This design comes from an exercise in tuning for small area and a short achievable clock period on the open sky130 flow, not from production work. Where RTL was checked, it was by simulation tests only, not by an equivalence proof against the original. Not every run is shown, and edits may drop behaviour that the tests do not exercise. Only the layout flow was run in runs 17 and 18; the RTL was not checked for function there. No driver is modelled on the clock port, so clocking that relies on it looks cheaper here than on a real chip. Power is estimated from default activity; no workload was simulated.

**Run 1: routed metal, one color a layer**

Only two layers are drawn.
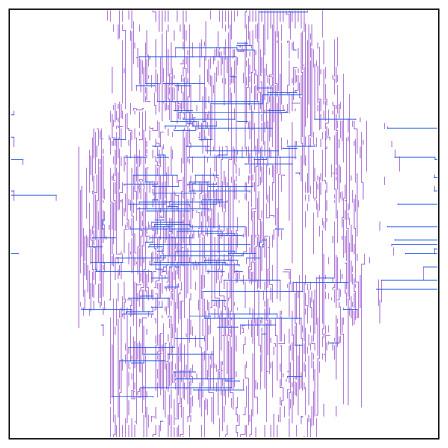
**Run 1: congestion heat map**

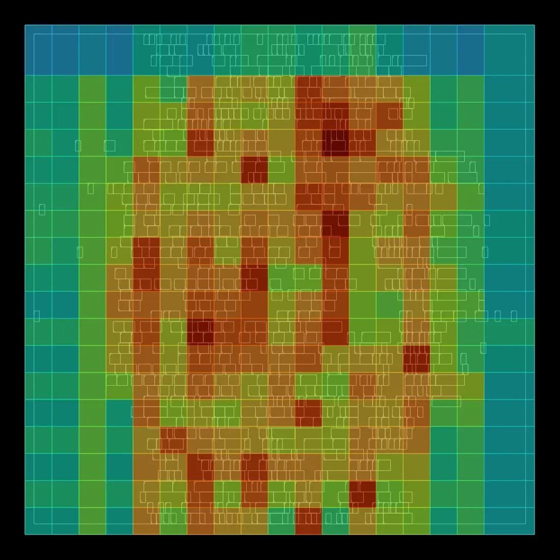
**Run 1: metal 2**

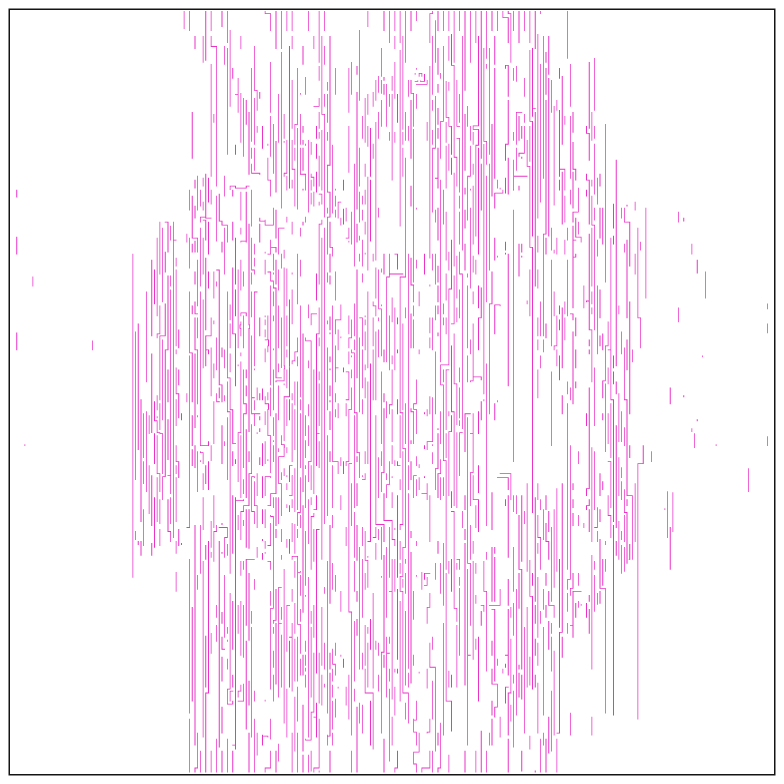
**Run 1: close-up of the layout**

Region (50, 24) to (80, 54) um. Cells in gray, sequential cells in the stronger gray; small squares are vias.
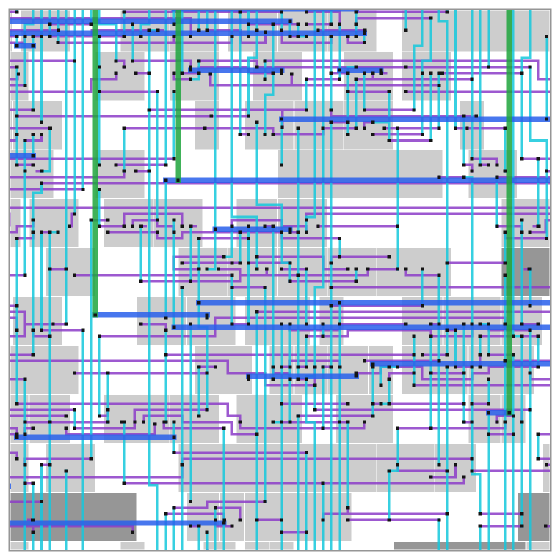
File: design/flow/config.mk
export PLATFORM = sky130hd
export DESIGN_NAME = ALU
export DESIGN_NICKNAME = ALU
export VERILOG_FILES = /design/flow/design.v
export SDC_FILE = /design/flow/constraint.sdc
export NUM_CORES = 4
export LEC_CHECK = 0
export CAP_MARGIN = 20
export CORE_MARGIN = 2
export CORE_UTILIZATION = 40
export SETUP_SLACK_MARGIN = 1.3
export SLEW_MARGIN = 20
export SYNTH_HIERARCHICAL = 1
File: design/flow/constraint.sdc
create_clock -name core_clock -period 5.0 [get_ports {clk}]
set_input_delay 1.0000 -clock core_clock [delete_from_list [all_inputs] [get_ports {clk}]]
set_output_delay 1.0000 -clock core_clock [all_outputs]
set_load 0.01 [all_outputs]
File: design/flow/design.v
module alu_inv(input a, output y);
    assign y = ~a;
endmodule
module alu_nand2(input a, input b, output y);
    assign y = ~(a & b);
endmodule
module alu_nor2(input a, input b, output y);
    assign y = ~(a | b);
endmodule
module alu_and2(input a, input b, output y);
    assign y = a & b;
endmodule
module alu_xor2(input a, input b, output y);
    assign y = a ^ b;
endmodule
module alu_xnor2(input a, input b, output y);
    assign y = ~(a ^ b);
endmodule
module alu_aoi21(input a1, input a2, input b1, output y);
    assign y = ~((a1 & a2) | b1);
endmodule
module alu_oai21(input a1, input a2, input b1, output y);
    assign y = ~((a1 | a2) & b1);
endmodule
module alu_aoi22(input a1, input a2, input b1, input b2, output y);
    assign y = ~((a1 & a2) | (b1 & b2));
endmodule
module alu_aoi222(input a1, input a2, input b1, input b2, input c1, input c2, output y);
    assign y = ~((a1 & a2) | (b1 & b2) | (c1 & c2));
endmodule
module alu_nand3(input a, input b, input c, output y);
    assign y = ~(a & b & c);
endmodule
module alu_nand4(input a, input b, input c, input d, output y);
    assign y = ~(a & b & c & d);
endmodule
module alu_maj3(input a, input b, input c, output y);
    assign y = (a & b) | (c & (a | b));
endmodule
module alu_and2b(input an, input b, output y);
    assign y = ~an & b;
endmodule
module alu_a21o(input a1, input a2, input b1, output y);
    assign y = (a1 & a2) | b1;
endmodule
module alu_mux2i(input a0, input a1, input s, output y);
    assign y = ~(s ? a1 : a0);
endmodule
module alu_subdec(input s2, input s1, input s0, output y);
    assign y = ~s2 & (s1 | s0);
endmodule
module ALU(
    input [31:0] rs1,
    input [31:0] rs2,
    input clk,
    input [3:0] sel,
    output reg [31:0] out
);
    wire m_s    = ~sel[3] & ~sel[2] & ~sel[1];             
    wire m_c    = ~sel[3] & ~sel[2] &  sel[1];             
    wire m_g    = (sel == 4'd4) | (sel == 4'd5);           
    wire m_p    = (sel == 4'd5) | (sel == 4'd6);           
    wire m_l    = (sel == 4'd7);                           
    wire m_r    = (sel == 4'd8) | (sel == 4'd9);           
    wire m_h    = sel[3] & (sel[2] | sel[1]);              
    wire fill   = sel[3] & sel[0] & rs1[31];               
    wire fill_n = ~fill;
    wire rev    = ~sel[3];
    wire rev_n  = sel[3];
    wire [4:0] sa   = rs2[4:0];
    wire [4:0] sa_n = ~rs2[4:0];
    wire sub_0;
    wire sub_1;
    wire sub_2;
    wire sub_3;
    wire xo0;
    wire p0;
    wire g0;
    wire xo1;
    wire p1;
    wire g1;
    wire xo2;
    wire p2;
    wire g2;
    wire xo3;
    wire p3;
    wire g3;
    wire xo4;
    wire p4;
    wire g4;
    wire xo5;
    wire p5;
    wire g5;
    wire xo6;
    wire p6;
    wire g6;
    wire xo7;
    wire p7;
    wire g7;
    wire xo8;
    wire p8;
    wire g8;
    wire xo9;
    wire p9;
    wire g9;
    wire xo10;
    wire p10;
    wire g10;
    wire xo11;
    wire p11;
    wire g11;
    wire xo12;
    wire p12;
    wire g12;
    wire xo13;
    wire p13;
    wire g13;
    wire xo14;
    wire p14;
    wire g14;
    wire xo15;
    wire p15;
    wire g15;
    wire xo16;
    wire p16;
    wire g16;
    wire xo17;
    wire p17;
    wire g17;
    wire xo18;
    wire p18;
    wire g18;
    wire xo19;
    wire p19;
    wire g19;
    wire xo20;
    wire p20;
    wire g20;
    wire xo21;
    wire p21;
    wire g21;
    wire xo22;
    wire p22;
    wire g22;
    wire xo23;
    wire p23;
    wire g23;
    wire xo24;
    wire p24;
    wire g24;
    wire xo25;
    wire p25;
    wire g25;
    wire xo26;
    wire p26;
    wire g26;
    wire xo27;
    wire p27;
    wire g27;
    wire xo28;
    wire p28;
    wire g28;
    wire xo29;
    wire p29;
    wire g29;
    wire xo30;
    wire p30;
    wire g30;
    wire xo31;
    wire p31;
    wire g31;
    wire g0c;
    wire G0_1;
    wire G0_3;
    wire P0_3;
    wire G0_5;
    wire P0_5;
    wire G0_7;
    wire P0_7;
    wire G0_9;
    wire P0_9;
    wire G0_11;
    wire P0_11;
    wire G0_13;
    wire P0_13;
    wire G0_15;
    wire P0_15;
    wire G0_17;
    wire P0_17;
    wire G0_19;
    wire P0_19;
    wire G0_21;
    wire P0_21;
    wire G0_23;
    wire P0_23;
    wire G0_25;
    wire P0_25;
    wire G0_27;
    wire P0_27;
    wire G0_29;
    wire P0_29;
    wire G0_31;
    wire P0_31;
    wire G0_1_i;
    wire G1_2;
    wire G1_3;
    wire g6_i;
    wire p6_i;
    wire G1_6;
    wire P1_6;
    wire G1_7;
    wire P1_7;
    wire g10_i;
    wire p10_i;
    wire G1_10;
    wire P1_10;
    wire G1_11;
    wire P1_11;
    wire g14_i;
    wire p14_i;
    wire G1_14;
    wire P1_14;
    wire G1_15;
    wire P1_15;
    wire g18_i;
    wire p18_i;
    wire G1_18;
    wire P1_18;
    wire G1_19;
    wire P1_19;
    wire g22_i;
    wire p22_i;
    wire G1_22;
    wire P1_22;
    wire G1_23;
    wire P1_23;
    wire g26_i;
    wire p26_i;
    wire G1_26;
    wire P1_26;
    wire G1_27;
    wire P1_27;
    wire g30_i;
    wire p30_i;
    wire G1_30;
    wire P1_30;
    wire G1_31;
    wire P1_31;
    wire G2_4;
    wire G1_3_i;
    wire G2_5;
    wire G2_6;
    wire G2_7;
    wire G2_12;
    wire P2_12;
    wire G0_13_i;
    wire P0_13_i;
    wire G2_13;
    wire P2_13;
    wire G2_14;
    wire P2_14;
    wire G2_15;
    wire P2_15;
    wire G2_20;
    wire P2_20;
    wire G0_21_i;
    wire P0_21_i;
    wire G2_21;
    wire P2_21;
    wire G2_22;
    wire P2_22;
    wire G2_23;
    wire P2_23;
    wire G2_28;
    wire P2_28;
    wire G0_29_i;
    wire P0_29_i;
    wire G2_29;
    wire P2_29;
    wire G2_30;
    wire P2_30;
    wire G2_31;
    wire P2_31;
    wire G2_7_i;
    wire G3_8;
    wire G3_9;
    wire G3_10;
    wire G3_11;
    wire G3_12;
    wire G3_13;
    wire G3_14;
    wire G3_15;
    wire g24_i;
    wire p24_i;
    wire G3_24;
    wire P3_24;
    wire G3_25;
    wire P3_25;
    wire G1_26_i;
    wire P1_26_i;
    wire G3_26;
    wire P3_26;
    wire G1_27_i;
    wire P1_27_i;
    wire G3_27;
    wire P3_27;
    wire G3_28;
    wire P3_28;
    wire G3_29;
    wire P3_29;
    wire G3_30;
    wire P3_30;
    wire G3_31;
    wire P3_31;
    wire G4_16;
    wire G3_15_i;
    wire G4_17;
    wire G4_18;
    wire G4_19;
    wire G4_20;
    wire G4_21;
    wire G4_22;
    wire G4_23;
    wire G4_24;
    wire G4_25;
    wire G4_26;
    wire G4_27;
    wire G4_28;
    wire G4_29;
    wire G4_30;
    wire G4_31;
    wire s0;
    wire s1;
    wire s2;
    wire s3;
    wire s4;
    wire s5;
    wire s6;
    wire s7;
    wire s8;
    wire s9;
    wire s10;
    wire s11;
    wire s12;
    wire s13;
    wire s14;
    wire s15;
    wire s16;
    wire s17;
    wire s18;
    wire s19;
    wire s20;
    wire s21;
    wire s22;
    wire s23;
    wire s24;
    wire s25;
    wire s26;
    wire s27;
    wire s28;
    wire s29;
    wire s30;
    wire s31;
    wire lt_n;
    wire x0;
    wire x1;
    wire x2;
    wire x3;
    wire x4;
    wire x5;
    wire x6;
    wire x7;
    wire x8;
    wire x9;
    wire x10;
    wire x11;
    wire x12;
    wire x13;
    wire x14;
    wire x15;
    wire x16;
    wire x17;
    wire x18;
    wire x19;
    wire x20;
    wire x21;
    wire x22;
    wire x23;
    wire x24;
    wire x25;
    wire x26;
    wire x27;
    wire x28;
    wire x29;
    wire x30;
    wire x31;
    wire sh0_0;
    wire sh0_1;
    wire sh0_2;
    wire sh0_3;
    wire sh0_4;
    wire sh0_5;
    wire sh0_6;
    wire sh0_7;
    wire sh0_8;
    wire sh0_9;
    wire sh0_10;
    wire sh0_11;
    wire sh0_12;
    wire sh0_13;
    wire sh0_14;
    wire sh0_15;
    wire sh0_16;
    wire sh0_17;
    wire sh0_18;
    wire sh0_19;
    wire sh0_20;
    wire sh0_21;
    wire sh0_22;
    wire sh0_23;
    wire sh0_24;
    wire sh0_25;
    wire sh0_26;
    wire sh0_27;
    wire sh0_28;
    wire sh0_29;
    wire sh0_30;
    wire sh0_31;
    wire sh1_0;
    wire sh1_1;
    wire sh1_2;
    wire sh1_3;
    wire sh1_4;
    wire sh1_5;
    wire sh1_6;
    wire sh1_7;
    wire sh1_8;
    wire sh1_9;
    wire sh1_10;
    wire sh1_11;
    wire sh1_12;
    wire sh1_13;
    wire sh1_14;
    wire sh1_15;
    wire sh1_16;
    wire sh1_17;
    wire sh1_18;
    wire sh1_19;
    wire sh1_20;
    wire sh1_21;
    wire sh1_22;
    wire sh1_23;
    wire sh1_24;
    wire sh1_25;
    wire sh1_26;
    wire sh1_27;
    wire sh1_28;
    wire sh1_29;
    wire sh1_30;
    wire sh1_31;
    wire sh2_0;
    wire sh2_1;
    wire sh2_2;
    wire sh2_3;
    wire sh2_4;
    wire sh2_5;
    wire sh2_6;
    wire sh2_7;
    wire sh2_8;
    wire sh2_9;
    wire sh2_10;
    wire sh2_11;
    wire sh2_12;
    wire sh2_13;
    wire sh2_14;
    wire sh2_15;
    wire sh2_16;
    wire sh2_17;
    wire sh2_18;
    wire sh2_19;
    wire sh2_20;
    wire sh2_21;
    wire sh2_22;
    wire sh2_23;
    wire sh2_24;
    wire sh2_25;
    wire sh2_26;
    wire sh2_27;
    wire sh2_28;
    wire sh2_29;
    wire sh2_30;
    wire sh2_31;
    wire sh3_0;
    wire sh3_1;
    wire sh3_2;
    wire sh3_3;
    wire sh3_4;
    wire sh3_5;
    wire sh3_6;
    wire sh3_7;
    wire sh3_8;
    wire sh3_9;
    wire sh3_10;
    wire sh3_11;
    wire sh3_12;
    wire sh3_13;
    wire sh3_14;
    wire sh3_15;
    wire sh3_16;
    wire sh3_17;
    wire sh3_18;
    wire sh3_19;
    wire sh3_20;
    wire sh3_21;
    wire sh3_22;
    wire sh3_23;
    wire sh3_24;
    wire sh3_25;
    wire sh3_26;
    wire sh3_27;
    wire sh3_28;
    wire sh3_29;
    wire sh3_30;
    wire sh3_31;
    wire sh4_0;
    wire sh4_1;
    wire sh4_2;
    wire sh4_3;
    wire sh4_4;
    wire sh4_5;
    wire sh4_6;
    wire sh4_7;
    wire sh4_8;
    wire sh4_9;
    wire sh4_10;
    wire sh4_11;
    wire sh4_12;
    wire sh4_13;
    wire sh4_14;
    wire sh4_15;
    wire sh4_16;
    wire sh4_17;
    wire sh4_18;
    wire sh4_19;
    wire sh4_20;
    wire sh4_21;
    wire sh4_22;
    wire sh4_23;
    wire sh4_24;
    wire sh4_25;
    wire sh4_26;
    wire sh4_27;
    wire sh4_28;
    wire sh4_29;
    wire sh4_30;
    wire sh4_31;
    wire rsum0;
    wire ra0;
    wire rb0;
    wire n0;
    wire rsum1;
    wire ra1;
    wire rb1;
    wire n1;
    wire rsum2;
    wire ra2;
    wire rb2;
    wire n2;
    wire rsum3;
    wire ra3;
    wire rb3;
    wire n3;
    wire rsum4;
    wire ra4;
    wire rb4;
    wire n4;
    wire rsum5;
    wire ra5;
    wire rb5;
    wire n5;
    wire rsum6;
    wire ra6;
    wire rb6;
    wire n6;
    wire rsum7;
    wire ra7;
    wire rb7;
    wire n7;
    wire rsum8;
    wire ra8;
    wire rb8;
    wire n8;
    wire rsum9;
    wire ra9;
    wire rb9;
    wire n9;
    wire rsum10;
    wire ra10;
    wire rb10;
    wire n10;
    wire rsum11;
    wire ra11;
    wire rb11;
    wire n11;
    wire rsum12;
    wire ra12;
    wire rb12;
    wire n12;
    wire rsum13;
    wire ra13;
    wire rb13;
    wire n13;
    wire rsum14;
    wire ra14;
    wire rb14;
    wire n14;
    wire rsum15;
    wire ra15;
    wire rb15;
    wire n15;
    wire rsum16;
    wire ra16;
    wire rb16;
    wire n16;
    wire rsum17;
    wire ra17;
    wire rb17;
    wire n17;
    wire rsum18;
    wire ra18;
    wire rb18;
    wire n18;
    wire rsum19;
    wire ra19;
    wire rb19;
    wire n19;
    wire rsum20;
    wire ra20;
    wire rb20;
    wire n20;
    wire rsum21;
    wire ra21;
    wire rb21;
    wire n21;
    wire rsum22;
    wire ra22;
    wire rb22;
    wire n22;
    wire rsum23;
    wire ra23;
    wire rb23;
    wire n23;
    wire rsum24;
    wire ra24;
    wire rb24;
    wire n24;
    wire rsum25;
    wire ra25;
    wire rb25;
    wire n25;
    wire rsum26;
    wire ra26;
    wire rb26;
    wire n26;
    wire rsum27;
    wire ra27;
    wire rb27;
    wire n27;
    wire rsum28;
    wire ra28;
    wire rb28;
    wire n28;
    wire rsum29;
    wire ra29;
    wire rb29;
    wire n29;
    wire rsum30;
    wire ra30;
    wire rb30;
    wire n30;
    wire rsum31;
    wire ra31;
    wire rb31;
    wire n31;
    alu_subdec u1 (.s2(sel[2]), .s1(sel[1]), .s0(sel[0]), .y(sub_0));
    alu_subdec u2 (.s2(sel[2]), .s1(sel[1]), .s0(sel[0]), .y(sub_1));
    alu_subdec u3 (.s2(sel[2]), .s1(sel[1]), .s0(sel[0]), .y(sub_2));
    alu_subdec u4 (.s2(sel[2]), .s1(sel[1]), .s0(sel[0]), .y(sub_3));
    alu_xor2 u5 (.a(rs1[0]), .b(rs2[0]), .y(xo0));
    alu_xor2 u6 (.a(xo0), .b(sub_0), .y(p0));
    alu_and2b u7 (.an(p0), .b(rs1[0]), .y(g0));
    alu_xor2 u8 (.a(rs1[1]), .b(rs2[1]), .y(xo1));
    alu_xor2 u9 (.a(xo1), .b(sub_0), .y(p1));
    alu_and2b u10 (.an(p1), .b(rs1[1]), .y(g1));
    alu_xor2 u11 (.a(rs1[2]), .b(rs2[2]), .y(xo2));
    alu_xor2 u12 (.a(xo2), .b(sub_0), .y(p2));
    alu_and2b u13 (.an(p2), .b(rs1[2]), .y(g2));
    alu_xor2 u14 (.a(rs1[3]), .b(rs2[3]), .y(xo3));
    alu_xor2 u15 (.a(xo3), .b(sub_0), .y(p3));
    alu_and2b u16 (.an(p3), .b(rs1[3]), .y(g3));
    alu_xor2 u17 (.a(rs1[4]), .b(rs2[4]), .y(xo4));
    alu_xor2 u18 (.a(xo4), .b(sub_0), .y(p4));
    alu_and2b u19 (.an(p4), .b(rs1[4]), .y(g4));
    alu_xor2 u20 (.a(rs1[5]), .b(rs2[5]), .y(xo5));
    alu_xor2 u21 (.a(xo5), .b(sub_0), .y(p5));
    alu_and2b u22 (.an(p5), .b(rs1[5]), .y(g5));
    alu_xor2 u23 (.a(rs1[6]), .b(rs2[6]), .y(xo6));
    alu_xor2 u24 (.a(xo6), .b(sub_0), .y(p6));
    alu_and2b u25 (.an(p6), .b(rs1[6]), .y(g6));
    alu_xor2 u26 (.a(rs1[7]), .b(rs2[7]), .y(xo7));
    alu_xor2 u27 (.a(xo7), .b(sub_0), .y(p7));
    alu_and2b u28 (.an(p7), .b(rs1[7]), .y(g7));
    alu_xor2 u29 (.a(rs1[8]), .b(rs2[8]), .y(xo8));
    alu_xor2 u30 (.a(xo8), .b(sub_1), .y(p8));
    alu_and2b u31 (.an(p8), .b(rs1[8]), .y(g8));
    alu_xor2 u32 (.a(rs1[9]), .b(rs2[9]), .y(xo9));
    alu_xor2 u33 (.a(xo9), .b(sub_1), .y(p9));
    alu_and2b u34 (.an(p9), .b(rs1[9]), .y(g9));
    alu_xor2 u35 (.a(rs1[10]), .b(rs2[10]), .y(xo10));
    alu_xor2 u36 (.a(xo10), .b(sub_1), .y(p10));
    alu_and2b u37 (.an(p10), .b(rs1[10]), .y(g10));
    alu_xor2 u38 (.a(rs1[11]), .b(rs2[11]), .y(xo11));
    alu_xor2 u39 (.a(xo11), .b(sub_1), .y(p11));
    alu_and2b u40 (.an(p11), .b(rs1[11]), .y(g11));
    alu_xor2 u41 (.a(rs1[12]), .b(rs2[12]), .y(xo12));
    alu_xor2 u42 (.a(xo12), .b(sub_1), .y(p12));
    alu_and2b u43 (.an(p12), .b(rs1[12]), .y(g12));
    alu_xor2 u44 (.a(rs1[13]), .b(rs2[13]), .y(xo13));
    alu_xor2 u45 (.a(xo13), .b(sub_1), .y(p13));
    alu_and2b u46 (.an(p13), .b(rs1[13]), .y(g13));
    alu_xor2 u47 (.a(rs1[14]), .b(rs2[14]), .y(xo14));
    alu_xor2 u48 (.a(xo14), .b(sub_1), .y(p14));
    alu_and2b u49 (.an(p14), .b(rs1[14]), .y(g14));
    alu_xor2 u50 (.a(rs1[15]), .b(rs2[15]), .y(xo15));
    alu_xor2 u51 (.a(xo15), .b(sub_1), .y(p15));
    alu_and2b u52 (.an(p15), .b(rs1[15]), .y(g15));
    alu_xor2 u53 (.a(rs1[16]), .b(rs2[16]), .y(xo16));
    alu_xor2 u54 (.a(xo16), .b(sub_2), .y(p16));
    alu_and2b u55 (.an(p16), .b(rs1[16]), .y(g16));
    alu_xor2 u56 (.a(rs1[17]), .b(rs2[17]), .y(xo17));
    alu_xor2 u57 (.a(xo17), .b(sub_2), .y(p17));
    alu_and2b u58 (.an(p17), .b(rs1[17]), .y(g17));
    alu_xor2 u59 (.a(rs1[18]), .b(rs2[18]), .y(xo18));
    alu_xor2 u60 (.a(xo18), .b(sub_2), .y(p18));
    alu_and2b u61 (.an(p18), .b(rs1[18]), .y(g18));
    alu_xor2 u62 (.a(rs1[19]), .b(rs2[19]), .y(xo19));
    alu_xor2 u63 (.a(xo19), .b(sub_2), .y(p19));
    alu_and2b u64 (.an(p19), .b(rs1[19]), .y(g19));
    alu_xor2 u65 (.a(rs1[20]), .b(rs2[20]), .y(xo20));
    alu_xor2 u66 (.a(xo20), .b(sub_2), .y(p20));
    alu_and2b u67 (.an(p20), .b(rs1[20]), .y(g20));
    alu_xor2 u68 (.a(rs1[21]), .b(rs2[21]), .y(xo21));
    alu_xor2 u69 (.a(xo21), .b(sub_2), .y(p21));
    alu_and2b u70 (.an(p21), .b(rs1[21]), .y(g21));
    alu_xor2 u71 (.a(rs1[22]), .b(rs2[22]), .y(xo22));
    alu_xor2 u72 (.a(xo22), .b(sub_2), .y(p22));
    alu_and2b u73 (.an(p22), .b(rs1[22]), .y(g22));
    alu_xor2 u74 (.a(rs1[23]), .b(rs2[23]), .y(xo23));
    alu_xor2 u75 (.a(xo23), .b(sub_2), .y(p23));
    alu_and2b u76 (.an(p23), .b(rs1[23]), .y(g23));
    alu_xor2 u77 (.a(rs1[24]), .b(rs2[24]), .y(xo24));
    alu_xor2 u78 (.a(xo24), .b(sub_3), .y(p24));
    alu_and2b u79 (.an(p24), .b(rs1[24]), .y(g24));
    alu_xor2 u80 (.a(rs1[25]), .b(rs2[25]), .y(xo25));
    alu_xor2 u81 (.a(xo25), .b(sub_3), .y(p25));
    alu_and2b u82 (.an(p25), .b(rs1[25]), .y(g25));
    alu_xor2 u83 (.a(rs1[26]), .b(rs2[26]), .y(xo26));
    alu_xor2 u84 (.a(xo26), .b(sub_3), .y(p26));
    alu_and2b u85 (.an(p26), .b(rs1[26]), .y(g26));
    alu_xor2 u86 (.a(rs1[27]), .b(rs2[27]), .y(xo27));
    alu_xor2 u87 (.a(xo27), .b(sub_3), .y(p27));
    alu_and2b u88 (.an(p27), .b(rs1[27]), .y(g27));
    alu_xor2 u89 (.a(rs1[28]), .b(rs2[28]), .y(xo28));
    alu_xor2 u90 (.a(xo28), .b(sub_3), .y(p28));
    alu_and2b u91 (.an(p28), .b(rs1[28]), .y(g28));
    alu_xor2 u92 (.a(rs1[29]), .b(rs2[29]), .y(xo29));
    alu_xor2 u93 (.a(xo29), .b(sub_3), .y(p29));
    alu_and2b u94 (.an(p29), .b(rs1[29]), .y(g29));
    alu_xor2 u95 (.a(rs1[30]), .b(rs2[30]), .y(xo30));
    alu_xor2 u96 (.a(xo30), .b(sub_3), .y(p30));
    alu_and2b u97 (.an(p30), .b(rs1[30]), .y(g30));
    alu_xor2 u98 (.a(rs1[31]), .b(rs2[31]), .y(xo31));
    alu_xor2 u99 (.a(xo31), .b(sub_3), .y(p31));
    alu_and2b u100 (.an(p31), .b(rs1[31]), .y(g31));
    alu_a21o u101 (.a1(p0), .a2(sub_0), .b1(g0), .y(g0c));
    alu_aoi21 u102 (.a1(p1), .a2(g0c), .b1(g1), .y(G0_1));
    alu_aoi21 u103 (.a1(p3), .a2(g2), .b1(g3), .y(G0_3));
    alu_nand2 u104 (.a(p3), .b(p2), .y(P0_3));
    alu_aoi21 u105 (.a1(p5), .a2(g4), .b1(g5), .y(G0_5));
    alu_nand2 u106 (.a(p5), .b(p4), .y(P0_5));
    alu_aoi21 u107 (.a1(p7), .a2(g6), .b1(g7), .y(G0_7));
    alu_nand2 u108 (.a(p7), .b(p6), .y(P0_7));
    alu_aoi21 u109 (.a1(p9), .a2(g8), .b1(g9), .y(G0_9));
    alu_nand2 u110 (.a(p9), .b(p8), .y(P0_9));
    alu_aoi21 u111 (.a1(p11), .a2(g10), .b1(g11), .y(G0_11));
    alu_nand2 u112 (.a(p11), .b(p10), .y(P0_11));
    alu_aoi21 u113 (.a1(p13), .a2(g12), .b1(g13), .y(G0_13));
    alu_nand2 u114 (.a(p13), .b(p12), .y(P0_13));
    alu_aoi21 u115 (.a1(p15), .a2(g14), .b1(g15), .y(G0_15));
    alu_nand2 u116 (.a(p15), .b(p14), .y(P0_15));
    alu_aoi21 u117 (.a1(p17), .a2(g16), .b1(g17), .y(G0_17));
    alu_nand2 u118 (.a(p17), .b(p16), .y(P0_17));
    alu_aoi21 u119 (.a1(p19), .a2(g18), .b1(g19), .y(G0_19));
    alu_nand2 u120 (.a(p19), .b(p18), .y(P0_19));
    alu_aoi21 u121 (.a1(p21), .a2(g20), .b1(g21), .y(G0_21));
    alu_nand2 u122 (.a(p21), .b(p20), .y(P0_21));
    alu_aoi21 u123 (.a1(p23), .a2(g22), .b1(g23), .y(G0_23));
    alu_nand2 u124 (.a(p23), .b(p22), .y(P0_23));
    alu_aoi21 u125 (.a1(p25), .a2(g24), .b1(g25), .y(G0_25));
    alu_nand2 u126 (.a(p25), .b(p24), .y(P0_25));
    alu_aoi21 u127 (.a1(p27), .a2(g26), .b1(g27), .y(G0_27));
    alu_nand2 u128 (.a(p27), .b(p26), .y(P0_27));
    alu_aoi21 u129 (.a1(p29), .a2(g28), .b1(g29), .y(G0_29));
    alu_nand2 u130 (.a(p29), .b(p28), .y(P0_29));
    alu_aoi21 u131 (.a1(p31), .a2(g30), .b1(g31), .y(G0_31));
    alu_nand2 u132 (.a(p31), .b(p30), .y(P0_31));
    alu_inv u133 (.a(G0_1), .y(G0_1_i));
    alu_aoi21 u134 (.a1(p2), .a2(G0_1_i), .b1(g2), .y(G1_2));
    alu_oai21 u135 (.a1(P0_3), .a2(G0_1), .b1(G0_3), .y(G1_3));
    alu_inv u136 (.a(g6), .y(g6_i));
    alu_inv u137 (.a(p6), .y(p6_i));
    alu_oai21 u138 (.a1(p6_i), .a2(G0_5), .b1(g6_i), .y(G1_6));
    alu_nor2 u139 (.a(p6_i), .b(P0_5), .y(P1_6));
    alu_oai21 u140 (.a1(P0_7), .a2(G0_5), .b1(G0_7), .y(G1_7));
    alu_nor2 u141 (.a(P0_7), .b(P0_5), .y(P1_7));
    alu_inv u142 (.a(g10), .y(g10_i));
    alu_inv u143 (.a(p10), .y(p10_i));
    alu_oai21 u144 (.a1(p10_i), .a2(G0_9), .b1(g10_i), .y(G1_10));
    alu_nor2 u145 (.a(p10_i), .b(P0_9), .y(P1_10));
    alu_oai21 u146 (.a1(P0_11), .a2(G0_9), .b1(G0_11), .y(G1_11));
    alu_nor2 u147 (.a(P0_11), .b(P0_9), .y(P1_11));
    alu_inv u148 (.a(g14), .y(g14_i));
    alu_inv u149 (.a(p14), .y(p14_i));
    alu_oai21 u150 (.a1(p14_i), .a2(G0_13), .b1(g14_i), .y(G1_14));
    alu_nor2 u151 (.a(p14_i), .b(P0_13), .y(P1_14));
    alu_oai21 u152 (.a1(P0_15), .a2(G0_13), .b1(G0_15), .y(G1_15));
    alu_nor2 u153 (.a(P0_15), .b(P0_13), .y(P1_15));
    alu_inv u154 (.a(g18), .y(g18_i));
    alu_inv u155 (.a(p18), .y(p18_i));
    alu_oai21 u156 (.a1(p18_i), .a2(G0_17), .b1(g18_i), .y(G1_18));
    alu_nor2 u157 (.a(p18_i), .b(P0_17), .y(P1_18));
    alu_oai21 u158 (.a1(P0_19), .a2(G0_17), .b1(G0_19), .y(G1_19));
    alu_nor2 u159 (.a(P0_19), .b(P0_17), .y(P1_19));
    alu_inv u160 (.a(g22), .y(g22_i));
    alu_inv u161 (.a(p22), .y(p22_i));
    alu_oai21 u162 (.a1(p22_i), .a2(G0_21), .b1(g22_i), .y(G1_22));
    alu_nor2 u163 (.a(p22_i), .b(P0_21), .y(P1_22));
    alu_oai21 u164 (.a1(P0_23), .a2(G0_21), .b1(G0_23), .y(G1_23));
    alu_nor2 u165 (.a(P0_23), .b(P0_21), .y(P1_23));
    alu_inv u166 (.a(g26), .y(g26_i));
    alu_inv u167 (.a(p26), .y(p26_i));
    alu_oai21 u168 (.a1(p26_i), .a2(G0_25), .b1(g26_i), .y(G1_26));
    alu_nor2 u169 (.a(p26_i), .b(P0_25), .y(P1_26));
    alu_oai21 u170 (.a1(P0_27), .a2(G0_25), .b1(G0_27), .y(G1_27));
    alu_nor2 u171 (.a(P0_27), .b(P0_25), .y(P1_27));
    alu_inv u172 (.a(g30), .y(g30_i));
    alu_inv u173 (.a(p30), .y(p30_i));
    alu_oai21 u174 (.a1(p30_i), .a2(G0_29), .b1(g30_i), .y(G1_30));
    alu_nor2 u175 (.a(p30_i), .b(P0_29), .y(P1_30));
    alu_oai21 u176 (.a1(P0_31), .a2(G0_29), .b1(G0_31), .y(G1_31));
    alu_nor2 u177 (.a(P0_31), .b(P0_29), .y(P1_31));
    alu_aoi21 u178 (.a1(p4), .a2(G1_3), .b1(g4), .y(G2_4));
    alu_inv u179 (.a(G1_3), .y(G1_3_i));
    alu_oai21 u180 (.a1(P0_5), .a2(G1_3_i), .b1(G0_5), .y(G2_5));
    alu_aoi21 u181 (.a1(P1_6), .a2(G1_3), .b1(G1_6), .y(G2_6));
    alu_aoi21 u182 (.a1(P1_7), .a2(G1_3), .b1(G1_7), .y(G2_7));
    alu_aoi21 u183 (.a1(p12), .a2(G1_11), .b1(g12), .y(G2_12));
    alu_nand2 u184 (.a(p12), .b(P1_11), .y(P2_12));
    alu_inv u185 (.a(G0_13), .y(G0_13_i));
    alu_inv u186 (.a(P0_13), .y(P0_13_i));
    alu_aoi21 u187 (.a1(P0_13_i), .a2(G1_11), .b1(G0_13_i), .y(G2_13));
    alu_nand2 u188 (.a(P0_13_i), .b(P1_11), .y(P2_13));
    alu_aoi21 u189 (.a1(P1_14), .a2(G1_11), .b1(G1_14), .y(G2_14));
    alu_nand2 u190 (.a(P1_14), .b(P1_11), .y(P2_14));
    alu_aoi21 u191 (.a1(P1_15), .a2(G1_11), .b1(G1_15), .y(G2_15));
    alu_nand2 u192 (.a(P1_15), .b(P1_11), .y(P2_15));
    alu_aoi21 u193 (.a1(p20), .a2(G1_19), .b1(g20), .y(G2_20));
    alu_nand2 u194 (.a(p20), .b(P1_19), .y(P2_20));
    alu_inv u195 (.a(G0_21), .y(G0_21_i));
    alu_inv u196 (.a(P0_21), .y(P0_21_i));
    alu_aoi21 u197 (.a1(P0_21_i), .a2(G1_19), .b1(G0_21_i), .y(G2_21));
    alu_nand2 u198 (.a(P0_21_i), .b(P1_19), .y(P2_21));
    alu_aoi21 u199 (.a1(P1_22), .a2(G1_19), .b1(G1_22), .y(G2_22));
    alu_nand2 u200 (.a(P1_22), .b(P1_19), .y(P2_22));
    alu_aoi21 u201 (.a1(P1_23), .a2(G1_19), .b1(G1_23), .y(G2_23));
    alu_nand2 u202 (.a(P1_23), .b(P1_19), .y(P2_23));
    alu_aoi21 u203 (.a1(p28), .a2(G1_27), .b1(g28), .y(G2_28));
    alu_nand2 u204 (.a(p28), .b(P1_27), .y(P2_28));
    alu_inv u205 (.a(G0_29), .y(G0_29_i));
    alu_inv u206 (.a(P0_29), .y(P0_29_i));
    alu_aoi21 u207 (.a1(P0_29_i), .a2(G1_27), .b1(G0_29_i), .y(G2_29));
    alu_nand2 u208 (.a(P0_29_i), .b(P1_27), .y(P2_29));
    alu_aoi21 u209 (.a1(P1_30), .a2(G1_27), .b1(G1_30), .y(G2_30));
    alu_nand2 u210 (.a(P1_30), .b(P1_27), .y(P2_30));
    alu_aoi21 u211 (.a1(P1_31), .a2(G1_27), .b1(G1_31), .y(G2_31));
    alu_nand2 u212 (.a(P1_31), .b(P1_27), .y(P2_31));
    alu_inv u213 (.a(G2_7), .y(G2_7_i));
    alu_aoi21 u214 (.a1(p8), .a2(G2_7_i), .b1(g8), .y(G3_8));
    alu_oai21 u215 (.a1(P0_9), .a2(G2_7), .b1(G0_9), .y(G3_9));
    alu_aoi21 u216 (.a1(P1_10), .a2(G2_7_i), .b1(G1_10), .y(G3_10));
    alu_aoi21 u217 (.a1(P1_11), .a2(G2_7_i), .b1(G1_11), .y(G3_11));
    alu_oai21 u218 (.a1(P2_12), .a2(G2_7), .b1(G2_12), .y(G3_12));
    alu_oai21 u219 (.a1(P2_13), .a2(G2_7), .b1(G2_13), .y(G3_13));
    alu_oai21 u220 (.a1(P2_14), .a2(G2_7), .b1(G2_14), .y(G3_14));
    alu_oai21 u221 (.a1(P2_15), .a2(G2_7), .b1(G2_15), .y(G3_15));
    alu_inv u222 (.a(g24), .y(g24_i));
    alu_inv u223 (.a(p24), .y(p24_i));
    alu_oai21 u224 (.a1(p24_i), .a2(G2_23), .b1(g24_i), .y(G3_24));
    alu_nor2 u225 (.a(p24_i), .b(P2_23), .y(P3_24));
    alu_oai21 u226 (.a1(P0_25), .a2(G2_23), .b1(G0_25), .y(G3_25));
    alu_nor2 u227 (.a(P0_25), .b(P2_23), .y(P3_25));
    alu_inv u228 (.a(G1_26), .y(G1_26_i));
    alu_inv u229 (.a(P1_26), .y(P1_26_i));
    alu_oai21 u230 (.a1(P1_26_i), .a2(G2_23), .b1(G1_26_i), .y(G3_26));
    alu_nor2 u231 (.a(P1_26_i), .b(P2_23), .y(P3_26));
    alu_inv u232 (.a(G1_27), .y(G1_27_i));
    alu_inv u233 (.a(P1_27), .y(P1_27_i));
    alu_oai21 u234 (.a1(P1_27_i), .a2(G2_23), .b1(G1_27_i), .y(G3_27));
    alu_nor2 u235 (.a(P1_27_i), .b(P2_23), .y(P3_27));
    alu_oai21 u236 (.a1(P2_28), .a2(G2_23), .b1(G2_28), .y(G3_28));
    alu_nor2 u237 (.a(P2_28), .b(P2_23), .y(P3_28));
    alu_oai21 u238 (.a1(P2_29), .a2(G2_23), .b1(G2_29), .y(G3_29));
    alu_nor2 u239 (.a(P2_29), .b(P2_23), .y(P3_29));
    alu_oai21 u240 (.a1(P2_30), .a2(G2_23), .b1(G2_30), .y(G3_30));
    alu_nor2 u241 (.a(P2_30), .b(P2_23), .y(P3_30));
    alu_oai21 u242 (.a1(P2_31), .a2(G2_23), .b1(G2_31), .y(G3_31));
    alu_nor2 u243 (.a(P2_31), .b(P2_23), .y(P3_31));
    alu_aoi21 u244 (.a1(p16), .a2(G3_15), .b1(g16), .y(G4_16));
    alu_inv u245 (.a(G3_15), .y(G3_15_i));
    alu_oai21 u246 (.a1(P0_17), .a2(G3_15_i), .b1(G0_17), .y(G4_17));
    alu_aoi21 u247 (.a1(P1_18), .a2(G3_15), .b1(G1_18), .y(G4_18));
    alu_aoi21 u248 (.a1(P1_19), .a2(G3_15), .b1(G1_19), .y(G4_19));
    alu_oai21 u249 (.a1(P2_20), .a2(G3_15_i), .b1(G2_20), .y(G4_20));
    alu_oai21 u250 (.a1(P2_21), .a2(G3_15_i), .b1(G2_21), .y(G4_21));
    alu_oai21 u251 (.a1(P2_22), .a2(G3_15_i), .b1(G2_22), .y(G4_22));
    alu_oai21 u252 (.a1(P2_23), .a2(G3_15_i), .b1(G2_23), .y(G4_23));
    alu_aoi21 u253 (.a1(P3_24), .a2(G3_15), .b1(G3_24), .y(G4_24));
    alu_aoi21 u254 (.a1(P3_25), .a2(G3_15), .b1(G3_25), .y(G4_25));
    alu_aoi21 u255 (.a1(P3_26), .a2(G3_15), .b1(G3_26), .y(G4_26));
    alu_aoi21 u256 (.a1(P3_27), .a2(G3_15), .b1(G3_27), .y(G4_27));
    alu_aoi21 u257 (.a1(P3_28), .a2(G3_15), .b1(G3_28), .y(G4_28));
    alu_aoi21 u258 (.a1(P3_29), .a2(G3_15), .b1(G3_29), .y(G4_29));
    alu_aoi21 u259 (.a1(P3_30), .a2(G3_15), .b1(G3_30), .y(G4_30));
    alu_aoi21 u260 (.a1(P3_31), .a2(G3_15), .b1(G3_31), .y(G4_31));
    alu_xor2 u261 (.a(p0), .b(sub_0), .y(s0));
    alu_xor2 u262 (.a(p1), .b(g0c), .y(s1));
    alu_xor2 u263 (.a(p2), .b(G0_1_i), .y(s2));
    alu_xnor2 u264 (.a(p3), .b(G1_2), .y(s3));
    alu_xor2 u265 (.a(p4), .b(G1_3), .y(s4));
    alu_xnor2 u266 (.a(p5), .b(G2_4), .y(s5));
    alu_xor2 u267 (.a(p6), .b(G2_5), .y(s6));
    alu_xnor2 u268 (.a(p7), .b(G2_6), .y(s7));
    alu_xor2 u269 (.a(p8), .b(G2_7_i), .y(s8));
    alu_xnor2 u270 (.a(p9), .b(G3_8), .y(s9));
    alu_xor2 u271 (.a(p10), .b(G3_9), .y(s10));
    alu_xnor2 u272 (.a(p11), .b(G3_10), .y(s11));
    alu_xnor2 u273 (.a(p12), .b(G3_11), .y(s12));
    alu_xor2 u274 (.a(p13), .b(G3_12), .y(s13));
    alu_xor2 u275 (.a(p14), .b(G3_13), .y(s14));
    alu_xor2 u276 (.a(p15), .b(G3_14), .y(s15));
    alu_xor2 u277 (.a(p16), .b(G3_15), .y(s16));
    alu_xnor2 u278 (.a(p17), .b(G4_16), .y(s17));
    alu_xor2 u279 (.a(p18), .b(G4_17), .y(s18));
    alu_xnor2 u280 (.a(p19), .b(G4_18), .y(s19));
    alu_xnor2 u281 (.a(p20), .b(G4_19), .y(s20));
    alu_xor2 u282 (.a(p21), .b(G4_20), .y(s21));
    alu_xor2 u283 (.a(p22), .b(G4_21), .y(s22));
    alu_xor2 u284 (.a(p23), .b(G4_22), .y(s23));
    alu_xor2 u285 (.a(p24), .b(G4_23), .y(s24));
    alu_xnor2 u286 (.a(p25), .b(G4_24), .y(s25));
    alu_xnor2 u287 (.a(p26), .b(G4_25), .y(s26));
    alu_xnor2 u288 (.a(p27), .b(G4_26), .y(s27));
    alu_xnor2 u289 (.a(p28), .b(G4_27), .y(s28));
    alu_xnor2 u290 (.a(p29), .b(G4_28), .y(s29));
    alu_xnor2 u291 (.a(p30), .b(G4_29), .y(s30));
    alu_xnor2 u292 (.a(p31), .b(G4_30), .y(s31));
    alu_mux2i u293 (.a0(k1), .a1(k0), .s(G4_31), .y(lt_n));
    alu_aoi22 u294 (.a1(rev), .a2(rs1[31]), .b1(rev_n), .b2(rs1[0]), .y(x0));
    alu_aoi22 u295 (.a1(rev), .a2(rs1[30]), .b1(rev_n), .b2(rs1[1]), .y(x1));
    alu_aoi22 u296 (.a1(rev), .a2(rs1[29]), .b1(rev_n), .b2(rs1[2]), .y(x2));
    alu_aoi22 u297 (.a1(rev), .a2(rs1[28]), .b1(rev_n), .b2(rs1[3]), .y(x3));
    alu_aoi22 u298 (.a1(rev), .a2(rs1[27]), .b1(rev_n), .b2(rs1[4]), .y(x4));
    alu_aoi22 u299 (.a1(rev), .a2(rs1[26]), .b1(rev_n), .b2(rs1[5]), .y(x5));
    alu_aoi22 u300 (.a1(rev), .a2(rs1[25]), .b1(rev_n), .b2(rs1[6]), .y(x6));
    alu_aoi22 u301 (.a1(rev), .a2(rs1[24]), .b1(rev_n), .b2(rs1[7]), .y(x7));
    alu_aoi22 u302 (.a1(rev), .a2(rs1[23]), .b1(rev_n), .b2(rs1[8]), .y(x8));
    alu_aoi22 u303 (.a1(rev), .a2(rs1[22]), .b1(rev_n), .b2(rs1[9]), .y(x9));
    alu_aoi22 u304 (.a1(rev), .a2(rs1[21]), .b1(rev_n), .b2(rs1[10]), .y(x10));
    alu_aoi22 u305 (.a1(rev), .a2(rs1[20]), .b1(rev_n), .b2(rs1[11]), .y(x11));
    alu_aoi22 u306 (.a1(rev), .a2(rs1[19]), .b1(rev_n), .b2(rs1[12]), .y(x12));
    alu_aoi22 u307 (.a1(rev), .a2(rs1[18]), .b1(rev_n), .b2(rs1[13]), .y(x13));
    alu_aoi22 u308 (.a1(rev), .a2(rs1[17]), .b1(rev_n), .b2(rs1[14]), .y(x14));
    alu_aoi22 u309 (.a1(rev), .a2(rs1[16]), .b1(rev_n), .b2(rs1[15]), .y(x15));
    alu_aoi22 u310 (.a1(rev), .a2(rs1[15]), .b1(rev_n), .b2(rs1[16]), .y(x16));
    alu_aoi22 u311 (.a1(rev), .a2(rs1[14]), .b1(rev_n), .b2(rs1[17]), .y(x17));
    alu_aoi22 u312 (.a1(rev), .a2(rs1[13]), .b1(rev_n), .b2(rs1[18]), .y(x18));
    alu_aoi22 u313 (.a1(rev), .a2(rs1[12]), .b1(rev_n), .b2(rs1[19]), .y(x19));
    alu_aoi22 u314 (.a1(rev), .a2(rs1[11]), .b1(rev_n), .b2(rs1[20]), .y(x20));
    alu_aoi22 u315 (.a1(rev), .a2(rs1[10]), .b1(rev_n), .b2(rs1[21]), .y(x21));
    alu_aoi22 u316 (.a1(rev), .a2(rs1[9]), .b1(rev_n), .b2(rs1[22]), .y(x22));
    alu_aoi22 u317 (.a1(rev), .a2(rs1[8]), .b1(rev_n), .b2(rs1[23]), .y(x23));
    alu_aoi22 u318 (.a1(rev), .a2(rs1[7]), .b1(rev_n), .b2(rs1[24]), .y(x24));
    alu_aoi22 u319 (.a1(rev), .a2(rs1[6]), .b1(rev_n), .b2(rs1[25]), .y(x25));
    alu_aoi22 u320 (.a1(rev), .a2(rs1[5]), .b1(rev_n), .b2(rs1[26]), .y(x26));
    alu_aoi22 u321 (.a1(rev), .a2(rs1[4]), .b1(rev_n), .b2(rs1[27]), .y(x27));
    alu_aoi22 u322 (.a1(rev), .a2(rs1[3]), .b1(rev_n), .b2(rs1[28]), .y(x28));
    alu_aoi22 u323 (.a1(rev), .a2(rs1[2]), .b1(rev_n), .b2(rs1[29]), .y(x29));
    alu_aoi22 u324 (.a1(rev), .a2(rs1[1]), .b1(rev_n), .b2(rs1[30]), .y(x30));
    alu_aoi22 u325 (.a1(rev), .a2(rs1[0]), .b1(rev_n), .b2(rs1[31]), .y(x31));
    alu_aoi22 u326 (.a1(sa[0]), .a2(x1), .b1(sa_n[0]), .b2(x0), .y(sh0_0));
    alu_aoi22 u327 (.a1(sa[0]), .a2(x2), .b1(sa_n[0]), .b2(x1), .y(sh0_1));
    alu_aoi22 u328 (.a1(sa[0]), .a2(x3), .b1(sa_n[0]), .b2(x2), .y(sh0_2));
    alu_aoi22 u329 (.a1(sa[0]), .a2(x4), .b1(sa_n[0]), .b2(x3), .y(sh0_3));
    alu_aoi22 u330 (.a1(sa[0]), .a2(x5), .b1(sa_n[0]), .b2(x4), .y(sh0_4));
    alu_aoi22 u331 (.a1(sa[0]), .a2(x6), .b1(sa_n[0]), .b2(x5), .y(sh0_5));
    alu_aoi22 u332 (.a1(sa[0]), .a2(x7), .b1(sa_n[0]), .b2(x6), .y(sh0_6));
    alu_aoi22 u333 (.a1(sa[0]), .a2(x8), .b1(sa_n[0]), .b2(x7), .y(sh0_7));
    alu_aoi22 u334 (.a1(sa[0]), .a2(x9), .b1(sa_n[0]), .b2(x8), .y(sh0_8));
    alu_aoi22 u335 (.a1(sa[0]), .a2(x10), .b1(sa_n[0]), .b2(x9), .y(sh0_9));
    alu_aoi22 u336 (.a1(sa[0]), .a2(x11), .b1(sa_n[0]), .b2(x10), .y(sh0_10));
    alu_aoi22 u337 (.a1(sa[0]), .a2(x12), .b1(sa_n[0]), .b2(x11), .y(sh0_11));
    alu_aoi22 u338 (.a1(sa[0]), .a2(x13), .b1(sa_n[0]), .b2(x12), .y(sh0_12));
    alu_aoi22 u339 (.a1(sa[0]), .a2(x14), .b1(sa_n[0]), .b2(x13), .y(sh0_13));
    alu_aoi22 u340 (.a1(sa[0]), .a2(x15), .b1(sa_n[0]), .b2(x14), .y(sh0_14));
    alu_aoi22 u341 (.a1(sa[0]), .a2(x16), .b1(sa_n[0]), .b2(x15), .y(sh0_15));
    alu_aoi22 u342 (.a1(sa[0]), .a2(x17), .b1(sa_n[0]), .b2(x16), .y(sh0_16));
    alu_aoi22 u343 (.a1(sa[0]), .a2(x18), .b1(sa_n[0]), .b2(x17), .y(sh0_17));
    alu_aoi22 u344 (.a1(sa[0]), .a2(x19), .b1(sa_n[0]), .b2(x18), .y(sh0_18));
    alu_aoi22 u345 (.a1(sa[0]), .a2(x20), .b1(sa_n[0]), .b2(x19), .y(sh0_19));
    alu_aoi22 u346 (.a1(sa[0]), .a2(x21), .b1(sa_n[0]), .b2(x20), .y(sh0_20));
    alu_aoi22 u347 (.a1(sa[0]), .a2(x22), .b1(sa_n[0]), .b2(x21), .y(sh0_21));
    alu_aoi22 u348 (.a1(sa[0]), .a2(x23), .b1(sa_n[0]), .b2(x22), .y(sh0_22));
    alu_aoi22 u349 (.a1(sa[0]), .a2(x24), .b1(sa_n[0]), .b2(x23), .y(sh0_23));
    alu_aoi22 u350 (.a1(sa[0]), .a2(x25), .b1(sa_n[0]), .b2(x24), .y(sh0_24));
    alu_aoi22 u351 (.a1(sa[0]), .a2(x26), .b1(sa_n[0]), .b2(x25), .y(sh0_25));
    alu_aoi22 u352 (.a1(sa[0]), .a2(x27), .b1(sa_n[0]), .b2(x26), .y(sh0_26));
    alu_aoi22 u353 (.a1(sa[0]), .a2(x28), .b1(sa_n[0]), .b2(x27), .y(sh0_27));
    alu_aoi22 u354 (.a1(sa[0]), .a2(x29), .b1(sa_n[0]), .b2(x28), .y(sh0_28));
    alu_aoi22 u355 (.a1(sa[0]), .a2(x30), .b1(sa_n[0]), .b2(x29), .y(sh0_29));
    alu_aoi22 u356 (.a1(sa[0]), .a2(x31), .b1(sa_n[0]), .b2(x30), .y(sh0_30));
    alu_aoi22 u357 (.a1(sa[0]), .a2(fill_n), .b1(sa_n[0]), .b2(x31), .y(sh0_31));
    alu_aoi22 u358 (.a1(sa[1]), .a2(sh0_2), .b1(sa_n[1]), .b2(sh0_0), .y(sh1_0));
    alu_aoi22 u359 (.a1(sa[1]), .a2(sh0_3), .b1(sa_n[1]), .b2(sh0_1), .y(sh1_1));
    alu_aoi22 u360 (.a1(sa[1]), .a2(sh0_4), .b1(sa_n[1]), .b2(sh0_2), .y(sh1_2));
    alu_aoi22 u361 (.a1(sa[1]), .a2(sh0_5), .b1(sa_n[1]), .b2(sh0_3), .y(sh1_3));
    alu_aoi22 u362 (.a1(sa[1]), .a2(sh0_6), .b1(sa_n[1]), .b2(sh0_4), .y(sh1_4));
    alu_aoi22 u363 (.a1(sa[1]), .a2(sh0_7), .b1(sa_n[1]), .b2(sh0_5), .y(sh1_5));
    alu_aoi22 u364 (.a1(sa[1]), .a2(sh0_8), .b1(sa_n[1]), .b2(sh0_6), .y(sh1_6));
    alu_aoi22 u365 (.a1(sa[1]), .a2(sh0_9), .b1(sa_n[1]), .b2(sh0_7), .y(sh1_7));
    alu_aoi22 u366 (.a1(sa[1]), .a2(sh0_10), .b1(sa_n[1]), .b2(sh0_8), .y(sh1_8));
    alu_aoi22 u367 (.a1(sa[1]), .a2(sh0_11), .b1(sa_n[1]), .b2(sh0_9), .y(sh1_9));
    alu_aoi22 u368 (.a1(sa[1]), .a2(sh0_12), .b1(sa_n[1]), .b2(sh0_10), .y(sh1_10));
    alu_aoi22 u369 (.a1(sa[1]), .a2(sh0_13), .b1(sa_n[1]), .b2(sh0_11), .y(sh1_11));
    alu_aoi22 u370 (.a1(sa[1]), .a2(sh0_14), .b1(sa_n[1]), .b2(sh0_12), .y(sh1_12));
    alu_aoi22 u371 (.a1(sa[1]), .a2(sh0_15), .b1(sa_n[1]), .b2(sh0_13), .y(sh1_13));
    alu_aoi22 u372 (.a1(sa[1]), .a2(sh0_16), .b1(sa_n[1]), .b2(sh0_14), .y(sh1_14));
    alu_aoi22 u373 (.a1(sa[1]), .a2(sh0_17), .b1(sa_n[1]), .b2(sh0_15), .y(sh1_15));
    alu_aoi22 u374 (.a1(sa[1]), .a2(sh0_18), .b1(sa_n[1]), .b2(sh0_16), .y(sh1_16));
    alu_aoi22 u375 (.a1(sa[1]), .a2(sh0_19), .b1(sa_n[1]), .b2(sh0_17), .y(sh1_17));
    alu_aoi22 u376 (.a1(sa[1]), .a2(sh0_20), .b1(sa_n[1]), .b2(sh0_18), .y(sh1_18));
    alu_aoi22 u377 (.a1(sa[1]), .a2(sh0_21), .b1(sa_n[1]), .b2(sh0_19), .y(sh1_19));
    alu_aoi22 u378 (.a1(sa[1]), .a2(sh0_22), .b1(sa_n[1]), .b2(sh0_20), .y(sh1_20));
    alu_aoi22 u379 (.a1(sa[1]), .a2(sh0_23), .b1(sa_n[1]), .b2(sh0_21), .y(sh1_21));
    alu_aoi22 u380 (.a1(sa[1]), .a2(sh0_24), .b1(sa_n[1]), .b2(sh0_22), .y(sh1_22));
    alu_aoi22 u381 (.a1(sa[1]), .a2(sh0_25), .b1(sa_n[1]), .b2(sh0_23), .y(sh1_23));
    alu_aoi22 u382 (.a1(sa[1]), .a2(sh0_26), .b1(sa_n[1]), .b2(sh0_24), .y(sh1_24));
    alu_aoi22 u383 (.a1(sa[1]), .a2(sh0_27), .b1(sa_n[1]), .b2(sh0_25), .y(sh1_25));
    alu_aoi22 u384 (.a1(sa[1]), .a2(sh0_28), .b1(sa_n[1]), .b2(sh0_26), .y(sh1_26));
    alu_aoi22 u385 (.a1(sa[1]), .a2(sh0_29), .b1(sa_n[1]), .b2(sh0_27), .y(sh1_27));
    alu_aoi22 u386 (.a1(sa[1]), .a2(sh0_30), .b1(sa_n[1]), .b2(sh0_28), .y(sh1_28));
    alu_aoi22 u387 (.a1(sa[1]), .a2(sh0_31), .b1(sa_n[1]), .b2(sh0_29), .y(sh1_29));
    alu_aoi22 u388 (.a1(sa[1]), .a2(fill), .b1(sa_n[1]), .b2(sh0_30), .y(sh1_30));
    alu_aoi22 u389 (.a1(sa[1]), .a2(fill), .b1(sa_n[1]), .b2(sh0_31), .y(sh1_31));
    alu_aoi22 u390 (.a1(sa[2]), .a2(sh1_4), .b1(sa_n[2]), .b2(sh1_0), .y(sh2_0));
    alu_aoi22 u391 (.a1(sa[2]), .a2(sh1_5), .b1(sa_n[2]), .b2(sh1_1), .y(sh2_1));
    alu_aoi22 u392 (.a1(sa[2]), .a2(sh1_6), .b1(sa_n[2]), .b2(sh1_2), .y(sh2_2));
    alu_aoi22 u393 (.a1(sa[2]), .a2(sh1_7), .b1(sa_n[2]), .b2(sh1_3), .y(sh2_3));
    alu_aoi22 u394 (.a1(sa[2]), .a2(sh1_8), .b1(sa_n[2]), .b2(sh1_4), .y(sh2_4));
    alu_aoi22 u395 (.a1(sa[2]), .a2(sh1_9), .b1(sa_n[2]), .b2(sh1_5), .y(sh2_5));
    alu_aoi22 u396 (.a1(sa[2]), .a2(sh1_10), .b1(sa_n[2]), .b2(sh1_6), .y(sh2_6));
    alu_aoi22 u397 (.a1(sa[2]), .a2(sh1_11), .b1(sa_n[2]), .b2(sh1_7), .y(sh2_7));
    alu_aoi22 u398 (.a1(sa[2]), .a2(sh1_12), .b1(sa_n[2]), .b2(sh1_8), .y(sh2_8));
    alu_aoi22 u399 (.a1(sa[2]), .a2(sh1_13), .b1(sa_n[2]), .b2(sh1_9), .y(sh2_9));
    alu_aoi22 u400 (.a1(sa[2]), .a2(sh1_14), .b1(sa_n[2]), .b2(sh1_10), .y(sh2_10));
    alu_aoi22 u401 (.a1(sa[2]), .a2(sh1_15), .b1(sa_n[2]), .b2(sh1_11), .y(sh2_11));
    alu_aoi22 u402 (.a1(sa[2]), .a2(sh1_16), .b1(sa_n[2]), .b2(sh1_12), .y(sh2_12));
    alu_aoi22 u403 (.a1(sa[2]), .a2(sh1_17), .b1(sa_n[2]), .b2(sh1_13), .y(sh2_13));
    alu_aoi22 u404 (.a1(sa[2]), .a2(sh1_18), .b1(sa_n[2]), .b2(sh1_14), .y(sh2_14));
    alu_aoi22 u405 (.a1(sa[2]), .a2(sh1_19), .b1(sa_n[2]), .b2(sh1_15), .y(sh2_15));
    alu_aoi22 u406 (.a1(sa[2]), .a2(sh1_20), .b1(sa_n[2]), .b2(sh1_16), .y(sh2_16));
    alu_aoi22 u407 (.a1(sa[2]), .a2(sh1_21), .b1(sa_n[2]), .b2(sh1_17), .y(sh2_17));
    alu_aoi22 u408 (.a1(sa[2]), .a2(sh1_22), .b1(sa_n[2]), .b2(sh1_18), .y(sh2_18));
    alu_aoi22 u409 (.a1(sa[2]), .a2(sh1_23), .b1(sa_n[2]), .b2(sh1_19), .y(sh2_19));
    alu_aoi22 u410 (.a1(sa[2]), .a2(sh1_24), .b1(sa_n[2]), .b2(sh1_20), .y(sh2_20));
    alu_aoi22 u411 (.a1(sa[2]), .a2(sh1_25), .b1(sa_n[2]), .b2(sh1_21), .y(sh2_21));
    alu_aoi22 u412 (.a1(sa[2]), .a2(sh1_26), .b1(sa_n[2]), .b2(sh1_22), .y(sh2_22));
    alu_aoi22 u413 (.a1(sa[2]), .a2(sh1_27), .b1(sa_n[2]), .b2(sh1_23), .y(sh2_23));
    alu_aoi22 u414 (.a1(sa[2]), .a2(sh1_28), .b1(sa_n[2]), .b2(sh1_24), .y(sh2_24));
    alu_aoi22 u415 (.a1(sa[2]), .a2(sh1_29), .b1(sa_n[2]), .b2(sh1_25), .y(sh2_25));
    alu_aoi22 u416 (.a1(sa[2]), .a2(sh1_30), .b1(sa_n[2]), .b2(sh1_26), .y(sh2_26));
    alu_aoi22 u417 (.a1(sa[2]), .a2(sh1_31), .b1(sa_n[2]), .b2(sh1_27), .y(sh2_27));
    alu_aoi22 u418 (.a1(sa[2]), .a2(fill_n), .b1(sa_n[2]), .b2(sh1_28), .y(sh2_28));
    alu_aoi22 u419 (.a1(sa[2]), .a2(fill_n), .b1(sa_n[2]), .b2(sh1_29), .y(sh2_29));
    alu_aoi22 u420 (.a1(sa[2]), .a2(fill_n), .b1(sa_n[2]), .b2(sh1_30), .y(sh2_30));
    alu_aoi22 u421 (.a1(sa[2]), .a2(fill_n), .b1(sa_n[2]), .b2(sh1_31), .y(sh2_31));
    alu_aoi22 u422 (.a1(sa[3]), .a2(sh2_8), .b1(sa_n[3]), .b2(sh2_0), .y(sh3_0));
    alu_aoi22 u423 (.a1(sa[3]), .a2(sh2_9), .b1(sa_n[3]), .b2(sh2_1), .y(sh3_1));
    alu_aoi22 u424 (.a1(sa[3]), .a2(sh2_10), .b1(sa_n[3]), .b2(sh2_2), .y(sh3_2));
    alu_aoi22 u425 (.a1(sa[3]), .a2(sh2_11), .b1(sa_n[3]), .b2(sh2_3), .y(sh3_3));
    alu_aoi22 u426 (.a1(sa[3]), .a2(sh2_12), .b1(sa_n[3]), .b2(sh2_4), .y(sh3_4));
    alu_aoi22 u427 (.a1(sa[3]), .a2(sh2_13), .b1(sa_n[3]), .b2(sh2_5), .y(sh3_5));
    alu_aoi22 u428 (.a1(sa[3]), .a2(sh2_14), .b1(sa_n[3]), .b2(sh2_6), .y(sh3_6));
    alu_aoi22 u429 (.a1(sa[3]), .a2(sh2_15), .b1(sa_n[3]), .b2(sh2_7), .y(sh3_7));
    alu_aoi22 u430 (.a1(sa[3]), .a2(sh2_16), .b1(sa_n[3]), .b2(sh2_8), .y(sh3_8));
    alu_aoi22 u431 (.a1(sa[3]), .a2(sh2_17), .b1(sa_n[3]), .b2(sh2_9), .y(sh3_9));
    alu_aoi22 u432 (.a1(sa[3]), .a2(sh2_18), .b1(sa_n[3]), .b2(sh2_10), .y(sh3_10));
    alu_aoi22 u433 (.a1(sa[3]), .a2(sh2_19), .b1(sa_n[3]), .b2(sh2_11), .y(sh3_11));
    alu_aoi22 u434 (.a1(sa[3]), .a2(sh2_20), .b1(sa_n[3]), .b2(sh2_12), .y(sh3_12));
    alu_aoi22 u435 (.a1(sa[3]), .a2(sh2_21), .b1(sa_n[3]), .b2(sh2_13), .y(sh3_13));
    alu_aoi22 u436 (.a1(sa[3]), .a2(sh2_22), .b1(sa_n[3]), .b2(sh2_14), .y(sh3_14));
    alu_aoi22 u437 (.a1(sa[3]), .a2(sh2_23), .b1(sa_n[3]), .b2(sh2_15), .y(sh3_15));
    alu_aoi22 u438 (.a1(sa[3]), .a2(sh2_24), .b1(sa_n[3]), .b2(sh2_16), .y(sh3_16));
    alu_aoi22 u439 (.a1(sa[3]), .a2(sh2_25), .b1(sa_n[3]), .b2(sh2_17), .y(sh3_17));
    alu_aoi22 u440 (.a1(sa[3]), .a2(sh2_26), .b1(sa_n[3]), .b2(sh2_18), .y(sh3_18));
    alu_aoi22 u441 (.a1(sa[3]), .a2(sh2_27), .b1(sa_n[3]), .b2(sh2_19), .y(sh3_19));
    alu_aoi22 u442 (.a1(sa[3]), .a2(sh2_28), .b1(sa_n[3]), .b2(sh2_20), .y(sh3_20));
    alu_aoi22 u443 (.a1(sa[3]), .a2(sh2_29), .b1(sa_n[3]), .b2(sh2_21), .y(sh3_21));
    alu_aoi22 u444 (.a1(sa[3]), .a2(sh2_30), .b1(sa_n[3]), .b2(sh2_22), .y(sh3_22));
    alu_aoi22 u445 (.a1(sa[3]), .a2(sh2_31), .b1(sa_n[3]), .b2(sh2_23), .y(sh3_23));
    alu_aoi22 u446 (.a1(sa[3]), .a2(fill), .b1(sa_n[3]), .b2(sh2_24), .y(sh3_24));
    alu_aoi22 u447 (.a1(sa[3]), .a2(fill), .b1(sa_n[3]), .b2(sh2_25), .y(sh3_25));
    alu_aoi22 u448 (.a1(sa[3]), .a2(fill), .b1(sa_n[3]), .b2(sh2_26), .y(sh3_26));
    alu_aoi22 u449 (.a1(sa[3]), .a2(fill), .b1(sa_n[3]), .b2(sh2_27), .y(sh3_27));
    alu_aoi22 u450 (.a1(sa[3]), .a2(fill), .b1(sa_n[3]), .b2(sh2_28), .y(sh3_28));
    alu_aoi22 u451 (.a1(sa[3]), .a2(fill), .b1(sa_n[3]), .b2(sh2_29), .y(sh3_29));
    alu_aoi22 u452 (.a1(sa[3]), .a2(fill), .b1(sa_n[3]), .b2(sh2_30), .y(sh3_30));
    alu_aoi22 u453 (.a1(sa[3]), .a2(fill), .b1(sa_n[3]), .b2(sh2_31), .y(sh3_31));
    alu_aoi22 u454 (.a1(sa[4]), .a2(sh3_16), .b1(sa_n[4]), .b2(sh3_0), .y(sh4_0));
    alu_aoi22 u455 (.a1(sa[4]), .a2(sh3_17), .b1(sa_n[4]), .b2(sh3_1), .y(sh4_1));
    alu_aoi22 u456 (.a1(sa[4]), .a2(sh3_18), .b1(sa_n[4]), .b2(sh3_2), .y(sh4_2));
    alu_aoi22 u457 (.a1(sa[4]), .a2(sh3_19), .b1(sa_n[4]), .b2(sh3_3), .y(sh4_3));
    alu_aoi22 u458 (.a1(sa[4]), .a2(sh3_20), .b1(sa_n[4]), .b2(sh3_4), .y(sh4_4));
    alu_aoi22 u459 (.a1(sa[4]), .a2(sh3_21), .b1(sa_n[4]), .b2(sh3_5), .y(sh4_5));
    alu_aoi22 u460 (.a1(sa[4]), .a2(sh3_22), .b1(sa_n[4]), .b2(sh3_6), .y(sh4_6));
    alu_aoi22 u461 (.a1(sa[4]), .a2(sh3_23), .b1(sa_n[4]), .b2(sh3_7), .y(sh4_7));
    alu_aoi22 u462 (.a1(sa[4]), .a2(sh3_24), .b1(sa_n[4]), .b2(sh3_8), .y(sh4_8));
    alu_aoi22 u463 (.a1(sa[4]), .a2(sh3_25), .b1(sa_n[4]), .b2(sh3_9), .y(sh4_9));
    alu_aoi22 u464 (.a1(sa[4]), .a2(sh3_26), .b1(sa_n[4]), .b2(sh3_10), .y(sh4_10));
    alu_aoi22 u465 (.a1(sa[4]), .a2(sh3_27), .b1(sa_n[4]), .b2(sh3_11), .y(sh4_11));
    alu_aoi22 u466 (.a1(sa[4]), .a2(sh3_28), .b1(sa_n[4]), .b2(sh3_12), .y(sh4_12));
    alu_aoi22 u467 (.a1(sa[4]), .a2(sh3_29), .b1(sa_n[4]), .b2(sh3_13), .y(sh4_13));
    alu_aoi22 u468 (.a1(sa[4]), .a2(sh3_30), .b1(sa_n[4]), .b2(sh3_14), .y(sh4_14));
    alu_aoi22 u469 (.a1(sa[4]), .a2(sh3_31), .b1(sa_n[4]), .b2(sh3_15), .y(sh4_15));
    alu_aoi22 u470 (.a1(sa[4]), .a2(fill_n), .b1(sa_n[4]), .b2(sh3_16), .y(sh4_16));
    alu_aoi22 u471 (.a1(sa[4]), .a2(fill_n), .b1(sa_n[4]), .b2(sh3_17), .y(sh4_17));
    alu_aoi22 u472 (.a1(sa[4]), .a2(fill_n), .b1(sa_n[4]), .b2(sh3_18), .y(sh4_18));
    alu_aoi22 u473 (.a1(sa[4]), .a2(fill_n), .b1(sa_n[4]), .b2(sh3_19), .y(sh4_19));
    alu_aoi22 u474 (.a1(sa[4]), .a2(fill_n), .b1(sa_n[4]), .b2(sh3_20), .y(sh4_20));
    alu_aoi22 u475 (.a1(sa[4]), .a2(fill_n), .b1(sa_n[4]), .b2(sh3_21), .y(sh4_21));
    alu_aoi22 u476 (.a1(sa[4]), .a2(fill_n), .b1(sa_n[4]), .b2(sh3_22), .y(sh4_22));
    alu_aoi22 u477 (.a1(sa[4]), .a2(fill_n), .b1(sa_n[4]), .b2(sh3_23), .y(sh4_23));
    alu_aoi22 u478 (.a1(sa[4]), .a2(fill_n), .b1(sa_n[4]), .b2(sh3_24), .y(sh4_24));
    alu_aoi22 u479 (.a1(sa[4]), .a2(fill_n), .b1(sa_n[4]), .b2(sh3_25), .y(sh4_25));
    alu_aoi22 u480 (.a1(sa[4]), .a2(fill_n), .b1(sa_n[4]), .b2(sh3_26), .y(sh4_26));
    alu_aoi22 u481 (.a1(sa[4]), .a2(fill_n), .b1(sa_n[4]), .b2(sh3_27), .y(sh4_27));
    alu_aoi22 u482 (.a1(sa[4]), .a2(fill_n), .b1(sa_n[4]), .b2(sh3_28), .y(sh4_28));
    alu_aoi22 u483 (.a1(sa[4]), .a2(fill_n), .b1(sa_n[4]), .b2(sh3_29), .y(sh4_29));
    alu_aoi22 u484 (.a1(sa[4]), .a2(fill_n), .b1(sa_n[4]), .b2(sh3_30), .y(sh4_30));
    alu_aoi22 u485 (.a1(sa[4]), .a2(fill_n), .b1(sa_n[4]), .b2(sh3_31), .y(sh4_31));
    alu_nand2 u486 (.a(m_s), .b(s0), .y(rsum0));
    alu_aoi22 u487 (.a1(m_r), .a2(sh4_0), .b1(m_l), .b2(sh4_31), .y(ra0));
    alu_aoi222 u488 (.a1(m_g), .a2(g0), .b1(m_p), .b2(p0), .c1(m_h), .c2(out[0]), .y(rb0));
    alu_nand4 u489 (.a(rsum0), .b(ra0), .c(rb0), .d(lt_n), .y(n0));
    alu_nand2 u490 (.a(m_s), .b(s1), .y(rsum1));
    alu_aoi22 u491 (.a1(m_r), .a2(sh4_1), .b1(m_l), .b2(sh4_30), .y(ra1));
    alu_aoi222 u492 (.a1(m_g), .a2(g1), .b1(m_p), .b2(p1), .c1(m_h), .c2(out[1]), .y(rb1));
    alu_nand3 u493 (.a(rsum1), .b(ra1), .c(rb1), .y(n1));
    alu_nand2 u494 (.a(m_s), .b(s2), .y(rsum2));
    alu_aoi22 u495 (.a1(m_r), .a2(sh4_2), .b1(m_l), .b2(sh4_29), .y(ra2));
    alu_aoi222 u496 (.a1(m_g), .a2(g2), .b1(m_p), .b2(p2), .c1(m_h), .c2(out[2]), .y(rb2));
    alu_nand3 u497 (.a(rsum2), .b(ra2), .c(rb2), .y(n2));
    alu_nand2 u498 (.a(m_s), .b(s3), .y(rsum3));
    alu_aoi22 u499 (.a1(m_r), .a2(sh4_3), .b1(m_l), .b2(sh4_28), .y(ra3));
    alu_aoi222 u500 (.a1(m_g), .a2(g3), .b1(m_p), .b2(p3), .c1(m_h), .c2(out[3]), .y(rb3));
    alu_nand3 u501 (.a(rsum3), .b(ra3), .c(rb3), .y(n3));
    alu_nand2 u502 (.a(m_s), .b(s4), .y(rsum4));
    alu_aoi22 u503 (.a1(m_r), .a2(sh4_4), .b1(m_l), .b2(sh4_27), .y(ra4));
    alu_aoi222 u504 (.a1(m_g), .a2(g4), .b1(m_p), .b2(p4), .c1(m_h), .c2(out[4]), .y(rb4));
    alu_nand3 u505 (.a(rsum4), .b(ra4), .c(rb4), .y(n4));
    alu_nand2 u506 (.a(m_s), .b(s5), .y(rsum5));
    alu_aoi22 u507 (.a1(m_r), .a2(sh4_5), .b1(m_l), .b2(sh4_26), .y(ra5));
    alu_aoi222 u508 (.a1(m_g), .a2(g5), .b1(m_p), .b2(p5), .c1(m_h), .c2(out[5]), .y(rb5));
    alu_nand3 u509 (.a(rsum5), .b(ra5), .c(rb5), .y(n5));
    alu_nand2 u510 (.a(m_s), .b(s6), .y(rsum6));
    alu_aoi22 u511 (.a1(m_r), .a2(sh4_6), .b1(m_l), .b2(sh4_25), .y(ra6));
    alu_aoi222 u512 (.a1(m_g), .a2(g6), .b1(m_p), .b2(p6), .c1(m_h), .c2(out[6]), .y(rb6));
    alu_nand3 u513 (.a(rsum6), .b(ra6), .c(rb6), .y(n6));
    alu_nand2 u514 (.a(m_s), .b(s7), .y(rsum7));
    alu_aoi22 u515 (.a1(m_r), .a2(sh4_7), .b1(m_l), .b2(sh4_24), .y(ra7));
    alu_aoi222 u516 (.a1(m_g), .a2(g7), .b1(m_p), .b2(p7), .c1(m_h), .c2(out[7]), .y(rb7));
    alu_nand3 u517 (.a(rsum7), .b(ra7), .c(rb7), .y(n7));
    alu_nand2 u518 (.a(m_s), .b(s8), .y(rsum8));
    alu_aoi22 u519 (.a1(m_r), .a2(sh4_8), .b1(m_l), .b2(sh4_23), .y(ra8));
    alu_aoi222 u520 (.a1(m_g), .a2(g8), .b1(m_p), .b2(p8), .c1(m_h), .c2(out[8]), .y(rb8));
    alu_nand3 u521 (.a(rsum8), .b(ra8), .c(rb8), .y(n8));
    alu_nand2 u522 (.a(m_s), .b(s9), .y(rsum9));
    alu_aoi22 u523 (.a1(m_r), .a2(sh4_9), .b1(m_l), .b2(sh4_22), .y(ra9));
    alu_aoi222 u524 (.a1(m_g), .a2(g9), .b1(m_p), .b2(p9), .c1(m_h), .c2(out[9]), .y(rb9));
    alu_nand3 u525 (.a(rsum9), .b(ra9), .c(rb9), .y(n9));
    alu_nand2 u526 (.a(m_s), .b(s10), .y(rsum10));
    alu_aoi22 u527 (.a1(m_r), .a2(sh4_10), .b1(m_l), .b2(sh4_21), .y(ra10));
    alu_aoi222 u528 (.a1(m_g), .a2(g10), .b1(m_p), .b2(p10), .c1(m_h), .c2(out[10]), .y(rb10));
    alu_nand3 u529 (.a(rsum10), .b(ra10), .c(rb10), .y(n10));
    alu_nand2 u530 (.a(m_s), .b(s11), .y(rsum11));
    alu_aoi22 u531 (.a1(m_r), .a2(sh4_11), .b1(m_l), .b2(sh4_20), .y(ra11));
    alu_aoi222 u532 (.a1(m_g), .a2(g11), .b1(m_p), .b2(p11), .c1(m_h), .c2(out[11]), .y(rb11));
    alu_nand3 u533 (.a(rsum11), .b(ra11), .c(rb11), .y(n11));
    alu_nand2 u534 (.a(m_s), .b(s12), .y(rsum12));
    alu_aoi22 u535 (.a1(m_r), .a2(sh4_12), .b1(m_l), .b2(sh4_19), .y(ra12));
    alu_aoi222 u536 (.a1(m_g), .a2(g12), .b1(m_p), .b2(p12), .c1(m_h), .c2(out[12]), .y(rb12));
    alu_nand3 u537 (.a(rsum12), .b(ra12), .c(rb12), .y(n12));
    alu_nand2 u538 (.a(m_s), .b(s13), .y(rsum13));
    alu_aoi22 u539 (.a1(m_r), .a2(sh4_13), .b1(m_l), .b2(sh4_18), .y(ra13));
    alu_aoi222 u540 (.a1(m_g), .a2(g13), .b1(m_p), .b2(p13), .c1(m_h), .c2(out[13]), .y(rb13));
    alu_nand3 u541 (.a(rsum13), .b(ra13), .c(rb13), .y(n13));
    alu_nand2 u542 (.a(m_s), .b(s14), .y(rsum14));
    alu_aoi22 u543 (.a1(m_r), .a2(sh4_14), .b1(m_l), .b2(sh4_17), .y(ra14));
    alu_aoi222 u544 (.a1(m_g), .a2(g14), .b1(m_p), .b2(p14), .c1(m_h), .c2(out[14]), .y(rb14));
    alu_nand3 u545 (.a(rsum14), .b(ra14), .c(rb14), .y(n14));
    alu_nand2 u546 (.a(m_s), .b(s15), .y(rsum15));
    alu_aoi22 u547 (.a1(m_r), .a2(sh4_15), .b1(m_l), .b2(sh4_16), .y(ra15));
    alu_aoi222 u548 (.a1(m_g), .a2(g15), .b1(m_p), .b2(p15), .c1(m_h), .c2(out[15]), .y(rb15));
    alu_nand3 u549 (.a(rsum15), .b(ra15), .c(rb15), .y(n15));
    alu_nand2 u550 (.a(m_s), .b(s16), .y(rsum16));
    alu_aoi22 u551 (.a1(m_r), .a2(sh4_16), .b1(m_l), .b2(sh4_15), .y(ra16));
    alu_aoi222 u552 (.a1(m_g), .a2(g16), .b1(m_p), .b2(p16), .c1(m_h), .c2(out[16]), .y(rb16));
    alu_nand3 u553 (.a(rsum16), .b(ra16), .c(rb16), .y(n16));
    alu_nand2 u554 (.a(m_s), .b(s17), .y(rsum17));
    alu_aoi22 u555 (.a1(m_r), .a2(sh4_17), .b1(m_l), .b2(sh4_14), .y(ra17));
    alu_aoi222 u556 (.a1(m_g), .a2(g17), .b1(m_p), .b2(p17), .c1(m_h), .c2(out[17]), .y(rb17));
    alu_nand3 u557 (.a(rsum17), .b(ra17), .c(rb17), .y(n17));
    alu_nand2 u558 (.a(m_s), .b(s18), .y(rsum18));
    alu_aoi22 u559 (.a1(m_r), .a2(sh4_18), .b1(m_l), .b2(sh4_13), .y(ra18));
    alu_aoi222 u560 (.a1(m_g), .a2(g18), .b1(m_p), .b2(p18), .c1(m_h), .c2(out[18]), .y(rb18));
    alu_nand3 u561 (.a(rsum18), .b(ra18), .c(rb18), .y(n18));
    alu_nand2 u562 (.a(m_s), .b(s19), .y(rsum19));
    alu_aoi22 u563 (.a1(m_r), .a2(sh4_19), .b1(m_l), .b2(sh4_12), .y(ra19));
    alu_aoi222 u564 (.a1(m_g), .a2(g19), .b1(m_p), .b2(p19), .c1(m_h), .c2(out[19]), .y(rb19));
    alu_nand3 u565 (.a(rsum19), .b(ra19), .c(rb19), .y(n19));
    alu_nand2 u566 (.a(m_s), .b(s20), .y(rsum20));
    alu_aoi22 u567 (.a1(m_r), .a2(sh4_20), .b1(m_l), .b2(sh4_11), .y(ra20));
    alu_aoi222 u568 (.a1(m_g), .a2(g20), .b1(m_p), .b2(p20), .c1(m_h), .c2(out[20]), .y(rb20));
    alu_nand3 u569 (.a(rsum20), .b(ra20), .c(rb20), .y(n20));
    alu_nand2 u570 (.a(m_s), .b(s21), .y(rsum21));
    alu_aoi22 u571 (.a1(m_r), .a2(sh4_21), .b1(m_l), .b2(sh4_10), .y(ra21));
    alu_aoi222 u572 (.a1(m_g), .a2(g21), .b1(m_p), .b2(p21), .c1(m_h), .c2(out[21]), .y(rb21));
    alu_nand3 u573 (.a(rsum21), .b(ra21), .c(rb21), .y(n21));
    alu_nand2 u574 (.a(m_s), .b(s22), .y(rsum22));
    alu_aoi22 u575 (.a1(m_r), .a2(sh4_22), .b1(m_l), .b2(sh4_9), .y(ra22));
    alu_aoi222 u576 (.a1(m_g), .a2(g22), .b1(m_p), .b2(p22), .c1(m_h), .c2(out[22]), .y(rb22));
    alu_nand3 u577 (.a(rsum22), .b(ra22), .c(rb22), .y(n22));
    alu_nand2 u578 (.a(m_s), .b(s23), .y(rsum23));
    alu_aoi22 u579 (.a1(m_r), .a2(sh4_23), .b1(m_l), .b2(sh4_8), .y(ra23));
    alu_aoi222 u580 (.a1(m_g), .a2(g23), .b1(m_p), .b2(p23), .c1(m_h), .c2(out[23]), .y(rb23));
    alu_nand3 u581 (.a(rsum23), .b(ra23), .c(rb23), .y(n23));
    alu_nand2 u582 (.a(m_s), .b(s24), .y(rsum24));
    alu_aoi22 u583 (.a1(m_r), .a2(sh4_24), .b1(m_l), .b2(sh4_7), .y(ra24));
    alu_aoi222 u584 (.a1(m_g), .a2(g24), .b1(m_p), .b2(p24), .c1(m_h), .c2(out[24]), .y(rb24));
    alu_nand3 u585 (.a(rsum24), .b(ra24), .c(rb24), .y(n24));
    alu_nand2 u586 (.a(m_s), .b(s25), .y(rsum25));
    alu_aoi22 u587 (.a1(m_r), .a2(sh4_25), .b1(m_l), .b2(sh4_6), .y(ra25));
    alu_aoi222 u588 (.a1(m_g), .a2(g25), .b1(m_p), .b2(p25), .c1(m_h), .c2(out[25]), .y(rb25));
    alu_nand3 u589 (.a(rsum25), .b(ra25), .c(rb25), .y(n25));
    alu_nand2 u590 (.a(m_s), .b(s26), .y(rsum26));
    alu_aoi22 u591 (.a1(m_r), .a2(sh4_26), .b1(m_l), .b2(sh4_5), .y(ra26));
    alu_aoi222 u592 (.a1(m_g), .a2(g26), .b1(m_p), .b2(p26), .c1(m_h), .c2(out[26]), .y(rb26));
    alu_nand3 u593 (.a(rsum26), .b(ra26), .c(rb26), .y(n26));
    alu_nand2 u594 (.a(m_s), .b(s27), .y(rsum27));
    alu_aoi22 u595 (.a1(m_r), .a2(sh4_27), .b1(m_l), .b2(sh4_4), .y(ra27));
    alu_aoi222 u596 (.a1(m_g), .a2(g27), .b1(m_p), .b2(p27), .c1(m_h), .c2(out[27]), .y(rb27));
    alu_nand3 u597 (.a(rsum27), .b(ra27), .c(rb27), .y(n27));
    alu_nand2 u598 (.a(m_s), .b(s28), .y(rsum28));
    alu_aoi22 u599 (.a1(m_r), .a2(sh4_28), .b1(m_l), .b2(sh4_3), .y(ra28));
    alu_aoi222 u600 (.a1(m_g), .a2(g28), .b1(m_p), .b2(p28), .c1(m_h), .c2(out[28]), .y(rb28));
    alu_nand3 u601 (.a(rsum28), .b(ra28), .c(rb28), .y(n28));
    alu_nand2 u602 (.a(m_s), .b(s29), .y(rsum29));
    alu_aoi22 u603 (.a1(m_r), .a2(sh4_29), .b1(m_l), .b2(sh4_2), .y(ra29));
    alu_aoi222 u604 (.a1(m_g), .a2(g29), .b1(m_p), .b2(p29), .c1(m_h), .c2(out[29]), .y(rb29));
    alu_nand3 u605 (.a(rsum29), .b(ra29), .c(rb29), .y(n29));
    alu_nand2 u606 (.a(m_s), .b(s30), .y(rsum30));
    alu_aoi22 u607 (.a1(m_r), .a2(sh4_30), .b1(m_l), .b2(sh4_1), .y(ra30));
    alu_aoi222 u608 (.a1(m_g), .a2(g30), .b1(m_p), .b2(p30), .c1(m_h), .c2(out[30]), .y(rb30));
    alu_nand3 u609 (.a(rsum30), .b(ra30), .c(rb30), .y(n30));
    alu_nand2 u610 (.a(m_s), .b(s31), .y(rsum31));
    alu_aoi22 u611 (.a1(m_r), .a2(sh4_31), .b1(m_l), .b2(sh4_0), .y(ra31));
    alu_aoi222 u612 (.a1(m_g), .a2(g31), .b1(m_p), .b2(p31), .c1(m_h), .c2(out[31]), .y(rb31));
    alu_nand3 u613 (.a(rsum31), .b(ra31), .c(rb31), .y(n31));
    wire u  = sel[0] | (rs1[31] == rs2[31]);
    wire k1 = m_c & ~u & rs1[31];
    wire k0 = m_c & (u | rs1[31]);
    always @(posedge clk)
        out <= {n31, n30, n29, n28, n27, n26, n25, n24, n23, n22, n21, n20, n19, n18, n17, n16, n15, n14, n13, n12, n11, n10, n9, n8, n7, n6, n5, n4, n3, n2, n1, n0};
endmodule
File: design/flow/flow/run.sh
#!/bin/bash
# Standard layout with two changes: plain buf_1 cells as the port buffers, and
# every synthesized cell swapped for its smallest size before placement (the
# resizer sizes up again where needed).
set -euo pipefail
export BUFFER_PORTS_ARGS="-buffer_cell sky130_fd_sc_hd__buf_1"
export POST_FLOORPLAN_TCL="$PWD/flow/downsize.tcl"
bash standard.sh finish > make_finish.log 2>&1
File: design/flow/flow/downsize.tcl
# Swap every cell for the smallest cell of the same function (the same name
# without its drive-strength suffix); the resizer's repair steps that follow
# size up again where slew, capacitance or timing need it.
set dont_use [split $::env(DONT_USE_CELLS)]
set smallest [dict create]
foreach lc [get_lib_cells sky130_fd_sc_hd__*] {
  set n [get_name $lc]
  if {[lsearch -exact $dont_use $n] >= 0} { continue }
  if {![regexp {^(.+)_([0-9]+)$} $n -> fam drv]} { continue }
  set a [get_property $lc area]
  if {![dict exists $smallest $fam] || $a < [lindex [dict get $smallest $fam] 1]} {
    dict set smallest $fam [list $n $a]
  }
}
set count 0
foreach inst [get_cells *] {
  set lc [get_lib_cells -of_objects $inst]
  set n [get_name $lc]
  if {![regexp {^(.+)_([0-9]+)$} $n -> fam drv]} { continue }
  if {![dict exists $smallest $fam]} { continue }
  lassign [dict get $smallest $fam] best a
  if {$best ne $n && $a < [get_property $lc area]} {
    replace_cell $inst $best
    incr count
  }
}
puts "downsize.tcl: replaced $count cells"
File: design/flow/standard.sh
#!/bin/bash
# synth_recipe.tcl (not shown) runs the flow's synth.tcl, then flattens the netlist and writes it again
# the make line also repeats each setting of config.mk as NAME=value (left out here)
make -C /OpenROAD-flow-scripts/flow DESIGN_CONFIG=/design/flow/config.mk WORK_HOME=/design/flow/orfs CLKGATE_MAP_FILE= SYNTH_SCRIPT=/design/flow/synth_recipe.tcl "${@:-finish}"
==> results.cfg, run 1 <==
[outcome]
outcome = finished clean

[critical_path]
cp_cell_sequence = buf_1, buf_4, clkinvlp_4, buf_4, a22oi_1, a22oi_1, a22oi_1, a22oi_1, a22oi_1, a22oi_1, a22oi_1, nand3_1
end_kind = flop
path_class = input port to flop
setup.worst_path.end = out[30]
slowest_delay_ns = 0.36
r2r_end = out[0]
required_ns = 5.14
cp_common_cell = a22oi_1
rr_worst_depth = 2
crit_fanout = 38
cp-startpoint = sel[3]

[logic_synthesis]
ys.flop_type = dfxtp_1
ys_seq_area_share_pct = 10.06
synth.cell_area_sq_um = 6365
synth_compound_area_share_pct = 58.90
synthArstFlopShare_pct = 0
ys_ff_latch = 32
synthTopCellsByArea = a22oi_2 44%, xor2_1 11%, dfxtp_1 10%
ys_types = 21
synth_fp_nets = 736
synthAdderAreaFrac_pct = 0
yosys_warnings = 7
yosys.area_share.simple_pct = 15.35
synth_top_family_by_area = compound AO/OA/AOI/OAI gates
synthTopCellsByCount = 224 x a22oi_2, 80 x xor2_1, 60 x nand2_1
synth.area.mux_share_pct = 0.1573
synth_edf_count = 0

[cts]
cts_max_level = 2
path_clk_slew_ns = 0.06
insertion_delay_ns = 0.28
clock_path_buffers = 2
cts.sinks = 32
numCtsBuffers = 5

[final_layout]
top_register = out
drive_gt1_share_pct = 7.098
mostFrequentLayoutCells = 224 x a22oi_1, 100 x buf_1, 73 x xor2_1
nets = 871
largest_register_ffs = 32
reg.largest.list = out: 32 flops
area_delta_synth_final_pct = -5.956
layoutNonFillerInstCount = 1019

[timing]
finalMaxSlewViolations = 0
tightest_slew_ns = 0.9397
min_period_over_period_pct = 71.78
final.min_clock_period_ns = 3.589
holdWs_ns = 0.5120
fmax_mhz = 278.6
relSlewSlack_pct = 37.28
finalHoldViolCount = 0
tns_ns = 0
setup_viol = 0

[power_and_ir_drop]
p_leak_nw = 2.270
p_clk_share_pct = 23.9
power_w = 0.001620
pwr-share-seq_pct = 21.7
peakVddDrop_mv = 0.1287
p_int_w = 0.0009077

[placement]
post-place-ws_ns = 0.8196
place_inst = 1001
dp_hpwl_um = 14310
dpl_cell_area_sq_um = 5625

[floorplan]
die_area_sq_um = 16940
die_height_um = 130.1
io_pins = 101
coreArea_sq_um = 15710

[grt]
track_usage_pct = 21.63
grt_start_max_net_pins = 39
met3_usage_pct = 1.845
grt_pass1_vias = 5267

[routing]
drt_first_pass_iters = 9
routed.top_layer = met4
drt-initial-drc-count = 1269
m1WireLength_um = 7965
drc = 0

[worst_hold_path]
min_to = out[23]
holdPathStages = 2
About 'routed metal, one color a layer':
[blue] M3 | wire length: 1,470 um
[purple] M2 | wire length: 9,360 um

About 'congestion heat map':
M2 GR Usage: 36.25%
Most Crowded Layer GR: met2
GRT met1 Usage: 29.57%
mean routed wirelength per cell: 18.84 um
final core occ: 38.10%

About 'metal 2':
nets with wire on the layer: 742
main direction: vertical
wire length on this layer: 9,360 um

About 'close-up of the layout':
[purple] M1
[blue] M3
[green] M4
[cyan] M2
cells with their middle in the window: 66
netlist names of flops here include: out (1)
most frequent: a22oi_1 (26), buf_4 (7)
sequential cells in the window: 1

-- run 1: cells by family (layout without fill, tap and decap cells) --
kind of cell,Yosys count,in the layout
AO/OA/AOI/OAI,342,342
XOR/XNOR,97,97
buffers and inverters,37,173
flip-flops,32,32
multiplexers,1,1
AND/OR/NAND/NOR,158,158
-- run 1: power by group through the flow --
stage / combinational (W) / sequential (W) / clock [W]
finish: 0.000881 / 0.000351 / 0.000387
global route: 0.000969 / 0.000355 / 0.000402
CTS: 0.000847 / 0.000350 / 0.000394
detailed placement: 0.000841 / 0.000355 / 0
global placement: 0.000838 / 0.000357 / 0
floorplan: 0.000791 / 0.000374 / 0
-- run 1: cell type report --
type / count / area (sq um)
Inverter: 37 / 142.6
Fill cell: 1643 / 9727
Multi-Input combinational cell: 598 / 4151
Timing Repair inverter: 1 / 7.507
Clock inverter: 1 / 30.03
Tap cell: 216 / 270.3
Clock buffer: 7 / 152.6
Sequential cell: 32 / 640.6
Timing Repair Buffer: 127 / 590.6
-- run 1: timing repair --
item,4_1_cts,5_1_grt
gates resized for setup,5,12
endpoints found under the setup margin,15,30
pin swaps,0,1
buffers inserted,0,9
gates cloned,1,0
**Run 1: cell density map**

Bar = 50 um. The die is cut into 13 by 13 equal tiles; black is low, pale yellow is high, 0 to 100% covered.
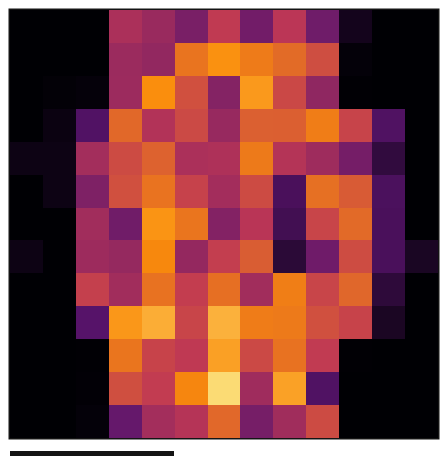

==> inputs of run 2 (changes only) <==
--- a/design/flow/config.mk
+++ b/design/flow/config.mk
@@ -10,3 +10,3 @@
 export CORE_UTILIZATION = 40
-export SETUP_SLACK_MARGIN = 1.3
+export SETUP_SLACK_MARGIN = 1.65
 export SLEW_MARGIN = 20
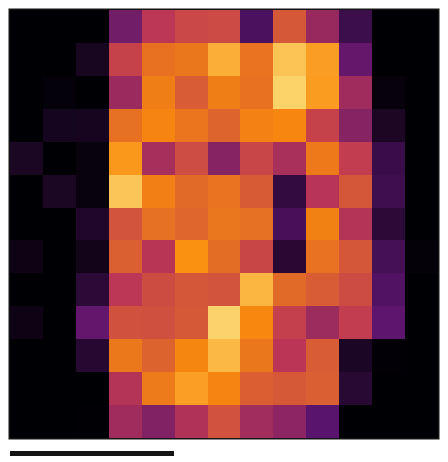
**Above:** run 2 (cell density map).
Bar = 50 um. The die is cut into 13 by 13 equal tiles; black is low, pale yellow is high, 0 to 100% covered.
fullest tile: 90%
mean over tiles: 36%
tiles over 75% full: 7.1%
nearly empty tiles: 27%
Starting Density: 40.51%
Core Box Area: 15,710 sq um
final core occ: 40.91%

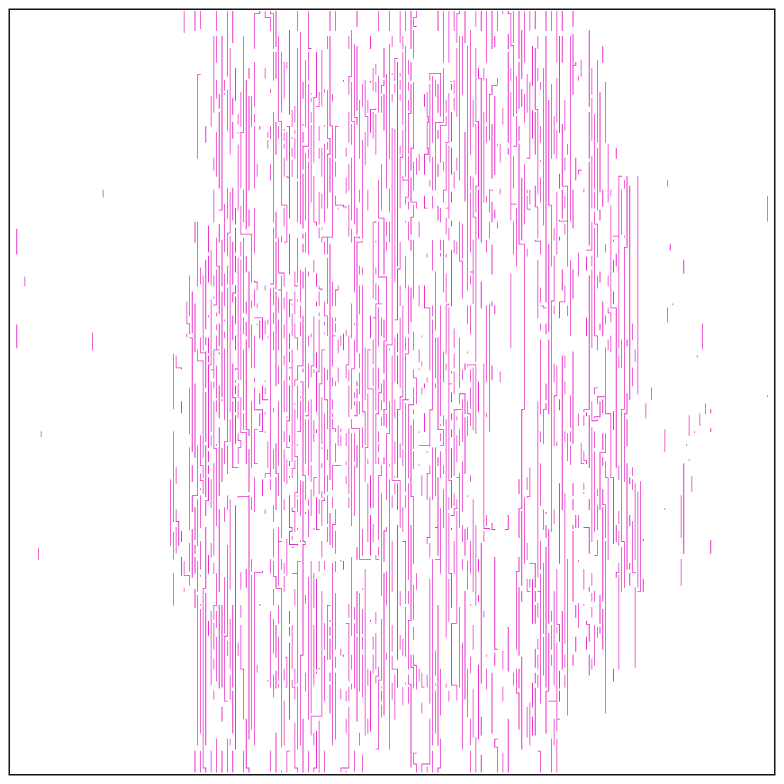
**Above:** run 2 (metal 2).
nets with wire on the layer: 758
share of all routed wire: 48%
wire length on this layer: 9,160 um
main direction: vertical

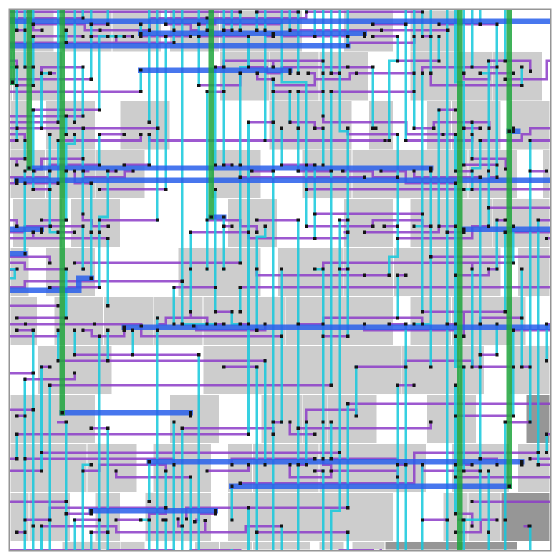
**Above:** run 2 (close-up of the layout).
Region (50, 24) to (80, 54) um. Cells in gray, sequential cells in the stronger gray; small squares are vias.
[cyan] M2
[purple] M1
[blue] M3
[green] M4
sequential cells in the window: 0
cells with their middle in the window: 70
most frequent: a22oi_1 (29), a22oi_2 (6), buf_4 (5)

==> run 2 against run 1 <==
Combinational power is 9.0% higher. Non-clock buffer count is 5 higher. Final cell count is 0.59% higher. Highest routed layer unchanged. Critical endpoint is now out[10]. Clock skew stayed put. Clock power hardly changed. Synthesized cell count stayed put. Synthesized area stayed put. Sequential power hardly changed. Sequential share of layout area is 0.74 points lower. Global-route usage hardly changed. Routed wire length is 0.17% lower. Worst hold slack better by 0.0069 ns.
==> results.cfg, run 2 <==
[outcome]
outcome = finished clean

[power_and_ir_drop]
p_int_w = 0.0009464
maxPowerGroup = combinational logic
p_leak_nw = 2.356
p_clk_share_pct = 22.9
pwr-share-seq_pct = 20.6
power_w = 0.001700
comb_power_w = 0.000960
peakVddDrop_mv = 0.1059
pg_seq_w = 0.000351
clk-power_w = 0.000389
p_sw_share_pct = 44.32

[critical_path]
required_ns = 5.15
path_delay_family = compound AO/OA/AOI/OAI gates
worst_path_max_delay_cell = a22oi_1
cp_cell_sequence = clkbuf_4, clkinvlp_2, buf_4, a22oi_1, a22oi_1, a22oi_1, a22oi_1, a22oi_1, a22oi_1, a22oi_1, nand3_1
crit_fanout = 34
cp_common_cell = a22oi_1
end_kind = flop
arrival_ns = 3.46
slowest_delay_ns = 0.33
path_class = input port to flop

[logic_synthesis]
synthTopCellsByArea = a22oi_2 44%, xor2_1 11%, dfxtp_1 10%
synth.largest_area_cell = a22oi_2
yosys.area_share.simple_pct = 15.35
ys_ff_latch = 32
synth_fp_nets = 736
synth_xor_area_share_pct = 13.35
synthTopCellsByCount = 224 x a22oi_2, 80 x xor2_1, 60 x nand2_1
synth.cell_area_sq_um = 6365
synth_edf_count = 0
synthAdderAreaFrac_pct = 0
synth_compound_area_share_pct = 58.90
ys_types = 21
yosysTopAreaCellShare_pct = 44.03
synth_top_family_by_area = compound AO/OA/AOI/OAI gates
synth.area.mux_share_pct = 0.1573
synthArstFlopShare_pct = 0
yosys_warnings = 7
ys_seq_area_share_pct = 10.06
ys.flop_type = dfxtp_1

[routing]
detail-route-antenna-nets = 0
drc = 0
drt-initial-drc-count = 1152
post_drt_wl_per_cell_um = 18.70
drt_first_pass_iters = 9

[cts]
numCtsBuffers = 5
clock_path_buffers = 2
cts.sinks = 32
cts_setup_buffers = 0
insertion_delay_ns = 0.28
path_clk_slew_ns = 0.06
cts_max_level = 2
ctsResizeCount = 30

[final_layout]
layoutNonFillerInstCount = 1025
mostFrequentLayoutCells = 207 x a22oi_1, 95 x buf_1, 61 x xor2_1
largest_register_ffs = 32
area_delta_synth_final_pct = 1.003
nets = 877
drive_gt1_share_pct = 13.72
mostFrequentLayoutCell = a22oi_1
reg.largest.list = out: 32 flops
top_register = out

[grt]
grt_pass1_wl_um = 29030
track_usage_pct = 21.63
antenna_found_initial = 0
gr-total-overflow = 0
grt_start_max_net_pins = 35
grt_pass1_vias = 5364

[timing]
fmax_mhz = 302.5
final.min_clock_period_ns = 3.306
relSlewSlack_pct = 29.55
holdWs_ns = 0.5189
tightest_slew_ns = 1.056
fin_worst_skew_ns = 0
setup_viol = 0
tns_ns = 0
min_period_over_period_pct = 66.12
finalMaxSlewViolations = 0
finalHoldViolCount = 0

[placement]
dp_hpwl_um = 14160
place_inst = 1001

[floorplan]
die_height_um = 130.1
rows = 46
die_area_sq_um = 16940
io_pins = 101
==> run 2: metrics by stage <==
step	area [sq um]	setup WS, ns
global placement	5632	0.6855
floorplan	6506	1.653
global route	6429	1.606
finish	6429	1.694
CTS	5973	1.648
detailed placement	5632	0.5655
==> run 2: worst paths after layout <==
path	slack, ns	end	start	cells after the start
max	1.69	out[10]	sel[3]	11
min	0.52	out[20]	out[20]	2
min reg2reg	0.52	out[20]	out[20]	2
max reg2reg	4.06	out[0]	out[0]	2
==> run 2: final cells by class <==
cell class,count,area (sq um)
Fill cell,1614,9284
Multi-Input combinational cell,598,4518
Timing Repair Buffer,132,654.4
Sequential cell,32,640.6
Tap cell,216,270.3
Clock buffer,7,152.6
Inverter,37,147.6
Clock inverter,1,30.03
Timing Repair inverter,2,15.01
==> run 2: kinds of logic (layout without fill, tap and decap cells) <==
kind of cell / after synthesis / count (layout)
mux: 1 / 1
buf+inv: 37 / 179
flops: 32 / 32
xor+xnor: 97 / 97
simple gates: 158 / 158
compound gates: 342 / 342
==> run 2: routing by layer <==
layer,part of all wire [%],wire [um],GRT usage (%)
met4,3.6,694,8.729
met2,48,9163,35.11
met5,0,0,0
met3,8.6,1652,2.296
met1,40,7658,29.34
**Run 2: routed metal, one color a layer**

Only two layers are drawn.
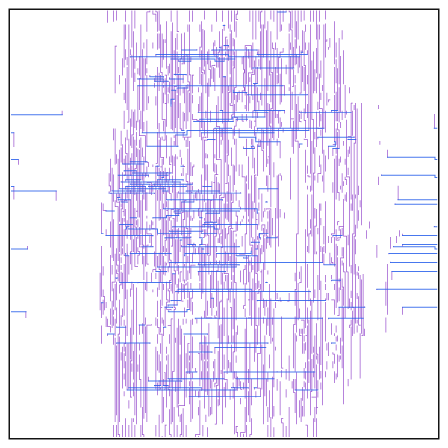

==> inputs of run 3 (changes only) <==
--- a/design/flow/config.mk
+++ b/design/flow/config.mk
@@ -10,3 +10,3 @@
 export CORE_UTILIZATION = 40
-export SETUP_SLACK_MARGIN = 1.65
+export SETUP_SLACK_MARGIN = 1.4
 export SLEW_MARGIN = 20
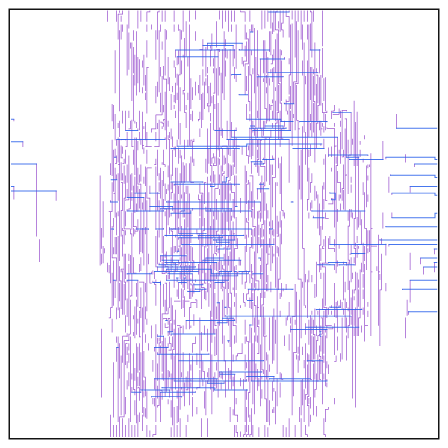
**Above:** run 3 (routed metal, one color a layer).
Only two layers are drawn.
[blue] M3 | wire length: 1,400 um
[purple] M2 | wire length: 8,940 um

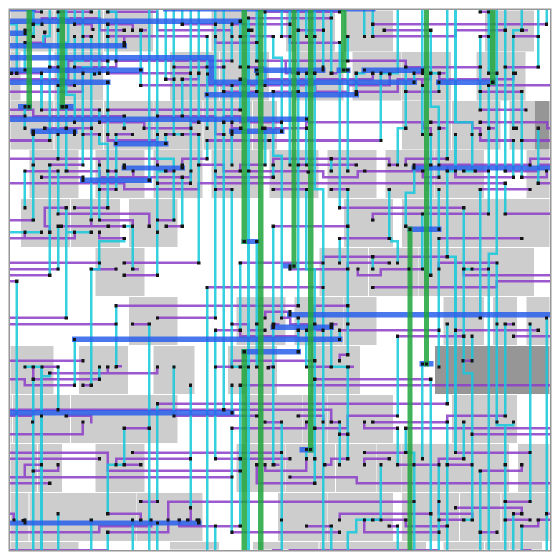
**Above:** run 3 (close-up of the layout).
Region (50, 24) to (80, 54) um. Cells in gray, sequential cells in the stronger gray; small squares are vias.
[green] M4
[purple] M1
[cyan] M2
[blue] M3
sequential cells in the window: 1
netlist names of flops here include: out (1)
cells with their middle in the window: 72
most frequent: a22oi_1 (43), nand2_1 (3), buf_4 (3)

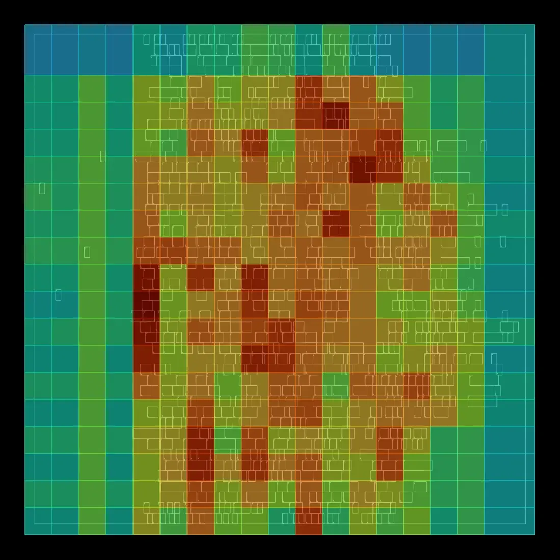
**Above:** run 3 (congestion heat map).
mean routed wirelength per cell: 18.70 um
met3 GRT Util: 1.763%
global-route usage over all layers: 20.51%
M2 GR Usage: 34.31%

==> run 3 against run 2 <==
Still clean. Synthesized cell count unchanged. Synthesized area unchanged. Design area down 6.9%. Worst hold slack worse by 0.0079 ns. Global-route usage down 1.1 points. Combinational power down 6.6%. Power down 8.8%. Clock skew unchanged. Die area unchanged. Critical path depth down 2. Non-clock buffer count down 7.
==> results.cfg, run 3 <==
[cts]
clock_path_buffers = 2
cts_max_level = 2
clockRootBuffer = clkbuf_16
path_clk_slew_ns = 0.06
insertion_delay_ns = 0.28
cts_hold_buf = 0
numCtsBuffers = 5
cts.sinks = 32
cts_tree = yes

[worst_hold_path]
min-delay-start = out[25]
min_to = out[25]
hold_class = flop to flop
holdPathStages = 2

[floorplan]
die_height_um = 130.1
coreArea_sq_um = 15710
start_util_pct = 40.51
taps = 216
die_area_sq_um = 16940
io_pins = 101
rows = 46
die_w_um = 130.1

[power_and_ir_drop]
p_sw_share_pct = 46.22
p_int_w = 0.0008335
peakVddDrop_mv = 0.1261
power.net_switching_w = 0.0007162
power_w = 0.001550
p_leak_nw = 2.253
pwr-share-comb_pct = 57.9
pwr-share-seq_pct = 22.5
p_clk_share_pct = 19.7
power_density_nw_per_um2 = 258.9

[routing]
detail-route-antenna-nets = 0
m1WireLength_um = 7981
viasPerCell = 6.050
met2WireLength_um = 8937
drt-initial-drc-count = 1195
drc = 0
dr_wl_met3_um = 1399
routed.top_layer = met4
wl_um = 19010
num_vias = 6153
drt_first_pass_iters = 9

[timing]
final.min_clock_period_ns = 3.470
fin_worst_skew_ns = 0
tns_ns = 0
finalMaxSlewViolations = 0
relSlewSlack_pct = 37.33
min_period_over_period_pct = 69.40
holdWs_ns = 0.5110
rsz0062_at_grt = true
setup_viol = 0
fmax_mhz = 288.2
tightest_slew_ns = 0.9391
setup_ws_ns = 1.530
finalHoldViolCount = 0

[grt]
grt_pass1_wl_um = 27390
antenna_found_initial = 0
gr-total-overflow = 0
grt_start_max_net_pins = 37
grt_pass1_vias = 5155

[final_layout]
mostFrequentLayoutCells = 224 x a22oi_1, 98 x buf_1, 70 x xor2_1
multiInputCombCellCount = 599
largest_register_ffs = 32
buffers = 125
clkCellAreaFrac_pct = 2.236
seqCellArea_sq_um = 640.6
antenna-diode-count = 0
top_register = out
seq_share_pct = 10.70
nFillCells = 1655
drive_gt1_share_pct = 7.615
mostFrequentLayoutCell = a22oi_1
buffer_area_share_pct = 9.843
nets = 870
layoutNonFillerInstCount = 1017
inverters = 38
flops_and_latches = 32
dominant_cells = multi-input combinational cells
clock_buffers = 6
multi_input_area_sq_um = 4203
multi_input_area_share_pct = 70.20
reg.largest.list = out: 32 flops
area_delta_synth_final_pct = -5.937
post-route-util_pct = 38.10
stdcell_area_sq_um = 5987

[logic_synthesis]
yosys_warnings = 7
synth_fp_nets = 736
synthTopCellsByArea = a22oi_2 44%, xor2_1 11%, dfxtp_1 10%
ys.flop_type = dfxtp_1
synth_edf_count = 0
synthArstFlopShare_pct = 0
ys_types = 21
ys_ff_latch = 32
synth.cell_area_sq_um = 6365
synth_cells = 667
ys_seq_area_share_pct = 10.06
synth.largest_area_cell = a22oi_2
post_synth.cell_area_avg_sq_um = 9.543
yosysTopAreaCellShare_pct = 44.03
synthTopCellsByCount = 224 x a22oi_2, 80 x xor2_1, 60 x nand2_1
synth_most_common_cell = a22oi_2

[critical_path]
r2r_end = out[0]
path_delay_family = compound AO/OA/AOI/OAI gates
rr_worst_depth = 2
reg2reg_from = out[0]
path_class = input port to flop
cp.buffers_inverters = 2
ff2ff_setup_slack_ns = 4.02
end_kind = flop
worst_path_max_delay_cell = inv_1
cp_cell_sequence = buf_1, inv_1, a22oi_1, a22oi_1, a22oi_1, a22oi_1, a22oi_1, a22oi_1, nand3_1
critical_path.startpoint_type = input port
required_ns = 5.15
crit_fanout = 32
critical_path_depth = 9
cp-startpoint = rs2[0]
cp_common_cell = a22oi_1
setup.worst_path.end = out[5]
arrival_ns = 3.62
slowest_delay_ns = 0.71

[placement]
port_buffers = 100
gp_congestion = 0.9505
dp_hpwl_um = 14060
place_inst = 997
dpl_cell_area_sq_um = 5595
post-place-ws_ns = 0.7716

[job]
cap_violations = 0

[outcome]
outcome = finished clean
[run 3: cell count changes in the layout (fill, tap and decap cells not counted), moves of 5 or more]
cell	change
a21oi_1	+5
xor2_1	+9
xor2_4	-10
buf_4	-6
a22oi_1	+17
a22oi_2	-17
a21oi_2	-5
[run 3: power groups by stage]
stage	logic (W)	registers, W	clock network [W]
2_1_floorplan	0.000793	0.000374	0
3_3_place_gp	0.000832	0.000355	0
3_5_place_dp	0.000832	0.000353	0
4_1_cts	0.000839	0.000348	0.000309
5_1_grt	0.000981	0.000353	0.000318
6_report	0.000897	0.000348	0.000305
[run 3: what timing repair did]
| action | in CTS | in global routing |
|---|---|---|
| pin swaps | 0 | 1 |
| gates cloned | 0 | 3 |
| gates resized for setup | 8 | 22 |
| endpoints found under the setup margin | 21 | 31 |
| buffers inserted | 0 | 10 |
[run 3: kinds of logic after synthesis]
kind of cell | synth area share (%)
AND/OR/NAND/NOR | 15.35
flip-flops | 10.06
multiplexers | 0.1573
AO/OA/AOI/OAI | 58.90
buffers and inverters | 2.182
XOR/XNOR | 13.35
[run 3: layer usage]
layer	track usage [%]	vias to the layer above
li1	-	2950
met1	27.78	2869
met2	34.31	288
met3	1.763	46
met4	6.894	0
met5	0	-
**Run 3: cell density map**

Bar = 50 um. The die is cut into 13 by 13 equal tiles; black is low, pale yellow is high, 0 to 100% covered.
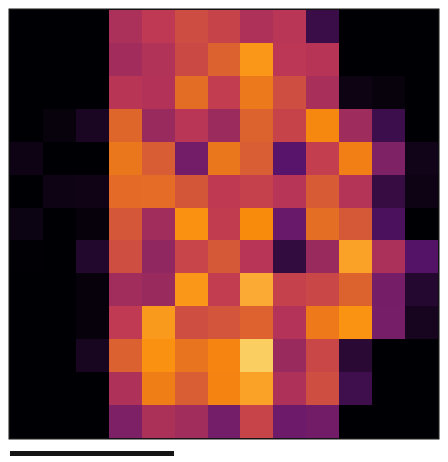

==> inputs of run 4 (changes only) <==
--- a/design/flow/config.mk
+++ b/design/flow/config.mk
@@ -10,3 +10,3 @@
 export CORE_UTILIZATION = 40
-export SETUP_SLACK_MARGIN = 1.4
+export SETUP_SLACK_MARGIN = 1.5
 export SLEW_MARGIN = 20
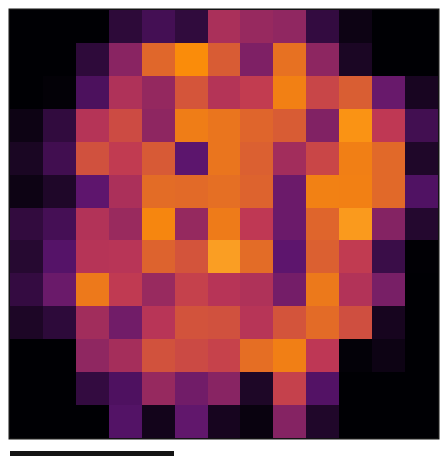
**Above:** run 4 (cell density map).
Bar = 50 um. The die is cut into 13 by 13 equal tiles; black is low, pale yellow is high, 0 to 100% covered.
mean over tiles: 34%
nearly empty tiles: 17%
tiles over 75% full: 2.4%

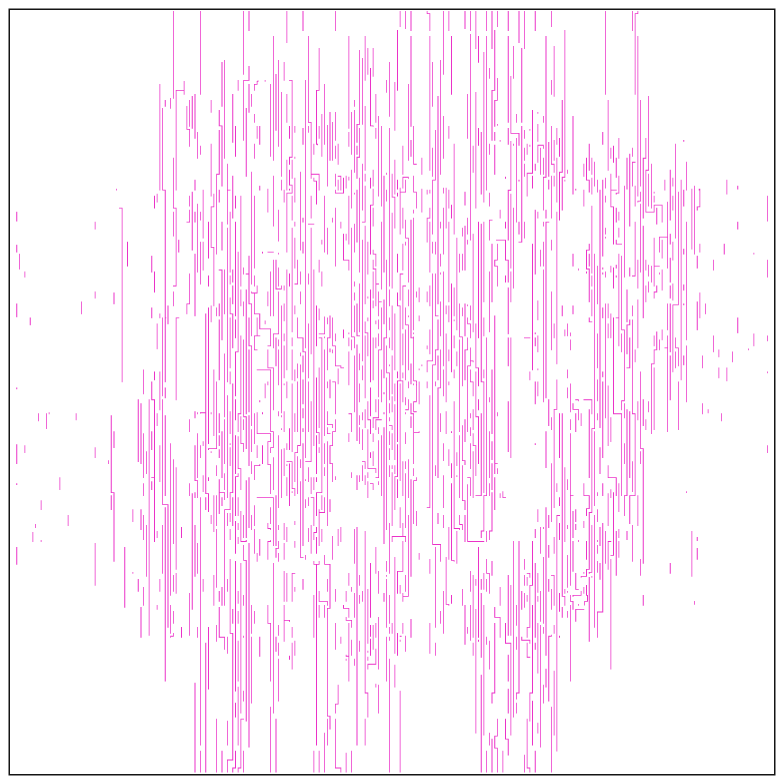
**Above:** run 4 (metal 2).
longest straight run: 45.6 um
main direction: vertical
nets with wire on the layer: 734
share of all routed wire: 45%
wire length on this layer: 8,680 um

==> run 4 against run 3 <==
Non-clock buffer count fell by 6. Die area stayed put. Maximum frequency grew 4.4%. Clock-buffer cell count increased by 2. Routed wire length up 1.4%. Final cell count is 0.49% lower. First-iteration DRC count down 11%. Highest routed layer unchanged. Clock power rose by 7.9%. Global-route usage rose by 1.1 points. Critical endpoint is now out[22]. Largest power group unchanged. Sequential power hardly changed. Sequential share of layout area decreased by 0.16 points. Worst setup slack gained 0.15 ns.
==> results.cfg, run 4 <==
[outcome]
outcome = finished clean

[final_layout]
reg.largest.list = out: 32 flops
stdcell_area_sq_um = 6077
largest_register_ffs = 32
layoutNonFillerInstCount = 1012
seqCellArea_sq_um = 640.6
top_register = out
nFillCells = 1689
drive_gt1_share_pct = 8.417
antenna-diode-count = 0
multi_input_area_sq_um = 4314
post-route-util_pct = 38.68
area_delta_synth_final_pct = -4.521
nets = 864

[timing]
fmax_mhz = 300.8
finalMaxSlewViolations = 0
fin_worst_skew_ns = 0
final.min_clock_period_ns = 3.324
setup_ws_ns = 1.676
finalHoldViolCount = 0
relSlewSlack_pct = 37.45
setup_viol = 0
rsz0062_at_grt = false
tightest_slew_ns = 0.9360
holdWs_ns = 0.5097

[critical_path]
worst_path_max_delay_cell = o21ba_4
path_delay_family = compound AO/OA/AOI/OAI gates
path_class = input port to flop
cp.buffers_inverters = 5
required_ns = 5.23
end_kind = flop
cp_cell_sequence = buf_2, o21ba_4, buf_12, xor2_4, nor2b_2, a21oi_4, o21ai_4, a21oi_1, buf_4, o21ai_1, buf_4, inv_1, o21ai_1, xor2_1, nand2_1, nand3_1
slowest_delay_ns = 0.27
critical_path.startpoint_type = input port

[power_and_ir_drop]
p_clk_share_pct = 20.8
maxPowerGroup = combinational logic
clk-power_w = 0.000329
power_density_nw_per_um2 = 260.5
comb_power_w = 0.000907
power.net_switching_w = 0.0007294
pwr-share-comb_pct = 57.3
pwr-share-seq_pct = 21.9
p_int_w = 0.0008536
p_leak_nw = 2.251
peakVddDrop_mv = 0.1369

[cts]
cts_max_level = 2
path_clk_slew_ns = 0.05
clockRootBuffer = clkbuf_16
cts_tree = yes
insertion_delay_ns = 0.30
clock_path_buffers = 2
cts_setup_buffers = 0
cts_hold_buf = 0
cts.sinks = 32
ctsResizeCount = 21

[floorplan]
coreArea_sq_um = 15710
die_w_um = 130.1
io_pins = 101
start_util_pct = 40.51
die_height_um = 130.1
rows = 46
die_area_sq_um = 16940

[logic_synthesis]
ys_types = 21
synth_most_common_cell = a22oi_2
synth.largest_area_cell = a22oi_2
post_synth.cell_area_avg_sq_um = 9.543
synth_edf_count = 0
synth_fp_nets = 736
synthTopCellsByArea = a22oi_2 44%, xor2_1 11%, dfxtp_1 10%
yosysTopAreaCellShare_pct = 44.03
ys_ff_latch = 32
synthTopCellsByCount = 224 x a22oi_2, 80 x xor2_1, 60 x nand2_1
ys.flop_type = dfxtp_1
synth.cell_area_sq_um = 6365
yosys_warnings = 7
synth_cells = 667
synthArstFlopShare_pct = 0

[grt]
grt_pass1_wl_um = 28520
gr-total-overflow = 0
antenna_found_initial = 0
grt_start_max_net_pins = 37
busiest_layer = met2
grt_pass1_vias = 5360

[routing]
met2WireLength_um = 8679
num_vias = 6196
dr_wl_met3_um = 1600
drt-initial-drc-count = 1068
m1WireLength_um = 8504
drt_first_pass_iters = 10
routed.top_layer = met4
drc = 0
detail-route-antenna-nets = 0
wl_um = 19280
post_drt_wl_per_cell_um = 19.06

[placement]
gp_congestion = 0.9320
port_buffers = 100
place_inst = 997
dpl_cell_area_sq_um = 5605
dp_hpwl_um = 13850

[worst_hold_path]
hold_class = flop to flop

[job]
cap_violations = 0
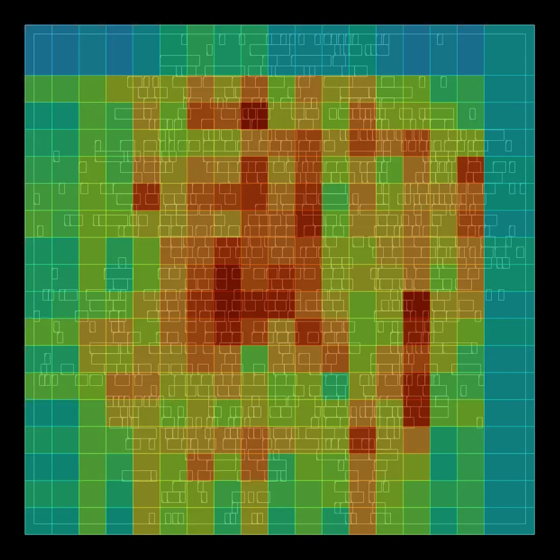
**Above:** run 4 (congestion heat map).
M2 GR Usage: 34.28%
GRT met1 Usage: 29.80%
global-route usage over all layers: 21.60%
met3 GRT Util: 3.690%

## run 4: area by class of cell
cell class                 count  share of cell area [%]
tap                          216                   4.447
timing repair buffer         119                   8.956
multi-input combinational    598                   70.99
timing repair inverter         2                  0.2471
inverter                      37                   2.409
clock buffer                   8                   2.409
sequential                    32                   10.54
## run 4: per-module statistics from Yosys, one instance, submodules excluded, a selection
module,cells inside,cell area (sq um),times used
alu_aoi222,1,10.01,32
alu_subdec,1,10.01,4
alu_inv,1,3.754,30
alu_nand3,1,5.005,31
alu_nand4,1,6.256,1
alu_xnor2,1,8.758,16
ALU,54,752.0,1
alu_aoi22,1,12.51,224
alu_mux2i,1,10.01,1
## run 4: logic make-up after synthesis
family	count (synthesis)	synth area share, %
AO/OA/AOI/OAI	342	58.90
flip-flops	32	10.06
buffers and inverters	37	2.182
multiplexers	1	0.1573
AND/OR/NAND/NOR	158	15.35
XOR/XNOR	97	13.35
## run 4: worst paths after layout
check / startpoint / endpoint / slack [ns] / cells after the start
hold / removal: out[16] / out[16] / 0.51 / 2
setup reg to reg: out[0] / out[0] / 4.14 / 2
hold reg to reg: out[16] / out[16] / 0.51 / 2
setup / recovery: sel[0] / out[22] / 1.68 / 16
==> inputs of run 5 (changes only) <==
--- a/design/flow/config.mk
+++ b/design/flow/config.mk
@@ -10,2 +10,3 @@
 export CORE_UTILIZATION = 40
+export GPL_TIMING_DRIVEN = 1
 export SETUP_SLACK_MARGIN = 1.5
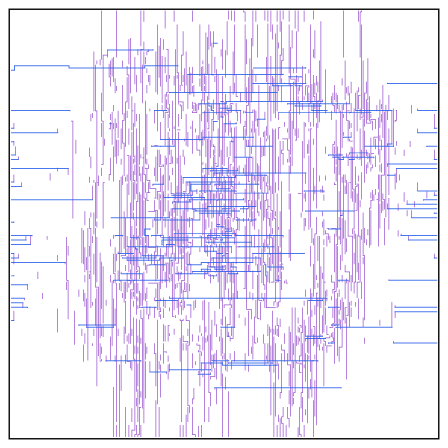
**Above:** run 5 (routed metal, one color a layer).
Only two layers are drawn.
[purple] M2 | wire length: 8,680 um
[blue] M3 | wire length: 1,600 um

==> run 5 against run 4 <==
Highest routed layer unchanged. Largest power group unchanged. Sequential share of layout area unchanged. Largest cell class unchanged. Design area stayed put. Power unchanged. Via count is the same. Maximum frequency unchanged. Utilization unchanged. Sequential power about the same. Critical path depth did not move. Worst hold slack unchanged. Flip-flop and latch count unchanged. Clock-buffer cell count is the same. Final cell count unchanged.
==> results.cfg, run 5 <==
[routing]
detail-route-antenna-nets = 0
drt_first_pass_iters = 10
drt-initial-drc-count = 1068
num_vias = 6196
dr_wl_met3_um = 1600
viasPerCell = 6.123
drc = 0
wl_um = 19280

[power_and_ir_drop]
p_int_w = 0.0008536
power.net_switching_w = 0.0007294
power_density_nw_per_um2 = 260.5
comb_power_w = 0.000907
p_sw_share_pct = 46.08
pwr-share-seq_pct = 21.9
peakVddDrop_mv = 0.1369
p_clk_share_pct = 20.8
pg_seq_w = 0.000347
p_leak_nw = 2.251

[placement]
port_buffers = 100
dp_hpwl_um = 13850

[final_layout]
stdcell_area_sq_um = 6077
drive_gt1_share_pct = 8.417
area_delta_synth_final_pct = -4.521
mostFrequentLayoutCells = 224 x a22oi_1, 94 x buf_1, 65 x xor2_1
top_register = out
nFillCells = 1689

[timing]
tns_ns = 0
min_period_over_period_pct = 66.49
holdWs_ns = 0.5097
final.min_clock_period_ns = 3.324
fmax_mhz = 300.8
finalHoldViolCount = 0
finalMaxSlewViolations = 0

[critical_path]
critical_path_depth = 16
required_ns = 5.23
cp.buffers_inverters = 5
worst_path_max_delay_cell = o21ba_4
ff2ff_setup_slack_ns = 4.14
cp-startpoint = sel[0]
crit_fanout = 9
path_delay_family = compound AO/OA/AOI/OAI gates
slowest_delay_ns = 0.27
critical_path.startpoint_type = input port
path_class = input port to flop
end_kind = flop
r2r_end = out[0]
setup.worst_path.end = out[22]

[grt]
met1_usage_pct = 29.80
grt_use_met2_pct = 34.28
grt_pass1_wl_um = 28520
gr-total-overflow = 0
met3_usage_pct = 3.690
busiest_layer = met2

[outcome]
outcome = finished clean

[logic_synthesis]
ys.flop_type = dfxtp_1
yosysTopAreaCellShare_pct = 44.03
yosys.area_share.simple_pct = 15.35
yosys_warnings = 7
synth_compound_area_share_pct = 58.90
synth.cell_area_sq_um = 6365
synth_xor_area_share_pct = 13.35
synthArstFlopShare_pct = 0
synthTopCellsByArea = a22oi_2 44%, xor2_1 11%, dfxtp_1 10%
ys_seq_area_share_pct = 10.06

[cts]
cts_hold_buf = 0
cts.sinks = 32
clock_path_buffers = 2
cts_max_level = 2
insertion_delay_ns = 0.30
cts_tree = yes
clockRootBuffer = clkbuf_16

[worst_hold_path]
holdPathStages = 2
hold_class = flop to flop

[floorplan]
die_w_um = 130.1
start_util_pct = 40.51
coreArea_sq_um = 15710
die_area_sq_um = 16940

[job]
cap_violations = 0
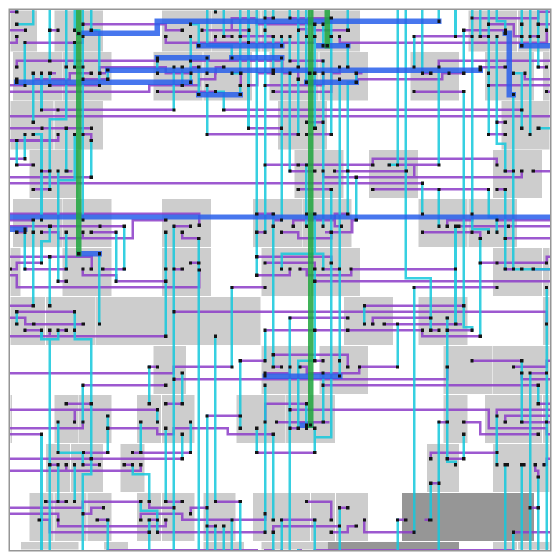
**Above:** run 5 (close-up of the layout).
Region (50, 24) to (80, 54) um. Cells in gray, sequential cells in the stronger gray; small squares are vias.
[purple] M1
[green] M4
[cyan] M2
[blue] M3
netlist names of flops here include: out (1)
cells with their middle in the window: 69
sequential cells in the window: 1
most frequent: a22oi_1 (44), nand2_1 (5), o21ai_1 (4)

## run 5: area by class of cell
class	count	area (sq um)	share of cell area (%)
Multi-Input combinational cell	598	4314	70.99
Sequential cell	32	640.6	10.54
Timing Repair Buffer	119	544.3	8.956
Tap cell	216	270.3	4.447
Clock buffer	8	146.4	2.409
Inverter	37	146.4	2.409
Timing Repair inverter	2	15.01	0.2471
## run 5: worst min path at each step
stage                 start       to  slack (ns)
floorplan           out[11]  out[11]        0.56
global placement    out[28]  out[28]        0.50
detailed placement   out[7]   out[7]        0.50
CTS                  out[7]   out[7]        0.52
global route        out[14]  out[14]        0.54
finish              out[16]  out[16]        0.51
## run 5: through the flow
stage,std cells,utilization (%),power (W),worst slack (ns)
finish,1012,38.68,0.001583,1.676
floorplan,667,-,0.001172,1.515
CTS,1005,37.24,0.001541,1.504
global route,1012,38.68,0.001692,1.502
detailed placement,997,35.67,0.001188,0.5851
global placement,997,35.67,0.001186,0.6603
## run 5: what timing repair did
| action | CTS | global route |
|---|---|---|
| endpoints found under the setup margin | 25 | 32 |
| pin swaps | 0 | 1 |
| gates resized for setup | 21 | 32 |
| hold endpoints to repair | 0 | 0 |
| gates cloned | 0 | 2 |
| setup buffers | 0 | 5 |
==> inputs of run 6 (changes only) <==
--- a/design/flow/config.mk
+++ b/design/flow/config.mk
@@ -10,3 +10,3 @@
 export CORE_UTILIZATION = 40
-export GPL_TIMING_DRIVEN = 1
+export CTS_BUF_LIST = sky130_fd_sc_hd__clkbuf_4 sky130_fd_sc_hd__clkbuf_8
 export SETUP_SLACK_MARGIN = 1.5
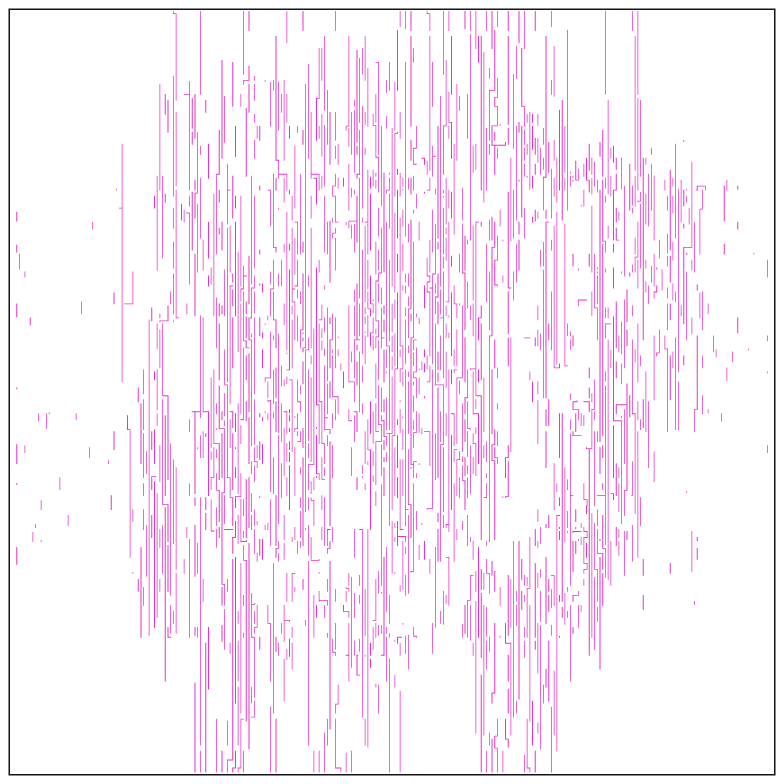
**Above:** run 6 (metal 2).
share of all routed wire: 45%
wire length on this layer: 8,760 um
main direction: vertical
longest straight run: 53.7 um

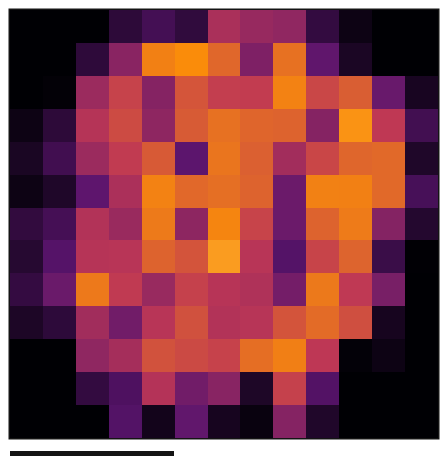
**Above:** run 6 (cell density map).
Bar = 50 um. The die is cut into 13 by 13 equal tiles; black is low, pale yellow is high, 0 to 100% covered.
fullest tile: 79%
mean over tiles: 34%
nearly empty tiles: 17%
tiles over 75% full: 1.8%
final core occ: 38.51%

==> run 6 against run 5 <==
Still clean on timing, DRC and antenna. Sequential power barely moved. Final cell count did not move. Sequential share of layout area barely moved. Clock-buffer cell count did not move. Non-clock buffer count did not move. Worst hold slack improved by 0.0061 ns. Critical path depth fell by 6. Critical endpoint is now out[6]. Highest routed layer unchanged.
==> results.cfg, run 6 <==
[outcome]
outcome = finished clean

[final_layout]
drive_gt1_share_pct = 8.794
dominant_cells = multi-input combinational cells
mostFrequentLayoutCell = a22oi_1
largest_register_ffs = 32
reg.largest.list = out: 32 flops
clock_buffers = 8
multi_input_area_share_pct = 71.73
inverters = 39
mostFrequentLayoutCells = 224 x a22oi_1, 95 x buf_1, 64 x xor2_1
buffer_area_share_pct = 8.933
top_register = out
antenna-diode-count = 0
multi_input_area_sq_um = 4340

[logic_synthesis]
yosys_warnings = 7
yosysTopAreaCellShare_pct = 44.03
ys_ff_latch = 32
synthTopCellsByArea = a22oi_2 44%, xor2_1 11%, dfxtp_1 10%
ys_types = 21
synthTopCellsByCount = 224 x a22oi_2, 80 x xor2_1, 60 x nand2_1
synthArstFlopShare_pct = 0
synth.largest_area_cell = a22oi_2
synth_most_common_cell = a22oi_2

[grt]
track_usage_pct = 21.49
grt_start_max_net_pins = 37
grt_pass1_vias = 5312
met1_usage_pct = 29.88
antenna_found_initial = 0
busiest_layer = met2
grt_use_met2_pct = 34.12
grt_pass1_wl_um = 28390
gr-total-overflow = 0

[critical_path]
setup.worst_path.end = out[6]
slowest_delay_ns = 0.43
path_class = input port to flop
crit_fanout = 16
cp_common_cell = a22oi_1
critical_path.startpoint_type = input port
arrival_ns = 3.65
reg2reg_from = out[0]
required_ns = 5.19
rr_worst_depth = 2

[placement]
gp_congestion = 0.9320
port_buffers = 100

[power_and_ir_drop]
pwr-share-seq_pct = 23.1
maxPowerGroup = combinational logic
pwr-share-comb_pct = 60.7
p_int_w = 0.0007791
p_leak_nw = 2.237
p_clk_share_pct = 16.2

[floorplan]
io_pins = 101
start_util_pct = 40.51
die_w_um = 130.1
die_height_um = 130.1
coreArea_sq_um = 15710
rows = 46
taps = 216

[cts]
clock_path_buffers = 2
clockRootBuffer = clkbuf_8
path_clk_slew_ns = 0.07
insertion_delay_ns = 0.32

[routing]
post_drt_wl_per_cell_um = 19.06
m1WireLength_um = 8716
drc = 0
met2WireLength_um = 8764
viasPerCell = 6.082
dr_wl_met3_um = 1432
routed.top_layer = met4
num_vias = 6155
wl_um = 19290

[timing]
rsz0062_at_grt = false
tns_ns = 0
fin_worst_skew_ns = 0
setup_viol = 0
relSlewSlack_pct = 37.88
fmax_mhz = 289.1
finalMaxSlewViolations = 0

[worst_hold_path]
holdPathStages = 2
hold_class = flop to flop
min_to = out[16]
min-delay-start = out[16]

[job]
cap_violations = 0
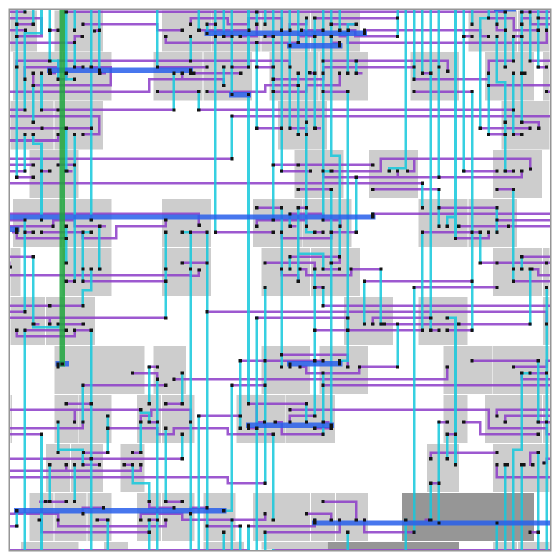
**Above:** run 6 (close-up of the layout).
Region (50, 24) to (80, 54) um. Cells in gray, sequential cells in the stronger gray; small squares are vias.
[cyan] M2
[purple] M1
[blue] M3
[green] M4
most frequent: a22oi_1 (44), nand2_1 (5), o21ai_1 (4)
netlist names of flops here include: out (1)
sequential cells in the window: 1
cells with their middle in the window: 69

run 6: critical path, delay by kind of cell:
family / cells / cell delay, ns
AO/OA/AOI/OAI: 7 / 1.79
AND/OR/NAND/NOR: 1 / 0.12
buffers and inverters: 2 / 0.73
run 6: logic make-up (layout without fill, tap and decap cells):
family,count (synthesis),after routing,share of synthesized area [%]
mux,1,1,0.1573
simple gates,158,158,15.35
buf+inv,37,166,2.182
xor+xnor,97,97,13.35
compound gates,342,342,58.90
flops,32,32,10.06
run 6: stage by stage:
| step | std cells | hold WS (ns) | total power [W] | setup WS [ns] |
|---|---|---|---|---|
| 4_1_cts | 1005 | 0.5224 | 0.001454 | 1.502 |
| 6_report | 1012 | 0.5158 | 0.001500 | 1.540 |
| 2_1_floorplan | 667 | 0.5557 | 0.001172 | 1.515 |
| 5_1_grt | 1012 | 0.5449 | 0.001606 | 1.497 |
| 3_3_place_gp | 997 | 0.5009 | 0.001186 | 0.6603 |
| 3_5_place_dp | 997 | 0.5024 | 0.001188 | 0.5851 |
run 6: what timing repair did:
item | CTS | global route
setup endpoints to repair | 22 | 32
buffers inserted | 0 | 5
gates cloned | 0 | 2
hold buffers | 0 | 0
gates resized for setup | 18 | 37
pin swaps | 0 | 1
==> inputs of run 7 (changes only) <==
==> design/flow/flow/run.sh (replaced) <==
#!/bin/bash
# Standard layout with three changes: plain buf_1 cells as the port buffers;
# every synthesized cell swapped for its smallest size before placement (the
# resizer sizes up again where needed); and after clock tree synthesis, cells
# the timing repair sized up are sized down again wherever the worst setup
# slack stays at the repair's target (SETUP_SLACK_MARGIN).
set -euo pipefail
export BUFFER_PORTS_ARGS="-buffer_cell sky130_fd_sc_hd__buf_1"
export POST_FLOORPLAN_TCL="$PWD/flow/downsize.tcl"
export POST_CTS_TCL="$PWD/flow/recover.tcl"
bash standard.sh finish > make_finish.log 2>&1
==> design/flow/flow/recover.tcl (new file) <==
# Area recovery: swap cells for smaller sizes of the same function wherever
# the worst setup slack stays at or above the target.
set ar_period $::env(FLOW_PERIOD_NS)
proc ar_wns {} {
  estimate_parasitics -placement
  return [expr {[sta::worst_slack_cmd max] * 1e9}]
}
proc ar_run {target {product 0}} {
  set fam [dict create]
  foreach lc [get_lib_cells sky130_fd_sc_hd__*] {
    if {[get_property $lc dont_use]} { continue }
    set n [get_name $lc]
    if {![regexp {^(.+)_([0-9]+)$} $n -> f d]} { continue }
    dict lappend fam $f [list $n [get_property $lc area]]
  }
  set wns [ar_wns]
  if {$wns < $target} { set target $wns }
  set a0 [expr {[rsz::design_area] * 1e12}]
  set tried 0
  set kept 0
  set best [expr {$a0 * ($::ar_period - $wns)}]
  foreach inst [get_cells *] {
    set name [get_full_name $inst]
    if {[string match clkbuf_* $name] || [string match clkload* $name]} { continue }
    set lc [get_lib_cells -of_objects $inst]
    if {$lc eq "" || $lc eq "NULL"} { continue }
    set cur [get_name $lc]
    if {![regexp {^(.+)_([0-9]+)$} $cur -> f d]} { continue }
    if {![dict exists $fam $f]} { continue }
    set area [get_property $lc area]
    set smaller {}
    foreach x [dict get $fam $f] { if {[lindex $x 1] < $area} { lappend smaller $x } }
    set smaller [lsort -real -decreasing -index 1 $smaller]
    foreach x $smaller {
      incr tried
      replace_cell $inst [lindex $x 0]
      set w [ar_wns]
      if {$product} {
        set s [expr {[rsz::design_area] * 1e12 * ($::ar_period - $w)}]
        set ok [expr {$s < $best}]
      } else {
        set ok [expr {$w >= $target}]
      }
      if {$ok} {
        if {$product} { set best $s }
        set cur [lindex $x 0]
        incr kept
      } else {
        replace_cell $inst $cur
        break
      }
    }
  }
  set w [ar_wns]
  puts [format "recover.tcl: %d tried, %d kept; area %.1f -> %.1f, wns %.3f (target %.3f)" \
          $tried $kept $a0 [expr {[rsz::design_area] * 1e12}] $w $target]
}
ar_run $::env(SETUP_SLACK_MARGIN)
--- a/design/flow/config.mk
+++ b/design/flow/config.mk
@@ -10,3 +10,2 @@
 export CORE_UTILIZATION = 40
-export CTS_BUF_LIST = sky130_fd_sc_hd__clkbuf_4 sky130_fd_sc_hd__clkbuf_8
 export SETUP_SLACK_MARGIN = 1.5
==> run 7 against run 6 <==
Synthesized cell count unchanged. Synthesized area unchanged. The flow now stops in 4_1_cts.
==> results.cfg, run 7 <==
[outcome]
error_message = Error: cts.tcl, 90 can't read "::ar_period": no such variable
stop_stage = 4_1_cts
outcome = did not finish

[floorplan]
io_pins = 101
die_height_um = 130.1
die_w_um = 130.1
rows = 46
start_util_pct = 40.51

[logic_synthesis]
synth_cells = 667
ys_ff_latch = 32
ys_seq_area_share_pct = 10.06
synth.largest_area_cell = a22oi_2
synth_most_common_cell = a22oi_2
synth.cell_area_sq_um = 6365
yosys_warnings = 7
ys_types = 21
ys.flop_type = dfxtp_1
synth_edf_count = 0
synth_fp_nets = 736
synthTopCellsByArea = a22oi_2 44%, xor2_1 11%, dfxtp_1 10%
post_synth.cell_area_avg_sq_um = 9.543
synthArstFlopShare_pct = 0
synthTopCellsByCount = 224 x a22oi_2, 80 x xor2_1, 60 x nand2_1
yosysTopAreaCellShare_pct = 44.03

[placement]
dpl_cell_area_sq_um = 5605
dp_hpwl_um = 13850
gp_congestion = 0.9320
port_buffers = 100

[cts]
cts.sinks = 32
run 7: cell counts after synthesis:
No cell type changed its count.
run 7: worst max path at each step:
stage / end / slack, ns / depth (start not counted)
floorplan: out[24] / 1.51 / 11
global placement: out[0] / 0.66 / 11
detailed placement: out[23] / 0.59 / 15
run 7: cell families after synthesis:
logic type	synth area share (%)
xor gates and xnor gates	13.35
muxes	0.1573
DFF	10.06
and+or+nand+nor	15.35
buffers and inverters	2.182
AOI/OAI and AO/OA	58.90
run 7: power by group through the flow:
stage	Sequential [W]	Clock (W)	Combinational, W
2_1_floorplan	0.000374	0	0.000798
3_5_place_dp	0.000352	0	0.000836
3_3_place_gp	0.000352	0	0.000834
run 7: per-stage QoR:
step / instances / setup WS [ns]
detailed placement: 997 / 0.5851
global placement: 997 / 0.6603
floorplan: 667 / 1.515
==> inputs of run 8 (changes only) <==
--- a/design/flow/config.mk
+++ b/design/flow/config.mk
@@ -10,3 +10,3 @@
 export CORE_UTILIZATION = 40
-export SETUP_SLACK_MARGIN = 1.5
+export SETUP_SLACK_MARGIN = 1.6
 export SLEW_MARGIN = 20
==> run 8 against run 7 <==
Synthesized cell count is the same. Synthesized area is the same. The flow again stops in 4_1_cts.
==> results.cfg, run 8 <==
[outcome]
outcome = did not finish
stop_stage = 4_1_cts
error_message = Error: cts.tcl, 90 can't read "::ar_period": no such variable

[cts]
cts.sinks = 32

[floorplan]
io_pins = 101
die_height_um = 130.1
die_w_um = 130.1
rows = 46
start_util_pct = 40.51

[logic_synthesis]
yosysTopAreaCellShare_pct = 44.03
ys.flop_type = dfxtp_1
synthArstFlopShare_pct = 0
synth_edf_count = 0
synthTopCellsByArea = a22oi_2 44%, xor2_1 11%, dfxtp_1 10%
yosys_warnings = 7
ys_ff_latch = 32
synth_most_common_cell = a22oi_2
synth_fp_nets = 736
synth.largest_area_cell = a22oi_2
synth_cells = 667
post_synth.cell_area_avg_sq_um = 9.543
synth.cell_area_sq_um = 6365
synthTopCellsByCount = 224 x a22oi_2, 80 x xor2_1, 60 x nand2_1
ys_seq_area_share_pct = 10.06
ys_types = 21

[placement]
place_inst = 1001
dp_hpwl_um = 14230
port_buffers = 100
gp_congestion = 0.9385
==> run 8: cell counts after synthesis <==
No cell type changed its count.
==> run 8: per-stage QoR <==
| stage | worst slack [ns] | area [sq um] | hold slack [ns] |
|---|---|---|---|
| after floorplan | 1.608 | 6501 | 0.5557 |
| after global placement | 0.7653 | 5627 | 0.5058 |
| after detailed placement | 0.6646 | 5627 | 0.5015 |
==> run 8: logic make-up after synthesis <==
group	Yosys count	synth area share (%)
DFF	32	10.06
muxes	1	0.1573
and+or+nand+nor	158	15.35
buffers and inverters	37	2.182
AOI/OAI and AO/OA	342	58.90
xor gates and xnor gates	97	13.35
==> run 8: worst min-delay path by stage <==
stage	slack, ns	depth (start not counted)	end
floorplan	0.56	2	out[11]
global placement	0.51	2	out[8]
detailed placement	0.50	2	out[20]
==> run 8: power groups by stage <==
stage	sequential (W)	combinational [W]	clock, W
floorplan	0.000374	0.000803	0
global placement	0.000357	0.000835	0
detailed placement	0.000355	0.000836	0
==> inputs of run 9 (changes only) <==
--- a/design/flow/flow/recover.tcl
+++ b/design/flow/flow/recover.tcl
@@ -2,3 +2,3 @@
 # the worst setup slack stays at or above the target.
-set ar_period $::env(FLOW_PERIOD_NS)
+set ::ar_period $::env(FLOW_PERIOD_NS)
 proc ar_wns {} {
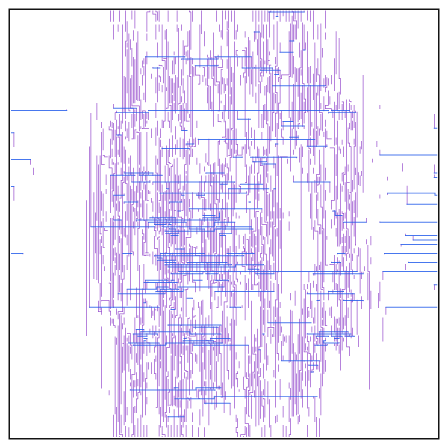
**Above:** run 9 (routed metal, one color a layer).
Only two layers are drawn.
[purple] M2 | wire length: 9,460 um
[blue] M3 | wire length: 1,440 um

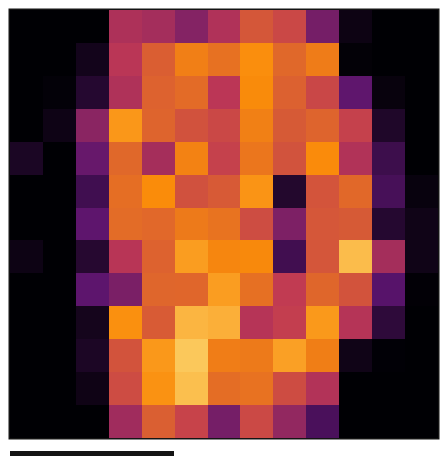
**Above:** run 9 (cell density map).
Bar = 50 um. The die is cut into 13 by 13 equal tiles; black is low, pale yellow is high, 0 to 100% covered.
tiles over 75% full: 8.9%
mean over tiles: 37%
nearly empty tiles: 25%
fullest tile: 88%
final core occ: 41.79%

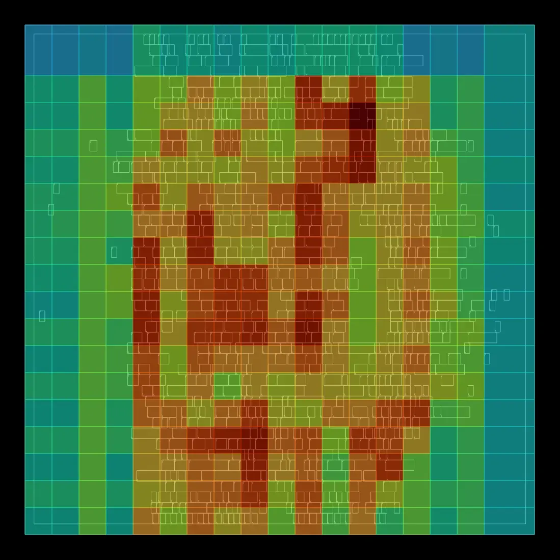
**Above:** run 9 (congestion heat map).
mean routed wirelength per cell: 19.18 um
global-route usage over all layers: 21.14%

==> run 9 against run 8 <==
Now clean on timing, DRC and antenna. Synthesized cell count did not move. Synthesized area unchanged.
==> results.cfg, run 9 <==
[outcome]
outcome = finished clean

[placement]
place_inst = 1001
port_buffers = 100
dp_hpwl_um = 14230
dpl_cell_area_sq_um = 5627
gp_congestion = 0.9385
post-place-ws_ns = 0.6646

[final_layout]
top_register = out
mostFrequentLayoutCell = a22oi_1
drive_gt1_share_pct = 17.22
mostFrequentLayoutCells = 172 x a22oi_1, 100 x buf_1, 60 x nand2_1
reg.largest.list = out: 32 flops
largest_register_ffs = 32
stdcell_area_sq_um = 6566
layoutNonFillerInstCount = 1029

[critical_path]
worst_path_max_delay_cell = a22oi_1
arrival_ns = 3.45
cp_common_cell = a22oi_1
path_delay_family = compound AO/OA/AOI/OAI gates
required_ns = 5.16
reg2reg_from = out[0]
crit_fanout = 34
path_class = input port to flop
cp_cell_sequence = clkbuf_2, buf_12, clkinvlp_2, buf_6, a22oi_1, a22oi_1, a22oi_1, a22oi_1, a22oi_1, a22oi_1, a22oi_1, nand3_1
rr_worst_depth = 2
ff2ff_setup_slack_ns = 4.04
end_kind = flop
critical_path.startpoint_type = input port

[routing]
viasPerCell = 6.182
num_vias = 6361
drc = 0
wl_um = 19730
drt_first_pass_iters = 9
detail-route-antenna-nets = 0

[worst_hold_path]
min-delay-start = out[18]
min_to = out[18]
holdPathStages = 2

[cts]
path_clk_slew_ns = 0.06
cts.sinks = 32
cts_tree = yes

[logic_synthesis]
synthAdderAreaFrac_pct = 0
synthTopCellsByCount = 224 x a22oi_2, 80 x xor2_1, 60 x nand2_1
synth.cell_area_sq_um = 6365
ys_ff_latch = 32
ys_seq_area_share_pct = 10.06
synth.area.mux_share_pct = 0.1573
synth_edf_count = 0
post_synth.cell_area_avg_sq_um = 9.543
synth_most_common_cell = a22oi_2
synth_xor_area_share_pct = 13.35
synth_compound_area_share_pct = 58.90
yosysTopAreaCellShare_pct = 44.03
ys.flop_type = dfxtp_1
synth_cells = 667
synth_fp_nets = 736
synth.largest_area_cell = a22oi_2
yosys.area_share.simple_pct = 15.35

[power_and_ir_drop]
p_int_w = 0.0009569
pg_seq_w = 0.000350
p_clk_share_pct = 22.7
power.net_switching_w = 0.0007649
peakVddDrop_mv = 0.1220
pwr-share-seq_pct = 20.3
pwr-share-comb_pct = 57.0
maxPowerGroup = combinational logic
p_sw_share_pct = 44.43
power_w = 0.001722
power_density_nw_per_um2 = 262.2
comb_power_w = 0.000981
p_leak_nw = 2.356
clk-power_w = 0.000390

[floorplan]
die_height_um = 130.1
die_area_sq_um = 16940
rows = 46
io_pins = 101
start_util_pct = 40.51
coreArea_sq_um = 15710
die_w_um = 130.1

[timing]
relSlewSlack_pct = 28.15
final.min_clock_period_ns = 3.293
finalMaxSlewViolations = 0
finalHoldViolCount = 0
fin_worst_skew_ns = 0
setup_viol = 0
holdWs_ns = 0.5118
setup_ws_ns = 1.707
tns_ns = 0
fmax_mhz = 303.7
tightest_slew_ns = 1.069
rsz0062_at_grt = true

[grt]
grt_start_max_net_pins = 38
grt_pass1_vias = 5280
gr-total-overflow = 0
-- run 9: Yosys stat by module (local to each module, per instance), excerpt --
module | area, sq um | flip-flops and latches | times used
alu_a21o | 7.507 | 0 | 1
alu_aoi22 | 12.51 | 0 | 224
alu_nand2 | 3.754 | 0 | 59
alu_nand3 | 5.005 | 0 | 31
alu_nand4 | 6.256 | 0 | 1
alu_xor2 | 8.758 | 0 | 80
alu_mux2i | 10.01 | 0 | 1
-- run 9: final cells by class --
cell class                      instances  area (sq um)
Timing Repair Buffer                  135         684.4
Tap cell                              216         270.3
Timing Repair inverter                  3         22.52
Clock inverter                          1         30.03
Multi-Input combinational cell        598          4614
Clock buffer                            7         152.6
Fill cell                            1608          9146
Inverter                               37         151.4
Sequential cell                        32         640.6
-- run 9: how the worst max path moves through the flow --
stage,to,slack (ns),cells after the start,startpoint
floorplan,out[2],1.61,8,sel[0]
finish,out[4],1.71,12,sel[3]
global placement,out[0],0.77,11,sel[0]
detailed placement,out[18],0.66,15,sel[0]
global route,out[17],1.54,17,sel[1]
-- run 9: metal layers --
layer  global-route usage, %  part of all wire, %
met5                       0                    0
met4                   6.072                  3.7
met3                   2.173                  7.3
met2                   35.79                   48
met1                   28.51                   41
**Run 9: close-up of the layout**

Region (50, 24) to (80, 54) um. Cells in gray, sequential cells in the stronger gray; small squares are vias.
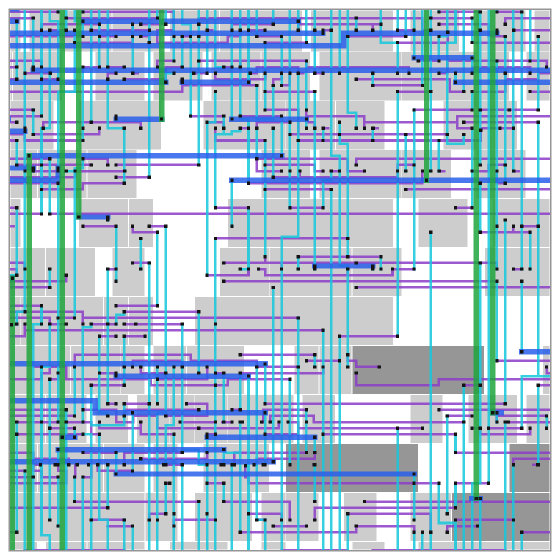

==> inputs of run 10 (changes only) <==
--- a/design/flow/config.mk
+++ b/design/flow/config.mk
@@ -10,3 +10,3 @@
 export CORE_UTILIZATION = 40
-export SETUP_SLACK_MARGIN = 1.6
+export SETUP_SLACK_MARGIN = 1.5
 export SLEW_MARGIN = 20
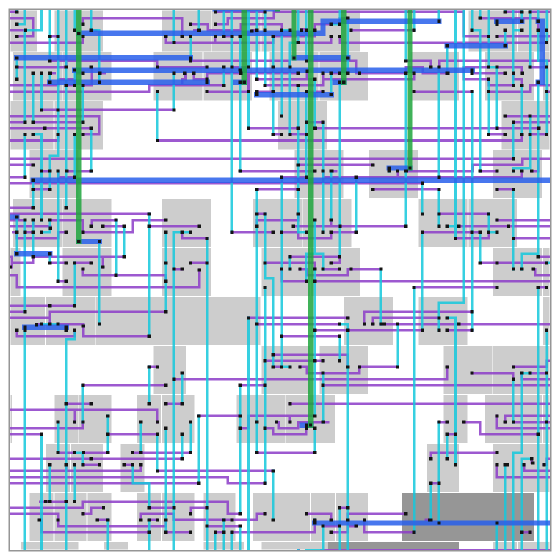
**Above:** run 10 (close-up of the layout).
Region (50, 24) to (80, 54) um. Cells in gray, sequential cells in the stronger gray; small squares are vias.
[blue] M3
[cyan] M2
[purple] M1
[green] M4
netlist names of flops here include: out (1)
cells with their middle in the window: 69
sequential cells in the window: 1
most frequent: a22oi_1 (44), nand2_1 (5), o21ai_1 (4)

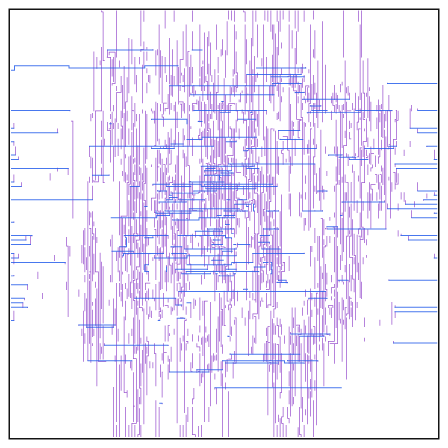
**Above:** run 10 (routed metal, one color a layer).
Only two layers are drawn.
[blue] M3 | wire length: 1,610 um
[purple] M2 | wire length: 8,680 um
DR vias: 6,203
mean routed wirelength per cell: 19.05 um
global-route usage over all layers: 21.60%

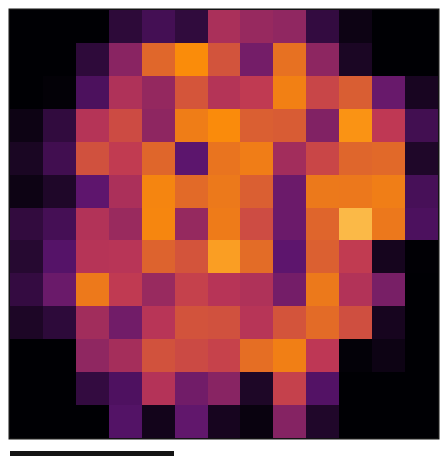
**Above:** run 10 (cell density map).
Bar = 50 um. The die is cut into 13 by 13 equal tiles; black is low, pale yellow is high, 0 to 100% covered.
fullest tile: 85%
mean over tiles: 35%
densest ninth of the die: center

==> run 10 against run 9 <==
Still clean on timing, DRC and antenna. Non-clock buffer count fell by 11. Synthesized cell count unchanged. Design area fell by 6.4%. Die area is the same. Global-route usage increased by 0.46 points. Combinational power fell by 6.9%. Flip-flop and latch count is the same. Maximum frequency is 1.3% lower. Critical path type unchanged. Largest power group unchanged.
==> results.cfg, run 10 <==
[outcome]
outcome = finished clean

[grt]
grt_pass1_wl_um = 28530
antenna_found_initial = 0
gr-total-overflow = 0
grt_start_max_net_pins = 37

[critical_path]
path_delay_family = compound AO/OA/AOI/OAI gates
reg2reg_from = out[5]
r2r_end = out[5]
rr_worst_depth = 2
worst_path_max_delay_cell = o21ba_4
required_ns = 5.23
cp.buffers_inverters = 5
cp_cell_sequence = buf_2, o21ba_4, buf_12, xor2_4, nor2b_2, a21oi_4, o21ai_4, a21oi_1, buf_4, o21ai_1, buf_4, inv_1, o21ai_1, xor2_1, nand2_1, nand3_1
ff2ff_setup_slack_ns = 4.12

[power_and_ir_drop]
p_sw_share_pct = 46.18
clk-power_w = 0.000332
power_density_nw_per_um2 = 259.1
p_int_w = 0.0008569
pwr-share-comb_pct = 57.3
maxPowerGroup = combinational logic
pg_seq_w = 0.000348
power.net_switching_w = 0.0007351
pwr-share-seq_pct = 21.8

[timing]
fin_worst_skew_ns = 0
rsz0062_at_grt = false
final.min_clock_period_ns = 3.336
holdWs_ns = 0.5134
setup_viol = 0
finalHoldViolCount = 0
min_period_over_period_pct = 66.73
relSlewSlack_pct = 39.31
finalMaxSlewViolations = 0
fmax_mhz = 299.7
tightest_slew_ns = 0.9093

[placement]
post-place-ws_ns = 0.5851
port_buffers = 100
gp_congestion = 0.9320
place_inst = 997
dp_hpwl_um = 13850
dpl_cell_area_sq_um = 5605

[routing]
drc = 0
detail-route-antenna-nets = 0
wl_um = 19390
viasPerCell = 6.093

[logic_synthesis]
synthArstFlopShare_pct = 0
synth.largest_area_cell = a22oi_2
synthTopCellsByArea = a22oi_2 44%, xor2_1 11%, dfxtp_1 10%
ys_seq_area_share_pct = 10.06
synthTopCellsByCount = 224 x a22oi_2, 80 x xor2_1, 60 x nand2_1
synth_edf_count = 0
synth_most_common_cell = a22oi_2
yosys_warnings = 7
yosysTopAreaCellShare_pct = 44.03
synth.cell_area_sq_um = 6365
synth_fp_nets = 736
ys.flop_type = dfxtp_1

[final_layout]
largest_register_ffs = 32
layoutNonFillerInstCount = 1018
top_register = out
area_delta_synth_final_pct = -3.479
post-route-util_pct = 39.10
mostFrequentLayoutCells = 224 x a22oi_1, 95 x buf_1, 64 x xor2_1

[floorplan]
rows = 46
start_util_pct = 40.51
die_area_sq_um = 16940
coreArea_sq_um = 15710
die_w_um = 130.1

[worst_hold_path]
holdPathStages = 2
hold_class = flop to flop
min_to = out[16]
min-delay-start = out[16]

[cts]
insertion_delay_ns = 0.30
cts_tree = yes

[job]
cap_violations = 0
-- run 10: kinds of logic after synthesis --
group / synth area share, %
AO/OA/AOI/OAI: 58.90
AND/OR/NAND/NOR: 15.35
XOR/XNOR: 13.35
buffers and inverters: 2.182
flip-flops: 10.06
multiplexers: 0.1573
-- run 10: worst max path at each step --
stage	end	slack [ns]	cells past startpoint
after global routing	out[21]	1.49	16
after floorplan	out[24]	1.51	11
final	out[22]	1.66	16
after detailed placement	out[23]	0.59	15
after global placement	out[0]	0.66	11
-- run 10: cell type report --
| cell class | instances | area, sq um | share of cell area, % |
|---|---|---|---|
| well taps | 216 | 270.3 | 4.399 |
| clock buffers | 8 | 146.4 | 2.383 |
| inverters | 37 | 153.9 | 2.505 |
| repair inverters | 3 | 22.52 | 0.3666 |
| repair buffers | 124 | 600.6 | 9.776 |
| flip-flops and latches | 32 | 640.6 | 10.43 |
| multi-input cells | 598 | 4309 | 70.14 |
-- run 10: layer usage --
metal | track usage, % | share of wire, % | vias up
met3 | 3.690 | 8.3 | 42
met1 | 29.79 | 44 | 2902
met4 | 6.894 | 2.9 | 0
met2 | 34.31 | 45 | 321
li1 | - | - | 2938
met5 | 0 | 0 | -
**Run 10: congestion heat map**

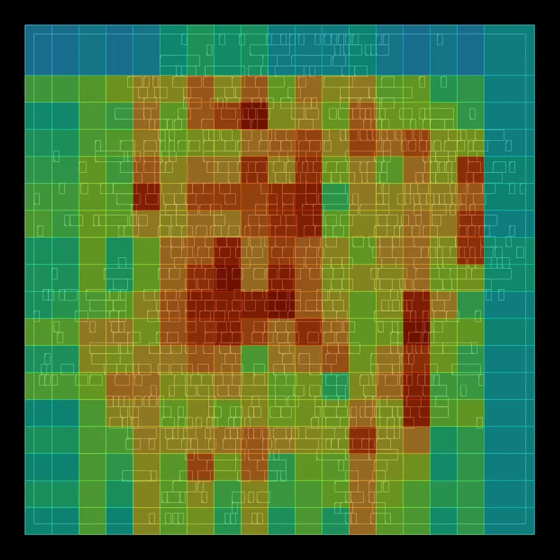

==> run 11: too many edits to list; what changed since run 10 <==
design/flow/design.v: 1303 -> 1319 lines; modules unchanged: 16
  alu_nor2b: new, 3 lines
  ALU: edited, 1252 -> 1268 lines
  removed: alu_subdec
==> module alu_nor2b as of run 11 <==
module alu_nor2b(input a, input bn, output y);
    assign y = ~(a | ~bn);
endmodule
==> design/flow/flow/run.sh (replaced) <==
#!/bin/bash
# Standard layout with two changes: plain buf_1 cells as the port buffers, and
# every synthesized cell swapped for its smallest size before placement (the
# resizer sizes up again where needed).
set -euo pipefail
export BUFFER_PORTS_ARGS="-buffer_cell sky130_fd_sc_hd__buf_1"
export POST_FLOORPLAN_TCL="$PWD/flow/downsize.tcl"
bash standard.sh finish > make_finish.log 2>&1
--- a/design/flow/config.mk
+++ b/design/flow/config.mk
@@ -9,5 +9,5 @@
 export CORE_MARGIN = 2
 export CORE_UTILIZATION = 40
-export SETUP_SLACK_MARGIN = 1.5
+export SETUP_SLACK_MARGIN = 1.7
 export SLEW_MARGIN = 20
 export SYNTH_HIERARCHICAL = 1
removed: design/flow/flow/recover.tcl
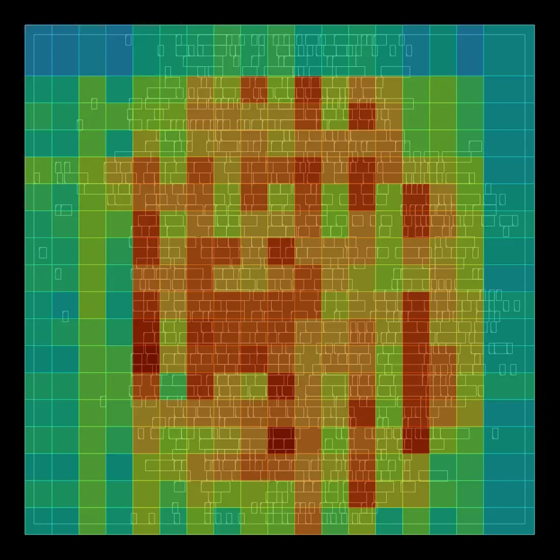
**Above:** run 11 (congestion heat map).
mean routed wirelength per cell: 19.64 um
M2 GR Usage: 34.46%
global-route usage over all layers: 22.49%

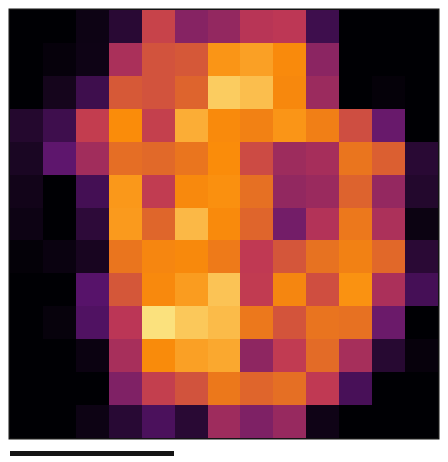
**Above:** run 11 (cell density map).
Bar = 50 um. The die is cut into 13 by 13 equal tiles; black is low, pale yellow is high, 0 to 100% covered.
tiles over 75% full: 11%
mean over tiles: 39%
nearly empty tiles: 21%
fullest tile: 94%
emptiest ninth of the die: lower left
Starting Density: 40.62%
final core occ: 43.96%

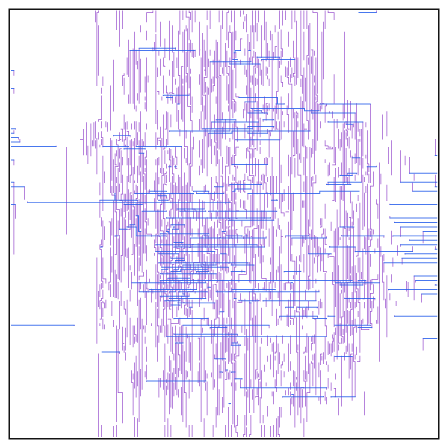
**Above:** run 11 (routed metal, one color a layer).
Only two layers are drawn.
[blue] M3 | wire length: 1,730 um
[purple] M2 | wire length: 9,290 um
Routed WL: 20,620 um
DR vias: 6,448

==> run 11 against run 10 <==
Still clean on timing, DRC and antenna. First-iteration DRC count grew 6.5%. Critical path depth is 4 lower. Utilization grew 4.9 points. Combinational power rose by 14%. Largest power group unchanged. Highest routed layer unchanged.
==> results.cfg, run 11 <==
[logic_synthesis]
synth_cells = 675
synth_edf_count = 0
synth_fp_nets = 744
ys_types = 19
ys.flop_type = dfxtp_1
synthTopCellsByCount = 224 x a22oi_2, 80 x xor2_1, 61 x nand2_1
ys_seq_area_share_pct = 10.04
post_synth.cell_area_avg_sq_um = 9.455
synthTopCellsByArea = a22oi_2 44%, xor2_1 11%, dfxtp_1 10%
yosysTopAreaCellShare_pct = 43.91
synth.cell_area_sq_um = 6382
synth_most_common_cell = a22oi_2
synthArstFlopShare_pct = 0
ys_ff_latch = 32
synth.largest_area_cell = a22oi_2
yosys_warnings = 7

[final_layout]
area_delta_synth_final_pct = 8.214
reg.largest.list = out: 32 flops
stdcell_area_sq_um = 6907
antenna-diode-count = 0
mostFrequentLayoutCells = 157 x a22oi_1, 95 x buf_1, 67 x a22oi_2
mostFrequentLayoutCell = a22oi_1
largest_register_ffs = 32
nets = 902
layoutNonFillerInstCount = 1050
drive_gt1_share_pct = 23.74
top_register = out

[critical_path]
rr_worst_depth = 2
reg2reg_from = out[0]
slowest_delay_ns = 0.44
critical_path_depth = 12
worst_path_max_delay_cell = a22oi_1
cp.buffers_inverters = 4
cp-startpoint = sel[3]
setup.worst_path.end = out[5]
crit_fanout = 34
arrival_ns = 3.54
path_class = input port to flop
cp_cell_sequence = clkbuf_2, buf_12, clkinvlp_2, buf_6, a22oi_1, a22oi_1, a22oi_2, a22oi_1, a22oi_1, a22oi_1, a22oi_1, nand3_1
required_ns = 5.23
path_delay_family = compound AO/OA/AOI/OAI gates
cp_common_cell = a22oi_1
end_kind = flop
critical_path.startpoint_type = input port
r2r_end = out[0]
ff2ff_setup_slack_ns = 4.02

[grt]
grt_pass1_wl_um = 30030
antenna_found_initial = 0
met1_usage_pct = 32.90
busiest_layer = met2
grt_pass1_vias = 5418
gr-total-overflow = 0
grt_start_max_net_pins = 38
met3_usage_pct = 2.747

[cts]
cts_setup_buffers = 8
cts_tree = yes
clock_path_buffers = 2
ctsResizeCount = 49
cts.sinks = 32
insertion_delay_ns = 0.28
cts_max_level = 2
cts_hold_buf = 0
numCtsBuffers = 5
clockRootBuffer = clkbuf_16
path_clk_slew_ns = 0.06

[worst_hold_path]
hold_class = flop to flop
min-delay-start = out[23]
min_to = out[23]
holdPathStages = 2

[timing]
finalHoldViolCount = 0
setup_viol = 0
relSlewSlack_pct = 18.51
final.min_clock_period_ns = 3.317
fin_worst_skew_ns = 0
tightest_slew_ns = 1.221
holdWs_ns = 0.5100
min_period_over_period_pct = 66.33
fmax_mhz = 301.5
rsz0062_at_grt = true
tns_ns = 0
finalMaxSlewViolations = 0
setup_ws_ns = 1.683

[routing]
drc = 0
m1WireLength_um = 8950
drt_first_pass_iters = 7
met2WireLength_um = 9290
detail-route-antenna-nets = 0
dr_wl_met3_um = 1733
drt-initial-drc-count = 1136
routed.top_layer = met4
viasPerCell = 6.141

[placement]
post-place-ws_ns = 0.7126
place_inst = 1008
dp_hpwl_um = 14550
gp_congestion = 0.9424
port_buffers = 100
dpl_cell_area_sq_um = 5629

[power_and_ir_drop]
p_leak_nw = 2.471
peakVddDrop_mv = 0.1449
power_w = 0.001755
power_density_nw_per_um2 = 254.1

[floorplan]
rows = 46
coreArea_sq_um = 15710
die_w_um = 130.3
die_area_sq_um = 16980
die_height_um = 130.3
io_pins = 101

[job]
cap_violations = 0

[outcome]
outcome = finished clean
-- run 11: cell types whose count changed in the layout (fill, tap and decap cells not counted), moves of 8 or more --
| cell | previous run | this run |
|---|---|---|
| a21oi_1 | 43 | 33 |
| a21oi_2 | 2 | 12 |
| a22oi_1 | 224 | 157 |
| a22oi_2 | 0 | 67 |
| buf_4 | 11 | 41 |
| xor2_1 | 64 | 55 |
| xor2_2 | 11 | 19 |
-- run 11: report_power, final --
group / internal, W / switching (W)
logic: 0.000410 / 0.000633
clock network: 0.000235 / 0.000127
registers: 0.000314 / 0.0000365
total: 0.000958 / 0.000797
-- run 11: cell type report --
class | instances | area, sq um
Clock buffer | 6 | 128.9
Clock inverter | 2 | 35.03
Fill cell | 1585 | 8806
Inverter | 37 | 147.6
Multi-Input combinational cell | 606 | 4825
Sequential cell | 32 | 640.6
Tap cell | 216 | 270.3
Timing Repair Buffer | 149 | 844.6
Timing Repair inverter | 2 | 15.01
-- run 11: cell families (layout without fill, tap and decap cells) --
kind of cell    count (synthesis)  after routing  share of synthesized area (%)
mux                             2              2                         0.3137
simple gates                  170            170                          16.17
xor+xnor                       97             97                          13.31
buf+inv                        37            196                          2.176
flops                          32             32                          10.04
compound gates                337            337                          57.99
**Run 11: metal 2**

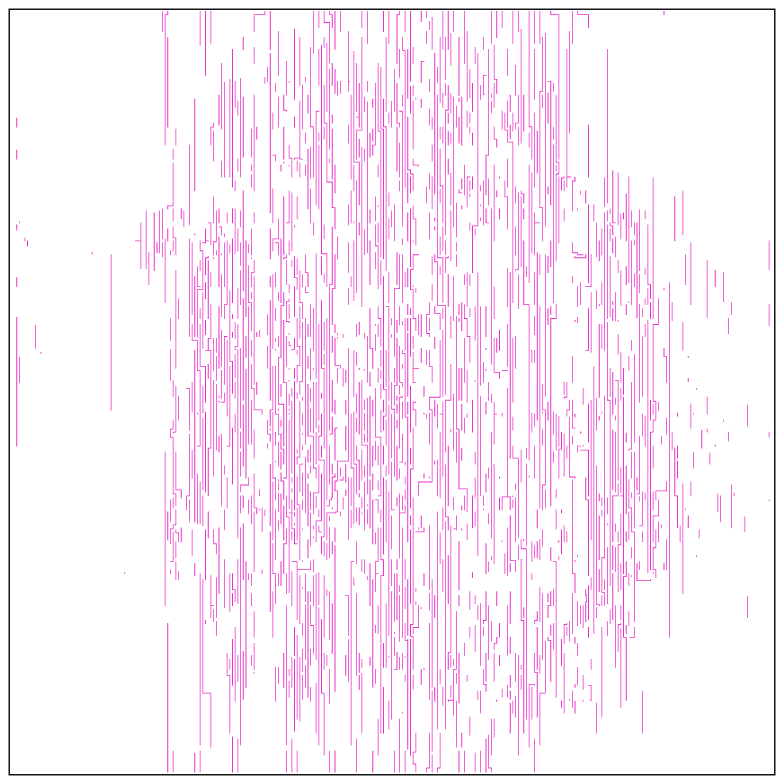

==> inputs of run 12 (changes only) <==
--- a/design/flow/config.mk
+++ b/design/flow/config.mk
@@ -10,3 +10,3 @@
 export CORE_UTILIZATION = 40
-export SETUP_SLACK_MARGIN = 1.7
+export SETUP_SLACK_MARGIN = 1.6
 export SLEW_MARGIN = 20
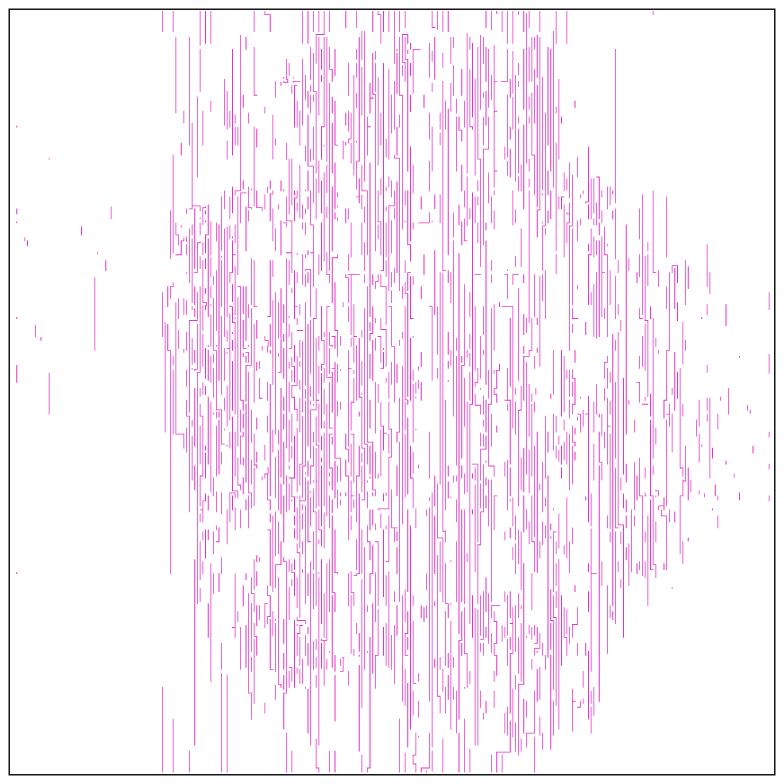
**Above:** run 12 (metal 2).
wire length on this layer: 9,170 um
main direction: vertical
M2 GR Usage: 33.69%
DR vias: 6,365
Routed WL: 20,140 um

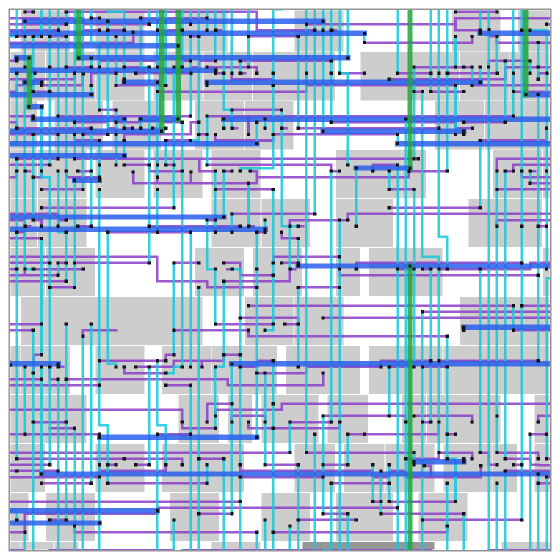
**Above:** run 12 (close-up of the layout).
Region (50, 24) to (80, 54) um. Cells in gray, sequential cells in the stronger gray; small squares are vias.
[green] M4
[blue] M3
[purple] M1
[cyan] M2
sequential cells in the window: 0
most frequent: a22oi_1 (39), buf_4 (7)
cells with their middle in the window: 72

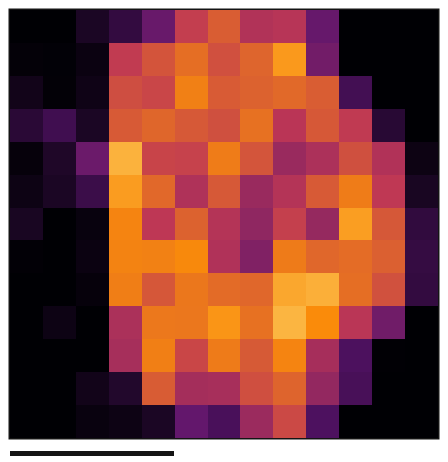
**Above:** run 12 (cell density map).
Bar = 50 um. The die is cut into 13 by 13 equal tiles; black is low, pale yellow is high, 0 to 100% covered.
fullest tile: 84%
mean over tiles: 36%
emptiest ninth of the die: lower left
nearly empty tiles: 23%
tiles over 75% full: 4.7%

==> run 12 against run 11 <==
Clock power rose by 7.5%. Final cell count fell by 1.7%. Highest routed layer unchanged. Worst hold slack improved by 0.0054 ns. Sequential power barely moved. Still clean. Global-route usage fell by 0.63 points.
==> results.cfg, run 12 <==
[cts]
clockRootBuffer = clkbuf_16
numCtsBuffers = 5
cts.sinks = 32
cts_tree = yes
ctsResizeCount = 22
path_clk_slew_ns = 0.06
cts_setup_buffers = 0

[grt]
antenna_found_initial = 0
grt_pass1_wl_um = 29370
gr-total-overflow = 0
track_usage_pct = 21.86
grt_start_max_net_pins = 35
grt_pass1_vias = 5327

[critical_path]
critical_path.startpoint_type = input port
crit_fanout = 34
path_class = input port to flop
cp_cell_sequence = clkbuf_4, clkinvlp_2, buf_4, a22oi_1, a22oi_1, a22oi_1, a22oi_1, a22oi_1, a22oi_1, a22oi_1, nand3_1
slowest_delay_ns = 0.34
end_kind = flop
arrival_ns = 3.50
required_ns = 5.15
cp_common_cell = a22oi_1

[power_and_ir_drop]
clk-power_w = 0.000389
peakVddDrop_mv = 0.1403
pwr-share-comb_pct = 56.1
power_w = 0.001691
p_int_w = 0.0009341
pwr-share-seq_pct = 20.9
maxPowerGroup = combinational logic
p_clk_share_pct = 23.0
comb_power_w = 0.000949
pg_seq_w = 0.000353
power_density_nw_per_um2 = 266.5
power.net_switching_w = 0.0007564
p_sw_share_pct = 44.75

[timing]
fin_worst_skew_ns = 0
relSlewSlack_pct = 29.89
setup_ws_ns = 1.650
fmax_mhz = 298.5
setup_viol = 0
tns_ns = 0
finalMaxSlewViolations = 0
finalHoldViolCount = 0
holdWs_ns = 0.5155
rsz0062_at_grt = true
min_period_over_period_pct = 67.00
final.min_clock_period_ns = 3.350

[placement]
dpl_cell_area_sq_um = 5652
place_inst = 1011
post-place-ws_ns = 0.5811
gp_congestion = 0.9593
dp_hpwl_um = 14600

[outcome]
outcome = finished clean

[logic_synthesis]
synthArstFlopShare_pct = 0
post_synth.cell_area_avg_sq_um = 9.455
ys_ff_latch = 32
yosys_warnings = 7
yosys.area_share.simple_pct = 16.17
synth_compound_area_share_pct = 57.99
synth_top_family_by_area = compound AO/OA/AOI/OAI gates
synth_cells = 675
synthTopCellsByCount = 224 x a22oi_2, 80 x xor2_1, 61 x nand2_1
yosysTopAreaCellShare_pct = 43.91
synthAdderAreaFrac_pct = 0
synth_most_common_cell = a22oi_2
synth_edf_count = 0
ys_types = 19
synth_fp_nets = 744
synth.area.mux_share_pct = 0.3137
synthTopCellsByArea = a22oi_2 44%, xor2_1 11%, dfxtp_1 10%
ys.flop_type = dfxtp_1
ys_seq_area_share_pct = 10.04
synth.largest_area_cell = a22oi_2

[routing]
post_drt_wl_per_cell_um = 19.51
drt-initial-drc-count = 1020
drc = 0
detail-route-antenna-nets = 0
drt_first_pass_iters = 9

[final_layout]
stdcell_area_sq_um = 6344
antenna-diode-count = 0
mostFrequentLayoutCell = a22oi_1
nFillCells = 1676
post-route-util_pct = 40.37
mostFrequentLayoutCells = 213 x a22oi_1, 96 x buf_1, 61 x nand2_1
area_delta_synth_final_pct = -0.6078
nets = 884
drive_gt1_share_pct = 12.99
top_register = out
reg.largest.list = out: 32 flops

[floorplan]
die_height_um = 130.3
rows = 46
start_util_pct = 40.62
die_w_um = 130.3
io_pins = 101
coreArea_sq_um = 15710

[worst_hold_path]
hold_class = flop to flop
run 12: critical path: cells and delay by family:
family	cells	cell delay (ns)
buffers and inverters	3	0.61
AND/OR/NAND/NOR	1	0.10
AO/OA/AOI/OAI	7	1.78
run 12: layout make-up:
type / instances / area, sq um / area share [%]
inverter: 37 / 147.6 / 2.327
timing repair buffer: 131 / 631.9 / 9.961
clock inverter: 1 / 30.03 / 0.4734
sequential: 32 / 640.6 / 10.10
multi-input combinational: 606 / 4456 / 70.24
clock buffer: 7 / 152.6 / 2.406
tap: 216 / 270.3 / 4.260
timing repair inverter: 2 / 15.01 / 0.2367
run 12: per-layer routing:
layer  wire [um]  up-vias  GRT usage [%]
met4         463        0          5.566
met1        8816     3029          31.70
li1            -     2970              -
met3        1694       40          3.444
met2        9165      326          33.69
met5           0        -              0
run 12: path summary, 6_finish.rpt:
| kind | start | endpoint | slack (ns) | depth (start not counted) |
|---|---|---|---|---|
| max reg2reg | out[16] | out[16] | 4.10 | 2 |
| max | sel[3] | out[10] | 1.65 | 11 |
| min | out[2] | out[2] | 0.52 | 2 |
| min reg2reg | out[2] | out[2] | 0.52 | 2 |
**Run 12: congestion heat map**

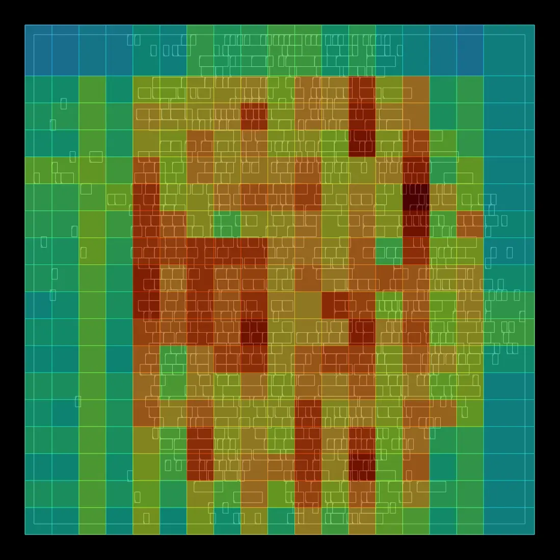

==> inputs of run 13 (changes only) <==
--- a/design/flow/config.mk
+++ b/design/flow/config.mk
@@ -10,3 +10,3 @@
 export CORE_UTILIZATION = 40
-export SETUP_SLACK_MARGIN = 1.6
+export SETUP_SLACK_MARGIN = 1.5
 export SLEW_MARGIN = 20
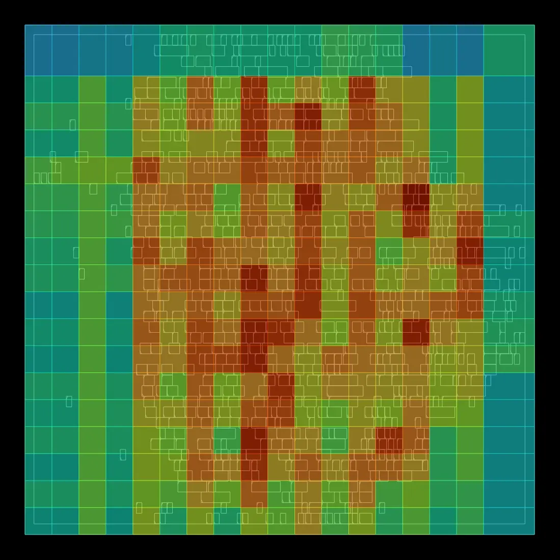
**Above:** run 13 (congestion heat map).
mean routed wirelength per cell: 19.57 um
met3 GRT Util: 2.911%

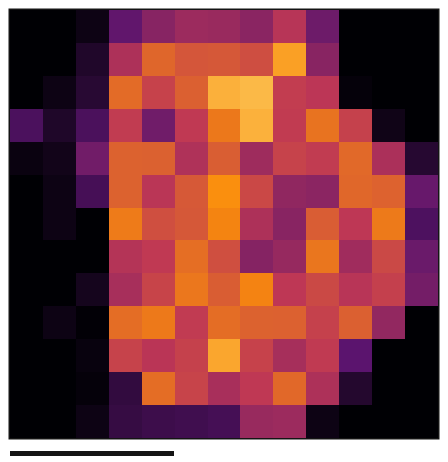
**Above:** run 13 (cell density map).
Bar = 50 um. The die is cut into 13 by 13 equal tiles; black is low, pale yellow is high, 0 to 100% covered.
fullest tile: 85%
emptiest ninth of the die: lower left
nearly empty tiles: 24%
mean over tiles: 34%
tiles over 75% full: 3.6%
final core occ: 38.72%

==> run 13 against run 12 <==
Power is 6.6% lower. Synthesized area unchanged. Worst setup slack better by 0.037 ns. Largest power group unchanged. Clock power is 17% lower. Still clean. Via count is 0.69% lower. Sequential power about the same. Final cell count decreased by 0.39%. Routed wire length is 0.13% lower. Die area did not move.
==> results.cfg, run 13 <==
[routing]
wl_um = 20110
num_vias = 6321
drc = 0
detail-route-antenna-nets = 0
viasPerCell = 6.149
drt_first_pass_iters = 7

[power_and_ir_drop]
p_sw_share_pct = 46.57
power_w = 0.001580
comb_power_w = 0.000904
maxPowerGroup = combinational logic
power.net_switching_w = 0.0007356
pwr-share-seq_pct = 22.2
power_density_nw_per_um2 = 259.7
p_leak_nw = 2.267
p_clk_share_pct = 20.5
pwr-share-comb_pct = 57.2

[final_layout]
multiInputCombCellCount = 606
stdcell_area_sq_um = 6083
flops_and_latches = 32
dominant_cells = multi-input combinational cells
mostFrequentLayoutCells = 222 x a22oi_1, 96 x buf_1, 66 x xor2_1
clkCellAreaFrac_pct = 2.448
buffers = 126
area_delta_synth_final_pct = -4.685
reg.largest.list = out: 32 flops
seqCellArea_sq_um = 640.6
layoutNonFillerInstCount = 1028
largest_register_ffs = 32
buffer_area_share_pct = 9.523
mostFrequentLayoutCell = a22oi_1
top_register = out

[logic_synthesis]
synthAdderAreaFrac_pct = 0
synth_cells = 675
synth_fp_nets = 744
synth_compound_area_share_pct = 57.99
synthTopCellsByCount = 224 x a22oi_2, 80 x xor2_1, 61 x nand2_1
yosys.area_share.simple_pct = 16.17
post_synth.cell_area_avg_sq_um = 9.455
synth.area.mux_share_pct = 0.3137
ys_ff_latch = 32
ys.flop_type = dfxtp_1

[floorplan]
die_area_sq_um = 16980
io_pins = 101
rows = 46
coreArea_sq_um = 15710
taps = 216
start_util_pct = 40.62

[cts]
ctsResizeCount = 24
cts_max_level = 2
path_clk_slew_ns = 0.05
cts.sinks = 32
insertion_delay_ns = 0.28
numCtsBuffers = 5
cts_tree = yes
cts_setup_buffers = 1
clockRootBuffer = clkbuf_16
clock_path_buffers = 2

[grt]
antenna_found_initial = 0
track_usage_pct = 22.37
gr-total-overflow = 0
grt_pass1_vias = 5328

[critical_path]
required_ns = 5.15
crit_fanout = 9
ff2ff_setup_slack_ns = 3.99
end_kind = flop
critical_path.startpoint_type = input port

[worst_hold_path]
hold_class = flop to flop

[timing]
tns_ns = 0
finalHoldViolCount = 0
rsz0062_at_grt = false
setup_viol = 0
final.min_clock_period_ns = 3.313
finalMaxSlewViolations = 0

[outcome]
outcome = finished clean

[placement]
post-place-ws_ns = 0.5340
place_inst = 1008
port_buffers = 100

[job]
cap_violations = 0
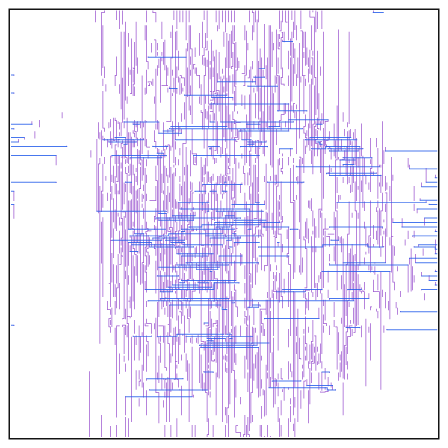
**Above:** run 13 (routed metal, one color a layer).
Only two layers are drawn.
[purple] M2 | wire length: 9,090 um
[blue] M3 | wire length: 1,790 um

==> run 13: worst max-delay path: stages <==
cell and delay (ns):
buf_2 0.19, nor2_4 0.23, nor2_4 0.08, buf_4 0.16, xor2_2 0.26, nor2b_1 0.11, a21oi_1 0.13, o21ai_1 0.08
buf_4 0.17, a21oi_2 0.24, o21ai_2 0.14, buf_4 0.20, a21oi_1 0.17, mux2i_1 0.20, nand4_1 0.10
==> run 13: worst paths after layout <==
check,cells after the start,from,to
worst max-delay path,15,sel[1],out[0]
worst min-delay path,2,out[27],out[27]
worst max register to register,2,out[0],out[0]
worst min register to register,2,out[27],out[27]
==> run 13: through the flow <==
stage	util (%)	hold slack, ns
after detailed placement	35.85	0.4951
after CTS	37.54	0.5101
after global placement	35.85	0.5044
final	38.72	0.5086
after floorplan	-	0.5557
after global routing	38.72	0.5461
==> run 13: metal layers <==
layer  up-vias  GRT usage, %  routed length (um)
met1      2975         32.20                8870
met5         -             0                   0
met2       356         34.77                9094
li1       2963             -                   -
met4         0         6.578                 354
met3        27         2.911                1794
==> run 13: cells by family after synthesis <==
logic type,Yosys count
AND/OR/NAND/NOR,170
flip-flops,32
buffers and inverters,37
XOR/XNOR,97
multiplexers,2
AO/OA/AOI/OAI,337
**Run 13: metal 2**

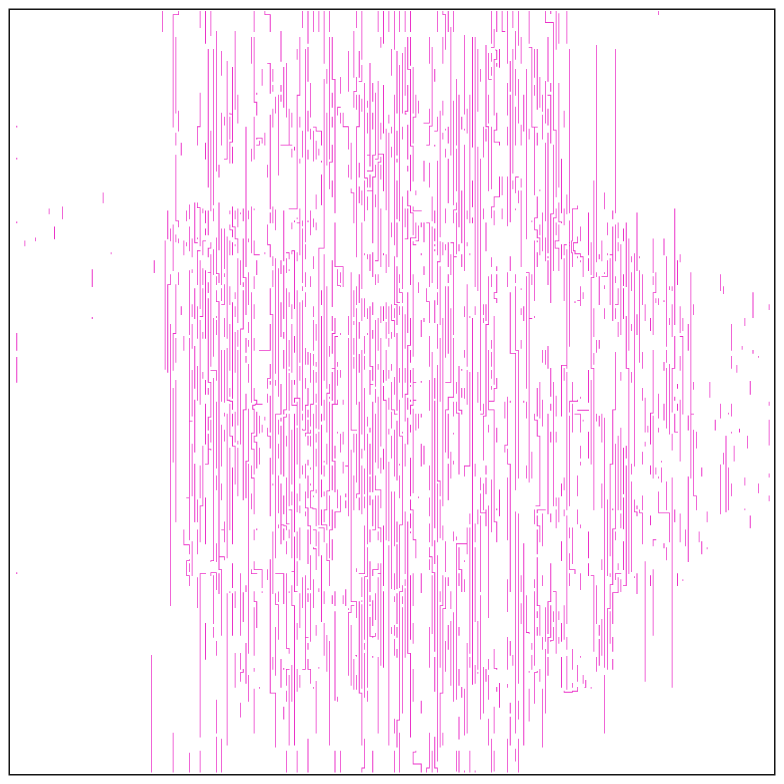

==> inputs of run 14 (changes only) <==
--- a/design/flow/config.mk
+++ b/design/flow/config.mk
@@ -7,3 +7,3 @@
 export LEC_CHECK = 0
-export CAP_MARGIN = 20
+export CAP_MARGIN = 0
 export CORE_MARGIN = 2
@@ -11,3 +11,3 @@
 export SETUP_SLACK_MARGIN = 1.5
-export SLEW_MARGIN = 20
+export SLEW_MARGIN = 0
 export SYNTH_HIERARCHICAL = 1
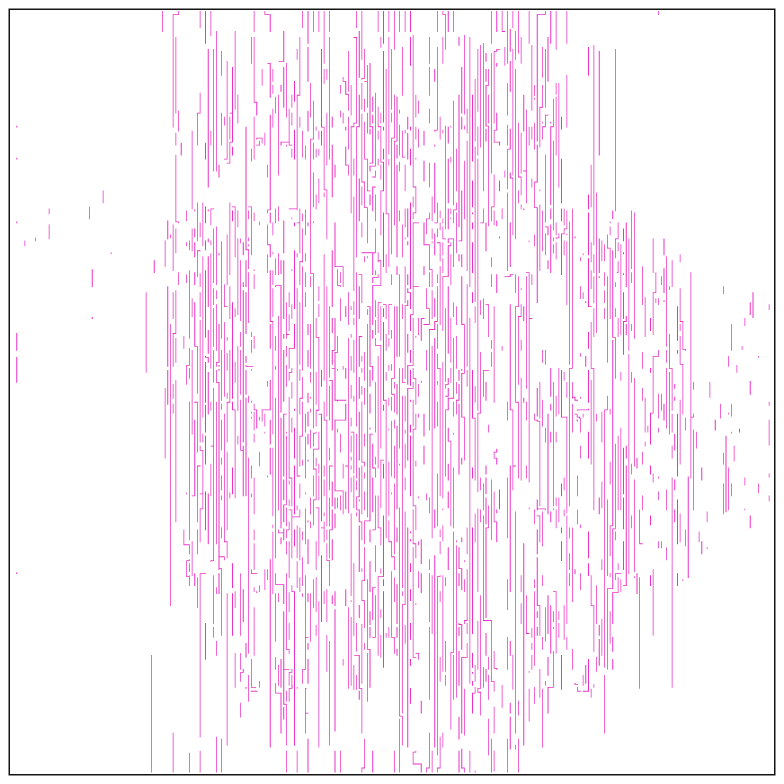
**Above:** run 14 (metal 2).
wire length on this layer: 9,140 um
longest straight run: 62.2 um
share of all routed wire: 45%
main direction: vertical

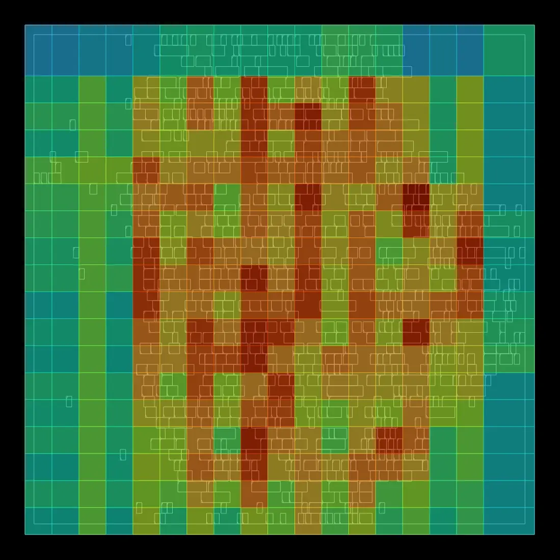
**Above:** run 14 (congestion heat map).
M2 GR Usage: 34.77%
final core occ: 38.73%

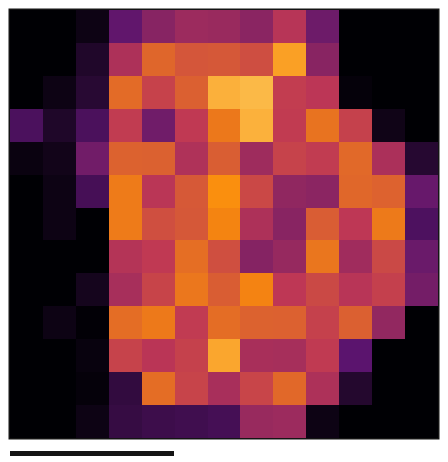
**Above:** run 14 (cell density map).
Bar = 50 um. The die is cut into 13 by 13 equal tiles; black is low, pale yellow is high, 0 to 100% covered.
nearly empty tiles: 24%
mean over tiles: 34%
fullest tile: 85%
tiles over 75% full: 3.6%
emptiest ninth of the die: lower left

==> run 14 against run 13 <==
Largest cell class unchanged. Synthesized cell count did not move. Synthesized area did not move. Global-route usage did not move. Worst setup slack got worse by 0.0037 ns. Clock-buffer cell count did not move. Maximum frequency fell by 0.11%.
==> results.cfg, run 14 <==
[timing]
min_period_over_period_pct = 66.34
finalMaxSlewViolations = 0
tightest_slew_ns = 1.167
final.min_clock_period_ns = 3.317
relSlewSlack_pct = 22.09
finalHoldViolCount = 0
fmax_mhz = 301.5
fin_worst_skew_ns = 0

[cts]
numCtsBuffers = 5
clockRootBuffer = clkbuf_16

[final_layout]
mostFrequentLayoutCell = a22oi_1
top_register = out
area_delta_synth_final_pct = -4.646
stdcell_area_sq_um = 6086
antenna-diode-count = 0

[critical_path]
r2r_end = out[0]
required_ns = 5.16
rr_worst_depth = 2
reg2reg_from = out[0]
crit_fanout = 9
cp_cell_sequence = buf_2, nor2_4, nor2_4, buf_4, xor2_2, nor2b_1, a21oi_1, o21ai_1, buf_4, a21oi_2, o21ai_2, buf_4, a21oi_1, mux2i_1, nand4_1
cp_common_cell = buf_4
path_class = input port to flop
cp.buffers_inverters = 4
cp-startpoint = sel[0]
slowest_delay_ns = 0.26
path_delay_family = compound AO/OA/AOI/OAI gates
arrival_ns = 3.47

[logic_synthesis]
synthTopCellsByArea = a22oi_2 44%, xor2_1 11%, dfxtp_1 10%
synthArstFlopShare_pct = 0
synth_fp_nets = 744
synth_compound_area_share_pct = 57.99
ys_ff_latch = 32
synth.cell_area_sq_um = 6382
post_synth.cell_area_avg_sq_um = 9.455
synth_top_family_by_area = compound AO/OA/AOI/OAI gates
yosys_warnings = 7
yosys.area_share.simple_pct = 16.17
synth.largest_area_cell = a22oi_2
synthAdderAreaFrac_pct = 0
synth_xor_area_share_pct = 13.31

[floorplan]
rows = 46
io_pins = 101

[power_and_ir_drop]
pwr-share-comb_pct = 57.2
p_sw_share_pct = 46.59
p_leak_nw = 2.271
power_density_nw_per_um2 = 259.8
power.net_switching_w = 0.0007368

[routing]
wl_um = 20190
drt_first_pass_iters = 10
num_vias = 6327
detail-route-antenna-nets = 0
drc = 0
viasPerCell = 6.149

[worst_hold_path]
holdPathStages = 2
min_to = out[27]

[grt]
grt_start_max_net_pins = 37
antenna_found_initial = 0
track_usage_pct = 22.37

[outcome]
outcome = finished clean

[placement]
dp_hpwl_um = 14730
gp_congestion = 0.9448
post-place-ws_ns = 0.5340
run 14: cell types whose count changed in the layout (fill, tap and decap cells not counted):
| cell | delta |
|---|---|
| nor2_4 | -1 |
| nor2_2 | +1 |
| buf_4 | +1 |
run 14: final cells by class:
class / count / area [sq um] / share of cell area, %
Multi-Input combinational cell: 606 / 4267 / 70.11
Sequential cell: 32 / 640.6 / 10.53
Clock buffer: 6 / 138.9 / 2.282
Inverter: 37 / 150.1 / 2.467
Timing Repair Buffer: 127 / 586.8 / 9.642
Clock inverter: 2 / 10.01 / 0.1645
Timing Repair inverter: 3 / 22.52 / 0.3701
Tap cell: 216 / 270.3 / 4.441
run 14: metal layers:
metal	track usage, %	wire (um)
met4	6.578	386
met5	0	0
met3	2.911	1652
met2	34.77	9135
met1	32.20	9019
run 14: power by group through the flow:
stage / Sequential, W / Clock (W) / Combinational (W)
global placement: 0.000359 / 0 / 0.000838
global route: 0.000358 / 0.000337 / 0.000996
CTS: 0.000352 / 0.000330 / 0.000861
floorplan: 0.000373 / 0 / 0.000797
finish: 0.000352 / 0.000324 / 0.000905
detailed placement: 0.000356 / 0 / 0.000842
**Run 14: close-up of the layout**

Region (50, 24) to (80, 54) um. Cells in gray, sequential cells in the stronger gray; small squares are vias.
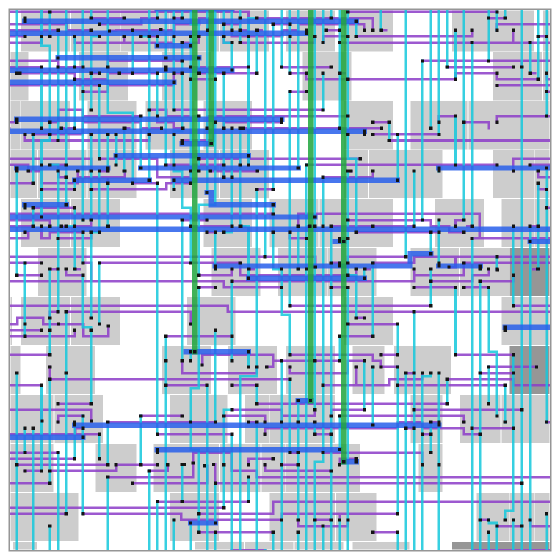

==> inputs of run 15 (changes only) <==
--- a/design/flow/config.mk
+++ b/design/flow/config.mk
@@ -10,3 +10,3 @@
 export CORE_UTILIZATION = 40
-export SETUP_SLACK_MARGIN = 1.5
+export SETUP_SLACK_MARGIN = 1.55
 export SLEW_MARGIN = 0
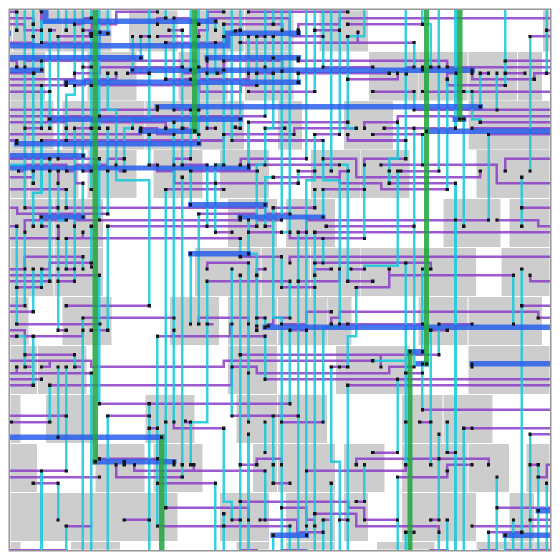
**Above:** run 15 (close-up of the layout).
Region (50, 24) to (80, 54) um. Cells in gray, sequential cells in the stronger gray; small squares are vias.
[cyan] M2
[blue] M3
[purple] M1
[green] M4
most frequent: a22oi_1 (39), buf_4 (7), nor2_4 (4)
cells with their middle in the window: 70
sequential cells in the window: 0

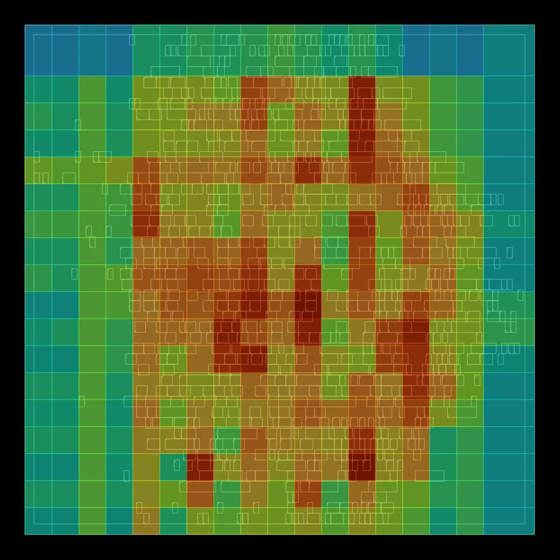
**Above:** run 15 (congestion heat map).
M2 GR Usage: 33.82%
final core occ: 39.89%
GRT met1 Usage: 32.56%

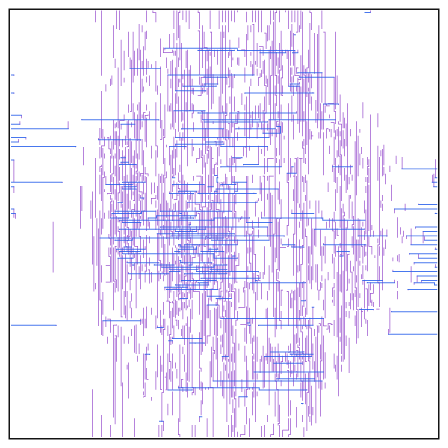
**Above:** run 15 (routed metal, one color a layer).
Only two layers are drawn.
[blue] M3 | wire length: 1,770 um
[purple] M2 | wire length: 8,780 um

==> run 15 against run 14 <==
Utilization grew 1.2 points. Critical path depth fell by 3. Synthesized area did not move. Clock power rose by about 20%. Global-route usage down 0.14 points. Highest routed layer unchanged.
==> results.cfg, run 15 <==
[timing]
final.min_clock_period_ns = 3.370
tightest_slew_ns = 1.199
finalMaxSlewViolations = 0
rsz0062_at_grt = true
tns_ns = 0
fmax_mhz = 296.7
holdWs_ns = 0.5191
fin_worst_skew_ns = 0
finalHoldViolCount = 0
min_period_over_period_pct = 67.40
relSlewSlack_pct = 19.99
setup_viol = 0

[logic_synthesis]
yosysTopAreaCellShare_pct = 43.91
synthArstFlopShare_pct = 0
synth_fp_nets = 744
synth_edf_count = 0
synthTopCellsByCount = 224 x a22oi_2, 80 x xor2_1, 61 x nand2_1
synth_most_common_cell = a22oi_2
ys.flop_type = dfxtp_1
synth.largest_area_cell = a22oi_2
yosys_warnings = 7
ys_ff_latch = 32
ys_types = 19
post_synth.cell_area_avg_sq_um = 9.455
synth.cell_area_sq_um = 6382
ys_seq_area_share_pct = 10.04
synthTopCellsByArea = a22oi_2 44%, xor2_1 11%, dfxtp_1 10%
synth_cells = 675

[floorplan]
die_height_um = 130.3
taps = 216
io_pins = 101
rows = 46
start_util_pct = 40.62
coreArea_sq_um = 15710
die_w_um = 130.3
die_area_sq_um = 16980

[critical_path]
reg2reg_from = out[0]
ff2ff_setup_slack_ns = 4.12
path_delay_family = compound AO/OA/AOI/OAI gates
critical_path_depth = 12
end_kind = flop
path_class = input port to flop
arrival_ns = 3.53
cp-startpoint = sel[3]
cp_common_cell = a22oi_1
cp.buffers_inverters = 4
slowest_delay_ns = 0.36
worst_path_max_delay_cell = a22oi_1
rr_worst_depth = 2
crit_fanout = 22
required_ns = 5.16
setup.worst_path.end = out[30]
critical_path.startpoint_type = input port
r2r_end = out[0]
cp_cell_sequence = buf_1, buf_6, clkinvlp_4, buf_4, a22oi_1, a22oi_1, a22oi_1, a22oi_1, a22oi_1, a22oi_1, a22oi_1, nand3_1

[cts]
clock_path_buffers = 2
cts.sinks = 32
numCtsBuffers = 5
cts_max_level = 2
cts_tree = yes
cts_hold_buf = 0
insertion_delay_ns = 0.28
clockRootBuffer = clkbuf_16
path_clk_slew_ns = 0.06

[final_layout]
multiInputCombCellCount = 606
multi_input_area_share_pct = 69.79
top_register = out
antenna-diode-count = 0
nFillCells = 1636
dominant_cells = multi-input combinational cells
flops_and_latches = 32
drive_gt1_share_pct = 11.15
reg.largest.list = out: 32 flops
mostFrequentLayoutCell = a22oi_1
nets = 884
clock_buffers = 7
buffer_area_share_pct = 10.00
seq_share_pct = 10.22
buffers = 130
area_delta_synth_final_pct = -1.804
inverters = 40
clkCellAreaFrac_pct = 2.915
mostFrequentLayoutCells = 217 x a22oi_1, 98 x buf_1, 64 x xor2_1
multi_input_area_sq_um = 4374
largest_register_ffs = 32
seqCellArea_sq_um = 640.6

[placement]
port_buffers = 100
dp_hpwl_um = 14530
gp_congestion = 0.9657

[grt]
met3_usage_pct = 2.952
busiest_layer = met2
gr-total-overflow = 0
antenna_found_initial = 0
grt_start_max_net_pins = 34
grt_pass1_vias = 5364
grt_pass1_wl_um = 29620
track_usage_pct = 22.22

[routing]
m1WireLength_um = 8914
met2WireLength_um = 8783
detail-route-antenna-nets = 0
drc = 0
post_drt_wl_per_cell_um = 19.40
dr_wl_met3_um = 1766
routed.top_layer = met4
viasPerCell = 6.118
num_vias = 6314
wl_um = 20020
drt-initial-drc-count = 1151
drt_first_pass_iters = 10

[outcome]
outcome = finished clean

[job]
cap_violations = 0

[worst_hold_path]
min-delay-start = out[22]
min_to = out[22]
hold_class = flop to flop
holdPathStages = 2

[power_and_ir_drop]
peakVddDrop_mv = 0.1268
power_density_nw_per_um2 = 265.8
p_leak_nw = 2.313
==> run 15: power breakdown <==
group	switching, W	internal (W)
combinational	0.000579	0.000347
clock	0.000127	0.000263
sequential	0.0000371	0.000314
==> run 15: metrics by stage <==
stage / instance area, sq um / cells / total power (W) / setup slack, ns
after floorplan: 6499 / 675 / 0.001172 / 1.528
after global placement: 5633 / 1008 / 0.001198 / 0.5847
after detailed placement: 5633 / 1008 / 0.001197 / 0.5988
after CTS: 5917 / 1019 / 0.001607 / 1.551
after global routing: 6267 / 1032 / 0.001779 / 1.501
final: 6267 / 1032 / 0.001666 / 1.630
==> run 15: timing repair <==
action                     CTS  global route
gates resized for setup     19            44
setup endpoints to repair   32            32
cloned                       1             2
buffers inserted             2            11
pin swaps                    0             2
==> run 15: logic make-up (layout without fill, tap and decap cells) <==
| family | count (synthesis) | after routing | synth area share, % |
|---|---|---|---|
| AOI/OAI and AO/OA | 337 | 337 | 57.99 |
| buffers and inverters | 37 | 178 | 2.176 |
| DFF | 32 | 32 | 10.04 |
| xor gates and xnor gates | 97 | 97 | 13.31 |
| and+or+nand+nor | 170 | 170 | 16.17 |
| muxes | 2 | 2 | 0.3137 |
**Run 15: metal 2**

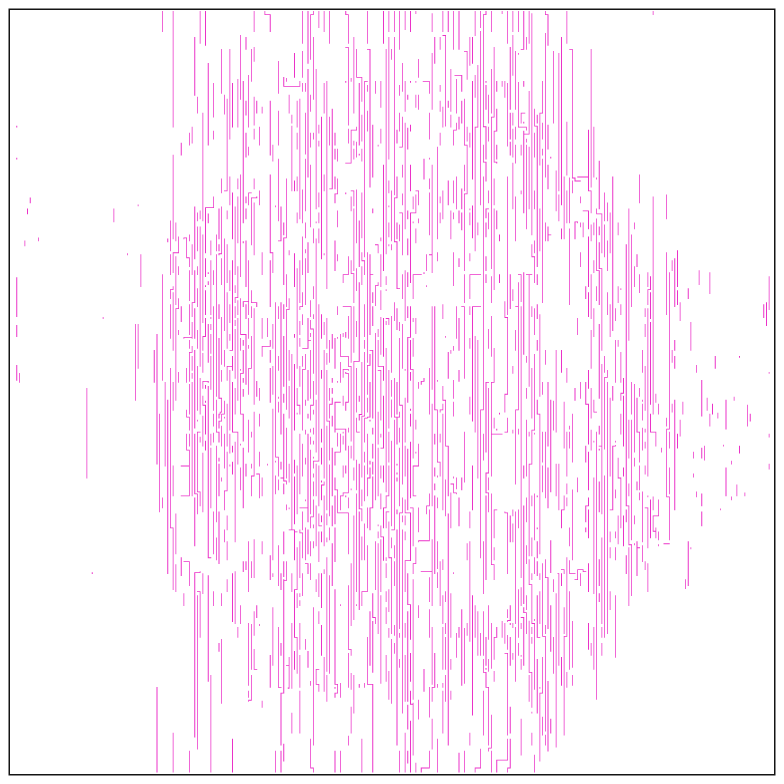

==> inputs of run 16 (changes only) <==
--- a/design/flow/flow/downsize.tcl
+++ b/design/flow/flow/downsize.tcl
@@ -2,3 +2,4 @@
 # without its drive-strength suffix); the resizer's repair steps that follow
-# size up again where slew, capacitance or timing need it.
+# size up again where slew, capacitance or timing need it. The adder's carry
+# tree (its AOI21 and OAI21 cells) keeps the sizes synthesis gave it.
 set dont_use [split $::env(DONT_USE_CELLS)]
@@ -20,2 +21,3 @@
   if {![dict exists $smallest $fam]} { continue }
+  if {$fam in {sky130_fd_sc_hd__a21oi sky130_fd_sc_hd__o21ai}} { continue }
   lassign [dict get $smallest $fam] best a
--- a/design/flow/config.mk
+++ b/design/flow/config.mk
@@ -7,7 +7,7 @@
 export LEC_CHECK = 0
-export CAP_MARGIN = 0
+export CAP_MARGIN = 20
 export CORE_MARGIN = 2
 export CORE_UTILIZATION = 40
-export SETUP_SLACK_MARGIN = 1.55
-export SLEW_MARGIN = 0
+export SETUP_SLACK_MARGIN = 1.5
+export SLEW_MARGIN = 20
 export SYNTH_HIERARCHICAL = 1
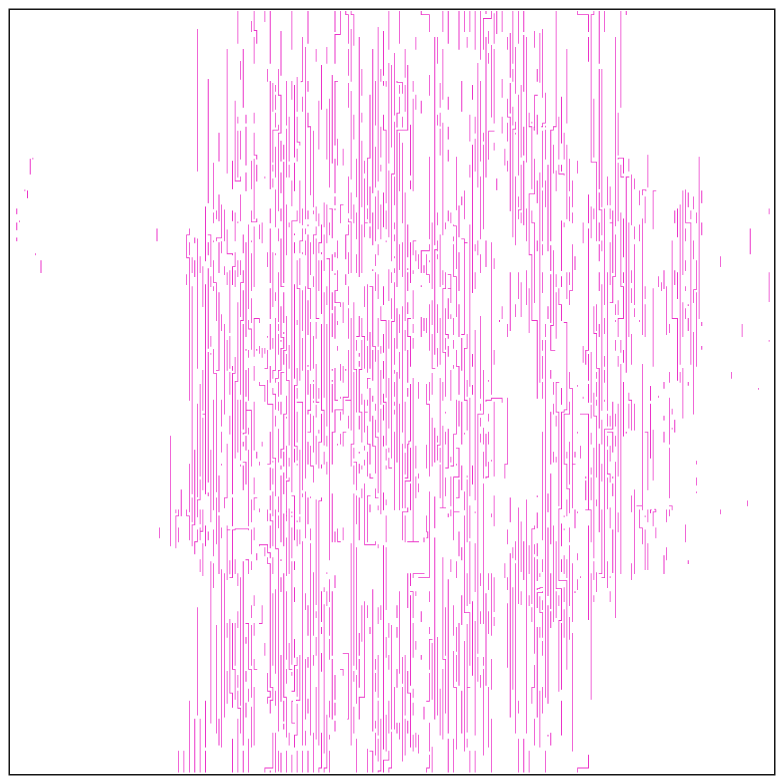
**Above:** run 16 (metal 2).
share of all routed wire: 47%
longest straight run: 60.9 um
wire length on this layer: 9,210 um
DR vias: 6,256
M2 GR Usage: 36.56%
Routed WL: 19,570 um

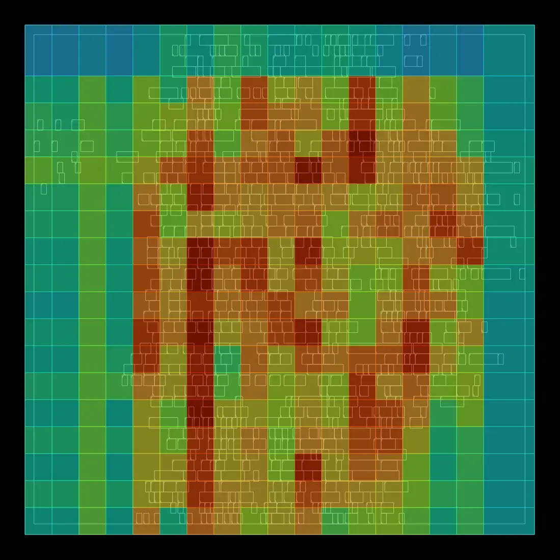
**Above:** run 16 (congestion heat map).
met3 GRT Util: 3.690%
mean routed wirelength per cell: 19.19 um
GRT met1 Usage: 29.62%
final core occ: 40.19%

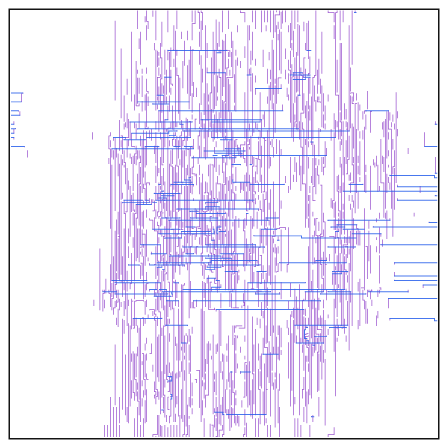
**Above:** run 16 (routed metal, one color a layer).
Only two layers are drawn.
[purple] M2 | wire length: 9,210 um
[blue] M3 | wire length: 1,540 um
global-route usage over all layers: 22.30%

==> run 16 against run 15 <==
Global-route usage grew 0.079 points. Combinational power increased by 3.9%. Clock-buffer cell count down 1. Sequential share of layout area fell by 0.077 points. Flip-flop and latch count stayed put. Utilization up 0.30 points. Still clean.
==> results.cfg, run 16 <==
[final_layout]
nets = 872
largest_register_ffs = 32
drive_gt1_share_pct = 15.92
antenna-diode-count = 0
stdcell_area_sq_um = 6315
nFillCells = 1652
mostFrequentLayoutCells = 217 x a22oi_1, 97 x buf_1, 61 x nand2_1
area_delta_synth_final_pct = -1.059
reg.largest.list = out: 32 flops
mostFrequentLayoutCell = a22oi_1

[logic_synthesis]
post_synth.cell_area_avg_sq_um = 9.455
yosysTopAreaCellShare_pct = 43.91
synth.largest_area_cell = a22oi_2
yosys_warnings = 7
synthArstFlopShare_pct = 0
synthAdderAreaFrac_pct = 0
synth_xor_area_share_pct = 13.31
synth_fp_nets = 744
ys.flop_type = dfxtp_1
synth_top_family_by_area = compound AO/OA/AOI/OAI gates
synthTopCellsByCount = 224 x a22oi_2, 80 x xor2_1, 61 x nand2_1
synth.cell_area_sq_um = 6382
synth_most_common_cell = a22oi_2
ys_types = 19
ys_ff_latch = 32
synth.area.mux_share_pct = 0.3137
synth_cells = 675
yosys.area_share.simple_pct = 16.17
synthTopCellsByArea = a22oi_2 44%, xor2_1 11%, dfxtp_1 10%
synth_edf_count = 0

[placement]
dp_hpwl_um = 14480
dpl_cell_area_sq_um = 5794
port_buffers = 100
post-place-ws_ns = 0.3737
gp_congestion = 0.8939
place_inst = 1005

[critical_path]
rr_worst_depth = 2
critical_path_depth = 12
r2r_end = out[13]
critical_path.startpoint_type = input port
ff2ff_setup_slack_ns = 4.12
arrival_ns = 3.55
required_ns = 5.15
cp.buffers_inverters = 4
slowest_delay_ns = 0.39
cp_cell_sequence = buf_1, buf_8, clkinvlp_4, buf_4, a22oi_1, a22oi_1, a22oi_1, a22oi_1, a22oi_1, a22oi_1, a22oi_1, nand3_1
end_kind = flop
cp_common_cell = a22oi_1
reg2reg_from = out[13]
path_class = input port to flop
worst_path_max_delay_cell = a22oi_1
crit_fanout = 38
setup.worst_path.end = out[5]

[timing]
fin_worst_skew_ns = 0
setup_ws_ns = 1.601
holdWs_ns = 0.5163
tightest_slew_ns = 0.9663
rsz0062_at_grt = true
setup_viol = 0
min_period_over_period_pct = 67.98
relSlewSlack_pct = 35.51
finalHoldViolCount = 0

[cts]
cts.sinks = 32
insertion_delay_ns = 0.28
cts_hold_buf = 0
numCtsBuffers = 5
cts_max_level = 2
path_clk_slew_ns = 0.05
cts_tree = yes
clock_path_buffers = 2

[routing]
detail-route-antenna-nets = 0
routed.top_layer = met4
m1WireLength_um = 8188
viasPerCell = 6.133
drt_first_pass_iters = 11
drc = 0

[grt]
antenna_found_initial = 0
grt_pass1_vias = 5458
gr-total-overflow = 0
busiest_layer = met2
grt_start_max_net_pins = 39

[floorplan]
die_height_um = 130.3
die_area_sq_um = 16980
die_w_um = 130.3
io_pins = 101
start_util_pct = 40.62

[job]
cap_violations = 0

[worst_hold_path]
hold_class = flop to flop

[power_and_ir_drop]
power_density_nw_per_um2 = 258.3
p_leak_nw = 2.274
power_w = 0.001631

[outcome]
outcome = finished clean
[run 16: final cells by class]
cell class	instances	share of cell area, %
clock buffers	6	2.199
inverters	37	2.318
clock inverters	2	0.1585
flip-flops and latches	32	10.14
well taps	216	4.280
repair inverters	2	0.2378
repair buffers	119	8.579
multi-input cells	606	72.08
[run 16: worst min-delay path by stage]
stage | startpoint | end | slack (ns) | cells past startpoint
detailed placement | out[22] | out[22] | 0.50 | 2
finish | out[30] | out[30] | 0.52 | 2
floorplan | out[11] | out[11] | 0.56 | 2
global placement | out[30] | out[30] | 0.50 | 2
global route | out[22] | out[22] | 0.54 | 2
CTS | out[30] | out[30] | 0.52 | 2
[run 16: what timing repair did]
| item | 4_1_cts | 5_1_grt |
|---|---|---|
| pin swaps | 1 | 0 |
| endpoints found under the setup margin | 32 | 32 |
| setup buffers | 3 | 2 |
| cloned | 1 | 1 |
| gates resized for setup | 31 | 29 |
[run 16: power by group]
part           leakage [nW]  switching (W)  internal, W
Clock                0.0766       0.000126     0.000197
Combinational          1.93       0.000608     0.000353
Sequential            0.268      0.0000335     0.000314
**Run 16: cell density map**

Bar = 50 um. The die is cut into 13 by 13 equal tiles; black is low, pale yellow is high, 0 to 100% covered.
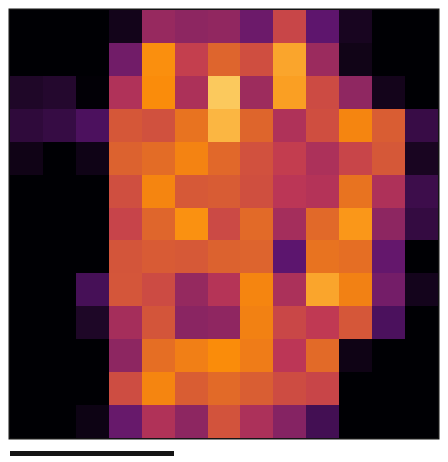

==> inputs of run 17 (changes only) <==
--- a/design/flow/design.v
+++ b/design/flow/design.v
@@ -692,2 +692,18 @@
     wire n31;
+    wire G1_3_d1;
+    wire G1_11_d1;
+    wire P1_11_d1;
+    wire G1_19_d1;
+    wire P1_19_d1;
+    wire G1_27_d1;
+    wire P1_27_d1;
+    wire G2_7_d1;
+    wire G2_23_d1;
+    wire G2_23_d2;
+    wire P2_23_d1;
+    wire P2_23_d2;
+    wire G3_15_d1;
+    wire G3_15_d2;
+    wire G3_15_d3;
+    wire G3_15_i_d1;
     alu_nor2 u1 (.a(sel[1]), .b(sel[0]), .y(sub_t0));
@@ -881,3 +897,3 @@
     alu_aoi21 u189 (.a1(P1_6), .a2(G1_3), .b1(G1_6), .y(G2_6));
-    alu_aoi21 u190 (.a1(P1_7), .a2(G1_3), .b1(G1_7), .y(G2_7));
+    alu_aoi21 u190 (.a1(P1_7), .a2(G1_3_d1), .b1(G1_7), .y(G2_7));
     alu_aoi21 u191 (.a1(p12), .a2(G1_11), .b1(g12), .y(G2_12));
@@ -890,4 +906,4 @@
     alu_nand2 u198 (.a(P1_14), .b(P1_11), .y(P2_14));
-    alu_aoi21 u199 (.a1(P1_15), .a2(G1_11), .b1(G1_15), .y(G2_15));
-    alu_nand2 u200 (.a(P1_15), .b(P1_11), .y(P2_15));
+    alu_aoi21 u199 (.a1(P1_15), .a2(G1_11_d1), .b1(G1_15), .y(G2_15));
+    alu_nand2 u200 (.a(P1_15), .b(P1_11_d1), .y(P2_15));
     alu_aoi21 u201 (.a1(p20), .a2(G1_19), .b1(g20), .y(G2_20));
@@ -900,4 +916,4 @@
     alu_nand2 u208 (.a(P1_22), .b(P1_19), .y(P2_22));
-    alu_aoi21 u209 (.a1(P1_23), .a2(G1_19), .b1(G1_23), .y(G2_23));
-    alu_nand2 u210 (.a(P1_23), .b(P1_19), .y(P2_23));
+    alu_aoi21 u209 (.a1(P1_23), .a2(G1_19_d1), .b1(G1_23), .y(G2_23));
+    alu_nand2 u210 (.a(P1_23), .b(P1_19_d1), .y(P2_23));
     alu_aoi21 u211 (.a1(p28), .a2(G1_27), .b1(g28), .y(G2_28));
@@ -910,4 +926,4 @@
     alu_nand2 u218 (.a(P1_30), .b(P1_27), .y(P2_30));
-    alu_aoi21 u219 (.a1(P1_31), .a2(G1_27), .b1(G1_31), .y(G2_31));
-    alu_nand2 u220 (.a(P1_31), .b(P1_27), .y(P2_31));
+    alu_aoi21 u219 (.a1(P1_31), .a2(G1_27_d1), .b1(G1_31), .y(G2_31));
+    alu_nand2 u220 (.a(P1_31), .b(P1_27_d1), .y(P2_31));
     alu_inv u221 (.a(G2_7), .y(G2_7_i));
@@ -916,7 +932,7 @@
     alu_aoi21 u224 (.a1(P1_10), .a2(G2_7_i), .b1(G1_10), .y(G3_10));
-    alu_aoi21 u225 (.a1(P1_11), .a2(G2_7_i), .b1(G1_11), .y(G3_11));
+    alu_aoi21 u225 (.a1(P1_11_d1), .a2(G2_7_i), .b1(G1_11_d1), .y(G3_11));
     alu_oai21 u226 (.a1(P2_12), .a2(G2_7), .b1(G2_12), .y(G3_12));
-    alu_oai21 u227 (.a1(P2_13), .a2(G2_7), .b1(G2_13), .y(G3_13));
-    alu_oai21 u228 (.a1(P2_14), .a2(G2_7), .b1(G2_14), .y(G3_14));
-    alu_oai21 u229 (.a1(P2_15), .a2(G2_7), .b1(G2_15), .y(G3_15));
+    alu_oai21 u227 (.a1(P2_13), .a2(G2_7_d1), .b1(G2_13), .y(G3_13));
+    alu_oai21 u228 (.a1(P2_14), .a2(G2_7_d1), .b1(G2_14), .y(G3_14));
+    alu_oai21 u229 (.a1(P2_15), .a2(G2_7_d1), .b1(G2_15), .y(G3_15));
     alu_inv u230 (.a(g24), .y(g24_i));
@@ -931,14 +947,14 @@
     alu_nor2 u239 (.a(P1_26_i), .b(P2_23), .y(P3_26));
-    alu_inv u240 (.a(G1_27), .y(G1_27_i));
-    alu_inv u241 (.a(P1_27), .y(P1_27_i));
-    alu_oai21 u242 (.a1(P1_27_i), .a2(G2_23), .b1(G1_27_i), .y(G3_27));
-    alu_nor2 u243 (.a(P1_27_i), .b(P2_23), .y(P3_27));
-    alu_oai21 u244 (.a1(P2_28), .a2(G2_23), .b1(G2_28), .y(G3_28));
-    alu_nor2 u245 (.a(P2_28), .b(P2_23), .y(P3_28));
-    alu_oai21 u246 (.a1(P2_29), .a2(G2_23), .b1(G2_29), .y(G3_29));
-    alu_nor2 u247 (.a(P2_29), .b(P2_23), .y(P3_29));
-    alu_oai21 u248 (.a1(P2_30), .a2(G2_23), .b1(G2_30), .y(G3_30));
-    alu_nor2 u249 (.a(P2_30), .b(P2_23), .y(P3_30));
-    alu_oai21 u250 (.a1(P2_31), .a2(G2_23), .b1(G2_31), .y(G3_31));
-    alu_nor2 u251 (.a(P2_31), .b(P2_23), .y(P3_31));
+    alu_inv u240 (.a(G1_27_d1), .y(G1_27_i));
+    alu_inv u241 (.a(P1_27_d1), .y(P1_27_i));
+    alu_oai21 u242 (.a1(P1_27_i), .a2(G2_23_d1), .b1(G1_27_i), .y(G3_27));
+    alu_nor2 u243 (.a(P1_27_i), .b(P2_23_d1), .y(P3_27));
+    alu_oai21 u244 (.a1(P2_28), .a2(G2_23_d1), .b1(G2_28), .y(G3_28));
+    alu_nor2 u245 (.a(P2_28), .b(P2_23_d1), .y(P3_28));
+    alu_oai21 u246 (.a1(P2_29), .a2(G2_23_d1), .b1(G2_29), .y(G3_29));
+    alu_nor2 u247 (.a(P2_29), .b(P2_23_d1), .y(P3_29));
+    alu_oai21 u248 (.a1(P2_30), .a2(G2_23_d2), .b1(G2_30), .y(G3_30));
+    alu_nor2 u249 (.a(P2_30), .b(P2_23_d2), .y(P3_30));
+    alu_oai21 u250 (.a1(P2_31), .a2(G2_23_d2), .b1(G2_31), .y(G3_31));
+    alu_nor2 u251 (.a(P2_31), .b(P2_23_d2), .y(P3_31));
     alu_aoi21 u252 (.a1(p16), .a2(G3_15), .b1(g16), .y(G4_16));
@@ -947,15 +963,15 @@
     alu_aoi21 u255 (.a1(P1_18), .a2(G3_15), .b1(G1_18), .y(G4_18));
-    alu_aoi21 u256 (.a1(P1_19), .a2(G3_15), .b1(G1_19), .y(G4_19));
+    alu_aoi21 u256 (.a1(P1_19_d1), .a2(G3_15), .b1(G1_19_d1), .y(G4_19));
     alu_oai21 u257 (.a1(P2_20), .a2(G3_15_i), .b1(G2_20), .y(G4_20));
     alu_oai21 u258 (.a1(P2_21), .a2(G3_15_i), .b1(G2_21), .y(G4_21));
-    alu_oai21 u259 (.a1(P2_22), .a2(G3_15_i), .b1(G2_22), .y(G4_22));
-    alu_oai21 u260 (.a1(P2_23), .a2(G3_15_i), .b1(G2_23), .y(G4_23));
-    alu_aoi21 u261 (.a1(P3_24), .a2(G3_15), .b1(G3_24), .y(G4_24));
-    alu_aoi21 u262 (.a1(P3_25), .a2(G3_15), .b1(G3_25), .y(G4_25));
-    alu_aoi21 u263 (.a1(P3_26), .a2(G3_15), .b1(G3_26), .y(G4_26));
-    alu_aoi21 u264 (.a1(P3_27), .a2(G3_15), .b1(G3_27), .y(G4_27));
-    alu_aoi21 u265 (.a1(P3_28), .a2(G3_15), .b1(G3_28), .y(G4_28));
-    alu_aoi21 u266 (.a1(P3_29), .a2(G3_15), .b1(G3_29), .y(G4_29));
-    alu_aoi21 u267 (.a1(P3_30), .a2(G3_15), .b1(G3_30), .y(G4_30));
-    alu_aoi21 u268 (.a1(P3_31), .a2(G3_15), .b1(G3_31), .y(G4_31));
+    alu_oai21 u259 (.a1(P2_22), .a2(G3_15_i_d1), .b1(G2_22), .y(G4_22));
+    alu_oai21 u260 (.a1(P2_23_d2), .a2(G3_15_i_d1), .b1(G2_23_d2), .y(G4_23));
+    alu_aoi21 u261 (.a1(P3_24), .a2(G3_15_d1), .b1(G3_24), .y(G4_24));
+    alu_aoi21 u262 (.a1(P3_25), .a2(G3_15_d1), .b1(G3_25), .y(G4_25));
+    alu_aoi21 u263 (.a1(P3_26), .a2(G3_15_d1), .b1(G3_26), .y(G4_26));
+    alu_aoi21 u264 (.a1(P3_27), .a2(G3_15_d1), .b1(G3_27), .y(G4_27));
+    alu_aoi21 u265 (.a1(P3_28), .a2(G3_15_d2), .b1(G3_28), .y(G4_28));
+    alu_aoi21 u266 (.a1(P3_29), .a2(G3_15_d2), .b1(G3_29), .y(G4_29));
+    alu_aoi21 u267 (.a1(P3_30), .a2(G3_15_d2), .b1(G3_30), .y(G4_30));
+    alu_aoi21 u268 (.a1(P3_31), .a2(G3_15_d2), .b1(G3_31), .y(G4_31));
     alu_xor2 u269 (.a(p0), .b(sub_0), .y(s0));
@@ -964,3 +980,3 @@
     alu_xnor2 u272 (.a(p3), .b(G1_2), .y(s3));
-    alu_xor2 u273 (.a(p4), .b(G1_3), .y(s4));
+    alu_xor2 u273 (.a(p4), .b(G1_3_d1), .y(s4));
     alu_xnor2 u274 (.a(p5), .b(G2_4), .y(s5));
@@ -976,3 +992,3 @@
     alu_xor2 u284 (.a(p15), .b(G3_14), .y(s15));
-    alu_xor2 u285 (.a(p16), .b(G3_15), .y(s16));
+    alu_xor2 u285 (.a(p16), .b(G3_15_d3), .y(s16));
     alu_xnor2 u286 (.a(p17), .b(G4_16), .y(s17));
@@ -1313,2 +1329,18 @@
     alu_nand3 u621 (.a(rsum31), .b(ra31), .c(rb31), .y(n31));
+    alu_oai21 u622 (.a1(P0_3), .a2(G0_1), .b1(G0_3), .y(G1_3_d1));
+    alu_oai21 u623 (.a1(P0_11), .a2(G0_9), .b1(G0_11), .y(G1_11_d1));
+    alu_nor2 u624 (.a(P0_11), .b(P0_9), .y(P1_11_d1));
+    alu_oai21 u625 (.a1(P0_19), .a2(G0_17), .b1(G0_19), .y(G1_19_d1));
+    alu_nor2 u626 (.a(P0_19), .b(P0_17), .y(P1_19_d1));
+    alu_oai21 u627 (.a1(P0_27), .a2(G0_25), .b1(G0_27), .y(G1_27_d1));
+    alu_nor2 u628 (.a(P0_27), .b(P0_25), .y(P1_27_d1));
+    alu_aoi21 u629 (.a1(P1_7), .a2(G1_3_d1), .b1(G1_7), .y(G2_7_d1));
+    alu_aoi21 u630 (.a1(P1_23), .a2(G1_19_d1), .b1(G1_23), .y(G2_23_d1));
+    alu_aoi21 u631 (.a1(P1_23), .a2(G1_19_d1), .b1(G1_23), .y(G2_23_d2));
+    alu_nand2 u632 (.a(P1_23), .b(P1_19_d1), .y(P2_23_d1));
+    alu_nand2 u633 (.a(P1_23), .b(P1_19_d1), .y(P2_23_d2));
+    alu_oai21 u634 (.a1(P2_15), .a2(G2_7_d1), .b1(G2_15), .y(G3_15_d1));
+    alu_oai21 u635 (.a1(P2_15), .a2(G2_7_d1), .b1(G2_15), .y(G3_15_d2));
+    alu_oai21 u636 (.a1(P2_15), .a2(G2_7_d1), .b1(G2_15), .y(G3_15_d3));
+    alu_inv u637 (.a(G3_15), .y(G3_15_i_d1));
     wire u  = sel[0] | (rs1[31] == rs2[31]);
--- a/design/flow/flow/downsize.tcl
+++ b/design/flow/flow/downsize.tcl
@@ -2,4 +2,3 @@
 # without its drive-strength suffix); the resizer's repair steps that follow
-# size up again where slew, capacitance or timing need it. The adder's carry
-# tree (its AOI21 and OAI21 cells) keeps the sizes synthesis gave it.
+# size up again where slew, capacitance or timing need it.
 set dont_use [split $::env(DONT_USE_CELLS)]
@@ -21,3 +20,2 @@
   if {![dict exists $smallest $fam]} { continue }
-  if {$fam in {sky130_fd_sc_hd__a21oi sky130_fd_sc_hd__o21ai}} { continue }
   lassign [dict get $smallest $fam] best a
--- a/design/flow/config.mk
+++ b/design/flow/config.mk
@@ -7,3 +7,3 @@
 export LEC_CHECK = 0
-export CAP_MARGIN = 20
+export CAP_MARGIN = 0
 export CORE_MARGIN = 2
@@ -11,3 +11,3 @@
 export SETUP_SLACK_MARGIN = 1.5
-export SLEW_MARGIN = 20
+export SLEW_MARGIN = 0
 export SYNTH_HIERARCHICAL = 1
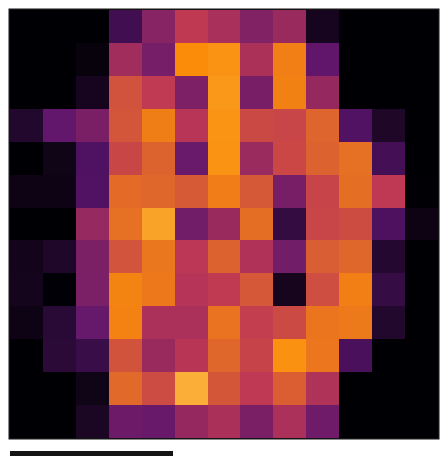
**Above:** run 17 (cell density map).
Bar = 50 um. The die is cut into 13 by 13 equal tiles; black is low, pale yellow is high, 0 to 100% covered.
fullest tile: 83%
tiles over 75% full: 4.1%
emptiest ninth of the die: upper right
nearly empty tiles: 23%
mean over tiles: 34%
final core occ: 38.28%
Core Box Area: 15,830 sq um

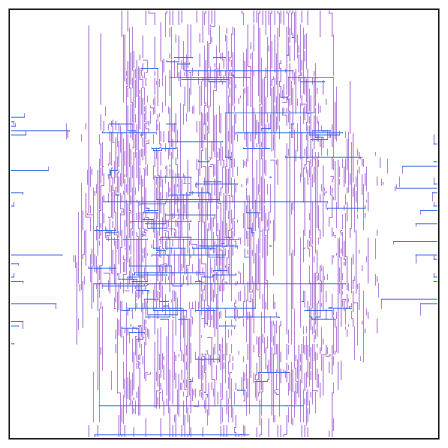
**Above:** run 17 (routed metal, one color a layer).
Only two layers are drawn.
[purple] M2 | wire length: 9,180 um
[blue] M3 | wire length: 1,260 um

==> run 17 against run 16 <==
Maximum frequency increased by 0.71%. Critical path depth is 1 lower. Global-route usage shrank 1.1 points. Power is 4.7% lower. Register-to-register slack got worse by 0.05 ns. Clock power shrank 5%.
==> results.cfg, run 17 <==
[final_layout]
layoutNonFillerInstCount = 1036
area_delta_synth_final_pct = -6.308
largest_register_ffs = 32
stdcell_area_sq_um = 6058
drive_gt1_share_pct = 8.303
mostFrequentLayoutCell = a22oi_1

[power_and_ir_drop]
pg_seq_w = 0.000347
clk-power_w = 0.000306
pwr-share-seq_pct = 22.4
power.net_switching_w = 0.0007289
power_density_nw_per_um2 = 256.5
comb_power_w = 0.000901
peakVddDrop_mv = 0.1336
pwr-share-comb_pct = 58.0
p_leak_nw = 2.244
p_clk_share_pct = 19.7
maxPowerGroup = combinational logic

[cts]
insertion_delay_ns = 0.28
clock_path_buffers = 2
cts_hold_buf = 0
numCtsBuffers = 5
cts_max_level = 2
cts_tree = yes

[critical_path]
ff2ff_setup_slack_ns = 4.07
slowest_delay_ns = 0.32
critical_path.startpoint_type = input port
crit_fanout = 17
r2r_end = out[0]
reg2reg_from = out[0]
path_class = input port to flop
cp_common_cell = a22oi_1
required_ns = 5.14

[logic_synthesis]
synth.area.mux_share_pct = 0.3096
synth_xor_area_share_pct = 13.14
yosys.area_share.simple_pct = 16.25
synth.largest_area_cell = a22oi_2
ys_ff_latch = 32
synthArstFlopShare_pct = 0
ys.flop_type = dfxtp_1
synth_cells = 691
synth_most_common_cell = a22oi_2
ys_types = 19
synth_compound_area_share_pct = 58.18
synth_top_family_by_area = compound AO/OA/AOI/OAI gates

[placement]
port_buffers = 100
gp_congestion = 0.9656
dp_hpwl_um = 14800

[grt]
gr-total-overflow = 0
grt_pass1_wl_um = 29890
antenna_found_initial = 0

[timing]
setup_viol = 0
fin_worst_skew_ns = 0
tns_ns = 0
fmax_mhz = 296.3
setup_ws_ns = 1.625

[outcome]
outcome = finished clean

[routing]
drt-initial-drc-count = 1093

[worst_hold_path]
min-delay-start = out[23]

[floorplan]
die_area_sq_um = 17200
die_height_um = 131.1
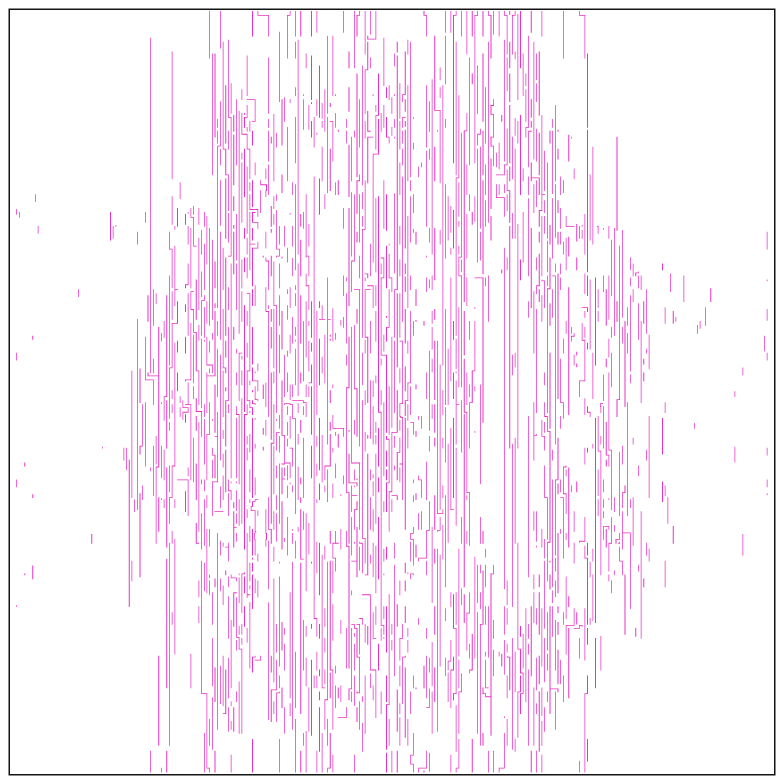
**Above:** run 17 (metal 2).
wire length on this layer: 9,180 um
nets with wire on the layer: 772
DR vias: 6,335
Routed WL: 19,520 um
M2 GR Usage: 35.47%

[run 17: cell types whose count changed in the layout (fill, tap and decap cells not counted), sizes merged]
cell    change
clkinv      -1
inv         +1
nand2       +2
a21oi       +3
nor2        +3
diode       +1
o21ai       +7
[run 17: worst max-delay path, delay by kind of cell]
kind,cells,cell delay (ns)
AO/OA/AOI/OAI,7,1.74
buffers and inverters,3,0.65
AND/OR/NAND/NOR,1,0.13
[run 17: final cells by class]
class | instances | area (sq um) | area share, %
multi-input combinational | 621 | 4320 | 71.31
sequential | 32 | 640.6 | 10.57
timing repair buffer | 119 | 525.5 | 8.674
tap | 216 | 270.3 | 4.461
inverter | 38 | 150.1 | 2.478
clock buffer | 6 | 128.9 | 2.127
timing repair inverter | 2 | 15.01 | 0.2478
clock inverter | 1 | 5.005 | 0.08261
antenna | 1 | 2.502 | 0.04131
[run 17: metal layers]
| metal | vias to the layer above | share of wire, % | global-route usage (%) |
|---|---|---|---|
| li1 | 3019 | - | - |
| met1 | 3016 | 44 | 29.13 |
| met2 | 273 | 47 | 35.47 |
| met3 | 27 | 6.4 | 2.431 |
| met4 | 0 | 2.2 | 4.891 |
| met5 | - | 0 | 0 |
**Run 17: close-up of the layout**

Region (51, 24) to (81, 54) um. Cells in gray, sequential cells in the stronger gray; small squares are vias.
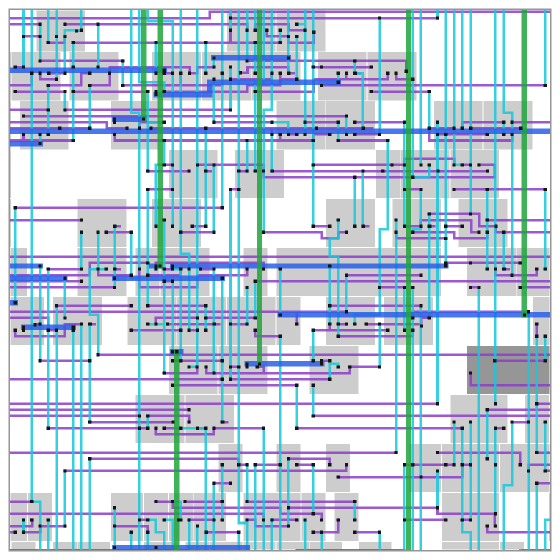

==> inputs of run 18 (changes only) <==
--- a/design/flow/config.mk
+++ b/design/flow/config.mk
@@ -10,3 +10,3 @@
 export CORE_UTILIZATION = 40
-export SETUP_SLACK_MARGIN = 1.5
+export SETUP_SLACK_MARGIN = 1.6
 export SLEW_MARGIN = 0
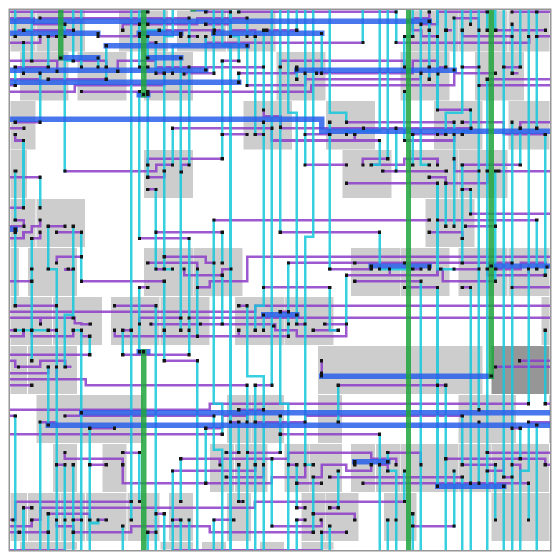
**Above:** run 18 (close-up of the layout).
Region (51, 24) to (81, 54) um. Cells in gray, sequential cells in the stronger gray; small squares are vias.
[purple] M1
[green] M4
[blue] M3
[cyan] M2
most frequent: a22oi_1 (39), nand2_1 (5), o21ai_1 (5)
sequential cells in the window: 0
cells with their middle in the window: 68

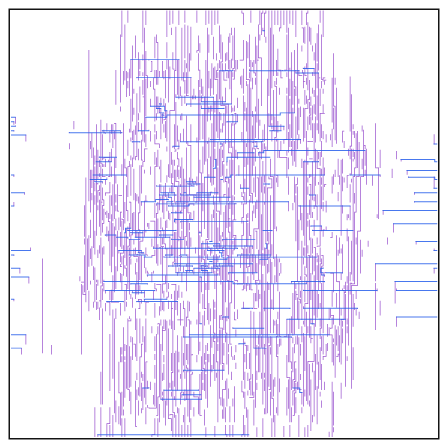
**Above:** run 18 (routed metal, one color a layer).
Only two layers are drawn.
[blue] M3 | wire length: 1,440 um
[purple] M2 | wire length: 9,550 um
Routed WL: 20,050 um
mean routed wirelength per cell: 19.22 um

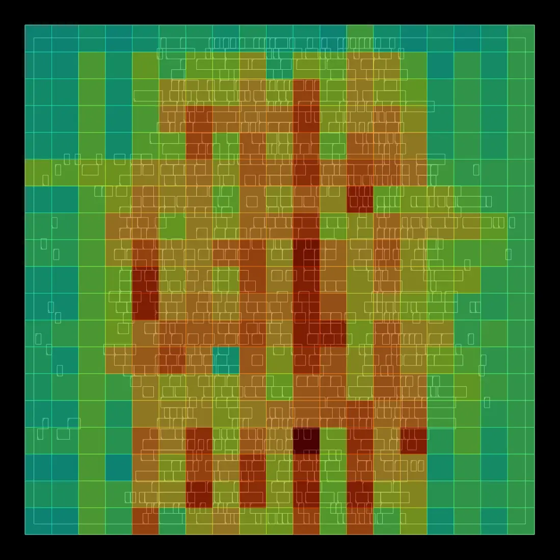
**Above:** run 18 (congestion heat map).
met3 GRT Util: 2.623%
GRT met1 Usage: 30.37%
M2 GR Usage: 35.41%

==> run 18 against run 17 <==
Clock power about the same. Synthesized cell count unchanged. Worst hold slack improved by 0.0051 ns. First-iteration DRC count decreased by 2.4%. Utilization increased by 1.5 points. Flip-flop and latch count unchanged. Sequential power about the same. Die area unchanged. Non-clock buffer count increased by 9. Design area increased by 3.8%. Register-to-register slack improved by 0.02 ns. Critical path type unchanged. Largest power group unchanged.
==> results.cfg, run 18 <==
[critical_path]
cp.buffers_inverters = 4
worst_path_max_delay_cell = a21oi_1
critical_path.startpoint_type = input port
crit_fanout = 9
cp-startpoint = sel[1]
cp_common_cell = a21oi_1
cp_cell_sequence = clkbuf_4, nor2_4, buf_4, nor2_4, buf_12, xor2_2, nor2b_1, a21oi_1, o21ai_2, a21oi_1, buf_4, o21ai_2, a21oi_1, mux2i_1, nand4_1
arrival_ns = 3.51
reg2reg_from = out[0]
path_class = input port to flop
slowest_delay_ns = 0.27
end_kind = flop

[final_layout]
mostFrequentLayoutCell = a22oi_1
nets = 896
nFillCells = 1670
layoutNonFillerInstCount = 1043
stdcell_area_sq_um = 6291
mostFrequentLayoutCells = 222 x a22oi_1, 97 x buf_1, 63 x nand2_1
drive_gt1_share_pct = 10.40
top_register = out
area_delta_synth_final_pct = -2.709
antenna-diode-count = 0

[floorplan]
io_pins = 101
die_w_um = 131.1
die_height_um = 131.1
rows = 46
coreArea_sq_um = 15830

[cts]
path_clk_slew_ns = 0.06
clock_path_buffers = 2
numCtsBuffers = 5
cts_tree = yes
insertion_delay_ns = 0.28
clockRootBuffer = clkbuf_16
cts_max_level = 2
cts.sinks = 32

[outcome]
outcome = finished clean

[power_and_ir_drop]
power_w = 0.001597
pwr-share-comb_pct = 59.0
pg_seq_w = 0.000348
p_int_w = 0.0008437
p_clk_share_pct = 19.2
maxPowerGroup = combinational logic
peakVddDrop_mv = 0.1222
power_density_nw_per_um2 = 253.8
clk-power_w = 0.000307
comb_power_w = 0.000943
p_leak_nw = 2.326
power.net_switching_w = 0.0007532

[logic_synthesis]
synthTopCellsByArea = a22oi_2 43%, xor2_1 11%, dfxtp_1 9.9%
ys_types = 19
synth.largest_area_cell = a22oi_2
post_synth.cell_area_avg_sq_um = 9.358
synth_cells = 691
synth_edf_count = 0
synth.area.mux_share_pct = 0.3096
synth_most_common_cell = a22oi_2
synth_compound_area_share_pct = 58.18
yosysTopAreaCellShare_pct = 43.34
synth_top_family_by_area = compound AO/OA/AOI/OAI gates
ys_seq_area_share_pct = 9.907
synthTopCellsByCount = 224 x a22oi_2, 80 x xor2_1, 63 x nand2_1
yosys.area_share.simple_pct = 16.25
ys_ff_latch = 32
synth_xor_area_share_pct = 13.14
synthArstFlopShare_pct = 0
synth.cell_area_sq_um = 6466
synthAdderAreaFrac_pct = 0
yosys_warnings = 7

[grt]
grt_pass1_vias = 5490
busiest_layer = met2
grt_start_max_net_pins = 37
track_usage_pct = 21.67
gr-total-overflow = 0
grt_pass1_wl_um = 30300
antenna_found_initial = 0

[timing]
setup_ws_ns = 1.654
fin_worst_skew_ns = 0
holdWs_ns = 0.5161
rsz0062_at_grt = true
finalHoldViolCount = 0
tightest_slew_ns = 1.158
final.min_clock_period_ns = 3.346
finalMaxSlewViolations = 0
min_period_over_period_pct = 66.93
setup_viol = 0
relSlewSlack_pct = 22.73
tns_ns = 0

[placement]
place_inst = 1025
dpl_cell_area_sq_um = 5709
port_buffers = 100
post-place-ws_ns = 0.8460
dp_hpwl_um = 14970

[worst_hold_path]
min-delay-start = out[25]
hold_class = flop to flop

[routing]
dr_wl_met3_um = 1435
num_vias = 6413
detail-route-antenna-nets = 0
viasPerCell = 6.149
drt_first_pass_iters = 10
drc = 0
routed.top_layer = met4
met2WireLength_um = 9546
m1WireLength_um = 8747

[job]
cap_violations = 0
[run 18: cell count changes in the layout (fill, tap and decap cells not counted), sizes merged]
cell,change
buf,+8
clkbuf,+1
clkinvlp,-1
diode,-1
[run 18: tightest hold or removal path, stage by stage, from the launching register on]
cell	delay, ns
dfxtp_1	0.33
a222oi_1	0.08
nand3_1	0.08
[run 18: area by class of cell]
class / instances / area (sq um) / area share [%]
clock inverters: 1 / 5.005 / 0.07955
clock buffers: 6 / 128.9 / 2.049
repair inverters: 1 / 7.507 / 0.1193
well taps: 216 / 270.3 / 4.296
multi-input cells: 621 / 4463 / 70.94
flip-flops and latches: 32 / 640.6 / 10.18
repair buffers: 128 / 628.1 / 9.984
inverters: 38 / 147.6 / 2.347
[run 18: final timing paths]
check                           cells past startpoint       to  slack (ns)
worst max register to register                      2   out[0]        4.09
worst min register to register                      2  out[25]        0.52
worst min-delay path                                2  out[25]        0.52
worst max-delay path                               15   out[0]        1.65
[run 18: timing repair]
item,CTS,global route
hold buffers,0,0
gates resized for setup,25,37
endpoints found under the setup margin,27,32
buffers inserted,0,10
cloned,0,1
pin swaps,0,5

[port drivers added, routing unchanged]
The flow's constraints put no driver on any port. The routed layouts listed below were extracted and timed again, unchanged, in two steps. Step 1, drivers: a clkbuf_16 drives clk and a buf_2 each remaining input, both assumed. Step 2 times the ports against the registers' clock, not the clock port: input delays grow and output delays shrink by t, the midpoint of the rising clock arrivals with the driver on. Three values: no drivers, after step 1, after step 2; two values: the first two.
run	shift t [ns]	setup WS [ns]	worst setup path after step 2	slew at the worst register clock pin (ns)
run 1	0.322	1.411 / 1.426 / 1.104	input to register	0.06 / 0.06
run 2	0.317	1.694 / 1.698 / 1.382	input to register	0.06 / 0.06
run 3	0.316	1.530 / 1.544 / 1.228	input to register	0.06 / 0.06
run 4	0.338	1.676 / 1.696 / 1.358	input to register	0.06 / 0.06
run 5	0.338	1.676 / 1.696 / 1.358	input to register	0.06 / 0.06
run 6	0.359	1.540 / 1.551 / 1.192	input to register	0.08 / 0.08
run 9	0.320	1.707 / 1.713 / 1.394	input to register	0.06 / 0.06
run 10	0.340	1.664 / 1.683 / 1.343	input to register	0.06 / 0.06
run 11	0.322	1.683 / 1.697 / 1.376	input to register	0.06 / 0.06
run 12	0.320	1.650 / 1.661 / 1.341	input to register	0.06 / 0.06
run 13	0.329	1.687 / 1.711 / 1.383	input to register	0.06 / 0.06
run 14	0.327	1.683 / 1.703 / 1.376	input to register	0.06 / 0.06
run 15	0.324	1.630 / 1.636 / 1.313	input to register	0.06 / 0.06
run 16	0.323	1.601 / 1.615 / 1.292	input to register	0.06 / 0.06
run 17	0.319	1.625 / 1.642 / 1.323	input to register	0.06 / 0.06
run 18	0.328	1.654 / 1.664 / 1.336	input to register	0.06 / 0.06
After both steps every run listed still meets setup and hold. For run 6, which loses most, drivers alone change the setup slack by +0.011 ns; drivers and shift together by -0.348 ns.
